This design comes from an exercise in tuning for small area and a short achievable clock period on the open sky130 flow, not from production work. Only simulation tests tie the RTL to the original design; equivalence was not proved. The series may have gaps, and a smaller design here may also do less where the tests do not look.

## flow/run.sh

```bash
#!/bin/bash
# synth_recipe.tcl (not shown) runs the flow's synth.tcl, then flattens the netlist and writes it again
# the make line also repeats each setting of config.mk as NAME=value (left out here)
make -C /OpenROAD-flow-scripts/flow DESIGN_CONFIG=/design/flow/config.mk WORK_HOME=/design/flow/orfs CLKGATE_MAP_FILE= SYNTH_SCRIPT=/design/flow/synth_recipe.tcl finish
```

## flow/config.mk

```make
export PLATFORM = sky130hd
export DESIGN_NAME = pipeline
export DESIGN_NICKNAME = pipeline
export VERILOG_FILES = /design/flow/design.v
export SDC_FILE = /design/flow/constraint.sdc
export NUM_CORES = 4
export LEC_CHECK = 0
export CAP_MARGIN = 20
export CORE_MARGIN = 2
export CORE_UTILIZATION = 40
export SLEW_MARGIN = 20
```

## flow/constraint.sdc

```tcl
create_clock -name core_clock -period 70.0 [get_ports {clk}]
set_input_delay 14.0000 -clock core_clock [delete_from_list [all_inputs] [get_ports {clk}]]
set_output_delay 14.0000 -clock core_clock [all_outputs]
set_load 0.01 [all_outputs]
```

## flow/design.v

```verilog
`timescale 1ns / 1ps
module AddID(
	input [31:0] outShift,PostPc,
	output [31:0] outAddId
    );
reg [31:0] tmpOut;
always @(*)
begin
	tmpOut = PostPc + outShift - 1'b1;
end
assign outAddId = tmpOut;
endmodule
`timescale 1ns / 1ps
module AluEX(
input [31:0] inOutMuxForwardA, inOutMuxForwardB,
input [5:0] instReg,
input [4:0] sa,
input [1:0] ALUOp,
output reg [31:0] outAlu
    );
	always @(*)
	begin
		if(ALUOp == 2'b10 || ALUOp == 2'b11)  
			begin
				case (instReg)
					6'b000000:
						outAlu <= inOutMuxForwardB * 2**sa;
					6'b000010:
						outAlu <= inOutMuxForwardB / 2**sa;
					6'b000011:
						outAlu <= $signed(inOutMuxForwardB) >>> sa;
					6'b000110:
						outAlu <= inOutMuxForwardB >> inOutMuxForwardA;
					6'b000111:
						outAlu <= $signed(inOutMuxForwardB) >>> inOutMuxForwardA;
					6'b100001:
						outAlu <= inOutMuxForwardA + inOutMuxForwardB;
					6'b100011:
						outAlu <= inOutMuxForwardA - inOutMuxForwardB;
					6'b100100:
						outAlu <= inOutMuxForwardA & inOutMuxForwardB;
					6'b100101:
						outAlu <= inOutMuxForwardA | inOutMuxForwardB;
					6'b100110:
						outAlu <= inOutMuxForwardA ^ inOutMuxForwardB;
					6'b101010:
						outAlu <= ($signed(inOutMuxForwardA) < $signed(inOutMuxForwardB)) ? 1 : 0;
					6'b001000:
						outAlu <= inOutMuxForwardA + inOutMuxForwardB;
					6'b001001:
						outAlu <= inOutMuxForwardA + inOutMuxForwardB;			
					6'b001100:
						outAlu <= inOutMuxForwardA & (inOutMuxForwardB & 32'b00000000_00000000_11111111_11111111);
					6'b001101:
						outAlu <= inOutMuxForwardA | (inOutMuxForwardB & 32'b00000000_00000000_11111111_11111111);
					6'b001110:
						outAlu <= inOutMuxForwardA ^ (inOutMuxForwardB & 32'b00000000_00000000_11111111_11111111);
					6'b001111:
						outAlu <= inOutMuxForwardB << 16;
					6'b001010:
						outAlu <= ($signed(inOutMuxForwardA) < $signed(inOutMuxForwardB)) ? 1 : 0;
					6'b001011:
						outAlu <= ($unsigned(inOutMuxForwardA) < $unsigned(inOutMuxForwardB)) ? 1 : 0;
					default:
						outAlu <= {32{1'b1}};
					endcase
			end
		else if(ALUOp == 2'b00)  
			begin
				outAlu <= inOutMuxForwardA + inOutMuxForwardB;
			end
		else
			begin
				outAlu <= 0;
			end
end		
endmodule
`timescale 1ns / 1ps
module EX_MEM_Latch(
	input [31:0] inOutAlu,indataRt,
	input inRegWrite,inMemRead,inMemWrite,clk,rst,inEX_Flush,enable,
	input [1:0] inMemtoReg,inflagStoreWordDividerMEM,
	input [4:0] inOutMuxRtRd, inRegRt,
	input [2:0] inflagLoadWordDividerMEM,
	output reg [31:0] outAlu, dataRt,
	output reg outMemRead,outMemWrite,outRegWrite,
	output reg [4:0] outMuxRtRd,outRegRt,
	output reg [1:0] outMemtoReg, outflagStoreWordDividerMEM,
	output reg [2:0] outflagLoadWordDividerMEM
		);
always @(posedge clk)
begin
if(rst)
	begin
		outRegWrite <= 0;
		outMemRead <= 0;
		outMemWrite <= 0;
		outMemtoReg <= 0;
		outRegRt <= 0;
		outAlu <= 0;
		dataRt <= 0;
		outMuxRtRd <= 0;
		outflagLoadWordDividerMEM <= 0;
		outflagStoreWordDividerMEM <= 0;
	end
else if(enable)
	begin
		if(inEX_Flush)  
			begin
				outRegWrite <= 0;
				outMemRead <= 0;
				outMemWrite <= 0;
				outMemtoReg <= 0;
			end
		else
			begin
				outRegWrite <= inRegWrite;
				outMemRead <= inMemRead;
				outMemWrite <= inMemWrite;
				outMemtoReg <= inMemtoReg;
			end
		outRegRt <= inRegRt;
		outAlu <= inOutAlu;
		dataRt <= indataRt;
		outMuxRtRd <= inOutMuxRtRd;
		outflagLoadWordDividerMEM <= inflagLoadWordDividerMEM;
		outflagStoreWordDividerMEM <= inflagStoreWordDividerMEM;
	end
end
endmodule
`timescale 1ns / 1ps
module EqualBranch(
	input inBranch, inflagBranch,
	input [31:0] inDataAEq, inDataBEq,
	output  outPCSrc
    );
reg tmp;
always @(*)
	begin
			if(inBranch)
				begin
					if(inflagBranch  
					&( inDataAEq == inDataBEq))
						begin
							tmp = 1;  
						end
					else if((inflagBranch == 0)  
						&( inDataAEq != inDataBEq))
						begin
							tmp = 1;
						end
					else
						begin
							tmp = 0;
						end
				end
			else
				begin
					tmp = 0;
				end
	end
assign outPCSrc = tmp;
endmodule
`timescale 1ns / 1ps
module ForwardingUnit(
	input [4:0] inRs, inRt,inRdEX_MEM,inRdMEM_WB,inRegRtMEM_WB,inRegRtEX_MEM,
	input inRegWriteEX_MEM, inRegWriteMEM_WB,inBranch,
   output  [1:0] outForwardA, outForwardB,
	output outForwardAD,outForwardBD
		);
	reg [1:0] tmpA,tmpB;
	reg tmpAD,tmpBD;
always @(*)
begin
	if(inRegWriteEX_MEM
	& (inRdEX_MEM != 0)
	& (inRdEX_MEM == inRs))
		tmpA = 2'b10;  
	else if(inRegWriteMEM_WB
	& (inRdMEM_WB != 0)
	& (inRdEX_MEM != inRs)
	& (inRdMEM_WB == inRs))
		tmpA = 2'b01;
	else
		tmpA = 2'b00;
	if(inRegWriteEX_MEM
	& (inRdEX_MEM != 0)
	& (inRdEX_MEM == inRt))
		tmpB = 2'b10;  
	else if(inRegWriteMEM_WB
	& (inRdMEM_WB != 0)
	& (inRdEX_MEM != inRt)
	& (inRdMEM_WB == inRt))
		tmpB = 2'b01;
	else
		tmpB = 2'b00;
	if(inBranch
	& (inRs != 0)
	& (inRs == inRdEX_MEM ))
		tmpAD = 1;
	else
		tmpAD = 0;
	if(inBranch
	& (inRt != 0)
	& (inRt == inRdEX_MEM ))
		tmpBD = 1;
	else
		tmpBD = 0;
end
assign outForwardA = tmpA;
assign outForwardB = tmpB;
assign outForwardAD = tmpAD;
assign outForwardBD = tmpBD;
endmodule
`timescale 1ns / 1ps
module HazardDetectionUnit(
input inMemRead,inPCSrc,
input [4:0] inID_EXRt,inIF_IDRs,inIF_IDRt,inRegRtMEM,
output reg outPCWrite,outIF_IDWrite,outIF_Flush,outEX_Flush,outStall
    );
always@ (*)
begin			
			if(inPCSrc)  
				begin
					outPCWrite = 1;  
					outIF_IDWrite = 1;  
					outStall=0;  
					outIF_Flush = 1;  
					outEX_Flush = 0;  
				end
			else if(inMemRead
			& ((inID_EXRt == inIF_IDRs)
				| (inID_EXRt == inIF_IDRt)))  
				begin
					outPCWrite = 0;
					outIF_IDWrite = 0;
					outStall = 0;
					outIF_Flush  = 0;
					outEX_Flush = 0;
				end
			else  
				begin
					outPCWrite = 1;
					outIF_IDWrite = 1;
					outStall = 1;
					outIF_Flush = 0;
					outEX_Flush = 0;
				end	
end
endmodule
`timescale 1ns / 1ps
module ID_EX_Latch(
input clk,rst,inMemRead,inMemWrite,inALUSrc,inRegWrite,inoutBranch,enable,
input [31:0] inPc,dataRs,dataRt,inSignExtend,
input [4:0] inRegRt,inRegRd,inRegRs,inSa,
input [1:0] inRegDst,inMemtoReg,inALUOp,inflagStoreWordDividerMEM,
input [2:0] inflagLoadWordDividerMEM,
input [5:0] inoutFunction,
output reg [31:0] outPcLatch,outImmediateLatch,
output reg [4:0] outRegRt,outRegRd,outRegRs,outSa,
output reg [2:0] flagLoadWordDividerMEM,
output reg [1:0] RegDst,MemtoReg,flagStoreWordDividerMEM,
output reg MemRead,MemWrite,ALUSrc,Branch,RegWrite,
output reg [5:0] outFunction,
output reg [31:0] outDataRs,outDataRt,
output reg [1:0] ALUOp
    );
always @(posedge clk)
begin
	if(rst)
	begin
		Branch <= 0;
		MemRead <= 0;
		MemWrite <= 0;
		ALUSrc <= 0;
		RegWrite <= 0;
		outPcLatch <= 0;
		outDataRs <= 0;
		outDataRt <= 0;
		outImmediateLatch <= 0;
		outRegRt <= 0;
		outRegRd <= 0;
		outRegRs <= 0;
		outSa <= 0;
		RegDst <= 0;
		MemtoReg <= 0;
		ALUOp <= 0;
		flagLoadWordDividerMEM <= 0;
		flagStoreWordDividerMEM <= 0;
		outFunction <= 0;
	end
	else if(enable)
	begin
		Branch <= inoutBranch;
		MemRead <= inMemRead;
		MemWrite <= inMemWrite;
		ALUSrc <= inALUSrc;
		RegWrite <= inRegWrite;
		outPcLatch <= inPc;
		outDataRs <= dataRs;
		outDataRt <= dataRt;
		outImmediateLatch <= inSignExtend;
		outRegRt <= inRegRt;
		outRegRd <= inRegRd;
		outRegRs <= inRegRs;
		outSa <= inSa;
		RegDst <= inRegDst;
		MemtoReg <= inMemtoReg;
		ALUOp <= inALUOp;
		flagLoadWordDividerMEM <= inflagLoadWordDividerMEM;
		flagStoreWordDividerMEM <= inflagStoreWordDividerMEM;
		outFunction <= inoutFunction;
	end
end
endmodule
`timescale 1ns / 1ps
module IF_ID_Latch(
input clk,rst,inIF_IDWrite,inIF_Flush,enablePc,
input [31:0] inPc,inInstruction,
output reg [31:0] outPc, outInstruction
    );
always @(posedge clk)
begin
if(rst)
	begin
		outPc <= 0;
		outInstruction <= 0;
	end
else if(enablePc)
	begin
	if (inIF_Flush)
		begin
			outPc <= inPc;
			outInstruction <= 32'b000000_000000_000000_000000;
		end
	else if (inIF_IDWrite)
		begin
			outPc <= inPc;
			outInstruction <= inInstruction;
		end
	end
end
endmodule
`timescale 1ns / 1ps
module InstDecode(
	input [4:0] inInstDecodeRsReg,inInstDecodeRtReg,inInstDecodeWriteReg,
	input RegWrite,clk,rst,enable,
	input [31:0] inInstDecodeWriteData,
	output [31:0] outInstDecodeRsReg,outInstDecodeRtReg
    );
reg [31:0] register[31:0];
always @(posedge clk)
begin
	if(rst)
		begin
			register[0] <= 32'h00000000;
			register[1] <= 32'h00000001;
			register[2] <= 32'h00000002;
			register[3] <= 32'h00000014;
			register[4] <= 32'h00000004;
			register[5] <= 32'h00000005;
			register[6] <= 32'h00000006;
			register[7] <= 32'h00000007;
			register[8] <= 32'h00000008;
			register[9] <= 32'h00000009;
			register[10] <= 32'h0000000a;
			register[11] <= 32'h0000000b;
			register[12] <= 32'h0000000c;
			register[13] <= 32'h0000000d;
			register[14] <= 32'h0000000e;
			register[15] <= 32'h0000000f;
			register[16] <= 32'h06040010;
			register[17] <= 32'h00000011;
			register[18] <= 32'h00000012;
			register[19] <= 32'h00000013;
			register[20] <= 32'hc1800614;
			register[21] <= 32'h00000015;
			register[22] <= 32'h00000016;
			register[23] <= 32'h00000017;
			register[24] <= 32'h00000018;
			register[25] <= 32'h00000018;
			register[26] <= 32'h0000001a;
			register[27] <= 32'h0000001b;
			register[28] <= 32'h0000001c;
			register[29] <= 32'h0000001d;
			register[30] <= 32'h0000001e;
			register[31] <= 32'h0000001f;
		end
	else if(enable & RegWrite)
		register[inInstDecodeWriteReg] <= inInstDecodeWriteData;
end
assign outInstDecodeRsReg = (enable & RegWrite & (inInstDecodeWriteReg == inInstDecodeRsReg)) ? inInstDecodeWriteData : register[inInstDecodeRsReg];
assign outInstDecodeRtReg = (enable & RegWrite & (inInstDecodeWriteReg == inInstDecodeRtReg)) ? inInstDecodeWriteData : register[inInstDecodeRtReg];
endmodule
`timescale 1ns / 1ps
module MEM_WB_Latch(
	input [31:0] inLoadWordDividerMEM, inAluLatch,
	input [4:0] inMuxRtRd,inRegRtMEM,
	input inRegWrite,clk,rst,enable,
	input [1:0]inMemtoReg,
	output reg [31:0] outLoadWordDividerMEM,outAluLatch,
	output reg [4:0] outMuxRtRd,outRegRtMEM,
	output reg outRegWrite,
	output reg [1:0] outMemtoReg
	);
always @(posedge clk)
begin
	if(rst)
		begin
			outLoadWordDividerMEM <= 0;
			outAluLatch <= 0;
			outMuxRtRd <= 0;
			outRegWrite <= 0;
			outMemtoReg <= 0;
			outRegRtMEM <= 0;
		end
	else if(enable)
		begin
			outLoadWordDividerMEM <= inLoadWordDividerMEM;
			outAluLatch <= inAluLatch;
			outMuxRtRd <= inMuxRtRd;
			outRegWrite <= inRegWrite;
			outMemtoReg <= inMemtoReg;
			outRegRtMEM <= inRegRtMEM;
		end
end
endmodule
`timescale 1ns / 1ps
module MuxDataA_ALU(
	input [31:0] inDataRs,inAluOut_EX_MEM,
	input inForwardAD,
	output [31:0] outDataAEq
    );
 reg [31:0] tmp;
always @(*)
begin
	if(inForwardAD)
		begin
			tmp = inAluOut_EX_MEM;
		end
	else
		begin
			tmp = inDataRs;
		end
end
assign outDataAEq = tmp;
endmodule
`timescale 1ns / 1ps
module MuxDataB_ALU(
	input [31:0] inDataRt,inAluOut_EX_MEM,
	input inForwardBD,
	output [31:0] outDataBEq
    );
 reg [31:0] tmp;
always @(*)
begin
	if(inForwardBD)
		begin
			tmp = inAluOut_EX_MEM;
		end
	else
		begin
			tmp = inDataRt;
		end
end
assign outDataBEq = tmp;
endmodule
`timescale 1ns / 1ps
module MuxExForwardA(
	input [31:0] inDataRs, inMuxWb,inOutAlu,
	input [1:0] inForwardA,
	output  [31:0] outMuxForwardA
    );
reg [31:0] tmp;
always @(*)
begin
	case(inForwardA)
		2'b00:
			tmp = inDataRs;
		2'b01:
			tmp = inMuxWb;	
		2'b10:
			tmp = inOutAlu;
		default:
			tmp = 0;
	endcase		
end
assign outMuxForwardA = tmp;
endmodule
`timescale 1ns / 1ps
module MuxExForwardB(
	input [31:0] inDataRt, inMuxWb,inOutAlu,inSignExt,
	input [1:0] inForwardB,
	input ALUSrc,
	output [31:0] outMuxForwardB
    );
reg [31:0] tmp;
always @(*)
begin
	if(ALUSrc)
		begin
			tmp = inSignExt;
		end
	else
		begin
			case(inForwardB)
				2'b00:
					tmp = inDataRt;
				2'b01:
					tmp = inMuxWb;
				2'b10:
					tmp = inOutAlu;
				2'b11:
					tmp = inDataRt;
			endcase		
		end
end
assign outMuxForwardB = tmp;
endmodule
`timescale 1ns / 1ps
module MuxRtRd(
	input [4:0] rt,rd,
	input [1:0] RegDst,
	output reg [4:0] outMuxRtRd
    );
always @(*)
begin
	if(RegDst == 1)
		begin
			outMuxRtRd = rd;  
		end
	else if(RegDst == 0)
		begin
			outMuxRtRd = rt;  
		end
	else if(RegDst == 2)
		begin
			outMuxRtRd = rd;  
		end
	else
		begin
			outMuxRtRd = rd;
		end
end
endmodule
`timescale 1ns / 1ps
module MuxJumpPc(
input [31:0] inMuxPc,inMuxJumpPc,
input Jump,
output [31:0] outMuxJumpPc
    );
reg [31:0] tmp;
always @(*)
begin
	if(Jump)
		begin
			tmp = inMuxJumpPc;
		end
	else
		begin
			tmp = inMuxPc;
		end
end
assign outMuxJumpPc = tmp;
endmodule
`timescale 1ns / 1ps
module MuxWB(
	input [1:0] MemtoReg,
	input [31:0] readDataMem, outAlu, currentPC,
	output reg [31:0] outMuxWb
    );
always @(*)
begin
	if(MemtoReg == 1)
		begin
			outMuxWb = readDataMem;
		end
	else if(MemtoReg == 0)
		begin
			outMuxWb = outAlu;
		end
	else if(MemtoReg == 2)
		begin
			outMuxWb = currentPC;
		end
	else
		begin
			outMuxWb = outAlu;
		end
end
endmodule
`timescale 1ns / 1ps
module ShiftID(
	input [31:0] signExt,
	output reg [31:0] outShift
    );
always @(*)
begin
	outShift = signExt * 1;  
end
endmodule
`timescale 1ns / 1ps
module ShiftIF(
	input [25:0] inInstruction,
	input [5:0] inPostPc,
	output [31:0] outShiftIF
    );
assign outShiftIF = {inPostPc, inInstruction};
endmodule
`timescale 1ns / 1ps
module SignExtend(
input [15:0] immediate,
output reg [31:0] outImmediate
    );
	always @(*)
	begin
		if(immediate[15] == 1'b0)
			outImmediate = immediate & 32'b00000000_00000000_11111111_11111111;
		else
			outImmediate = immediate | 32'b11111111_11111111_00000000_00000000;
	end
endmodule
`timescale 1ns / 1ps
module StageEX(
	input clk,rst,
	input MemRead,MemWrite,ALUSrc,RegWrite,inEX_Flush,enable,
	input [1:0] RegDst,MemtoReg,ALUOp,inflagStoreWordDividerMEM,inForwardA,inForwardB,
	input [2:0] inflagLoadWordDividerMEM,
	input [5:0] instReg,
	input [31:0] inPc,dataRs,dataRt,signExt,inOutMuxWb,
	input [4:0] inRegRt,inRegRd,sa,
	output outMemRead,outMemWrite,outRegWrite,
	output [31:0] outAlu,outDataRt,
	output [4:0] outMuxRtRd,outRegRt,
   output [1:0] outMemtoReg, outflagStoreWordDividerMEM,
	output [2:0] outflagLoadWordDividerMEM
 );
wire [31:0] outMuxEx,outAddExTmp,outAluTmp,outMuxForwardA,outMuxForwardB;
wire [4:0] outMuxRtRdTmp;
	MuxExForwardA callMuxExForwardA(
	.inDataRs(dataRs),
	.inMuxWb(inOutMuxWb),
	.inOutAlu(outAlu),  
	.inForwardA(inForwardA),
	.outMuxForwardA(outMuxForwardA)  
	);
	MuxExForwardB callMuxExForwardB(
	.inDataRt(dataRt),
	.inSignExt(signExt),
	.inMuxWb(inOutMuxWb),
	.inOutAlu(outAlu),  
	.inForwardB(inForwardB),
	.ALUSrc(ALUSrc),
	.outMuxForwardB(outMuxForwardB)  
	);
	MuxRtRd callMuxRtRd(  
	.RegDst(RegDst),
	.rt(inRegRt),
	.rd(inRegRd),
	.outMuxRtRd(outMuxRtRdTmp)
	);
	AluEX callAluEx(
	.ALUOp(ALUOp),
	.inOutMuxForwardA(outMuxForwardA),
	.inOutMuxForwardB(outMuxForwardB),
	.instReg(instReg),
	.sa(sa),
	.outAlu(outAluTmp)
	);
	EX_MEM_Latch callEX_MEM_Latch(
	.clk(clk),
	.rst(rst),
	.inOutAlu(outAluTmp),
	.indataRt(dataRt),
	.inOutMuxRtRd(outMuxRtRdTmp),
	.inMemtoReg(MemtoReg),
	.inRegWrite(RegWrite),
	.inMemRead(MemRead),
	.inMemWrite(MemWrite),
	.inflagLoadWordDividerMEM(inflagLoadWordDividerMEM),
	.inflagStoreWordDividerMEM(inflagStoreWordDividerMEM),
	.inEX_Flush(inEX_Flush),
	.enable(enable),
	.inRegRt(inRegRt),
	.outAlu(outAlu),
	.dataRt(outDataRt),
	.outMuxRtRd(outMuxRtRd),
	.outRegRt(outRegRt),
	.outMemtoReg(outMemtoReg),
	.outRegWrite(outRegWrite),
	.outMemRead(outMemRead),
	.outMemWrite(outMemWrite),
	.outflagLoadWordDividerMEM(outflagLoadWordDividerMEM),
	.outflagStoreWordDividerMEM(outflagStoreWordDividerMEM)
	);
endmodule
`timescale 1ns / 1ps
module StageID(
input clk, rst, inRegWrite, inStall,ForwardAD,ForwardBD,enable,
input [4:0] rs,rt,rd,writeReg,sa,
input [5:0] opCode, inFunction,
input [31:0] writeData, inPc,AluOut_EX_MEM, instruction,
input [15:0] immediate,
output  Branch,MemRead,MemWrite,ALUSrc,RegWrite,Jump,PCSrc,
output  [1:0] ALUOp, MemtoReg, RegDst,
output  [2:0] flagLoadWordDividerMEM,
output  [1:0] flagStoreWordDividerMEM,
output  [31:0] outPcLatch, outDataRs,outDataRt,outImmediateLatch,outAddBranch,outJumpTarget,
output  [4:0] outRegRt,outRegRd,outRegRs,outSa,
output  [5:0] Function
    );
wire [31:0] dataRs,dataRt, outImmediate,DataAEq,DataBEq,outShift;
wire outBranch,outMemRead,outMemWrite,outALUSrc,outRegWrite,outflagBranch;
wire [1:0] outALUOp, outMemtoReg, outRegDst;
wire [2:0] outflagLoadWordDividerMEM;
wire [1:0] outflagStoreWordDividerMEM;
wire [5:0] outFunction;
	ControlUnit callControlUnit(
	.clk(clk),
	.inOpcode(opCode),  
	.inFunction(inFunction),
	.instruction(instruction),
	.inStall(inStall),
	.RegDst(outRegDst),  
	.Branch(outBranch),
	.MemRead(outMemRead),
	.MemtoReg(outMemtoReg),
	.ALUOp(outALUOp),
	.MemWrite(outMemWrite),
	.ALUSrc(outALUSrc),
	.RegWrite(outRegWrite),
	.flagLoadWordDividerMEM(outflagLoadWordDividerMEM),
	.flagStoreWordDividerMEM(outflagStoreWordDividerMEM),
	.outFunction(outFunction),
	.flagBranch(outflagBranch),
	.Jump(Jump)
	);
	InstDecode callInstDecode (
		.inInstDecodeRsReg(rs),  
		.inInstDecodeRtReg(rt),
		.inInstDecodeWriteReg(writeReg),  
		.inInstDecodeWriteData(writeData),
		.RegWrite(inRegWrite),
		.clk(clk),
		.rst(rst),
		.enable(enable),
		.outInstDecodeRsReg(dataRs),  
		.outInstDecodeRtReg(dataRt)
		);
	MuxDataA_ALU callMuxDataA_ALU(  
	.inDataRs(dataRs),
	.inAluOut_EX_MEM(AluOut_EX_MEM),
	.inForwardAD(ForwardAD),
	.outDataAEq(DataAEq)
	);
	MuxDataB_ALU callMuxDataB_ALU(
	.inDataRt(dataRt),
	.inAluOut_EX_MEM(AluOut_EX_MEM),
	.inForwardBD(ForwardBD),
	.outDataBEq(DataBEq)
	);
	EqualBranch callEqualBranch(
	.inBranch(outBranch),  
	.inflagBranch(outflagBranch),  
	.inDataAEq(DataAEq),
	.inDataBEq(DataBEq),
	.outPCSrc(PCSrc)
	);
	SignExtend callSignExtend(
	.immediate(immediate),
	.outImmediate(outImmediate)  
	);
	ShiftID callShiftID(
	.signExt(outImmediate),  
	.outShift(outShift)
	);
	AddID callAddID(
	.PostPc(inPc),  
	.outShift(outShift),  
	.outAddId(outAddBranch)
	);
	ShiftIF callShiftIF(  
	.inInstruction(instruction[25:0]),
	.inPostPc(inPc[31:26]),
	.outShiftIF(outJumpTarget)
	);
	ID_EX_Latch callID_EX_Latch(
	.inoutBranch(outBranch),
	.clk(clk),
	.rst(rst),
	.inPc(inPc),
	.dataRs(dataRs),
	.dataRt(dataRt),
	.inSignExtend(outImmediate),
	.inRegRt(rt),
	.inRegRd(rd),
	.inRegRs(rs),
	.inSa(sa),
	.inRegDst(outRegDst),
	.inMemRead(outMemRead),
	.inMemtoReg(outMemtoReg),
	.inALUOp(outALUOp),
	.inMemWrite(outMemWrite),
	.inALUSrc(outALUSrc),
	.inRegWrite(outRegWrite),
	.inflagLoadWordDividerMEM(outflagLoadWordDividerMEM),
	.inflagStoreWordDividerMEM(outflagStoreWordDividerMEM),
	.inoutFunction(outFunction),
	.enable(enable),
	.outPcLatch(outPcLatch),
	.outDataRs(outDataRs),
	.outDataRt(outDataRt),
	.outImmediateLatch(outImmediateLatch),
	.outRegRt(outRegRt),
	.outRegRd(outRegRd),
	.outRegRs(outRegRs),
	.outSa(outSa),
	.RegDst(RegDst),
	.MemRead(MemRead),
	.MemtoReg(MemtoReg),
	.ALUOp(ALUOp),
	.MemWrite(MemWrite),
	.ALUSrc(ALUSrc),
	.RegWrite(RegWrite),
	.flagLoadWordDividerMEM(flagLoadWordDividerMEM),
	.flagStoreWordDividerMEM(flagStoreWordDividerMEM),
	.outFunction(Function),
	.Branch(Branch)
	);
endmodule
`timescale 1ns / 1ps
module StageIF(
	input clk,rst,Jump,inPCWrite,inIF_IDWrite,inIF_Flush,PCSrc,enablePc,
	input [31:0] outAddId,
	input [31:0] inJumpTarget,
	input [31:0] inInstruction,
	output [31:0] outPc,
	output [31:0] outInstructionLatch,outPostPc
    );
wire [31:0] PcMux, Pc, PcMuxJump, PostPc;
	Pc callPc (
	.inPc(PcMuxJump),
	.clk(clk),
	.rst(rst),
	.inPCWrite(inPCWrite),
	.enablePc(enablePc),
	.outPc(Pc)
	);
	addPc callAddPc (
	.inAddPc(Pc),
	.outAddPc(PostPc)
	);
	muxPc callMuxPc (  
	.inMuxAddPc(PostPc),
	.inMuxAddJmp(outAddId),  
	.PCSrc(PCSrc),
	.outMuxPc(PcMux)
	);
	MuxJumpPc callMuxJumpPc(  
	.inMuxJumpPc(inJumpTarget),
	.inMuxPc(PcMux),
	.Jump(Jump),
	.outMuxJumpPc(PcMuxJump)
	);
	IF_ID_Latch callIF_ID_Latch(
	.clk(clk),
	.rst(rst),
	.inInstruction(inInstruction),
	.inPc(PostPc),
	.inIF_IDWrite(inIF_IDWrite),
	.inIF_Flush(inIF_Flush),
	.enablePc(enablePc),
	.outInstruction(outInstructionLatch),
	.outPc(outPostPc)
	);
assign outPc = Pc;
endmodule
`timescale 1ns / 1ps
module StageMEM(
input [31:0] inMemAddress, inStoreWordDividerMEM,
input MemWrite,MemRead, clk,rst,inRegWrite,enable,
input [1:0] flagStoreWordDividerMEM,inMemtoReg,
input [2:0] flagLoadWordDividerMEM,
input [4:0] inMuxRtRd,inRegRtMEM,
input [31:0] inMemReadData,
output [31:0] outMemAddress, outMemWriteData,
output outMemWrite, outMemRead,
output [31:0] outLoadWordDividerMEM,outAluLatch,
output [1:0] outMemtoReg,
output outRegWrite,
output [4:0] outWriteReg,outRegRtMEM
);
wire [31:0] inMemWriteData,LoadWordDividerMEM;
	StoreWordDividerMEM callStoreWordDividerMEM(
	.flagStoreWordDividerMEM(flagStoreWordDividerMEM),
	.inStoreWordDividerMEM(inStoreWordDividerMEM),
	.outStoreWordDividerMEM(inMemWriteData)
	);
	LoadWordDividerMEM callLoadWordDividerMEM(
	.flagLoadWordDividerMEM(flagLoadWordDividerMEM),  
	.inLoadWordDividerMEM(inMemReadData),
	.outLoadWordDividerMEM(LoadWordDividerMEM)
	);
	MEM_WB_Latch callMEM_WB_Latch(
	.inLoadWordDividerMEM(LoadWordDividerMEM),
	.inAluLatch(inMemAddress),
	.inMuxRtRd(inMuxRtRd),
	.inRegRtMEM(inRegRtMEM),
	.inMemtoReg(inMemtoReg),
	.inRegWrite(inRegWrite),
	.clk(clk),
	.rst(rst),
	.enable(enable),
	.outLoadWordDividerMEM(outLoadWordDividerMEM),
	.outAluLatch(outAluLatch),
	.outMuxRtRd(outWriteReg),
	.outRegRtMEM(outRegRtMEM),
	.outMemtoReg(outMemtoReg),
	.outRegWrite(outRegWrite)
	);
assign outMemAddress = inMemAddress;
assign outMemWriteData = inMemWriteData;
assign outMemWrite = MemWrite & enable;
assign outMemRead = MemRead & enable;
endmodule
`timescale 1ns / 1ps
module StageWB(
	input [1:0] MemtoReg,
	input [31:0] readDataMem, outAlu, currentPC,
	output [31:0] outMuxWb
    );
	MuxWB callMuxWB(
	.MemtoReg(MemtoReg),
	.readDataMem(readDataMem),
	.currentPC(currentPC),  
	.outAlu(outAlu),
	.outMuxWb(outMuxWb)
	);
endmodule
`timescale 1ns / 1ps
module StoreWordDividerMEM(
	input [1:0] flagStoreWordDividerMEM,
	input [31:0] inStoreWordDividerMEM,
	output [31:0] outStoreWordDividerMEM
    );
reg [31:0] tmpStoreWordDividerMEM;
always @ (*)
begin
case(flagStoreWordDividerMEM) 
	0: 
		begin
			tmpStoreWordDividerMEM = inStoreWordDividerMEM;
		end
	1: 
		begin
			if(inStoreWordDividerMEM[7] == 0)
				begin
					tmpStoreWordDividerMEM = inStoreWordDividerMEM & 32'b00000000_00000000_00000000_11111111;
				end
			else
				begin
					tmpStoreWordDividerMEM = inStoreWordDividerMEM | 32'b11111111_11111111_11111111_00000000;
				end
		end
	2:
		begin
			if(inStoreWordDividerMEM[15] == 0)
				begin
					tmpStoreWordDividerMEM = inStoreWordDividerMEM & 32'b00000000_00000000_11111111_11111111;
				end
			else
				begin
					tmpStoreWordDividerMEM = inStoreWordDividerMEM | 32'b11111111_11111111_00000000_00000000;
				end
		end
	default:
		begin
			tmpStoreWordDividerMEM = inStoreWordDividerMEM;
		end
	endcase
end
assign outStoreWordDividerMEM = tmpStoreWordDividerMEM;
endmodule
`timescale 1ns / 1ps
module LoadWordDividerMEM( 
	 input [2:0] flagLoadWordDividerMEM,
    input [31:0] inLoadWordDividerMEM, 
	 output [31:0] outLoadWordDividerMEM
	 );
reg [31:0] tmpLoadWordDividerMEM;
always @(*)
begin
	case(flagLoadWordDividerMEM) 
	0:  
		begin
			tmpLoadWordDividerMEM = inLoadWordDividerMEM;
		end
	1:  
		begin
			tmpLoadWordDividerMEM = inLoadWordDividerMEM;
		end
	2:
		begin
			if(inLoadWordDividerMEM[7] == 0)
				begin
					tmpLoadWordDividerMEM = inLoadWordDividerMEM & 32'b00000000_00000000_00000000_11111111;
				end
			else
				begin
					tmpLoadWordDividerMEM = inLoadWordDividerMEM | 32'b11111111_11111111_11111111_00000000;
				end
		end
	3:
		begin
			tmpLoadWordDividerMEM = inLoadWordDividerMEM & 32'b00000000_00000000_00000000_11111111;
		end
	4:
		begin
			if(inLoadWordDividerMEM[15] == 0)
				begin
					tmpLoadWordDividerMEM = inLoadWordDividerMEM & 32'b00000000_00000000_11111111_11111111;
				end
			else
				begin
					tmpLoadWordDividerMEM = inLoadWordDividerMEM | 32'b11111111_11111111_00000000_00000000;
				end
		end
	5:
		begin
			tmpLoadWordDividerMEM = inLoadWordDividerMEM & 32'b00000000_00000000_11111111_11111111;
		end
	default:
		begin
			tmpLoadWordDividerMEM = inLoadWordDividerMEM;
		end
	endcase
end
assign outLoadWordDividerMEM = tmpLoadWordDividerMEM;
endmodule
`timescale 1ns / 1ps
module addPc(
	input [31:0] inAddPc,
	output [31:0] outAddPc
    );
assign outAddPc = inAddPc + 1;
endmodule
`timescale 1ns / 1ps
module ControlUnit(
	input [5:0] inOpcode, inFunction,  
	input [31:0] instruction,
	input clk,inStall,
	output reg Branch,MemRead,MemWrite,ALUSrc,flagBranch,Jump,RegWrite,
	output reg [1:0] ALUOp, MemtoReg, RegDst,
	output reg [2:0] flagLoadWordDividerMEM,
	output reg [1:0] flagStoreWordDividerMEM,
	output reg [5:0] outFunction
    );
	 reg opCode;
always @(*)
begin
			if(inStall)  
			begin
				if ( inOpcode == 0 & inFunction != 0)  
					begin
						RegDst = 1;
						Branch = 0;
						MemtoReg = 0;
						MemRead = 0;
						MemWrite = 0;
						ALUSrc = 0;
						RegWrite = 1;
						ALUOp = 2'b10;
						flagLoadWordDividerMEM = 0;
						flagStoreWordDividerMEM = 0;
						outFunction = inFunction;  
						flagBranch = 0;  
						Jump = 0;
					end
				else if (inOpcode == 35 )  
					begin
						RegDst = 0;
						Branch = 0;
						MemtoReg = 1;  
						MemRead = 1;
						MemWrite = 0;
						ALUSrc = 1;
						RegWrite = 1;
						ALUOp = 2'b00;
						flagLoadWordDividerMEM = 0;
						flagStoreWordDividerMEM = 0;
						outFunction = inOpcode;  
						flagBranch = 0;  
						Jump = 0;
					end
				else if (inOpcode == 39 )  
					begin
						RegDst = 0;
						Branch = 0;
						MemtoReg = 1;
						MemRead = 1;
						MemWrite = 0;
						ALUSrc = 1;
						RegWrite = 1;
						ALUOp = 2'b00;
						flagLoadWordDividerMEM = 1;
						flagStoreWordDividerMEM = 0;
						outFunction = inOpcode;  
						flagBranch = 0;  
						Jump = 0;
					end
				else if (inOpcode == 32 )  
					begin
						RegDst = 0;
						Branch = 0;
						MemtoReg = 1;
						MemRead = 1;
						MemWrite = 0;
						ALUSrc = 1;
						RegWrite = 1;
						ALUOp = 2'b00;
						flagLoadWordDividerMEM = 2;
						flagStoreWordDividerMEM = 0;
						outFunction = inOpcode;  
						flagBranch = 0;  
						Jump = 0;
					end
				else if (inOpcode == 36 )  
					begin
						RegDst = 0;
						Branch = 0;
						MemtoReg = 1;
						MemRead = 1;
						MemWrite = 0;
						ALUSrc = 1;
						RegWrite = 1;
						ALUOp = 2'b00;
						flagLoadWordDividerMEM = 3;
						flagStoreWordDividerMEM = 0;
						outFunction = inOpcode;  
						flagBranch = 0;  
						Jump = 0;
					end
				else if (inOpcode == 33 )  
					begin
						RegDst = 0;
						Branch = 0;
						MemtoReg = 1;
						MemRead = 1;
						MemWrite = 0;
						ALUSrc = 1;
						RegWrite = 1;
						ALUOp = 2'b00;
						flagLoadWordDividerMEM = 4;
						flagStoreWordDividerMEM = 0;
						outFunction = inOpcode;  
						flagBranch = 0;  
						Jump = 0;
					end
				else if (inOpcode == 37 )  
					begin
						RegDst = 0;
						Branch = 0;
						MemtoReg = 1;
						MemRead = 1;
						MemWrite = 0;
						ALUSrc = 1;
						RegWrite = 1;
						ALUOp = 2'b00;
						flagLoadWordDividerMEM = 5;
						flagStoreWordDividerMEM = 0;
						outFunction = inOpcode;  
						flagBranch = 0;  
						Jump = 0;
					end
				else if (inOpcode == 43 )  
					begin
						RegDst = 0;
						Branch = 0;
						MemtoReg = 0;
						MemRead = 0;
						MemWrite = 1;
						ALUSrc = 1;
						RegWrite = 0;
						ALUOp = 2'b00;
						flagLoadWordDividerMEM = 0;
						flagStoreWordDividerMEM = 0;
						outFunction = inOpcode;  
						flagBranch = 0;  
						Jump = 0;
					end
				else if (inOpcode == 40 )  
					begin
						RegDst = 0;
						Branch = 0;
						MemtoReg = 0;
						MemRead = 0;
						MemWrite = 1;
						ALUSrc = 1;
						RegWrite = 0;
						ALUOp = 2'b00;
						flagLoadWordDividerMEM = 0;
						flagStoreWordDividerMEM = 1;
						outFunction = inOpcode;  
						flagBranch = 0;  
						Jump = 0;
					end
				else if (inOpcode == 41 )  
					begin
						RegDst = 0;
						Branch = 0;
						MemtoReg = 0;
						MemRead = 0;
						MemWrite = 1;
						ALUSrc = 1;
						RegWrite = 0;
						ALUOp = 2'b00;
						flagLoadWordDividerMEM = 0;
						flagStoreWordDividerMEM = 2;
						outFunction = inOpcode;  
						flagBranch = 0;  
						Jump = 0;
					end
				else if (inOpcode == 4 )  
					begin
						RegDst = 0;
						Branch = 1;
						MemtoReg = 0;
						MemRead = 0;
						MemWrite = 0;
						ALUSrc = 0;
						RegWrite = 0;
						ALUOp = 2'b01;
						flagLoadWordDividerMEM = 0;
						flagStoreWordDividerMEM = 0;
						outFunction = inOpcode;  
						flagBranch = 1;  
						Jump = 0;
					end
				else if (inOpcode == 5 )  
					begin
						RegDst = 0;
						Branch = 1;
						MemtoReg = 0;
						MemRead = 0;
						MemWrite = 0;
						ALUSrc = 0;
						RegWrite = 0;
						ALUOp = 2'b01;
						flagLoadWordDividerMEM = 0;
						flagStoreWordDividerMEM = 0;
						outFunction = inOpcode;  
						flagBranch = 0;  
						Jump = 0;
					end
				else if (inOpcode == 2 )  
					begin
						RegDst = 0;
						Branch = 0;
						MemtoReg = 0;
						MemRead = 0;
						MemWrite = 0;
						ALUSrc = 0;
						RegWrite = 0;
						ALUOp = 2'b00;
						flagLoadWordDividerMEM = 0;
						flagStoreWordDividerMEM = 0;
						outFunction = inOpcode;  
						flagBranch = 0;  
						Jump = 1;
					end
				else if (inOpcode == 3 )  
					begin
						RegDst = 2;
						Branch = 0;
						MemtoReg = 2;
						MemRead = 0;
						MemWrite = 0;
						ALUSrc = 0;
						RegWrite = 0;
						ALUOp = 2'b00;
						flagLoadWordDividerMEM = 0;
						flagStoreWordDividerMEM = 0;
						outFunction = inOpcode;  
						flagBranch = 0;  
						Jump = 1;
					end
				else  
					begin
						RegDst = 0;
						Branch = 0;
						MemtoReg = 0;
						MemRead = 0;
						MemWrite = 0;
						ALUSrc = 1;
						RegWrite = 1;
						ALUOp = 2'b11;
						flagLoadWordDividerMEM = 0;
						flagStoreWordDividerMEM = 0;
						outFunction = inOpcode;  
						flagBranch = 0;  
						Jump = 0;
					end
			end
		else
			begin
				RegDst = 0;
				Branch = 0;
				MemtoReg = 0;
				MemRead = 0;
				MemWrite = 0;
				ALUSrc = 0;
				RegWrite = 0;
				ALUOp = 2'b00;
				flagLoadWordDividerMEM = 0;
				flagStoreWordDividerMEM = 0;
				outFunction = inOpcode;  
				flagBranch = 0;  
				Jump = 0;
			end
end
endmodule
`timescale 1ns / 1ps
module muxPc # (parameter tam=8)( 
input [31:0] inMuxAddPc,inMuxAddJmp,
input PCSrc,
output [31:0] outMuxPc
    );
	 reg [31:0] tmp;
always @(*)
begin
	if(PCSrc)
		begin
			tmp = inMuxAddJmp;
		end
	else
		begin
			tmp = inMuxAddPc;
		end
end
assign outMuxPc = tmp;
endmodule
`timescale 1ns / 1ps
module Pc(
input [31:0] inPc,
input clk,rst,inPCWrite,enablePc,
output  [31:0] outPc
    );
reg [31:0] tmpPc;
always @(posedge clk)
begin
	if(rst)
		tmpPc <= 0;
	else if(enablePc & inPCWrite)  
		tmpPc <= inPc;
end
assign outPc = tmpPc;
endmodule
`timescale 1ns / 1ps
module pipeline(
input clk,
input rst,
input en,
output [31:0] imem_addr,
input  [31:0] imem_data,
output [31:0] dmem_addr,
output [31:0] dmem_wdata,
output dmem_we,
output dmem_re,
input  [31:0] dmem_rdata,
output wb_en,
output [4:0] wb_reg,
output [31:0] wb_data
  );
wire [31:0] outPcLatch;
wire [31:0] outImmediate;
wire [31:0] readDataMem;
wire [31:0] jumpTarget;
wire [4:0] sa;
wire Jump,RegWriteMem,MemReadId,MemWriteId,ALUSrcId,RegWriteId,MemReadEx,MemWriteEx,RegWriteEx;
wire PCSrc,PCWrite,IF_IDWrite,IF_Flush,EX_Flush,Stall,ForwardAD,ForwardBD,BranchId;
wire [31:0] instruction,outMuxWb,outAddId,PostPc,dataRsId,dataRtId,dataRtEx,outAluLatchEx,outAluLatchMem;
wire [5:0] FunctionId;
wire [4:0] outMuxRtRd,WriteReg,outRegRt,outRegRd,outRegRs,regRtEX,regRtMEM;
wire [1:0] RegDstId,MemtoRegId,MemtoRegEx,MemtoRegMem,ALUOpId,flagStoreWordDividerMEMId,flagStoreWordDividerMEMEx,forwardA,forwardB;
wire [2:0] flagLoadWordDividerMEMId, flagLoadWordDividerMEMEx;
wire loadUse;
assign loadUse = MemReadId & ((outRegRt == instruction[25:21]) | (outRegRt == instruction[20:16]));
	StageIF callStageIF(
	.Jump(Jump),
	.clk(clk),
	.rst(rst),
	.outAddId(outAddId),
	.inJumpTarget(jumpTarget),
	.inInstruction(imem_data),
	.PCSrc(PCSrc),
	.inPCWrite(PCWrite),
	.inIF_IDWrite(IF_IDWrite),
	.inIF_Flush(IF_Flush),
	.enablePc(en),
	.outPc(imem_addr),
	.outInstructionLatch(instruction),
	.outPostPc(PostPc)
	);
	StageID callStageID(
	.clk(clk),
	.rst(rst),
	.inPc(PostPc),
	.instruction(instruction),
	.inFunction(instruction[5:0]),
	.opCode(instruction[31:26]),
	.rs(instruction[25:21]),
	.rt(instruction[20:16]),
	.rd(instruction[15:11]),
	.immediate(instruction[15:0]),
	.sa(instruction[10:6]),
	.writeData(outMuxWb),
	.writeReg(WriteReg),
	.inRegWrite(RegWriteMem),
	.inStall(~loadUse),
	.AluOut_EX_MEM(outAluLatchEx),
	.ForwardAD(ForwardAD),
	.ForwardBD(ForwardBD),
	.enable(en),
	.outAddBranch(outAddId),
	.outJumpTarget(jumpTarget),
	.outPcLatch(outPcLatch),
	.outDataRs(dataRsId),
	.outDataRt(dataRtId),
	.outImmediateLatch(outImmediate),
	.RegDst(RegDstId),
	.Branch(BranchId),
	.MemRead(MemReadId),
	.MemtoReg(MemtoRegId),
	.ALUOp(ALUOpId),
	.MemWrite(MemWriteId),
	.ALUSrc(ALUSrcId),
	.RegWrite(RegWriteId),
	.flagLoadWordDividerMEM(flagLoadWordDividerMEMId),
	.flagStoreWordDividerMEM(flagStoreWordDividerMEMId),
	.Function(FunctionId),
	.Jump(Jump),
	.outRegRt(outRegRt),
	.outRegRd(outRegRd),
	.outRegRs(outRegRs),
	.outSa(sa),
	.PCSrc(PCSrc)
	);
	StageEX callStageEX(
	.clk(clk),
	.rst(rst),
	.RegDst(RegDstId),
	.MemRead(MemReadId),
	.MemtoReg(MemtoRegId),
	.ALUOp(ALUOpId),
	.MemWrite(MemWriteId),
	.ALUSrc(ALUSrcId),
	.RegWrite(RegWriteId),
	.inflagLoadWordDividerMEM(flagLoadWordDividerMEMId),
	.inflagStoreWordDividerMEM(flagStoreWordDividerMEMId),
	.inPc(outPcLatch),
	.dataRs(dataRsId),
	.dataRt(dataRtId),
	.signExt(outImmediate),
	.sa(sa),
	.inRegRt(outRegRt),
	.inRegRd(outRegRd),
	.instReg(FunctionId),
	.inForwardA(forwardA),
	.inForwardB(forwardB),
	.inOutMuxWb(outMuxWb),
	.inEX_Flush(EX_Flush),
	.enable(en),
	.outAlu(outAluLatchEx),
	.outDataRt(dataRtEx),
	.outMuxRtRd(outMuxRtRd),
	.outRegRt(regRtEX),
	.outMemRead(MemReadEx),
	.outMemWrite(MemWriteEx),
	.outMemtoReg(MemtoRegEx),
	.outRegWrite(RegWriteEx),
	.outflagLoadWordDividerMEM(flagLoadWordDividerMEMEx),
	.outflagStoreWordDividerMEM(flagStoreWordDividerMEMEx)
	);
	StageMEM callStageMEM(
	.clk(clk),
	.rst(rst),
	.inMemAddress(outAluLatchEx),
	.inStoreWordDividerMEM(dataRtEx),
	.MemRead(MemReadEx),
	.MemWrite(MemWriteEx),
	.flagStoreWordDividerMEM(flagStoreWordDividerMEMEx),
	.flagLoadWordDividerMEM(flagLoadWordDividerMEMEx),
	.inMemtoReg(MemtoRegEx),
	.inRegWrite(RegWriteEx),
	.inMuxRtRd(outMuxRtRd),
	.inRegRtMEM(regRtEX),
	.enable(en),
	.inMemReadData(dmem_rdata),
	.outMemAddress(dmem_addr),
	.outMemWriteData(dmem_wdata),
	.outMemWrite(dmem_we),
	.outMemRead(dmem_re),
	.outLoadWordDividerMEM(readDataMem),
	.outAluLatch(outAluLatchMem),
	.outMemtoReg(MemtoRegMem),
	.outRegWrite(RegWriteMem),
	.outWriteReg(WriteReg),
	.outRegRtMEM(regRtMEM)
	);
	StageWB callStageWB(
	.outAlu(outAluLatchMem),
	.readDataMem(readDataMem),
	.currentPC(outPcLatch),
	.MemtoReg(MemtoRegMem),
	.outMuxWb(outMuxWb)
	);
	ForwardingUnit callForwardingUnit(
	.inRs(outRegRs),
	.inRt(outRegRt),
	.inRdEX_MEM(outMuxRtRd),
	.inRdMEM_WB(WriteReg),
	.inRegWriteEX_MEM(RegWriteEx),
	.inRegWriteMEM_WB(RegWriteMem),
	.inBranch(BranchId),
	.inRegRtMEM_WB(regRtMEM),
	.inRegRtEX_MEM(regRtEX),
	.outForwardA(forwardA),
	.outForwardB(forwardB),
	.outForwardAD(ForwardAD),
	.outForwardBD(ForwardBD)
	);
	HazardDetectionUnit callHazardDetectionUnit(
	.inMemRead(MemReadId),
	.inPCSrc(PCSrc),
	.inID_EXRt(outRegRt),
	.inIF_IDRs(instruction[25:21]),
	.inIF_IDRt(instruction[20:16]),
	.inRegRtMEM(regRtMEM),
	.outPCWrite(PCWrite),
	.outIF_IDWrite(IF_IDWrite),
	.outIF_Flush(IF_Flush),
	.outEX_Flush(EX_Flush),
	.outStall(Stall)
	);
assign wb_en = RegWriteMem & en;
assign wb_reg = WriteReg;
assign wb_data = outMuxWb;
endmodule
```

==> flow_metrics.env, run 1 <==
export IMPL_synth_mux_area_frac=0.167
export IMPL_first_pass_iters=8
export IMPL_core_area_sq_um=321000
export IMPL_route_layer_met1_wl_microns=207000
export IMPL_crit_slowest_cell="or4b_2"
export IMPL_skew_ps=67.5
export IMPL_synth_fp_nets=15000
export IMPL_multi_input_area_share=0.583
export IMPL_initial_core_util=0.402
export IMPL_hp_start="callStageID.callID_EX_Latch.MemtoReg[0]$_SDFFE_PP0P_"
export IMPL_synth_warnings=24
export IMPL_utilization=0.453
export IMPL_finalCriticalPeriod_ps=67310
export IMPL_ys_types=119
export IMPL_n_fill_cell=30800
export IMPL_critPathLaunchType="flop"
export IMPL_finalNetCount=15200
export IMPL_min_path_type="reg -> reg"
export IMPL_fmax_mhz=14.9
export IMPL_grt_use_total=0.343
export IMPL_cpMostUsedCell="buf_4"
export IMPL_grt_pass1_wl_microns=815000
export IMPL_critical_path_max_fanout=23
export IMPL_wl_met2_microns=261000
export IMPL_vias_per_cell=6.32
export IMPL_buffers=951
export IMPL_routed_wl_met3_microns=53800
export IMPL_vias=116000
export IMPL_yosys_area_top_type_share=0.238
export IMPL_place_area_sq_um=139000
export IMPL_rr_endpoint="callStageEX.callEX_MEM_Latch.outAlu[0]$_SDFFE_PP0P_"
export IMPL_mostFrequentLayoutCell="nor2_1"
export IMPL_dp_cells=18000
export IMPL_setup_viol=0
export IMPL_period_share=0.962
export IMPL_cts_resized=47
export IMPL_synth_fa_ha_area_frac=0.143
export IMPL_critPathMaxStageDelay_ps=670
export IMPL_worstSetupEndpointType="flop"
export IMPL_worst_slack_ps=2690
export IMPL_largest_reg_flops=1024
export IMPL_status="no timing/DRC/antenna violations"
export IMPL_dr_first_iter_drc_count=13200
export IMPL_holdPathEnd="callStageID.callID_EX_Latch.MemtoReg[0]$_SDFFE_PP0P_"
export IMPL_r2r_start="callStageEX.callEX_MEM_Latch.outMuxRtRd[0]$_SDFFE_PP0P_"
export IMPL_grt_start_max_net_pins=110
export IMPL_grtUsageMet3=0.0762
export IMPL_worstSetupPathType="reg -> reg"
export IMPL_cts_tree="done"
export IMPL_multi_input_area_sq_um=84800
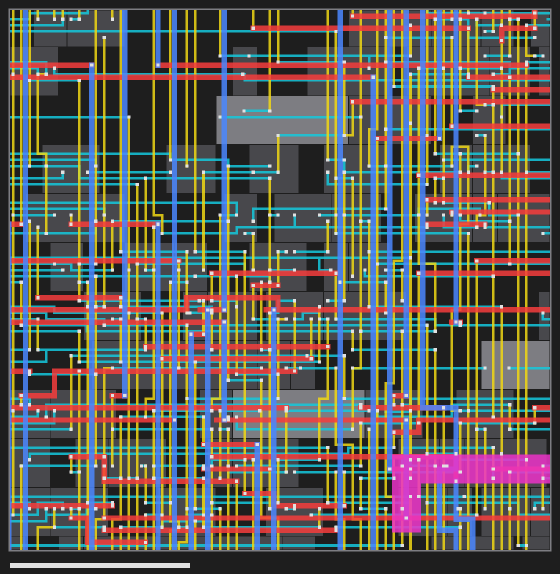
Fig. 1. Close-up of the layout (run 1).
Scale bar: 10 microns. Window x 271 to 301, y 157 to 187 microns. Cells in gray, sequential cells in the stronger gray; small squares are vias.
color	layer
cyan	metal 1
magenta	metal 5
red	metal 3
blue	metal 4
yellow	metal 2
netlist names of flops here include	callStageEX.callEX_MEM_Latch.outAlu (2), callStageEX.callEX_MEM_Latch.dataRt (1)
sequential cells in the window	3
most frequent	buf_4 (8), inv_1 (7), ha_1 (6)
cells with their middle in the window	63

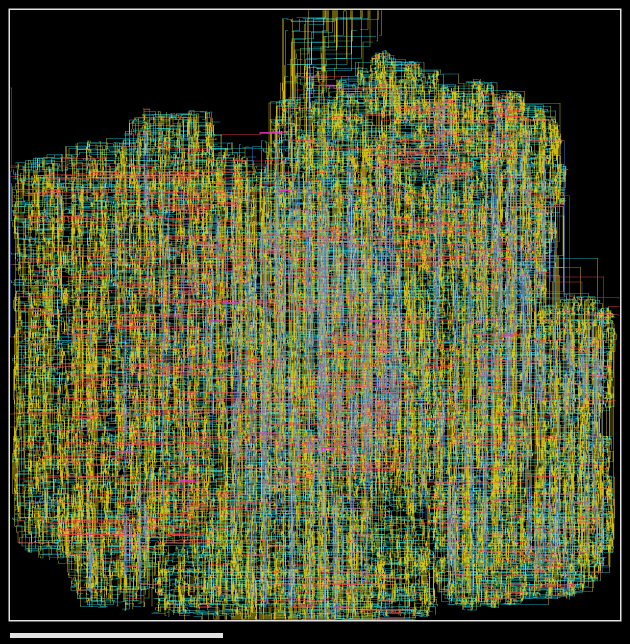
Fig. 2. Routed metal, one color a layer (run 1).
Scale bar: 200 microns.
color	layer	wire length
yellow	metal 2	261 mm
magenta	metal 5	157 microns
blue	metal 4	54.3 mm
cyan	metal 1	207 mm
red	metal 3	53.8 mm

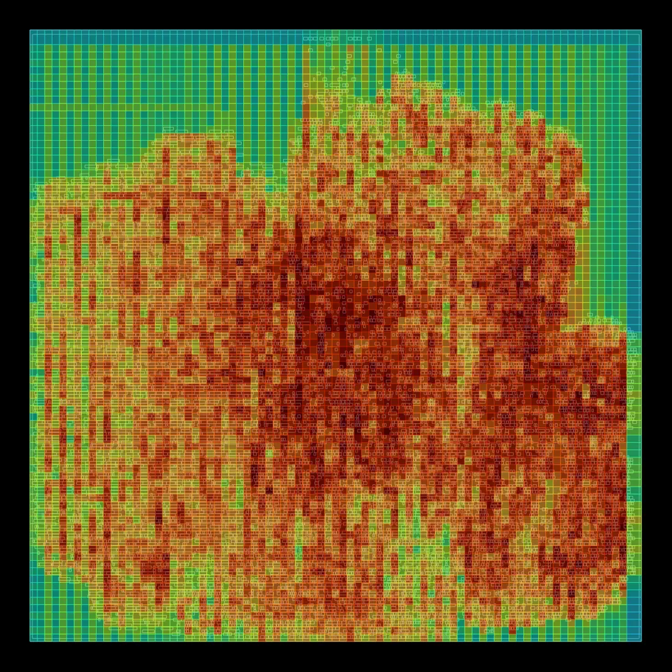
Fig. 3. Routing congestion (run 1).
routed len/inst: 31.5 microns
met2 Usage GRT: 0.548

Fig. 4: run 1, sequential cells grouped by signal name
Other sequential cells in the stronger gray, the rest of the logic in the fainter gray.
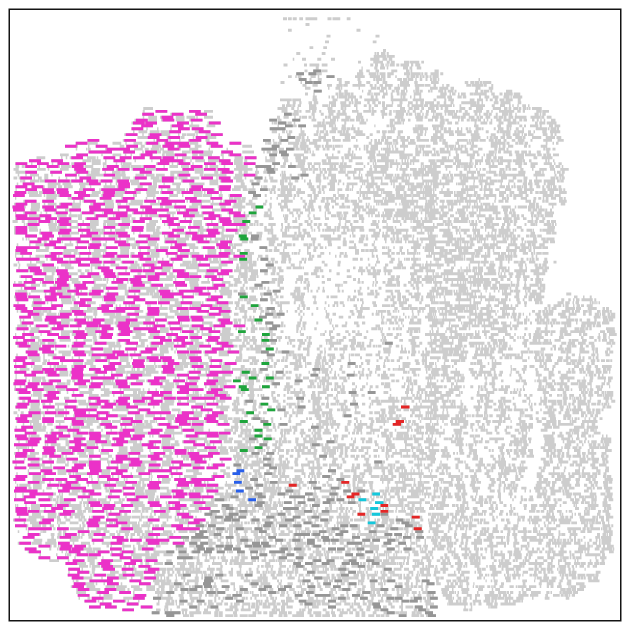

--- run 2 (changed files replaced; the others as in run 1) ---
==> flow/design.v <==
`timescale 1ns / 1ps
module pipeline(
input clk,
input rst,
input en,
output [31:0] imem_addr,
input  [31:0] imem_data,
output [31:0] dmem_addr,
output [31:0] dmem_wdata,
output dmem_we,
output dmem_re,
input  [31:0] dmem_rdata,
output wb_en,
output [4:0] wb_reg,
output [31:0] wb_data
  );
localparam OP_ADD  = 5'd0,  OP_SUB  = 5'd1,  OP_AND  = 5'd2,  OP_OR   = 5'd3,
           OP_XOR  = 5'd4,  OP_ANDM = 5'd5,  OP_ORM  = 5'd6,  OP_XORM = 5'd7,
           OP_LUI  = 5'd8,  OP_SLT  = 5'd9,  OP_SLTU = 5'd10, OP_SLL  = 5'd11,
           OP_SRL  = 5'd12, OP_SRA  = 5'd13, OP_SRLV = 5'd14, OP_SRAV = 5'd15,
           OP_ONES = 5'd16, OP_ZERO = 5'd17;
function [32:0] radd;
	input [31:0] a, b;
	input cin;
	integer k;
	reg c;
	begin
		c = cin;
		for (k = 0; k < 32; k = k + 1) begin
			radd[k] = a[k] ^ b[k] ^ c;
			c = (a[k] & b[k]) | (c & (a[k] ^ b[k]));
		end
		radd[32] = c;
	end
endfunction
function [31:0] rev32;
	input [31:0] a;
	integer k;
	begin
		for (k = 0; k < 32; k = k + 1) rev32[k] = a[31-k];
	end
endfunction
reg  [31:0] pc;
reg  [31:0] id_ir, id_pc;
reg         ex_regwrite, ex_memread, ex_memwrite, ex_branch;
reg         ex_alusrc, ex_regdst;
reg  [4:0]  ex_op;
reg         ex_sbyte, ex_shalf, ex_lbyte, ex_lhalf, ex_lsx;
reg  [31:0] ex_a, ex_b;
reg  [15:0] ex_imm;
reg  [4:0]  ex_rs, ex_rt;
reg         m_regwrite, m_memread, m_memwrite;
reg         m_lbyte, m_lhalf, m_lsx;
reg  [31:0] m_alu, m_st;
reg  [4:0]  m_dest;
reg         w_regwrite;
reg  [4:0]  w_dest;
reg  [31:0] w_data;
wire        fill8  = m_lsx & dmem_rdata[7];
wire        fill16 = m_lsx & dmem_rdata[15];
wire [31:0] ldv = {m_lbyte ? {16{fill8}} : (m_lhalf ? {16{fill16}} : dmem_rdata[31:16]),
                   m_lbyte ? {8{fill8}} : dmem_rdata[15:8],
                   dmem_rdata[7:0]};
wire [31:0] memres = m_memread ? ldv : m_alu;
wire [31:0] rfq [0:31];
genvar gi;
generate
	for (gi = 0; gi < 32; gi = gi + 1) begin : RF
		reg [31:0] q;
		wire [31:0] init = (gi == 3)  ? 32'h00000014 :
		                   (gi == 16) ? 32'h06040010 :
		                   (gi == 20) ? 32'hc1800614 :
		                   (gi == 25) ? 32'h00000018 : gi;
		always @(posedge clk)
			if (rst | (en & m_regwrite & (m_dest == gi)))
				q <= rst ? init : memres;
		assign rfq[gi] = q;
	end
endgenerate
wire [5:0] op = id_ir[31:26];
wire [5:0] fn = id_ir[5:0];
wire [4:0] rs = id_ir[25:21];
wire [4:0] rt = id_ir[20:16];
wire rtype   = (op == 6'd0) & (fn != 6'd0);
wire isLoad  = (op == 6'd35) | (op == 6'd39) | (op == 6'd32) | (op == 6'd36) | (op == 6'd33) | (op == 6'd37);
wire isStore = (op == 6'd43) | (op == 6'd40) | (op == 6'd41);
wire isBr    = (op == 6'd4) | (op == 6'd5);
wire isJ     = (op == 6'd2) | (op == 6'd3);
wire immc    = ~rtype & ~isLoad & ~isStore & ~isBr & ~isJ;
wire loadUse = ex_memread & ((ex_rt == rs) | (ex_rt == rt));
wire [5:0] code = rtype ? fn : op;
reg  [4:0] tabop;
always @(*) begin
	case (code)
		6'h00: tabop = OP_SLL;
		6'h02: tabop = OP_SRL;
		6'h03: tabop = OP_SRA;
		6'h06: tabop = OP_SRLV;
		6'h07: tabop = OP_SRAV;
		6'h21, 6'h08, 6'h09: tabop = OP_ADD;
		6'h23: tabop = OP_SUB;
		6'h24: tabop = OP_AND;
		6'h25: tabop = OP_OR;
		6'h26: tabop = OP_XOR;
		6'h2a, 6'h0a: tabop = OP_SLT;
		6'h0b: tabop = OP_SLTU;
		6'h0c: tabop = OP_ANDM;
		6'h0d: tabop = OP_ORM;
		6'h0e: tabop = OP_XORM;
		6'h0f: tabop = OP_LUI;
		default: tabop = OP_ONES;
	endcase
end
wire [4:0] idop = loadUse ? OP_ADD : ((rtype | immc) ? tabop : (isBr ? OP_ZERO : OP_ADD));
wire [31:0] rsv = rfq[rs];
wire [31:0] rtv = rfq[rt];
wire fwdAD = ex_branch & (ex_rs != 5'd0) & (ex_rs == m_dest);
wire fwdBD = ex_branch & (ex_rt != 5'd0) & (ex_rt == m_dest);
wire [31:0] cmpA = fwdAD ? m_alu : rsv;
wire [31:0] cmpB = fwdBD ? m_alu : rtv;
wire eq = (cmpA == cmpB);
wire pcsrc = ~loadUse & isBr & (op[0] ? ~eq : eq);
wire [31:0] sext_id = {{16{id_ir[15]}}, id_ir[15:0]};
wire [31:0] btarget = radd(id_pc, sext_id, 1'b0);
wire [5:0]  jhi = id_pc[31:26] + {5'd0, &id_pc[25:0]};
wire [31:0] jtarget = {jhi, id_ir[25:0]};
wire [31:0] pcinc = radd(pc, 32'd0, 1'b1);
wire [31:0] pcnext = isJ ? jtarget : (pcsrc ? btarget : pcinc);
always @(posedge clk) begin
	if (rst) begin
		pc <= 32'd0;
		id_ir <= 32'd0;
	end else if (en & ~loadUse) begin
		pc <= pcnext;
		id_ir <= pcsrc ? 32'd0 : imem_data;
	end
end
always @(posedge clk)
	if (en & ~loadUse) id_pc <= pc;
always @(posedge clk) begin
	if (rst) begin
		ex_regwrite <= 1'b0;
		ex_memread <= 1'b0;
		ex_memwrite <= 1'b0;
		ex_branch <= 1'b0;
	end else if (en) begin
		ex_regwrite <= ~loadUse & (rtype | isLoad | immc);
		ex_memread <= ~loadUse & isLoad;
		ex_memwrite <= ~loadUse & isStore;
		ex_branch <= ~loadUse & isBr;
	end
end
always @(posedge clk) begin
	if (en) begin
		ex_alusrc <= ~loadUse & (isLoad | isStore | immc);
		ex_regdst <= ~loadUse & (rtype | (op == 6'd3));
		ex_op <= idop;
		ex_sbyte <= (op == 6'd40);
		ex_shalf <= (op == 6'd41);
		ex_lbyte <= (op == 6'd32) | (op == 6'd36);
		ex_lhalf <= (op == 6'd33) | (op == 6'd37);
		ex_lsx <= (op == 6'd32) | (op == 6'd33);
		ex_a <= rsv;
		ex_b <= rtv;
		ex_imm <= id_ir[15:0];
		ex_rs <= rs;
		ex_rt <= rt;
	end
end
wire [4:0] ex_rd = ex_imm[15:11];
wire [4:0] ex_sa = ex_imm[10:6];
wire [4:0] ex_dest = ex_regdst ? ex_rd : ex_rt;
wire mfw = m_regwrite & (m_dest != 5'd0);
wire wfw = w_regwrite & (w_dest != 5'd0);
wire mhitA = (m_dest == ex_rs);
wire mhitB = (m_dest == ex_rt);
wire [31:0] fa = (mfw & mhitA) ? m_alu : ((wfw & ~mhitA & (w_dest == ex_rs)) ? w_data : ex_a);
wire [31:0] fb = (mfw & mhitB) ? m_alu : ((wfw & ~mhitB & (w_dest == ex_rt)) ? w_data : ex_b);
wire [31:0] aluA = fa;
wire [31:0] aluB = ex_alusrc ? {{16{ex_imm[15]}}, ex_imm} : fb;
wire sub = (ex_op == OP_SUB) | (ex_op == OP_SLT) | (ex_op == OP_SLTU);
wire [32:0] addr_ = radd(aluA, sub ? ~aluB : aluB, sub);
wire [31:0] sum = addr_[31:0];
wire ltu = ~addr_[32];
wire lts = (aluA[31] ^ aluB[31]) ? aluA[31] : sum[31];
wire mask = (ex_op == OP_ANDM) | (ex_op == OP_ORM) | (ex_op == OP_XORM);
wire [31:0] bm = {aluB[31:16] & {16{~mask}}, aluB[15:0]};
wire shl   = (ex_op == OP_SLL);
wire var_  = (ex_op == OP_SRLV) | (ex_op == OP_SRAV);
wire arith = (ex_op == OP_SRA) | (ex_op == OP_SRAV);
wire [4:0]  amt = var_ ? aluA[4:0] : ex_sa;
wire        fill = arith & aluB[31];
wire [31:0] sin = shl ? rev32(aluB) : aluB;
wire [32:0] shx = $signed({fill, sin}) >>> amt;
wire        big = var_ & (|aluA[31:5]);
wire [31:0] shr = big ? {32{fill}} : shx[31:0];
reg [31:0] alu;
always @(*) begin
	case (ex_op)
		OP_ADD, OP_SUB: alu = sum;
		OP_AND, OP_ANDM: alu = aluA & bm;
		OP_OR, OP_ORM: alu = aluA | bm;
		OP_XOR, OP_XORM: alu = aluA ^ bm;
		OP_LUI: alu = {aluB[15:0], 16'd0};
		OP_SLT: alu = {31'd0, lts};
		OP_SLTU: alu = {31'd0, ltu};
		OP_SLL: alu = rev32(shx[31:0]);
		OP_SRL, OP_SRA, OP_SRLV, OP_SRAV: alu = shr;
		OP_ZERO: alu = 32'd0;
		default: alu = 32'hffffffff;
	endcase
end
wire [31:0] stv = ex_sbyte ? {{24{ex_b[7]}}, ex_b[7:0]} :
                  (ex_shalf ? {{16{ex_b[15]}}, ex_b[15:0]} : ex_b);
always @(posedge clk) begin
	if (rst) begin
		m_regwrite <= 1'b0;
		m_memread <= 1'b0;
		m_memwrite <= 1'b0;
	end else if (en) begin
		m_regwrite <= ex_regwrite;
		m_memread <= ex_memread;
		m_memwrite <= ex_memwrite;
	end
end
always @(posedge clk) begin
	if (en) begin
		m_lbyte <= ex_lbyte;
		m_lhalf <= ex_lhalf;
		m_lsx <= ex_lsx;
		m_alu <= alu;
		m_st <= stv;
		m_dest <= ex_dest;
	end
end
always @(posedge clk) begin
	if (rst)
		w_regwrite <= 1'b0;
	else if (en)
		w_regwrite <= m_regwrite;
end
always @(posedge clk) begin
	if (en) begin
		w_dest <= m_dest;
		w_data <= memres;
	end
end
assign imem_addr = pc;
assign dmem_addr = m_alu;
assign dmem_wdata = m_st;
assign dmem_we = m_memwrite & en;
assign dmem_re = m_memread & en;
assign wb_en = w_regwrite & en;
assign wb_reg = w_dest;
assign wb_data = w_data;
endmodule
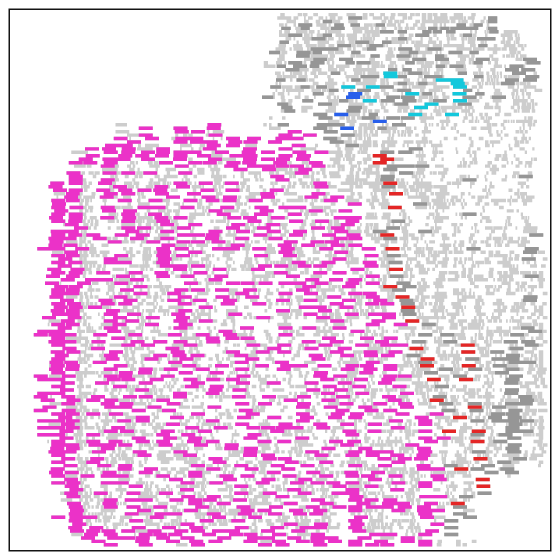
Fig. 5. Sequential cells grouped by signal name (run 2).
Other sequential cells in the stronger gray, the rest of the logic in the fainter gray.
color	signal	sequential cells
blue	m_dest	5
magenta	RF.q	1024
red	ex_a	32
cyan	ex_imm	16
not colored	262

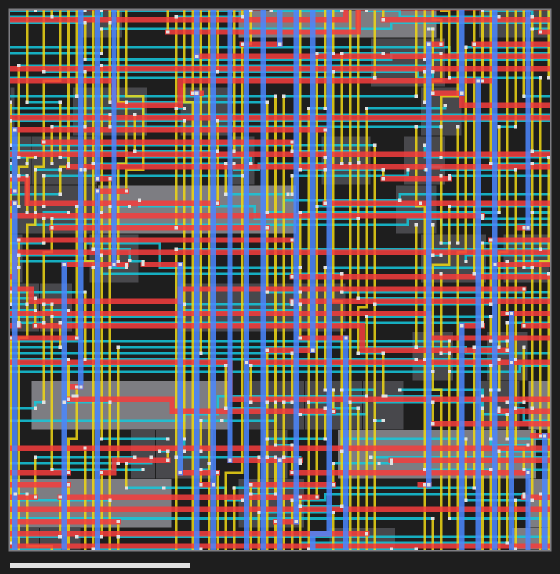
Fig. 6. Close-up of the layout (run 2).
Scale bar: 10 microns. Window x 198 to 228, y 113 to 143 microns. Cells in gray, sequential cells in the stronger gray; small squares are vias.
color	layer
cyan	metal 1
yellow	metal 2
blue	metal 4
red	metal 3
sequential cells in the window	5
most frequent	edfxtp_1 (5), and3_1 (5), nor2_1 (3)
netlist names of flops here include	RF.q (5)
cells with their middle in the window	34

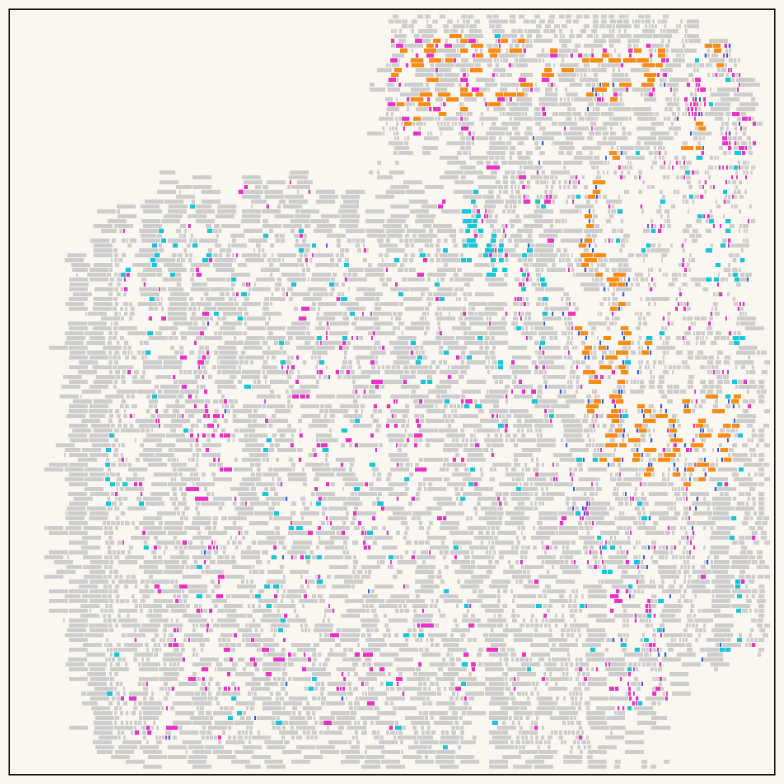
Fig. 7. Gate families picked out (run 2).
color	family	cells
blue	inv cells	135
orange	fa/ha/maj cells	163
cyan	non-inverting ao/oa cells	235
magenta	nor cells	663

==> run 2 against run 1 <==
Still clean. Register-to-register slack better by 49000 ps. Utilization rose by 0.83 points. Sequential share of layout area rose by 21 points. Die area decreased by 44%. Routed wire length is 31% lower. Critical path type is now in -> out. Highest routed layer unchanged.
==> flow_metrics.env, run 2 <==
export IMPL_cts_tree="done"
export IMPL_grt_use_total=0.420
export IMPL_status="no timing/DRC/antenna violations"
export IMPL_ys_types=118
export IMPL_critPathMaxStageDelay_ps=530
export IMPL_finalNetCount=6532
export IMPL_n_fill_cell=16100
export IMPL_yosys_area_top_type_share=0.533
export IMPL_finalCriticalPeriod_ps=29120
export IMPL_synth_fp_nets=6397
export IMPL_worstSetupPathType="in -> out"
export IMPL_route_layer_met1_wl_microns=131000
export IMPL_fmax_mhz=34.3
export IMPL_multi_input_area_share=0.362
export IMPL_mostFrequentLayoutCell="edfxtp_1"
export IMPL_grt_start_max_net_pins=93
export IMPL_grtUsageMet3=0.210
export IMPL_setup_viol=0
export IMPL_synth_warnings=1
export IMPL_rr_endpoint="m_alu[31]$_DFFE_PP_"
export IMPL_min_path_type="reg -> reg"
export IMPL_critical_path_max_fanout=43
export IMPL_holdPathEnd="m_lsx$_DFFE_PP_"
export IMPL_skew_ps=76.3
export IMPL_largest_reg_flops=1024
Fig. 8: run 2, routed metal, one color a layer
Scale bar: 100 microns.
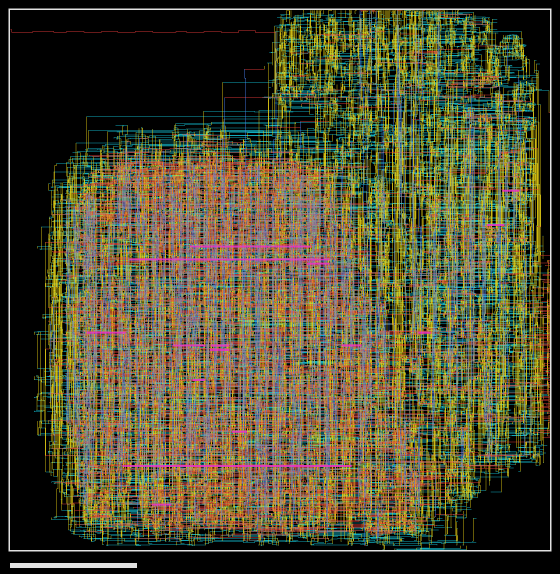

--- run 3 (changed files replaced; the others as in run 2) ---
==> flow/design.v <==
`timescale 1ns / 1ps
module pipeline(
input clk,
input rst,
input en,
output [31:0] imem_addr,
input  [31:0] imem_data,
output [31:0] dmem_addr,
output [31:0] dmem_wdata,
output dmem_we,
output dmem_re,
input  [31:0] dmem_rdata,
output wb_en,
output [4:0] wb_reg,
output [31:0] wb_data
  );
localparam OP_ADD  = 5'd0,  OP_SUB  = 5'd1,  OP_AND  = 5'd2,  OP_OR   = 5'd3,
           OP_XOR  = 5'd4,  OP_ANDM = 5'd5,  OP_ORM  = 5'd6,  OP_XORM = 5'd7,
           OP_LUI  = 5'd8,  OP_SLT  = 5'd9,  OP_SLTU = 5'd10, OP_SLL  = 5'd11,
           OP_SRL  = 5'd12, OP_SRA  = 5'd13, OP_SRLV = 5'd14, OP_SRAV = 5'd15,
           OP_ONES = 5'd16, OP_ZERO = 5'd17;
function [32:0] radd;
	input [31:0] a, b;
	input cin;
	integer k;
	reg c;
	begin
		c = cin;
		for (k = 0; k < 32; k = k + 1) begin
			radd[k] = a[k] ^ b[k] ^ c;
			c = (a[k] & b[k]) | (c & (a[k] ^ b[k]));
		end
		radd[32] = c;
	end
endfunction
function [31:0] rev32;
	input [31:0] a;
	integer k;
	begin
		for (k = 0; k < 32; k = k + 1) rev32[k] = a[31-k];
	end
endfunction
reg  [31:0] pc;
reg  [31:0] id_ir, id_pc;
reg         ex_regwrite, ex_memread, ex_memwrite, ex_branch;
reg         ex_alusrc, ex_regdst;
reg  [4:0]  ex_op;
reg         ex_sbyte, ex_shalf, ex_lbyte, ex_lhalf, ex_lsx;
reg  [31:0] ex_a, ex_b;
reg  [15:0] ex_imm;
reg  [4:0]  ex_rs, ex_rt;
reg         m_regwrite, m_memread, m_memwrite;
reg         m_lbyte, m_lhalf, m_lsx;
reg  [31:0] m_alu, m_st;
reg  [4:0]  m_dest;
reg         w_regwrite;
reg  [4:0]  w_dest;
reg  [31:0] w_data;
wire        fill8  = m_lsx & dmem_rdata[7];
wire        fill16 = m_lsx & dmem_rdata[15];
wire [31:0] ldv = {m_lbyte ? {16{fill8}} : (m_lhalf ? {16{fill16}} : dmem_rdata[31:16]),
                   m_lbyte ? {8{fill8}} : dmem_rdata[15:8],
                   dmem_rdata[7:0]};
wire [31:0] memres = m_memread ? ldv : m_alu;
wire [31:0] rfq [0:31];
genvar gi;
generate
	for (gi = 0; gi < 32; gi = gi + 1) begin : RF
		reg [31:0] q;
		wire [31:0] init = (gi == 3)  ? 32'h00000014 :
		                   (gi == 16) ? 32'h06040010 :
		                   (gi == 20) ? 32'hc1800614 :
		                   (gi == 25) ? 32'h00000018 : gi;
		always @(posedge clk)
			if (rst | (en & m_regwrite & (m_dest == gi)))
				q <= rst ? init : memres;
		assign rfq[gi] = q;
	end
endgenerate
wire [5:0] op = id_ir[31:26];
wire [5:0] fn = id_ir[5:0];
wire [4:0] rs = id_ir[25:21];
wire [4:0] rt = id_ir[20:16];
wire rtype   = (op == 6'd0) & (fn != 6'd0);
wire isLoad  = (op == 6'd35) | (op == 6'd39) | (op == 6'd32) | (op == 6'd36) | (op == 6'd33) | (op == 6'd37);
wire isStore = (op == 6'd43) | (op == 6'd40) | (op == 6'd41);
wire isBr    = (op == 6'd4) | (op == 6'd5);
wire isJ     = (op == 6'd2) | (op == 6'd3);
wire immc    = ~rtype & ~isLoad & ~isStore & ~isBr & ~isJ;
wire loadUse = ex_memread & ((ex_rt == rs) | (ex_rt == rt));
wire [5:0] code = rtype ? fn : op;
reg  [4:0] tabop;
always @(*) begin
	case (code)
		6'h00: tabop = OP_SLL;
		6'h02: tabop = OP_SRL;
		6'h03: tabop = OP_SRA;
		6'h06: tabop = OP_SRLV;
		6'h07: tabop = OP_SRAV;
		6'h21, 6'h08, 6'h09: tabop = OP_ADD;
		6'h23: tabop = OP_SUB;
		6'h24: tabop = OP_AND;
		6'h25: tabop = OP_OR;
		6'h26: tabop = OP_XOR;
		6'h2a, 6'h0a: tabop = OP_SLT;
		6'h0b: tabop = OP_SLTU;
		6'h0c: tabop = OP_ANDM;
		6'h0d: tabop = OP_ORM;
		6'h0e: tabop = OP_XORM;
		6'h0f: tabop = OP_LUI;
		default: tabop = OP_ONES;
	endcase
end
wire [4:0] idop = loadUse ? OP_ADD : ((rtype | immc) ? tabop : (isBr ? OP_ZERO : OP_ADD));
wire [1023:0] rfflat;
generate
	for (gi = 0; gi < 32; gi = gi + 1) begin : RFF
		assign rfflat[gi*32 +: 32] = rfq[gi];
	end
endgenerate
wire [31:0] rsv, rtv;
rf_rdport rdA (.q(rfflat), .ra(rs), .d(rsv));
rf_rdport rdB (.q(rfflat), .ra(rt), .d(rtv));
wire fwdAD = ex_branch & (ex_rs != 5'd0) & (ex_rs == m_dest);
wire fwdBD = ex_branch & (ex_rt != 5'd0) & (ex_rt == m_dest);
wire [31:0] cmpA = fwdAD ? m_alu : rsv;
wire [31:0] cmpB = fwdBD ? m_alu : rtv;
wire eq = (cmpA == cmpB);
wire pcsrc = ~loadUse & isBr & (op[0] ? ~eq : eq);
wire [31:0] sext_id = {{16{id_ir[15]}}, id_ir[15:0]};
wire [31:0] btarget = radd(id_pc, sext_id, 1'b0);
wire [5:0]  jhi = id_pc[31:26] + {5'd0, &id_pc[25:0]};
wire [31:0] jtarget = {jhi, id_ir[25:0]};
wire [31:0] pcinc = radd(pc, 32'd0, 1'b1);
wire [31:0] pcnext = isJ ? jtarget : (pcsrc ? btarget : pcinc);
always @(posedge clk) begin
	if (rst) begin
		pc <= 32'd0;
		id_ir <= 32'd0;
	end else if (en & ~loadUse) begin
		pc <= pcnext;
		id_ir <= pcsrc ? 32'd0 : imem_data;
	end
end
always @(posedge clk)
	if (en & ~loadUse) id_pc <= pc;
always @(posedge clk) begin
	if (rst) begin
		ex_regwrite <= 1'b0;
		ex_memread <= 1'b0;
		ex_memwrite <= 1'b0;
		ex_branch <= 1'b0;
	end else if (en) begin
		ex_regwrite <= ~loadUse & (rtype | isLoad | immc);
		ex_memread <= ~loadUse & isLoad;
		ex_memwrite <= ~loadUse & isStore;
		ex_branch <= ~loadUse & isBr;
	end
end
always @(posedge clk) begin
	if (en) begin
		ex_alusrc <= ~loadUse & (isLoad | isStore | immc);
		ex_regdst <= ~loadUse & (rtype | (op == 6'd3));
		ex_op <= idop;
		ex_sbyte <= (op == 6'd40);
		ex_shalf <= (op == 6'd41);
		ex_lbyte <= (op == 6'd32) | (op == 6'd36);
		ex_lhalf <= (op == 6'd33) | (op == 6'd37);
		ex_lsx <= (op == 6'd32) | (op == 6'd33);
		ex_a <= rsv;
		ex_b <= rtv;
		ex_imm <= id_ir[15:0];
		ex_rs <= rs;
		ex_rt <= rt;
	end
end
wire [4:0] ex_rd = ex_imm[15:11];
wire [4:0] ex_sa = ex_imm[10:6];
wire [4:0] ex_dest = ex_regdst ? ex_rd : ex_rt;
wire mfw = m_regwrite & (m_dest != 5'd0);
wire wfw = w_regwrite & (w_dest != 5'd0);
wire mhitA = (m_dest == ex_rs);
wire mhitB = (m_dest == ex_rt);
wire selAm = mfw & mhitA;
wire selAw = wfw & ~mhitA & (w_dest == ex_rs);
wire selAr = ~selAm & ~selAw;
wire fBm = mfw & mhitB;
wire fBw = wfw & ~mhitB & (w_dest == ex_rt);
wire selBm = ~ex_alusrc & fBm;
wire selBw = ~ex_alusrc & fBw;
wire selBr = ~ex_alusrc & ~fBm & ~fBw;
wire shl = (ex_op == OP_SLL);
wire selBi = ex_alusrc & ~shl;
wire kBlo = shl & ex_imm[15];
wire kBhi = selBi & ex_imm[15];
wire [31:0] aluA, aluB;
generate
	for (gi = 0; gi < 32; gi = gi + 1) begin : OPM
		ex_opa ma(.sm(selAm), .m(m_alu[gi]), .sw(selAw), .w(w_data[gi]), .sr(selAr), .r(ex_a[gi]), .y(aluA[gi]));
		if (gi < 16) begin : L
			ex_opb mb(.sm(selBm), .m(m_alu[gi]), .sw(selBw), .w(w_data[gi]), .sr(selBr), .r(ex_b[gi]),
			          .si(selBi), .i(ex_imm[gi]), .k(kBlo), .y(aluB[gi]));
		end else begin : H
			ex_opb mb(.sm(selBm), .m(m_alu[gi]), .sw(selBw), .w(w_data[gi]), .sr(selBr), .r(ex_b[gi]),
			          .si(shl), .i(ex_imm[31-gi]), .k(kBhi), .y(aluB[gi]));
		end
	end
endgenerate
wire [31:0] alu;
alu_core ALU(.a(aluA), .b(aluB), .op(ex_op), .sa(ex_sa), .y(alu));
wire [31:0] stv = ex_sbyte ? {{24{ex_b[7]}}, ex_b[7:0]} :
                  (ex_shalf ? {{16{ex_b[15]}}, ex_b[15:0]} : ex_b);
always @(posedge clk) begin
	if (rst) begin
		m_regwrite <= 1'b0;
		m_memread <= 1'b0;
		m_memwrite <= 1'b0;
	end else if (en) begin
		m_regwrite <= ex_regwrite;
		m_memread <= ex_memread;
		m_memwrite <= ex_memwrite;
	end
end
always @(posedge clk) begin
	if (en) begin
		m_lbyte <= ex_lbyte;
		m_lhalf <= ex_lhalf;
		m_lsx <= ex_lsx;
		m_alu <= alu;
		m_st <= stv;
		m_dest <= ex_dest;
	end
end
always @(posedge clk) begin
	if (rst)
		w_regwrite <= 1'b0;
	else if (en)
		w_regwrite <= m_regwrite;
end
always @(posedge clk) begin
	if (en) begin
		w_dest <= m_dest;
		w_data <= memres;
	end
end
assign imem_addr = pc;
assign dmem_addr = m_alu;
assign dmem_wdata = m_st;
assign dmem_we = m_memwrite & en;
assign dmem_re = m_memread & en;
assign wb_en = w_regwrite & en;
assign wb_reg = w_dest;
assign wb_data = w_data;
endmodule
module alu_dec(input [4:0] op, output sub, output mask, output s_sum, output s_g, output s_x,
               output s_lui, output s_slt, output s_sltu, output s_shr_n, output s_shl_n, output s_ones,
               output var_, output arith);
localparam OP_ADD  = 5'd0,  OP_SUB  = 5'd1,  OP_AND  = 5'd2,  OP_OR   = 5'd3,
           OP_XOR  = 5'd4,  OP_ANDM = 5'd5,  OP_ORM  = 5'd6,  OP_XORM = 5'd7,
           OP_LUI  = 5'd8,  OP_SLT  = 5'd9,  OP_SLTU = 5'd10, OP_SLL  = 5'd11,
           OP_SRL  = 5'd12, OP_SRA  = 5'd13, OP_SRLV = 5'd14, OP_SRAV = 5'd15,
           OP_ONES = 5'd16, OP_ZERO = 5'd17;
assign sub = (op == OP_SUB) | (op == OP_SLT) | (op == OP_SLTU);
assign mask = (op == OP_ANDM) | (op == OP_ORM) | (op == OP_XORM);
assign s_sum = (op == OP_ADD) | (op == OP_SUB);
assign s_g = (op == OP_AND) | (op == OP_ANDM) | (op == OP_OR) | (op == OP_ORM);
assign s_x = (op == OP_XOR) | (op == OP_XORM) | (op == OP_OR) | (op == OP_ORM);
assign s_lui = (op == OP_LUI);
assign s_slt = (op == OP_SLT);
assign s_sltu = (op == OP_SLTU);
assign s_shr_n = ~((op == OP_SRL) | (op == OP_SRA) | (op == OP_SRLV) | (op == OP_SRAV));
assign s_shl_n = ~(op == OP_SLL);
assign s_ones = (op == OP_ONES);
assign var_ = (op == OP_SRLV) | (op == OP_SRAV);
assign arith = (op == OP_SRA) | (op == OP_SRAV);
endmodule
module alu_ha(input a, input b, output x, output g);
assign x = a ^ b;
assign g = a & b;
endmodule
module alu_carry(input g, input x, input c, output co);
assign co = g | (x & c);
endmodule
module alu_xor(input a, input b, output y);
assign y = a ^ b;
endmodule
module alu_mux2i(input a, input b, input s, output y);
assign y = ~(s ? b : a);
endmodule
module alu_out(input s_sum, input sum, input s_g, input g, input s_x, input x,
               input s_shr_n, input shr_n, input s_shl_n, input shl_n, input k, output y);
assign y = (s_sum & sum) | (s_g & g) | (s_x & x) | (~s_shr_n & ~shr_n) | (~s_shl_n & ~shl_n) | k;
endmodule
module alu_outh(input s_sum, input sum, input s_g, input g, input s_x, input x,
               input s_shr_n, input shr_n, input s_shl_n, input shl_n, input s_lui, input lui, input k, output y);
assign y = (s_sum & sum) | (s_g & g) | (s_x & x) | (~s_shr_n & ~shr_n) | (~s_shl_n & ~shl_n) | (s_lui & lui) | k;
endmodule
module alu_core(input [31:0] a, input [31:0] b, input [4:0] op, input [4:0] sa, output [31:0] y);
wire sub, mask, s_sum, s_g, s_x, s_lui, s_slt, s_sltu, s_shr_n, s_shl_n, s_ones, var_, arith;
alu_dec dec(.op(op), .sub(sub), .mask(mask), .s_sum(s_sum), .s_g(s_g), .s_x(s_x), .s_lui(s_lui),
            .s_slt(s_slt), .s_sltu(s_sltu), .s_shr_n(s_shr_n), .s_shl_n(s_shl_n), .s_ones(s_ones), .var_(var_), .arith(arith));
wire [31:0] b2 = {b[31:16] & {16{~mask}}, b[15:0]} ^ {32{sub}};
wire [31:0] x, g, sum;
wire [32:0] c;
assign c[0] = sub;
genvar i, k;
generate for (i = 0; i < 32; i = i + 1) begin : S
	alu_ha h(.a(a[i]), .b(b2[i]), .x(x[i]), .g(g[i]));
	alu_carry cy(.g(g[i]), .x(x[i]), .c(c[i]), .co(c[i+1]));
	alu_xor sx(.a(x[i]), .b(c[i]), .y(sum[i]));
end endgenerate
wire ltu = ~c[32];
wire lts = (a[31] ^ b[31]) ? a[31] : sum[31];
wire fill = arith & b[31];
wire [4:0] amt = var_ ? a[4:0] : sa;
wire [31:0] st [0:5];
assign st[0] = b;
generate for (k = 0; k < 5; k = k + 1) begin : SH
	wire f = (k % 2 == 0) ? fill : ~fill;
	for (i = 0; i < 32; i = i + 1) begin : M
		wire src = (i + (1 << k) < 32) ? st[k][i + (1 << k)] : f;
		alu_mux2i m(.a(st[k][i]), .b(src), .s(amt[k]), .y(st[k+1][i]));
	end
end endgenerate
wire [31:0] shx_n = st[5];
wire big = var_ & (|a[31:5]);
wire kk0 = s_ones | (~s_shr_n & big & fill);
wire s_shr_n2 = s_shr_n | big;
generate for (i = 0; i < 32; i = i + 1) begin : O
	wire kk = (i == 0) ? (kk0 | (s_slt & lts) | (s_sltu & ltu)) : kk0;
	if (i < 16) begin : L
		alu_out o(.s_sum(s_sum), .sum(sum[i]), .s_g(s_g), .g(g[i]), .s_x(s_x), .x(x[i]),
		          .s_shr_n(s_shr_n2), .shr_n(shx_n[i]), .s_shl_n(s_shl_n), .shl_n(shx_n[31-i]), .k(kk), .y(y[i]));
	end else begin : H
		alu_outh o(.s_sum(s_sum), .sum(sum[i]), .s_g(s_g), .g(g[i]), .s_x(s_x), .x(x[i]),
		          .s_shr_n(s_shr_n2), .shr_n(shx_n[i]), .s_shl_n(s_shl_n), .shl_n(shx_n[31-i]), .s_lui(s_lui), .lui(b[i-16]), .k(kk), .y(y[i]));
	end
end endgenerate
endmodule
module rf_rdport(input [1023:0] q, input [4:0] ra, output [31:0] d);
wire [31:0] sel;
genvar k, b;
generate
	for (k = 0; k < 32; k = k + 1) begin : DEC
		assign sel[k] = (ra == k);
	end
	for (b = 0; b < 32; b = b + 1) begin : BIT
		wire [10:0] t;
		for (k = 0; k < 10; k = k + 1) begin : G
			rf_aoi222 g(.a1(sel[3*k]), .a2(q[(3*k)*32+b]), .b1(sel[3*k+1]), .b2(q[(3*k+1)*32+b]),
			            .c1(sel[3*k+2]), .c2(q[(3*k+2)*32+b]), .y(t[k]));
		end
		rf_aoi22 g10(.a1(sel[30]), .a2(q[30*32+b]), .b1(sel[31]), .b2(q[31*32+b]), .y(t[10]));
		assign d[b] = ~&t;
	end
endgenerate
endmodule
module rf_aoi222(input a1, input a2, input b1, input b2, input c1, input c2, output y);
assign y = ~((a1 & a2) | (b1 & b2) | (c1 & c2));
endmodule
module rf_aoi22(input a1, input a2, input b1, input b2, output y);
assign y = ~((a1 & a2) | (b1 & b2));
endmodule
module ex_opa(input sm, input m, input sw, input w, input sr, input r, output y);
assign y = (sm & m) | (sw & w) | (sr & r);
endmodule
module ex_opb(input sm, input m, input sw, input w, input sr, input r, input si, input i, input k, output y);
assign y = (sm & m) | (sw & w) | (sr & r) | (si & i) | k;
endmodule
==> flow/config.mk <==
export PLATFORM = sky130hd
export DESIGN_NAME = pipeline
export DESIGN_NICKNAME = pipeline
export VERILOG_FILES = /design/flow/design.v
export SDC_FILE = /design/flow/constraint.sdc
export NUM_CORES = 4
export LEC_CHECK = 0
export CAP_MARGIN = 20
export CORE_MARGIN = 2
export CORE_UTILIZATION = 55
export SLEW_MARGIN = 20
export SYNTH_HIERARCHICAL = 1
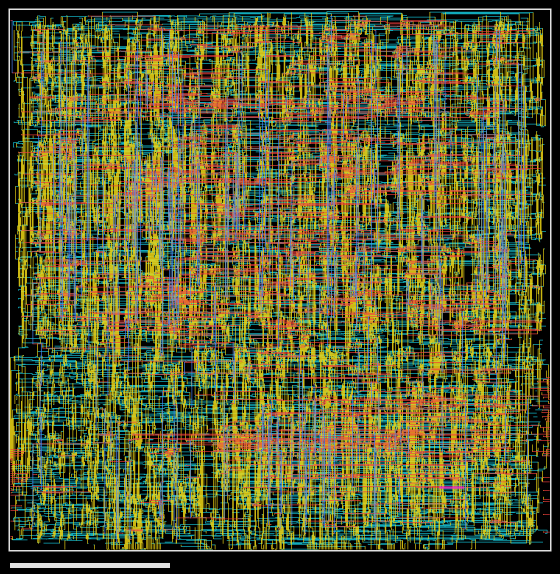
Fig. 9. Routed metal, one color a layer (run 3).
Scale bar: 100 microns.
color	layer	wire length
magenta	metal 5	13.8 microns
cyan	metal 1	82.1 mm
blue	metal 4	13000 microns
red	metal 3	28.3 mm
yellow	metal 2	99.9 mm

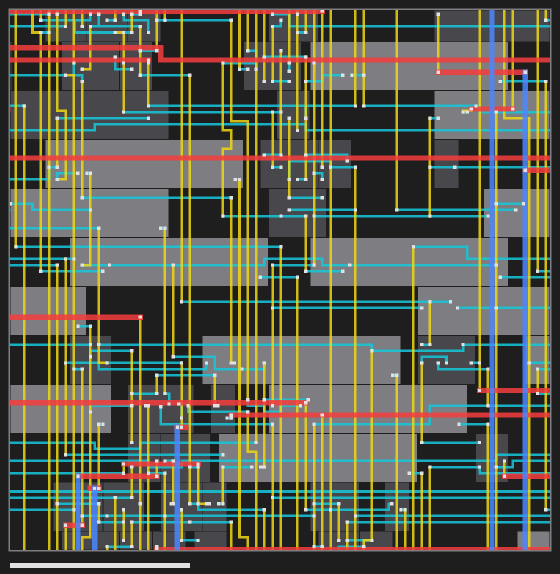
Fig. 10. Close-up of the layout (run 3).
Scale bar: 10 microns. Window x 154 to 184, y 86 to 116 microns. Cells in gray, sequential cells in the stronger gray; small squares are vias.
color	layer
cyan	metal 1
blue	metal 4
red	metal 3
yellow	metal 2
most frequent	edfxtp_1 (11)
cells with their middle in the window	38
sequential cells in the window	11
netlist names of flops here include	ex_b (5), ex_a (4), w_data (2)

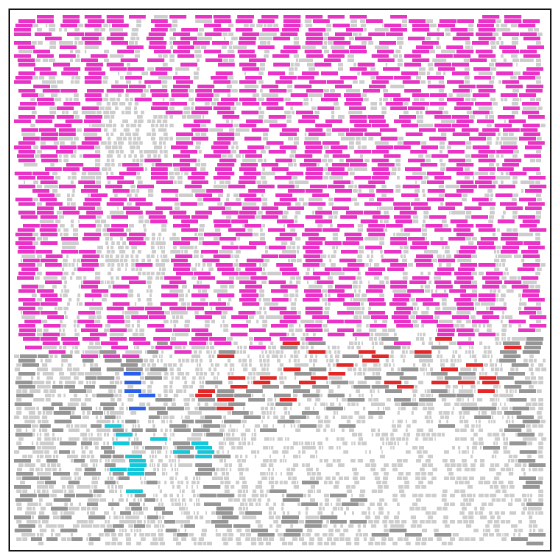
Fig. 11. Sequential cells grouped by signal name (run 3).
Other sequential cells in the stronger gray, the rest of the logic in the fainter gray.
color	signal	sequential cells
magenta	RF.q	1024
red	ex_a	32
blue	m_dest	5
cyan	ex_imm	16

==> run 3 against run 2 <==
Still clean. Final cell count down 31%. Highest routed layer unchanged. Critical endpoint unchanged. Critical path type unchanged. Hold slack improved by 8.6 ps.
==> flow_metrics.env, run 3 <==
export IMPL_status="no timing/DRC/antenna violations"
export IMPL_synth_fa_ha_area_frac=0.0239
export IMPL_synth_xor_area_share=0.0191
export IMPL_route_layer_met1_wl_microns=82100
export IMPL_synth_fp_nets=4300
export IMPL_min_path_type="reg -> reg"
export IMPL_worstSetupPathType="in -> out"
export IMPL_finalNetCount=4676
export IMPL_n_fill_cell=8373
export IMPL_synth_warnings=8
export IMPL_finalCriticalPeriod_ps=29370
export IMPL_grtUsageMet3=0.0710
export IMPL_maxCapViolCount=0
export IMPL_ys_types=64
export IMPL_antenna_found_initial=5
export IMPL_setup_viol=0
export IMPL_slew_viol_final=0
export IMPL_multi_input_area_share=0.304
export IMPL_synth_seq_cells=1339
export IMPL_hold_ws_ps=433
export IMPL_synth_mux_area_frac=0.0356
export IMPL_grt_start_max_net_pins=107
export IMPL_crit_chain="buf_8 -> and2_1 -> clkdlybuf4s50_1"
export IMPL_largest_reg_flops=1024
export IMPL_fmax_mhz=34.0
export IMPL_wl_per_cell_microns=36.5
export IMPL_hold_viol=0
export IMPL_hp_start="ex_lhalf$_DFFE_PP_"
export IMPL_mostFrequentLayoutCell="edfxtp_1"
export IMPL_yosys_area_top_type_share=0.622
export IMPL_seq_cell_count=1339
export IMPL_h_tree_depth=4
export IMPL_rr_endpoint="pc[31]$_SDFFE_PP0P_"
export IMPL_grt_use_total=0.385
export IMPL_die_area_sq_um=114000
export IMPL_critical_path_max_fanout=106
export IMPL_cts_tree="done"
Fig. 12: run 3, routing congestion
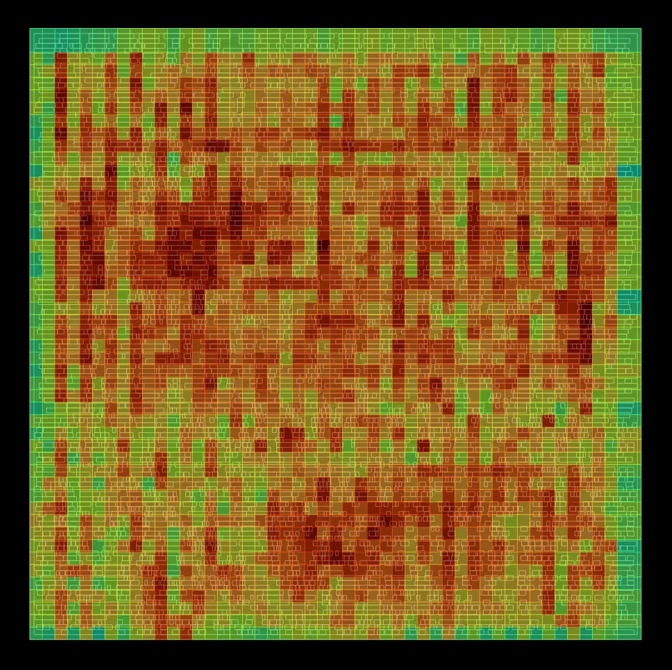

## Run 4: what changed since run 3
--- a/flow/design.v
+++ b/flow/design.v
@@ -47,3 +47,3 @@
 reg  [4:0]  ex_op;
-reg         ex_sbyte, ex_shalf, ex_lbyte, ex_lhalf, ex_lsx;
+reg         ex_lbyte, ex_lhalf, ex_lsx;
 reg  [31:0] ex_a, ex_b;
@@ -58,2 +58,3 @@
 reg  [31:0] w_data;
+wire ce = en | rst;
 wire        fill8  = m_lsx & dmem_rdata[7];
@@ -123,2 +124,5 @@
 rf_rdport rdB (.q(rfflat), .ra(rt), .d(rtv));
+wire stb = ~loadUse & (op == 6'd40);
+wire sth = ~loadUse & (op == 6'd41);
+wire [31:0] stv = stb ? {{24{rtv[7]}}, rtv[7:0]} : (sth ? {{16{rtv[15]}}, rtv[15:0]} : rtv);
 wire fwdAD = ex_branch & (ex_rs != 5'd0) & (ex_rs == m_dest);
@@ -135,2 +139,3 @@
 wire [31:0] pcnext = isJ ? jtarget : (pcsrc ? btarget : pcinc);
+wire fce = rst | (en & ~loadUse);
 always @(posedge clk) begin
@@ -139,3 +144,3 @@
 		id_ir <= 32'd0;
-	end else if (en & ~loadUse) begin
+	end else if (fce) begin
 		pc <= pcnext;
@@ -145,3 +150,3 @@
 always @(posedge clk)
-	if (en & ~loadUse) id_pc <= pc;
+	if (fce) id_pc <= pc;
 always @(posedge clk) begin
@@ -152,3 +157,3 @@
 		ex_branch <= 1'b0;
-	end else if (en) begin
+	end else if (ce) begin
 		ex_regwrite <= ~loadUse & (rtype | isLoad | immc);
@@ -160,3 +165,3 @@
 always @(posedge clk) begin
-	if (en) begin
+	if (ce) begin
 		ex_alusrc <= ~loadUse & (isLoad | isStore | immc);
@@ -164,4 +169,2 @@
 		ex_op <= idop;
-		ex_sbyte <= (op == 6'd40);
-		ex_shalf <= (op == 6'd41);
 		ex_lbyte <= (op == 6'd32) | (op == 6'd36);
@@ -170,3 +173,3 @@
 		ex_a <= rsv;
-		ex_b <= rtv;
+		ex_b <= stv;
 		ex_imm <= id_ir[15:0];
@@ -210,4 +213,2 @@
 alu_core ALU(.a(aluA), .b(aluB), .op(ex_op), .sa(ex_sa), .y(alu));
-wire [31:0] stv = ex_sbyte ? {{24{ex_b[7]}}, ex_b[7:0]} :
-                  (ex_shalf ? {{16{ex_b[15]}}, ex_b[15:0]} : ex_b);
 always @(posedge clk) begin
@@ -217,3 +218,3 @@
 		m_memwrite <= 1'b0;
-	end else if (en) begin
+	end else if (ce) begin
 		m_regwrite <= ex_regwrite;
@@ -224,3 +225,3 @@
 always @(posedge clk) begin
-	if (en) begin
+	if (ce) begin
 		m_lbyte <= ex_lbyte;
@@ -229,3 +230,3 @@
 		m_alu <= alu;
-		m_st <= stv;
+		m_st <= ex_b;
 		m_dest <= ex_dest;
@@ -236,3 +237,3 @@
 		w_regwrite <= 1'b0;
-	else if (en)
+	else if (ce)
 		w_regwrite <= m_regwrite;
@@ -240,3 +241,3 @@
 always @(posedge clk) begin
-	if (en) begin
+	if (ce) begin
 		w_dest <= m_dest;
--- a/flow/config.mk
+++ b/flow/config.mk
@@ -10,2 +10,4 @@
 export CORE_UTILIZATION = 55
+export CTS_CLUSTER_DIAMETER = 100
+export CTS_CLUSTER_SIZE = 20
 export SLEW_MARGIN = 20
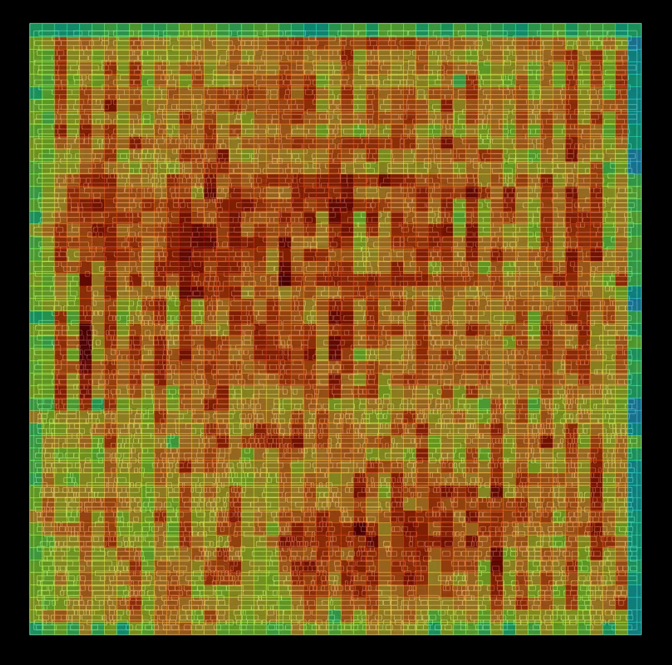
Fig. 13. Routing congestion (run 4).
Top Usage Layer GRT: met2
grt met1 use: 0.544
met2 Usage GRT: 0.574
routed len/inst: 37.5 microns

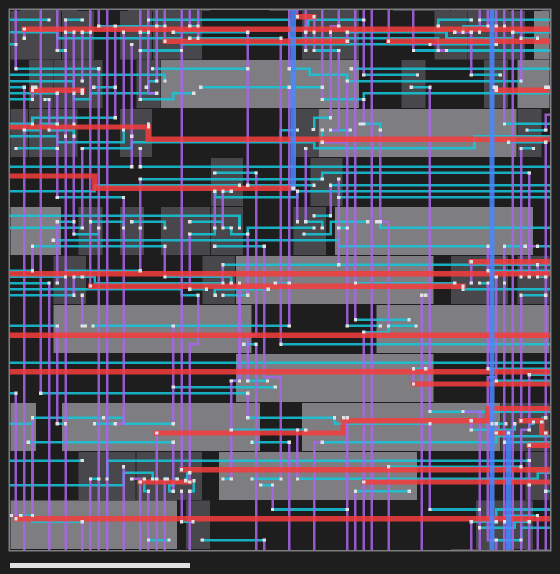
Fig. 14. Close-up of the layout (run 4).
Scale bar: 10 microns. Window x 154 to 184, y 87 to 117 microns. Cells in gray, sequential cells in the stronger gray; small squares are vias.
color	layer
cyan	metal 1
red	metal 3
purple	metal 2
blue	metal 4
sequential cells in the window	11
most frequent	edfxtp_1 (11), a21oi_1 (7), inv_1 (6)
netlist names of flops here include	ex_b (5), ex_a (3), w_data (3)
cells with their middle in the window	45

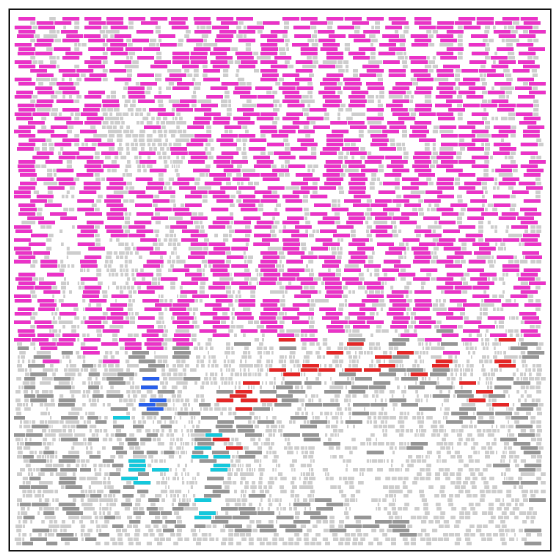
Fig. 15. Sequential cells grouped by signal name (run 4).
Other sequential cells in the stronger gray, the rest of the logic in the fainter gray.
color	signal	sequential cells
magenta	RF.q	1024
red	ex_a	32
blue	m_dest	5
cyan	ex_imm	16
not colored	260
Final Util: 0.621
Seq area share: 0.573
Sequential Area: 39400 sq um

==> run 4 against run 3 <==
First-iteration DRC count rose by 15%. Register-to-register slack better by 90 ps. Synthesized area grew 0.76%. Highest routed layer is now met4.
==> flow_metrics.env, run 4 <==
export IMPL_finalNetCount=4641
export IMPL_setup_viol=0
export IMPL_synth_fp_nets=4335
export IMPL_status="no timing/DRC/antenna violations"
export IMPL_yosys_area_top_type_share=0.617
export IMPL_multi_input_area_share=0.318
export IMPL_grtUsageMet3=0.0630
export IMPL_ys_types=74
export IMPL_rr_endpoint="pc[31]$_SDFFE_PP0P_"
export IMPL_seq_cell_count=1337
export IMPL_route_layer_met1_wl_microns=83100
export IMPL_yosys_area_share_simple=0.0795
export IMPL_maxCapViolCount=0
export IMPL_synth_warnings=8
export IMPL_die_area_sq_um=115000
export IMPL_cts_tree="done"
export IMPL_post_cts_buffers=0
export IMPL_dr_first_iter_drc_count=10600
export IMPL_grt_use_total=0.380
export IMPL_largest_reg_flops=1024
export IMPL_synth_xor_area_share=0.0190
export IMPL_fmax_mhz=33.8
export IMPL_slew_viol_final=0
export IMPL_mostFrequentLayoutCell="edfxtp_1"
export IMPL_synth_fa_ha_area_frac=0.0238
export IMPL_multi_input_area_sq_um=21900
export IMPL_arrival_ps=15600
export IMPL_reg2reg_slack_ps=56850
export IMPL_hp_start="ex_lhalf$_DFFE_PP_"
export IMPL_synth_seq_cells=1337
export IMPL_grt_start_max_net_pins=77
export IMPL_hold_ws_ps=416
export IMPL_hold_viol=0
export IMPL_die_h_microns=339
export IMPL_n_fill_cell=8547
export IMPL_critical_path_max_fanout=13
export IMPL_crit_chain="clkdlybuf4s50_1 -> and2_1 -> clkdlybuf4s50_1"
export IMPL_fp_dieW_microns=339
export IMPL_finalCriticalPeriod_ps=29600
export IMPL_synth_mux_area_frac=0.0298
export IMPL_worstSetupStartpoint="en"
export IMPL_initial_core_util=0.556
export IMPL_h_tree_depth=3
Fig. 16: run 4, routed metal, one color a layer
Scale bar: 100 microns.
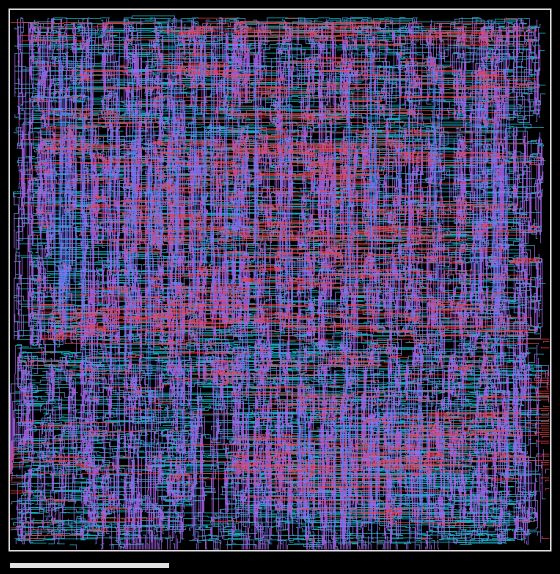

## Run 5: what changed since run 4
==> flow/flow/run.sh (new file) <==
#!/bin/bash
# The standard layout (standard.sh), with plain buf_2 cells as the port
# buffers instead of the delay cells buffer_ports picks by default. Every
# ORFS step writes its full log under orfs/logs/; make's output is in make.log.
set -euo pipefail
export BUFFER_PORTS_ARGS="-buffer_cell sky130_fd_sc_hd__buf_2"
bash standard.sh > make.log 2>&1
==> flow/standard.sh (new file) <==
#!/bin/bash
# synth_recipe.tcl (not shown) runs the flow's synth.tcl, then flattens the netlist and writes it again
# the make line also repeats each setting of config.mk as NAME=value (left out here)
make -C /OpenROAD-flow-scripts/flow DESIGN_CONFIG=/design/flow/config.mk WORK_HOME=/design/flow/orfs CLKGATE_MAP_FILE= SYNTH_SCRIPT=/design/flow/synth_recipe.tcl "${@:-finish}"
--- a/flow/config.mk
+++ b/flow/config.mk
@@ -7,3 +7,3 @@
 export LEC_CHECK = 0
-export CAP_MARGIN = 20
+export CAP_MARGIN = 10
 export CORE_MARGIN = 2
@@ -12,3 +12,3 @@
 export CTS_CLUSTER_SIZE = 20
-export SLEW_MARGIN = 20
+export SLEW_MARGIN = 10
 export SYNTH_HIERARCHICAL = 1
removed: flow/run.sh
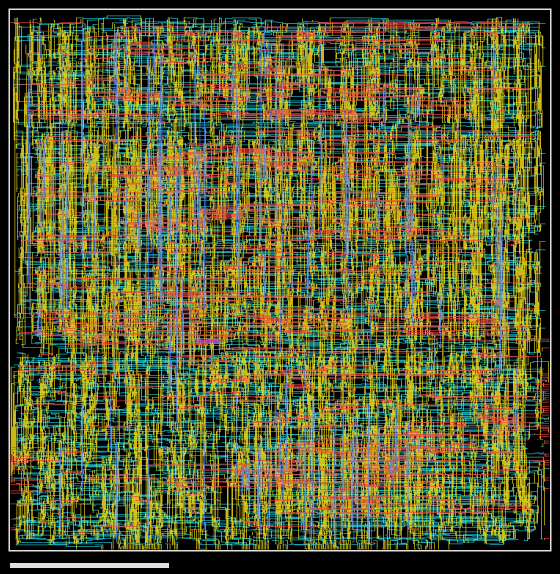
Fig. 17. Routed metal, one color a layer (run 5).
Scale bar: 100 microns.
color	layer	wire length
magenta	metal 5	13.8 microns
cyan	metal 1	83.4 mm
yellow	metal 2	101 mm
red	metal 3	28.6 mm
blue	metal 4	11700 microns
global-route usage over all layers: 0.380
vias post-DR: 46700

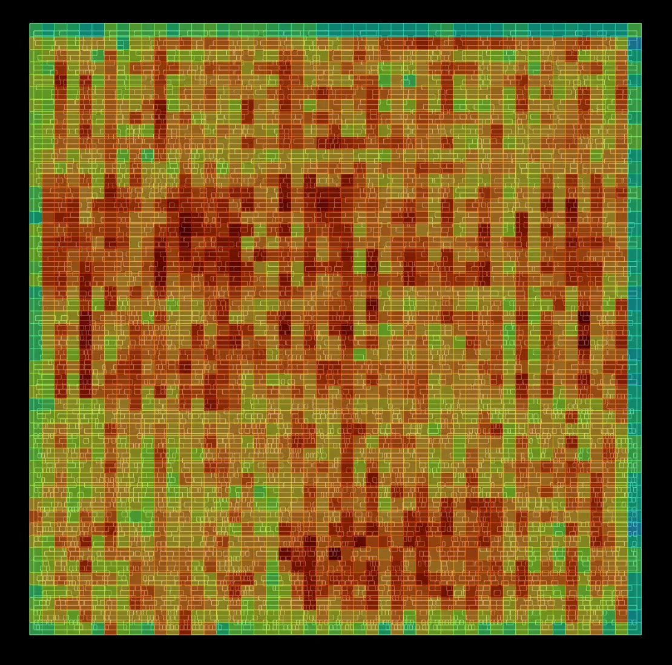
Fig. 18. Routing congestion (run 5).
routed len/inst: 37.5 microns
met3 GRT Util: 0.0717
met2 Usage GRT: 0.577

==> run 5 against run 4 <==
Critical path type unchanged. Routed wire length about the same. Maximum frequency up 3.6%. Critical path depth unchanged. Sequential share of layout area up 0.87 points. Global-route usage about the same. Design area down 1.5%. Still clean.
==> flow_metrics.env, run 5 <==
export IMPL_status="no timing/DRC/antenna violations"
export IMPL_dr_first_iter_drc_count=10100
export IMPL_busiest_layer="met2"
export IMPL_post_cts_buffers=0
export IMPL_cts_tree="done"
export IMPL_worstSetupStartpoint="en"
export IMPL_slew_viol_final=0
export IMPL_rr_endpoint="pc[31]$_SDFFE_PP0P_"
export IMPL_n_fill_cell=8731
export IMPL_initial_core_util=0.556
export IMPL_maxCapViolCount=0
export IMPL_largest_reg_flops=1024
export IMPL_hold_viol=0
export IMPL_yosys_area_top_type_share=0.617
export IMPL_utilization=0.612
export IMPL_h_tree_depth=3
export IMPL_synth_mux_area_frac=0.0298
export IMPL_fp_dieW_microns=339
export IMPL_setup_viol=0
export IMPL_synth_warnings=8
export IMPL_finalNetCount=4642
export IMPL_met1_usage=0.534
export IMPL_yosys_area_share_simple=0.0795
export IMPL_synth_fa_ha_area_frac=0.0238
export IMPL_synth_fp_nets=4335
export IMPL_crit_chain="buf_2 -> and2_1 -> buf_2"
export IMPL_finalCriticalPeriod_ps=28570
export IMPL_route_layer_met1_wl_microns=83400
export IMPL_multi_input_area_share=0.322
export IMPL_multi_input_area_sq_um=21800
export IMPL_regArea_sq_um=39400
export IMPL_ys_types=74
export IMPL_fmax_mhz=35.0
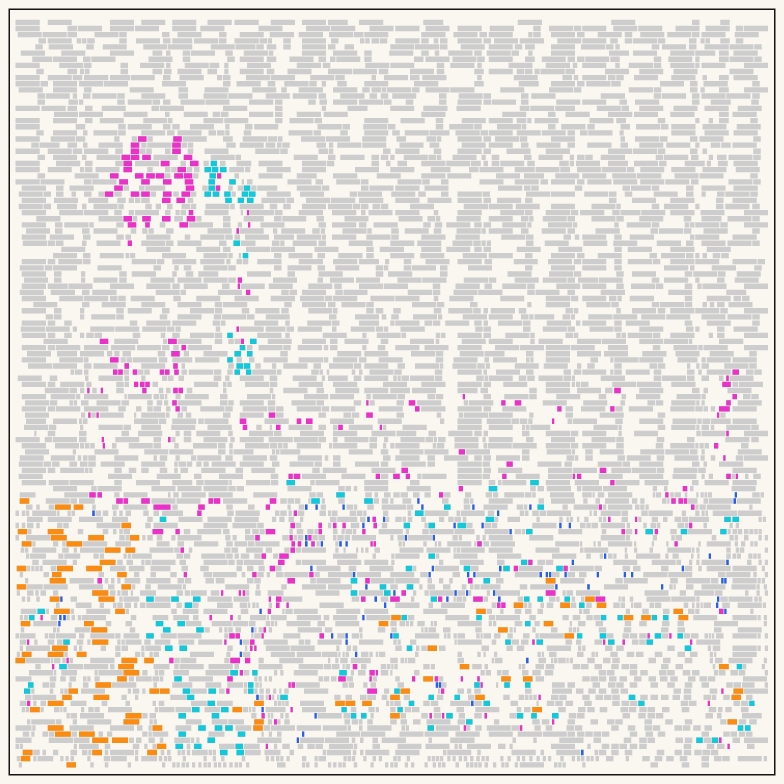
Fig. 19. Gate families picked out (run 5).
color	family	cells
magenta	nor cells	266
orange	fa/ha/maj cells	99
blue	inv cells	86
cyan	non-inverting ao/oa cells	153

Fig. 20: run 5, sequential cells grouped by signal name
Other sequential cells in the stronger gray, the rest of the logic in the fainter gray.
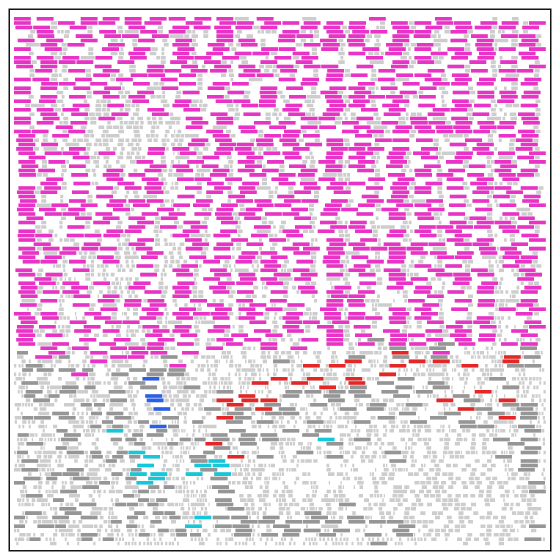

## Run 6: what changed since run 5
--- a/flow/config.mk
+++ b/flow/config.mk
@@ -9,3 +9,3 @@
 export CORE_MARGIN = 2
-export CORE_UTILIZATION = 55
+export CORE_UTILIZATION = 62
 export CTS_CLUSTER_DIAMETER = 100
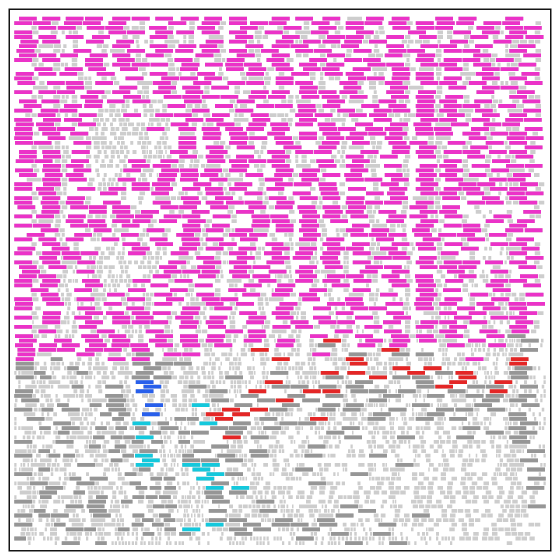
Fig. 21. Sequential cells grouped by signal name (run 6).
Other sequential cells in the stronger gray, the rest of the logic in the fainter gray.
color	signal	sequential cells
red	ex_a	32
blue	m_dest	5
cyan	ex_imm	16
magenta	RF.q	1024
not colored	260

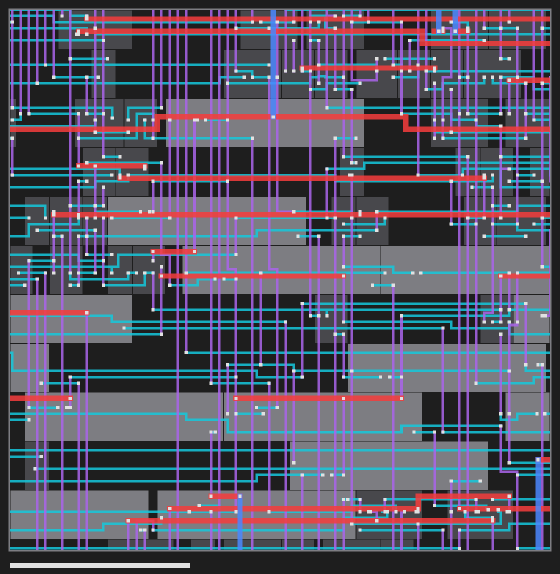
Fig. 22. Close-up of the layout (run 6).
Scale bar: 10 microns. Window x 145 to 175, y 81 to 111 microns. Cells in gray, sequential cells in the stronger gray; small squares are vias.
color	layer
red	metal 3
blue	metal 4
purple	metal 2
cyan	metal 1
netlist names of flops here include	ex_b (5), ex_a (4), w_data (2)
most frequent	edfxtp_1 (11), a21oi_1 (7)
cells with their middle in the window	48
sequential cells in the window	11

==> run 6 against run 5 <==
Flip-flop and latch count is the same. Register-to-register slack gained 60 ps. Maximum frequency about the same. Utilization increased by 7.2 points. Via count grew 0.98%. Clock skew is 15 ps lower. Design area shrank 0.68%. Critical path type unchanged. Largest cell class unchanged.
==> flow_metrics.env, run 6 <==
export IMPL_yosys_area_top_type_share=0.617
export IMPL_synth_seq_cells=1337
export IMPL_critical_path_top_delay_family="buffers and inverters"
export IMPL_cts_root_buf="clkbuf_16"
export IMPL_route_layer_met1_wl_microns=75600
export IMPL_worstPathRequired_ps=56000
export IMPL_synth_fp_nets=4335
export IMPL_maxCapViolCount=0
export IMPL_synth_warnings=8
export IMPL_vias=47100
export IMPL_regArea_sq_um=39400
export IMPL_n_fill_cell=6969
export IMPL_post_cts_buffers=0
export IMPL_synth_compound_area_frac=0.193
export IMPL_worstSetupStartpoint="en"
export IMPL_fmax_mhz=35.0
export IMPL_h_tree_depth=3
export IMPL_largest_reg_flops=1024
export IMPL_busiest_layer="met2"
export IMPL_status="no timing/DRC/antenna violations"
export IMPL_buf_share=0.0311
export IMPL_reg2reg_slack_ps=56830
export IMPL_ys_types=74
export IMPL_synth_top_family_by_area="compound AO/OA/AOI/OAI gates"
export IMPL_finalNetCount=4631
export IMPL_yosys_area_share_simple=0.0795
export IMPL_slew_viol_final=0
export IMPL_worstMarginPinSlew_ps=1250
export IMPL_cts_tree="done"
export IMPL_fp_dieW_microns=319
export IMPL_synth_fa_ha_area_frac=0.0238
export IMPL_finalCriticalPeriod_ps=28570
export IMPL_met1_usage=0.581
export IMPL_multi_input_area_sq_um=21700
export IMPL_initial_core_util=0.626
export IMPL_antenna_cells=1
export IMPL_setup_viol=0
export IMPL_synth_mux_area_frac=0.0298
export IMPL_multi_input_area_share=0.322
export IMPL_crit_chain="buf_2 -> and2_1 -> buf_2"
export IMPL_cts_hold_buf=0
export IMPL_dr_first_iter_drc_count=11200
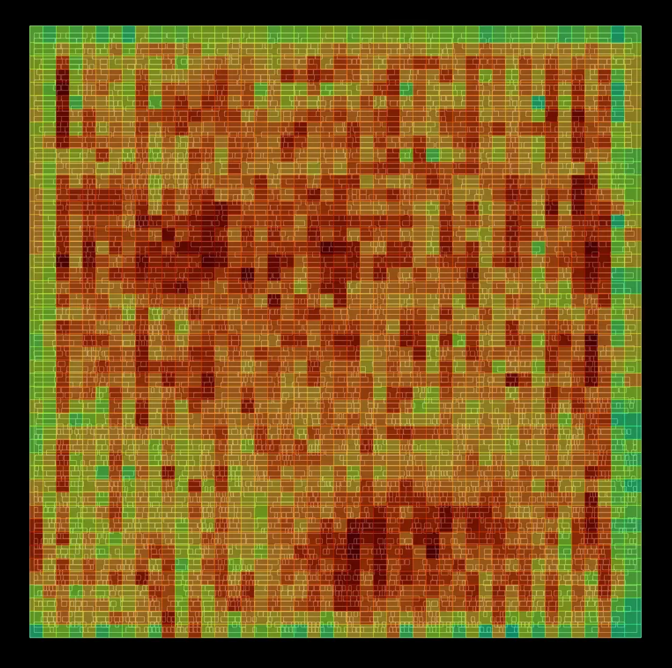
Fig. 23. Routing congestion (run 6).
Final Util: 0.684
routed len/inst: 37.8 microns
met2 Usage GRT: 0.611
global-route usage over all layers: 0.417
met3 GRT Util: 0.0899

Fig. 24: run 6, gate families picked out
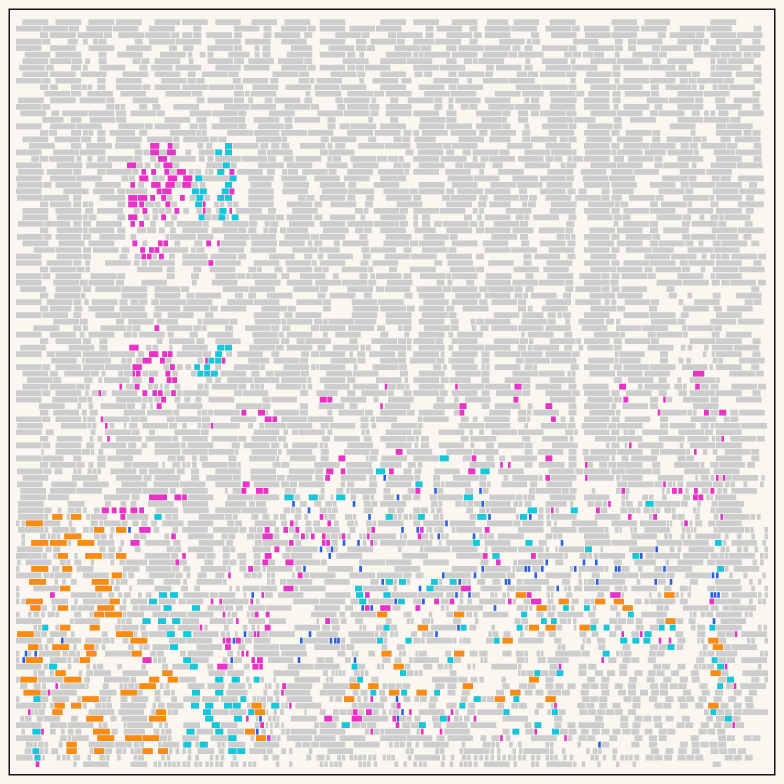

## Run 7: what changed since run 6
--- a/flow/design.v
+++ b/flow/design.v
@@ -58,3 +58,4 @@
 reg  [31:0] w_data;
-wire ce = en | rst;
+wire ce;
+pl_or2 ceg(.a(en), .b(rst), .y(ce));
 wire        fill8  = m_lsx & dmem_rdata[7];
@@ -370 +371,4 @@
 endmodule
+module pl_or2(input a, input b, output y);
+assign y = a | b;
+endmodule
--- a/flow/config.mk
+++ b/flow/config.mk
@@ -9,5 +9,5 @@
 export CORE_MARGIN = 2
-export CORE_UTILIZATION = 62
-export CTS_CLUSTER_DIAMETER = 100
-export CTS_CLUSTER_SIZE = 20
+export CORE_UTILIZATION = 55
+export CTS_CLUSTER_DIAMETER = 90
+export CTS_CLUSTER_SIZE = 26
 export SLEW_MARGIN = 10
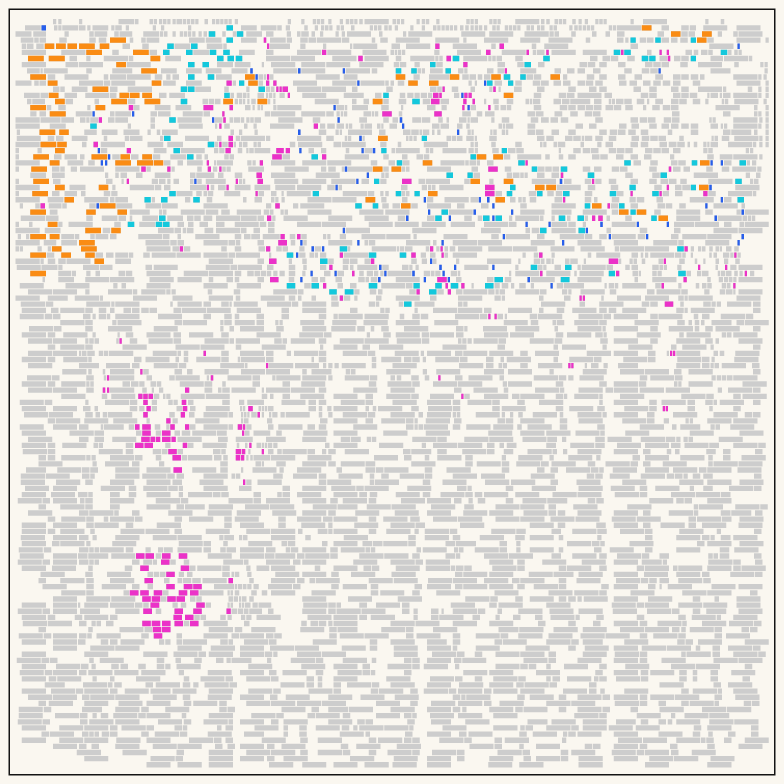
Fig. 25. Gate families picked out (run 7).
color	family	cells
orange	fa/ha/maj cells	99
magenta	nor cells	221
cyan	non-inverting ao/oa cells	126
blue	inv cells	87
multi-input gate share of total cell area: 0.324
most common cell after layout, fill and taps aside: edfxtp_1
Layout Cells excl Fill: 5921

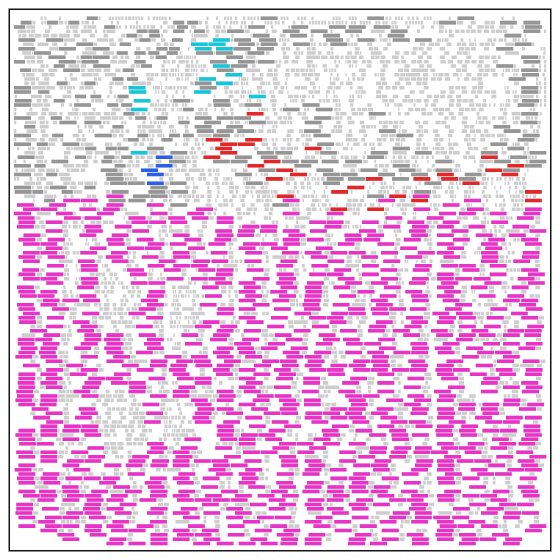
Fig. 26. Sequential cells grouped by signal name (run 7).
Other sequential cells in the stronger gray, the rest of the logic in the fainter gray.
color	signal	sequential cells
cyan	ex_imm	16
blue	m_dest	5
magenta	RF.q	1024
red	ex_a	32
not colored	260
Final Util: 0.607
Sequential Area: 39400 sq um

==> run 7 against run 6 <==
Final cell count grew 2.5%. Synthesized area down 0.19%. Clock-buffer cell count decreased by 24. Hold slack better by 2.7 ps. Flip-flop and latch count unchanged. Clock skew grew 12 ps. Synthesized cell count fell by 1.2%. Die area increased by 12%. Critical endpoint is now dmem_re. Largest cell class unchanged.
==> flow_metrics.env, run 7 <==
export IMPL_synth_fp_nets=4286
export IMPL_yosys_area_share_simple=0.0789
export IMPL_fmax_mhz=35.1
export IMPL_finalNetCount=4573
export IMPL_synth_warnings=8
export IMPL_n_fill_cell=8574
export IMPL_largest_reg_flops=1024
export IMPL_ys_types=73
export IMPL_synth_compound_area_frac=0.187
export IMPL_maxCapViolCount=0
export IMPL_h_tree_depth=2
export IMPL_worstSetupStartpoint="en"
export IMPL_grtUsageMet3=0.0704
export IMPL_status="no timing/DRC/antenna violations"
export IMPL_synth_fa_ha_area_frac=0.0238
export IMPL_met2_usage=0.578
export IMPL_yosys_area_top_type_share=0.618
export IMPL_dr_first_iter_drc_count=9751
export IMPL_finalCriticalPeriod_ps=28470
export IMPL_synth_seq_cells=1337
export IMPL_wl_per_cell_microns=37.6
export IMPL_multi_input_area_sq_um=21800
export IMPL_cts_tree="done"
export IMPL_crit_chain="buf_2 -> and2_1 -> buf_2"
export IMPL_synth_top_family_by_area="compound AO/OA/AOI/OAI gates"
export IMPL_route_layer_met1_wl_microns=82000
export IMPL_worstMarginPinSlew_ps=1200
export IMPL_antenna_cells=3
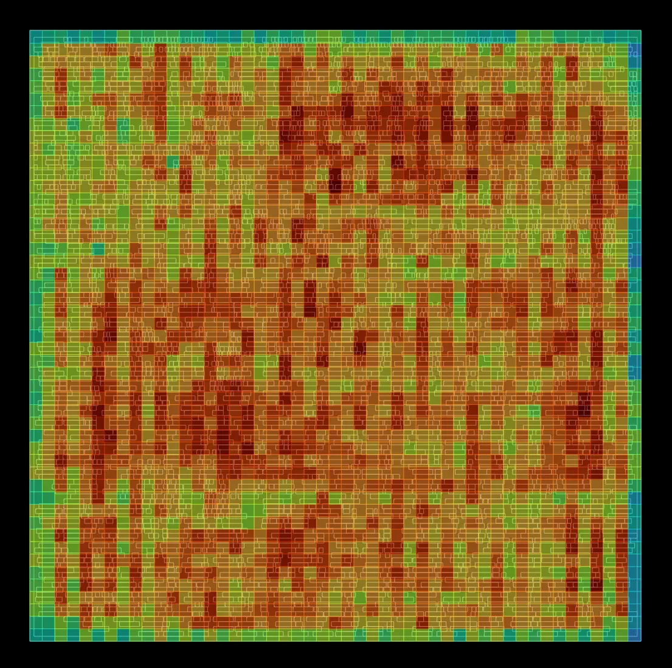
Fig. 27. Routing congestion (run 7).
global-route usage over all layers: 0.377
grt met1 use: 0.529

Fig. 28: run 7, routed metal, one color a layer
Scale bar: 100 microns.
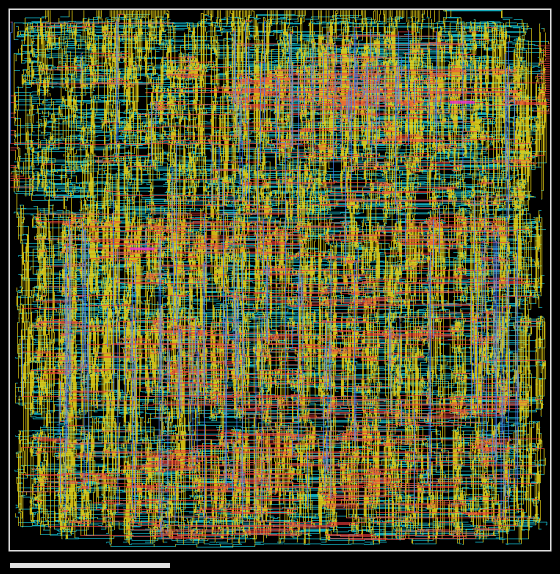

## Run 8: what changed since run 7
--- a/flow/config.mk
+++ b/flow/config.mk
@@ -9,3 +9,3 @@
 export CORE_MARGIN = 2
-export CORE_UTILIZATION = 55
+export CORE_UTILIZATION = 62
 export CTS_CLUSTER_DIAMETER = 90
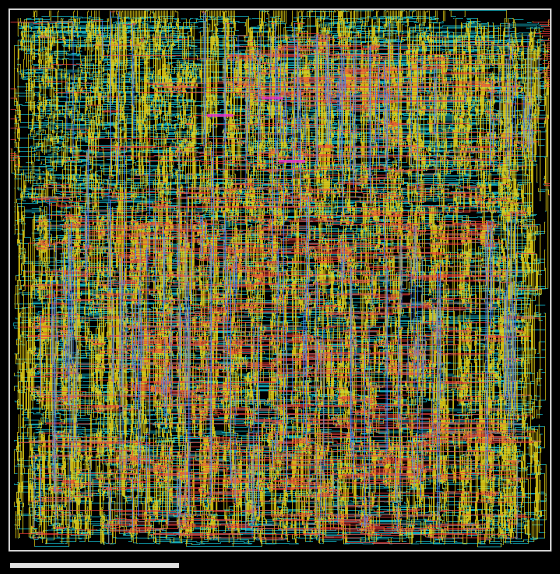
Fig. 29. Routed metal, one color a layer (run 8).
Scale bar: 100 microns.
color	layer	wire length
magenta	metal 5	38.6 microns
red	metal 3	31.4 mm
yellow	metal 2	95.9 mm
blue	metal 4	14100 microns
cyan	metal 1	74.3 mm
vias post-DR: 46400
global-route usage over all layers: 0.413
wirelength, routed: 216000 microns
routed len/inst: 37.8 microns

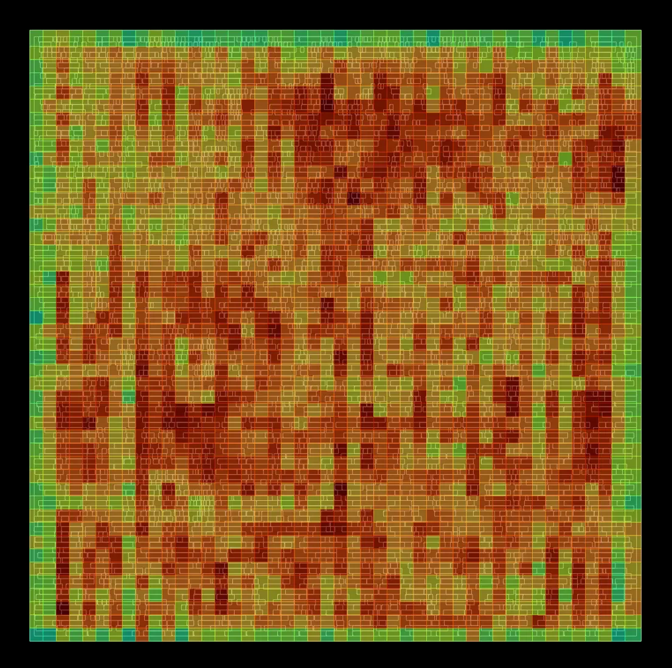
Fig. 30. Routing congestion (run 8).
Final Util: 0.680
met3 GRT Util: 0.0932
grt met1 use: 0.565
met2 Usage GRT: 0.618

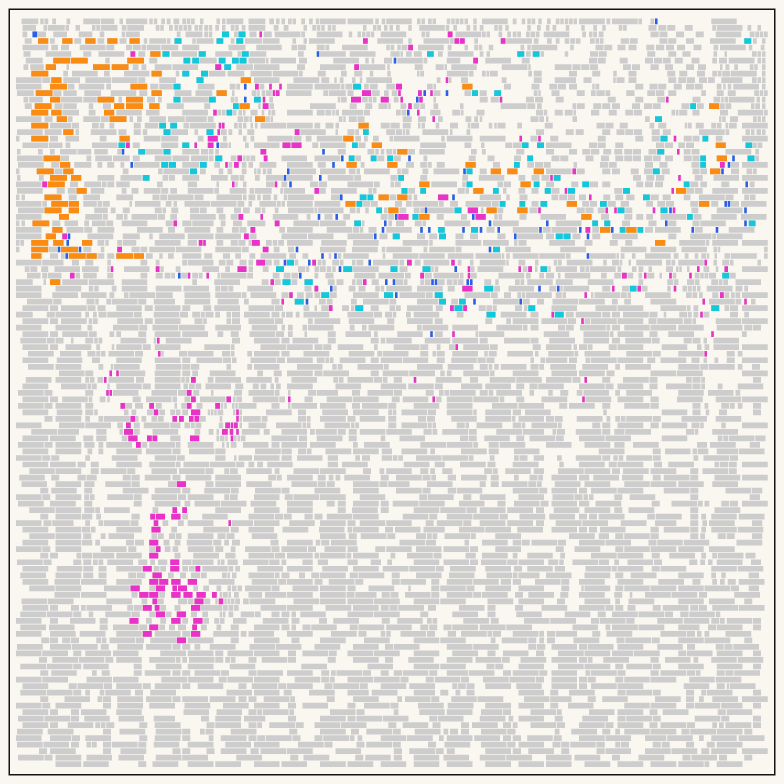
Fig. 31. Gate families picked out (run 8).
color	family	cells
cyan	non-inverting ao/oa cells	126
blue	inv cells	87
magenta	nor cells	221
orange	fa/ha/maj cells	99
multi-input gate share of total cell area: 0.326
Layout Cells excl Fill: 5705

==> run 8 against run 7 <==
Still clean. Largest cell class unchanged. First-iteration DRC count grew 9.0%. Worst setup slack gained 11 ps. Design area shrank 0.73%. Critical path type unchanged. Maximum frequency is essentially flat. Final cell count shrank 3.6%.
==> flow_metrics.env, run 8 <==
export IMPL_finalCriticalPeriod_ps=28460
export IMPL_async_reset_ff_frac=0
export IMPL_synthTopCellsByCount="edfxtp_1, a222oi_1, mux2i_1, nor2_1, nand4_1"
export IMPL_antenna_cells=2
export IMPL_fmax_mhz=35.1
export IMPL_ys_types=73
export IMPL_worstMarginPinSlew_ps=1280
export IMPL_maxCapViolCount=0
export IMPL_mostFrequentLayoutCell="edfxtp_1"
export IMPL_h_tree_depth=2
export IMPL_n_fill_cell=6935
export IMPL_worstSetupStartpoint="en"
export IMPL_synth_top_family_by_area="compound AO/OA/AOI/OAI gates"
export IMPL_regArea_sq_um=39400
export IMPL_route_layer_met1_wl_microns=74300
export IMPL_largest_reg_flops=1024
export IMPL_status="no timing/DRC/antenna violations"
export IMPL_dr_first_iter_drc_count=10600
export IMPL_finalNetCount=4563
export IMPL_yosys_area_top_type_share=0.618
export IMPL_synth_seq_cells=1337
export IMPL_crit_chain="buf_2 -> and2_1 -> buf_2"
export IMPL_multi_input_area_sq_um=21700
export IMPL_yosys_area_share_simple=0.0789
export IMPL_synth_warnings=8
export IMPL_cts_tree="done"
Fig. 32: run 8, sequential cells grouped by signal name
Other sequential cells in the stronger gray, the rest of the logic in the fainter gray.
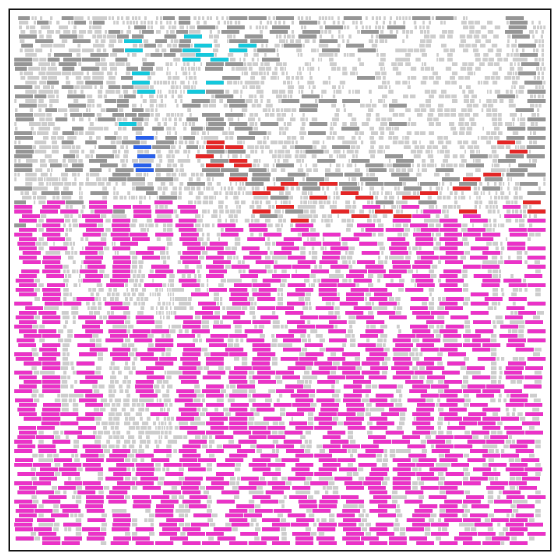

## Run 9: what changed since run 8
--- a/flow/config.mk
+++ b/flow/config.mk
@@ -9,3 +9,3 @@
 export CORE_MARGIN = 2
-export CORE_UTILIZATION = 62
+export CORE_UTILIZATION = 66
 export CTS_CLUSTER_DIAMETER = 90
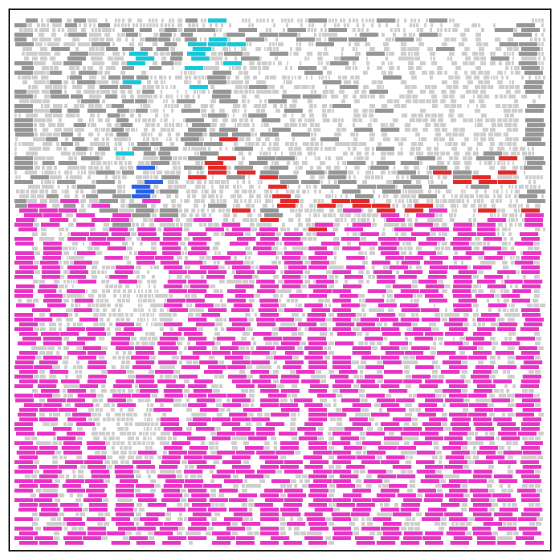
Fig. 33. Sequential cells grouped by signal name (run 9).
Other sequential cells in the stronger gray, the rest of the logic in the fainter gray.
color	signal	sequential cells
magenta	RF.q	1024
red	ex_a	32
blue	m_dest	5
cyan	ex_imm	16
Seq area share: 0.592
Final Util: 0.725

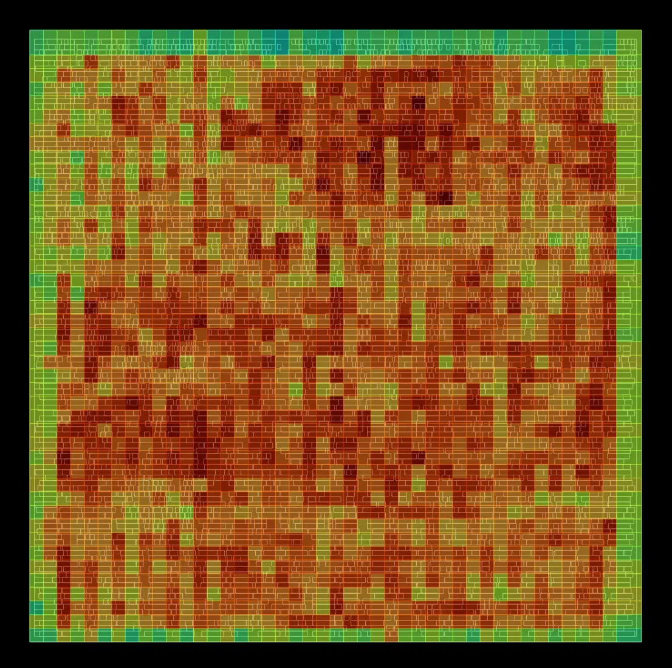
Fig. 34. Routing congestion (run 9).
global-route usage over all layers: 0.441
grt met1 use: 0.604
met3 GRT Util: 0.0998
routed len/inst: 38.0 microns
met2 Usage GRT: 0.649

==> run 9 against run 8 <==
Clock-buffer cell count increased by 1. Hold slack got worse by 6.2 ps. Clock skew hardly changed. Routed wire length shrank 0.45%. Flip-flop and latch count unchanged. Register-to-register slack about the same. Critical path depth stayed put. Utilization up 4.5 points. Global-route usage is 2.8 points higher. Synthesized area stayed put. Non-clock buffer count shrank 3. Highest routed layer unchanged.
==> flow_metrics.env, run 9 <==
export IMPL_h_tree_depth=2
export IMPL_dr_first_iter_drc_count=11700
export IMPL_core_area_sq_um=91900
export IMPL_antenna_cells=0
export IMPL_gp_congestion=1.02
export IMPL_fmax_mhz=35.0
export IMPL_multi_input_area_share=0.325
export IMPL_worstSetupStartpoint="en"
export IMPL_mostFrequentLayoutCell="edfxtp_1"
export IMPL_maxCapViolCount=0
export IMPL_synth_xor_area_share=0.0189
export IMPL_n_fill_cell=6255
export IMPL_vias=46800
export IMPL_cts_tree="done"
export IMPL_largest_reg_flops=1024
export IMPL_synthTopCellsByCount="edfxtp_1, a222oi_1, mux2i_1, nor2_1, nand4_1"
export IMPL_route_layer_met1_wl_microns=70800
export IMPL_finalNetCount=4560
export IMPL_ys_types=73
export IMPL_hold_viol=0
export IMPL_status="no timing/DRC/antenna violations"
export IMPL_stdcell_count=5656
export IMPL_yosys_area_share_simple=0.0789
export IMPL_synth_seq_cells=1337
export IMPL_seq_area_frac_synth=0.641
export IMPL_worstMarginPinSlew_ps=1280
export IMPL_yosys_area_top_type_share=0.618
export IMPL_reg2reg_slack_ps=56560
export IMPL_synth_top_family_by_area="compound AO/OA/AOI/OAI gates"
export IMPL_wl_microns=215000
export IMPL_crit_chain="buf_2 -> and2_1 -> buf_2"
export IMPL_finalCriticalPeriod_ps=28600
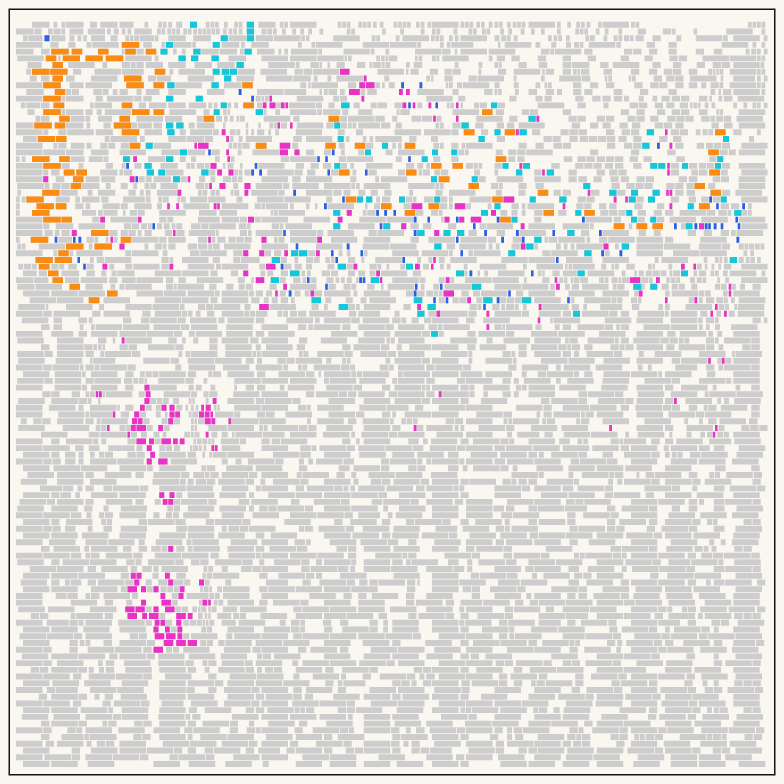
Fig. 35. Gate families picked out (run 9).
color	family	cells
cyan	non-inverting ao/oa cells	126
blue	inv cells	87
orange	fa/ha/maj cells	99
magenta	nor cells	221

Fig. 36: run 9, close-up of the layout
Scale bar: 10 microns. Window x 140 to 170, y 78 to 108 microns. Cells in gray, sequential cells in the stronger gray; small squares are vias.
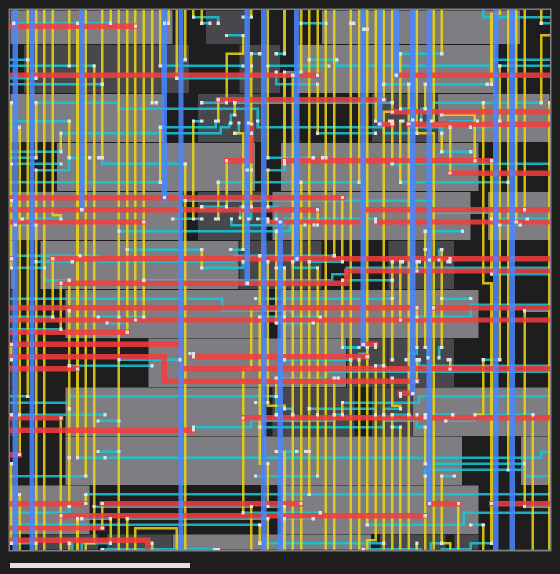

## Run 10: what changed since run 9
==> flow/flow/run.sh (replaced) <==
#!/bin/bash
# The standard layout (standard.sh), with two changes:
#  - plain buf_2 cells as the port buffers instead of the delay cells that
#    buffer_ports picks by default;
#  - after placement, the en port's buffer is upsized to buf_8 and the
#    placement legalized again (flow/upsize_en.tcl), then the standard flow
#    continues from CTS.
# Every ORFS step writes its full log under orfs/logs/; make's output is in
# make_place.log and make.log, the resize step's in upsize_en.log.
set -euo pipefail
export BUFFER_PORTS_ARGS="-buffer_cell sky130_fd_sc_hd__buf_2"
bash standard.sh place > make_place.log 2>&1
PLACE_ODB="orfs/results/${FLOW_PLATFORM:-sky130hd}/pipeline/base/3_place.odb" \
  openroad -no_init -exit flow/upsize_en.tcl > upsize_en.log 2>&1
bash standard.sh > make.log 2>&1
==> flow/flow/upsize_en.tcl (new file) <==
# Upsize the buffer on the en input port. en reaches wb_en, dmem_we and dmem_re
# through one AND gate each, and that input-to-output path sets the achieved
# clock period; the port buffer also drives en's other few loads.
read_db $::env(PLACE_ODB)
set db [ord::get_db]
set block [ord::get_db_block]
set master [$db findMaster sky130_fd_sc_hd__buf_8]
set net [[$block findBTerm en] getNet]
foreach iterm [$net getITerms] {
  set inst [$iterm getInst]
  set m [[$inst getMaster] getName]
  puts "en drives [$inst getName] ($m)"
  if {[string match "sky130_fd_sc_hd__buf_*" $m]} {
    $inst swapMaster $master
    puts "resized [$inst getName] to sky130_fd_sc_hd__buf_8"
  }
}
detailed_placement
check_placement -verbose
write_db $::env(PLACE_ODB)
--- a/flow/config.mk
+++ b/flow/config.mk
@@ -9,3 +9,3 @@
 export CORE_MARGIN = 2
-export CORE_UTILIZATION = 66
+export CORE_UTILIZATION = 62
 export CTS_CLUSTER_DIAMETER = 90
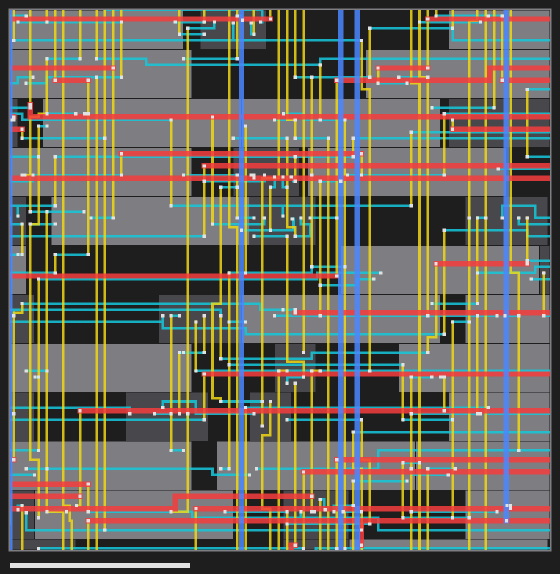
Fig. 37. Close-up of the layout (run 10).
Scale bar: 10 microns. Window x 144 to 174, y 81 to 111 microns. Cells in gray, sequential cells in the stronger gray; small squares are vias.
color	layer
cyan	metal 1
red	metal 3
yellow	metal 2
blue	metal 4
most frequent	edfxtp_1 (18), a222oi_1 (4), a22oi_2 (3)
sequential cells in the window	18
netlist names of flops here include	RF.q (18)
cells with their middle in the window	28

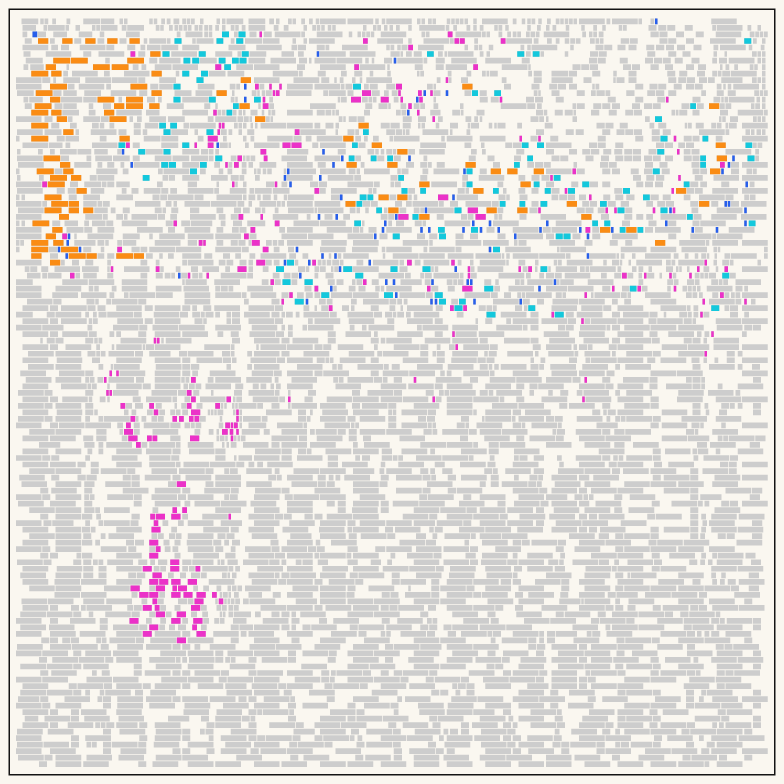
Fig. 38. Gate families picked out (run 10).
color	family	cells
cyan	non-inverting ao/oa cells	126
orange	fa/ha/maj cells	99
magenta	nor cells	221
blue	inv cells	87
multi-input gate share of total cell area: 0.326
Layout Cells excl Fill: 5707

==> run 10 against run 9 <==
Still clean. Clock-buffer cell count unchanged. Critical path depth unchanged. Flip-flop and latch count unchanged. Die area up 6.4%. Critical path type unchanged. Largest cell class unchanged. Highest routed layer unchanged.
==> flow_metrics.env, run 10 <==
export IMPL_reg2reg_slack_ps=56550
export IMPL_largest_reg_flops=1024
export IMPL_met2_usage=0.615
export IMPL_vias=46500
export IMPL_synth_top_family_by_area="compound AO/OA/AOI/OAI gates"
export IMPL_sh_seq_area=0.590
export IMPL_antenna_cells=2
export IMPL_cts_hold_buf=0
export IMPL_wl_microns=216000
export IMPL_dp_slack_ps=41540
export IMPL_n_fill_cell=6946
export IMPL_synth_seq_cells=1337
export IMPL_syn_inst=4120
export IMPL_crit_end="dmem_re"
export IMPL_gp_congestion=0.999
export IMPL_crit_chain="buf_8 -> and2_1 -> buf_2"
export IMPL_netlist_top_cells_area="edfxtp_1, a222oi_1, mux2i_1"
export IMPL_maxCapViolCount=0
export IMPL_die_h_microns=319
export IMPL_h_tree_depth=2
export IMPL_worstSetupStartpoint="en"
export IMPL_largest_cell_class="registers"
export IMPL_mostFrequentLayoutCell="edfxtp_1"
export IMPL_yosys_area_share_simple=0.0789
export IMPL_ys_flop_type="edfxtp_1"
export IMPL_finalCriticalPeriod_ps=28390
export IMPL_ys_types=73
export IMPL_finalNetCount=4564
export IMPL_route_layer_met1_wl_microns=74200
export IMPL_hold_viol=0
export IMPL_final_clk_cell_share=0.0246
export IMPL_drc=0
export IMPL_port_buffers=202
export IMPL_cts_tree="done"
export IMPL_seq_area_frac_synth=0.641
export IMPL_yosys_area_top_type_share=0.618
export IMPL_core_area_sq_um=98300
export IMPL_fmax_mhz=35.2
export IMPL_period_share=0.406
export IMPL_synth_xor_area_share=0.0189
export IMPL_worstSetupPathType="in -> out"
export IMPL_nWellTaps=1287
export IMPL_dr_first_iter_drc_count=10400
export IMPL_status="no timing/DRC/antenna violations"
export IMPL_vias_per_cell=8.15
export IMPL_synthTopCellsByCount="edfxtp_1, a222oi_1, mux2i_1, nor2_1, nand4_1"
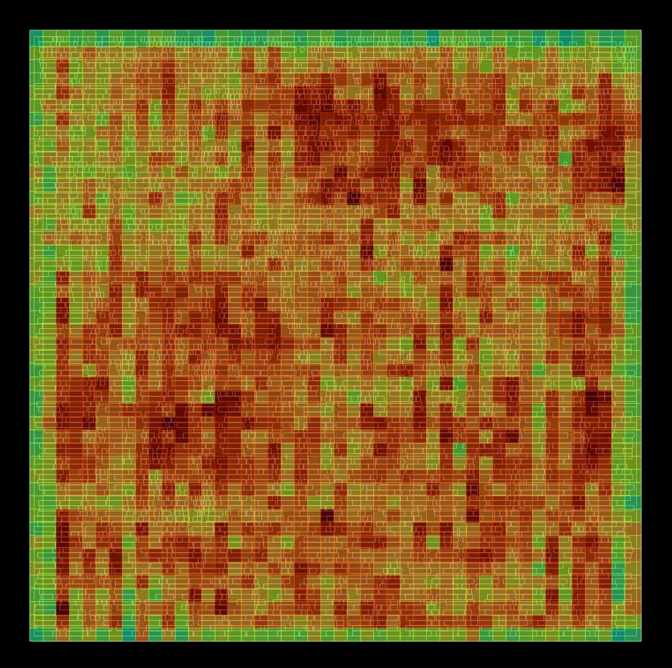
Fig. 39. Routing congestion (run 10).
Final Util: 0.680
routed len/inst: 37.8 microns
met3 GRT Util: 0.0860
grt met1 use: 0.569
global-route usage over all layers: 0.414

Fig. 40: run 10, routed metal, one color a layer
Scale bar: 100 microns.
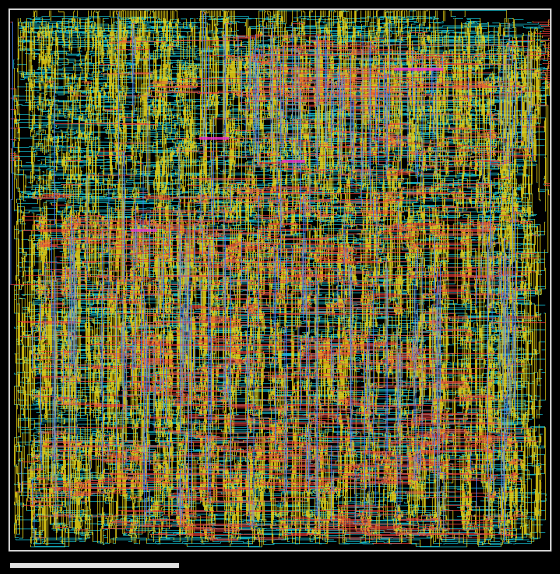

## Run 11: what changed since run 10
--- a/flow/flow/run.sh
+++ b/flow/flow/run.sh
@@ -4,3 +4,3 @@
 #    buffer_ports picks by default;
-#  - after placement, the en port's buffer is upsized to buf_8 and the
+#  - after placement, the cells on the en-to-output paths are upsized and the
 #    placement legalized again (flow/upsize_en.tcl), then the standard flow
==> flow/flow/upsize_en.tcl (replaced) <==
# Upsize the cells on the en-to-output paths. en reaches wb_en, dmem_we and
# dmem_re through one AND gate each, and those input-to-output paths set the
# achieved clock period: the en port's buffer becomes buf_8, and each of those
# AND gates and output port buffers one size up.
read_db $::env(PLACE_ODB)
set db [ord::get_db]
set block [ord::get_db_block]

proc driver_of {net} {
  foreach iterm [$net getITerms] {
    if {[$iterm isOutputSignal]} { return [$iterm getInst] }
  }
  return ""
}

set net [[$block findBTerm en] getNet]
foreach iterm [$net getITerms] {
  set inst [$iterm getInst]
  set m [[$inst getMaster] getName]
  if {[string match "sky130_fd_sc_hd__buf_*" $m]} {
    $inst swapMaster [$db findMaster sky130_fd_sc_hd__buf_8]
    puts "resized [$inst getName] ($m) to sky130_fd_sc_hd__buf_8"
  }
}
foreach port {wb_en dmem_we dmem_re} {
  set obuf [driver_of [[$block findBTerm $port] getNet]]
  if {$obuf eq ""} { continue }
  set m [[$obuf getMaster] getName]
  if {$m eq "sky130_fd_sc_hd__buf_2"} {
    $obuf swapMaster [$db findMaster sky130_fd_sc_hd__buf_4]
    puts "resized [$obuf getName] ($m) to sky130_fd_sc_hd__buf_4"
  }
  set in [$obuf findITerm A]
  set gate [driver_of [$in getNet]]
  if {$gate eq ""} { continue }
  set m [[$gate getMaster] getName]
  if {$m eq "sky130_fd_sc_hd__and2_1"} {
    $gate swapMaster [$db findMaster sky130_fd_sc_hd__and2_2]
    puts "resized [$gate getName] ($m) to sky130_fd_sc_hd__and2_2"
  }
}
detailed_placement
check_placement -verbose
write_db $::env(PLACE_ODB)
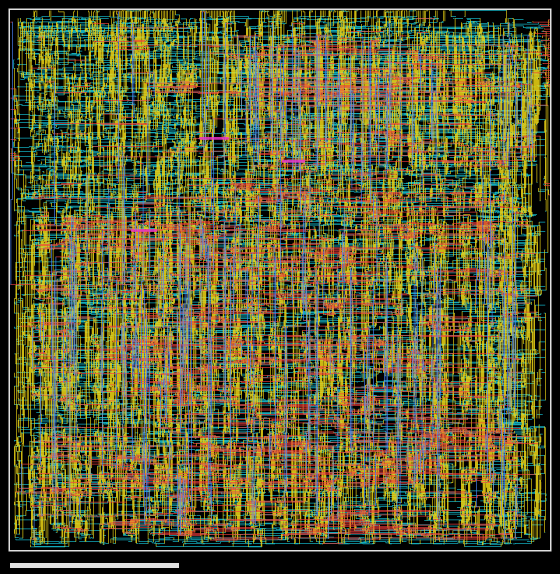
Fig. 41. Routed metal, one color a layer (run 11).
Scale bar: 100 microns.
color	layer	wire length
magenta	metal 5	41.4 microns
cyan	metal 1	74.1 mm
blue	metal 4	15300 microns
yellow	metal 2	95.6 mm
red	metal 3	31.1 mm

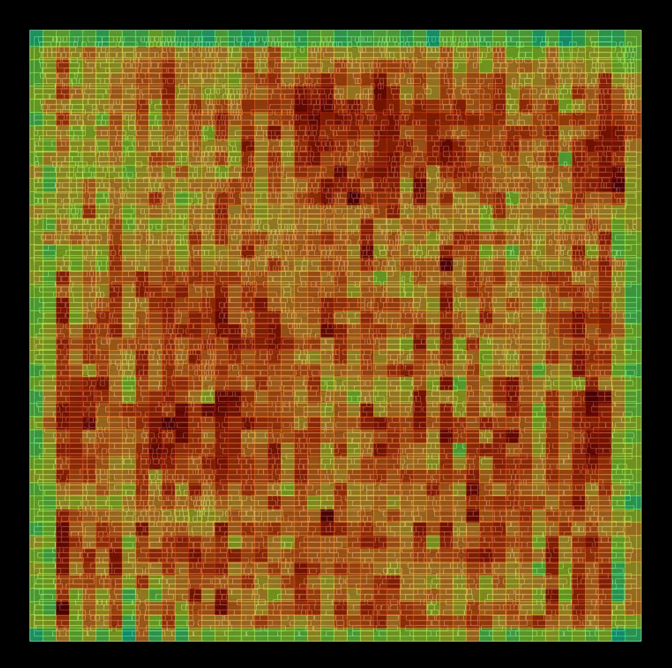
Fig. 42. Routing congestion (run 11).
Final Util: 0.680
grt met1 use: 0.569
routed len/inst: 37.9 microns
met2 Usage GRT: 0.615

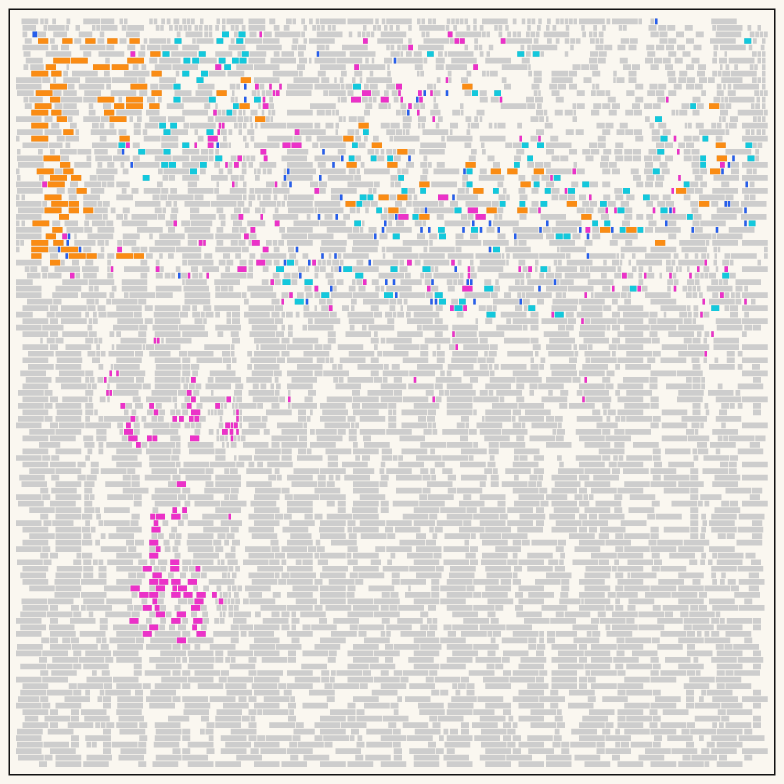
Fig. 43. Gate families picked out (run 11).
color	family	cells
magenta	nor cells	221
cyan	non-inverting ao/oa cells	126
blue	inv cells	87
orange	fa/ha/maj cells	99
multi-input gate share of total cell area: 0.326

==> run 11 against run 10 <==
Utilization about the same. Synthesized cell count unchanged. Clock-buffer cell count unchanged. First-iteration DRC count down 1.1%. Die area unchanged. Sequential share of layout area about the same. Final cell count unchanged. Via count about the same. Design area about the same. Critical endpoint is now dmem_we. Highest routed layer unchanged.
==> flow_metrics.env, run 11 <==
export IMPL_grtUsageMet3=0.0860
export IMPL_antenna_cells=2
export IMPL_worstSetupStartpoint="en"
export IMPL_ys_types=73
export IMPL_dr_first_iter_drc_count=10300
export IMPL_synth_seq_cells=1337
export IMPL_final_clk_cell_share=0.0246
export IMPL_vias=46600
export IMPL_maxCapViolCount=0
export IMPL_netlist_top_cells_area="edfxtp_1, a222oi_1, mux2i_1"
export IMPL_nWellTaps=1287
export IMPL_h_tree_depth=2
export IMPL_hold_viol=0
export IMPL_gp_congestion=0.999
export IMPL_syn_inst=4120
export IMPL_sh_seq_area=0.590
export IMPL_seq_area_frac_synth=0.641
export IMPL_dp_slack_ps=41540
export IMPL_core_area_sq_um=98300
export IMPL_die_h_microns=319
export IMPL_mostFrequentLayoutCell="edfxtp_1"
export IMPL_synth_xor_area_share=0.0189
export IMPL_largest_cell_class="registers"
export IMPL_ys_flop_type="edfxtp_1"
export IMPL_status="no timing/DRC/antenna violations"
export IMPL_crit_end="dmem_we"

==> gallery <==
Gate families picked out.
Plate I
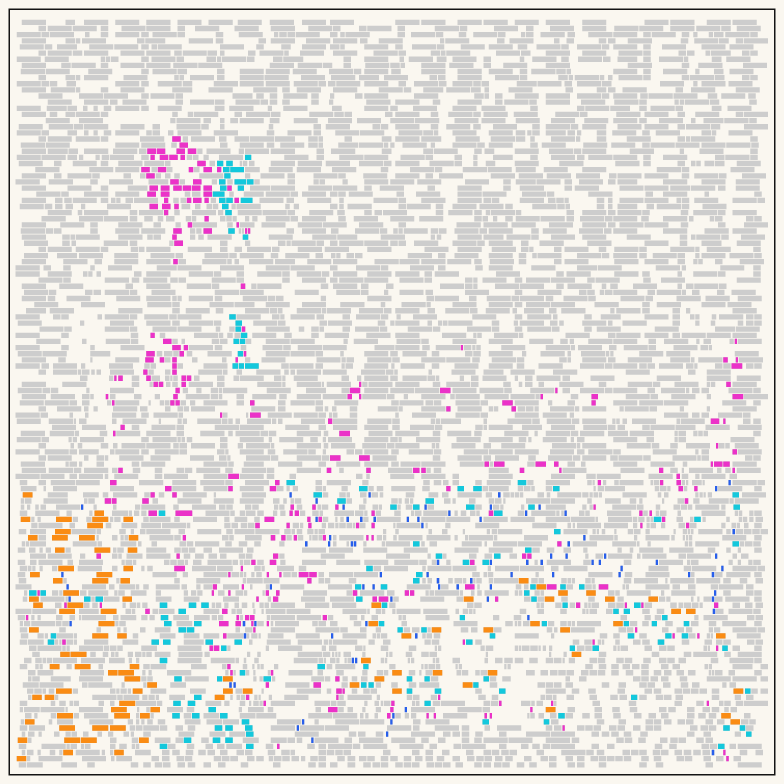
Plate II
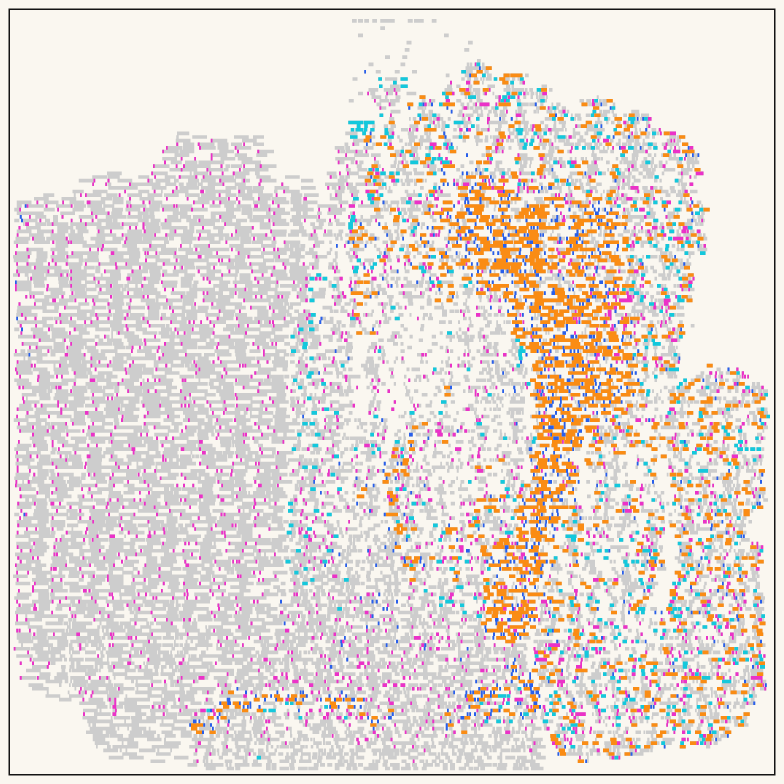
- Plate I = run 4
- Plate II = run 1
The one with the most cells is Plate II.

re-timing with driven ports:
Ports are ideal in the flow. The routed layouts listed here were re-timed in OpenROAD. Step 1 sets driving cells, clkbuf_16 on the clock port and buf_2 on the other inputs (assumed; they add their load-dependent delay and slew). Step 2 moves the port delays by t, midway between the first and last clock arrival at a register: inputs arrive t later, outputs are due t later. That takes back most of the time a late clock gives input paths. a / b / c = no drivers / after step 1 / after step 2; a / b = the first two.
run	shift t [ns]	slack for setup (ns)	hold slack, ns	clock arrival spread, ns	worst slew at a driven data input, ns
run 1	0.915	2.694 / 2.694 / 2.694	0.470 / 0.470 / 0.470	0.068 / 0.068	0.09
run 2	0.925	40.875 / 40.819 / 40.819	0.424 / 0.424 / 0.424	0.089 / 0.090	0.14
run 3	0.839	40.626 / 40.579 / 40.579	0.433 / 0.433 / 0.433	0.025 / 0.025	0.06
run 4	0.771	40.396 / 40.374 / 40.374	0.416 / 0.416 / 0.416	0.044 / 0.044	0.05
run 5	0.764	41.434 / 41.408 / 41.408	0.433 / 0.433 / 0.433	0.049 / 0.049	0.05
run 6	0.762	41.425 / 41.405 / 41.405	0.430 / 0.430 / 0.430	0.033 / 0.033	0.05
run 7	0.818	41.529 / 41.509 / 41.509	0.432 / 0.432 / 0.432	0.041 / 0.040	0.10
run 8	0.797	41.540 / 41.521 / 41.521	0.446 / 0.446 / 0.446	0.033 / 0.033	0.04
run 9	0.803	41.396 / 41.372 / 41.372	0.439 / 0.439 / 0.439	0.033 / 0.034	0.05
run 10	0.797	41.606 / 41.558 / 41.558	0.441 / 0.441 / 0.441	0.028 / 0.028	0.06
run 11	0.794	41.554 / 41.507 / 41.507	0.445 / 0.445 / 0.445	0.027 / 0.027	0.06
After both steps every run listed still meets setup and hold. The setup slack of run 2, which loses most, moves by -0.056 ns with the drivers and by -0.056 ns with both steps.
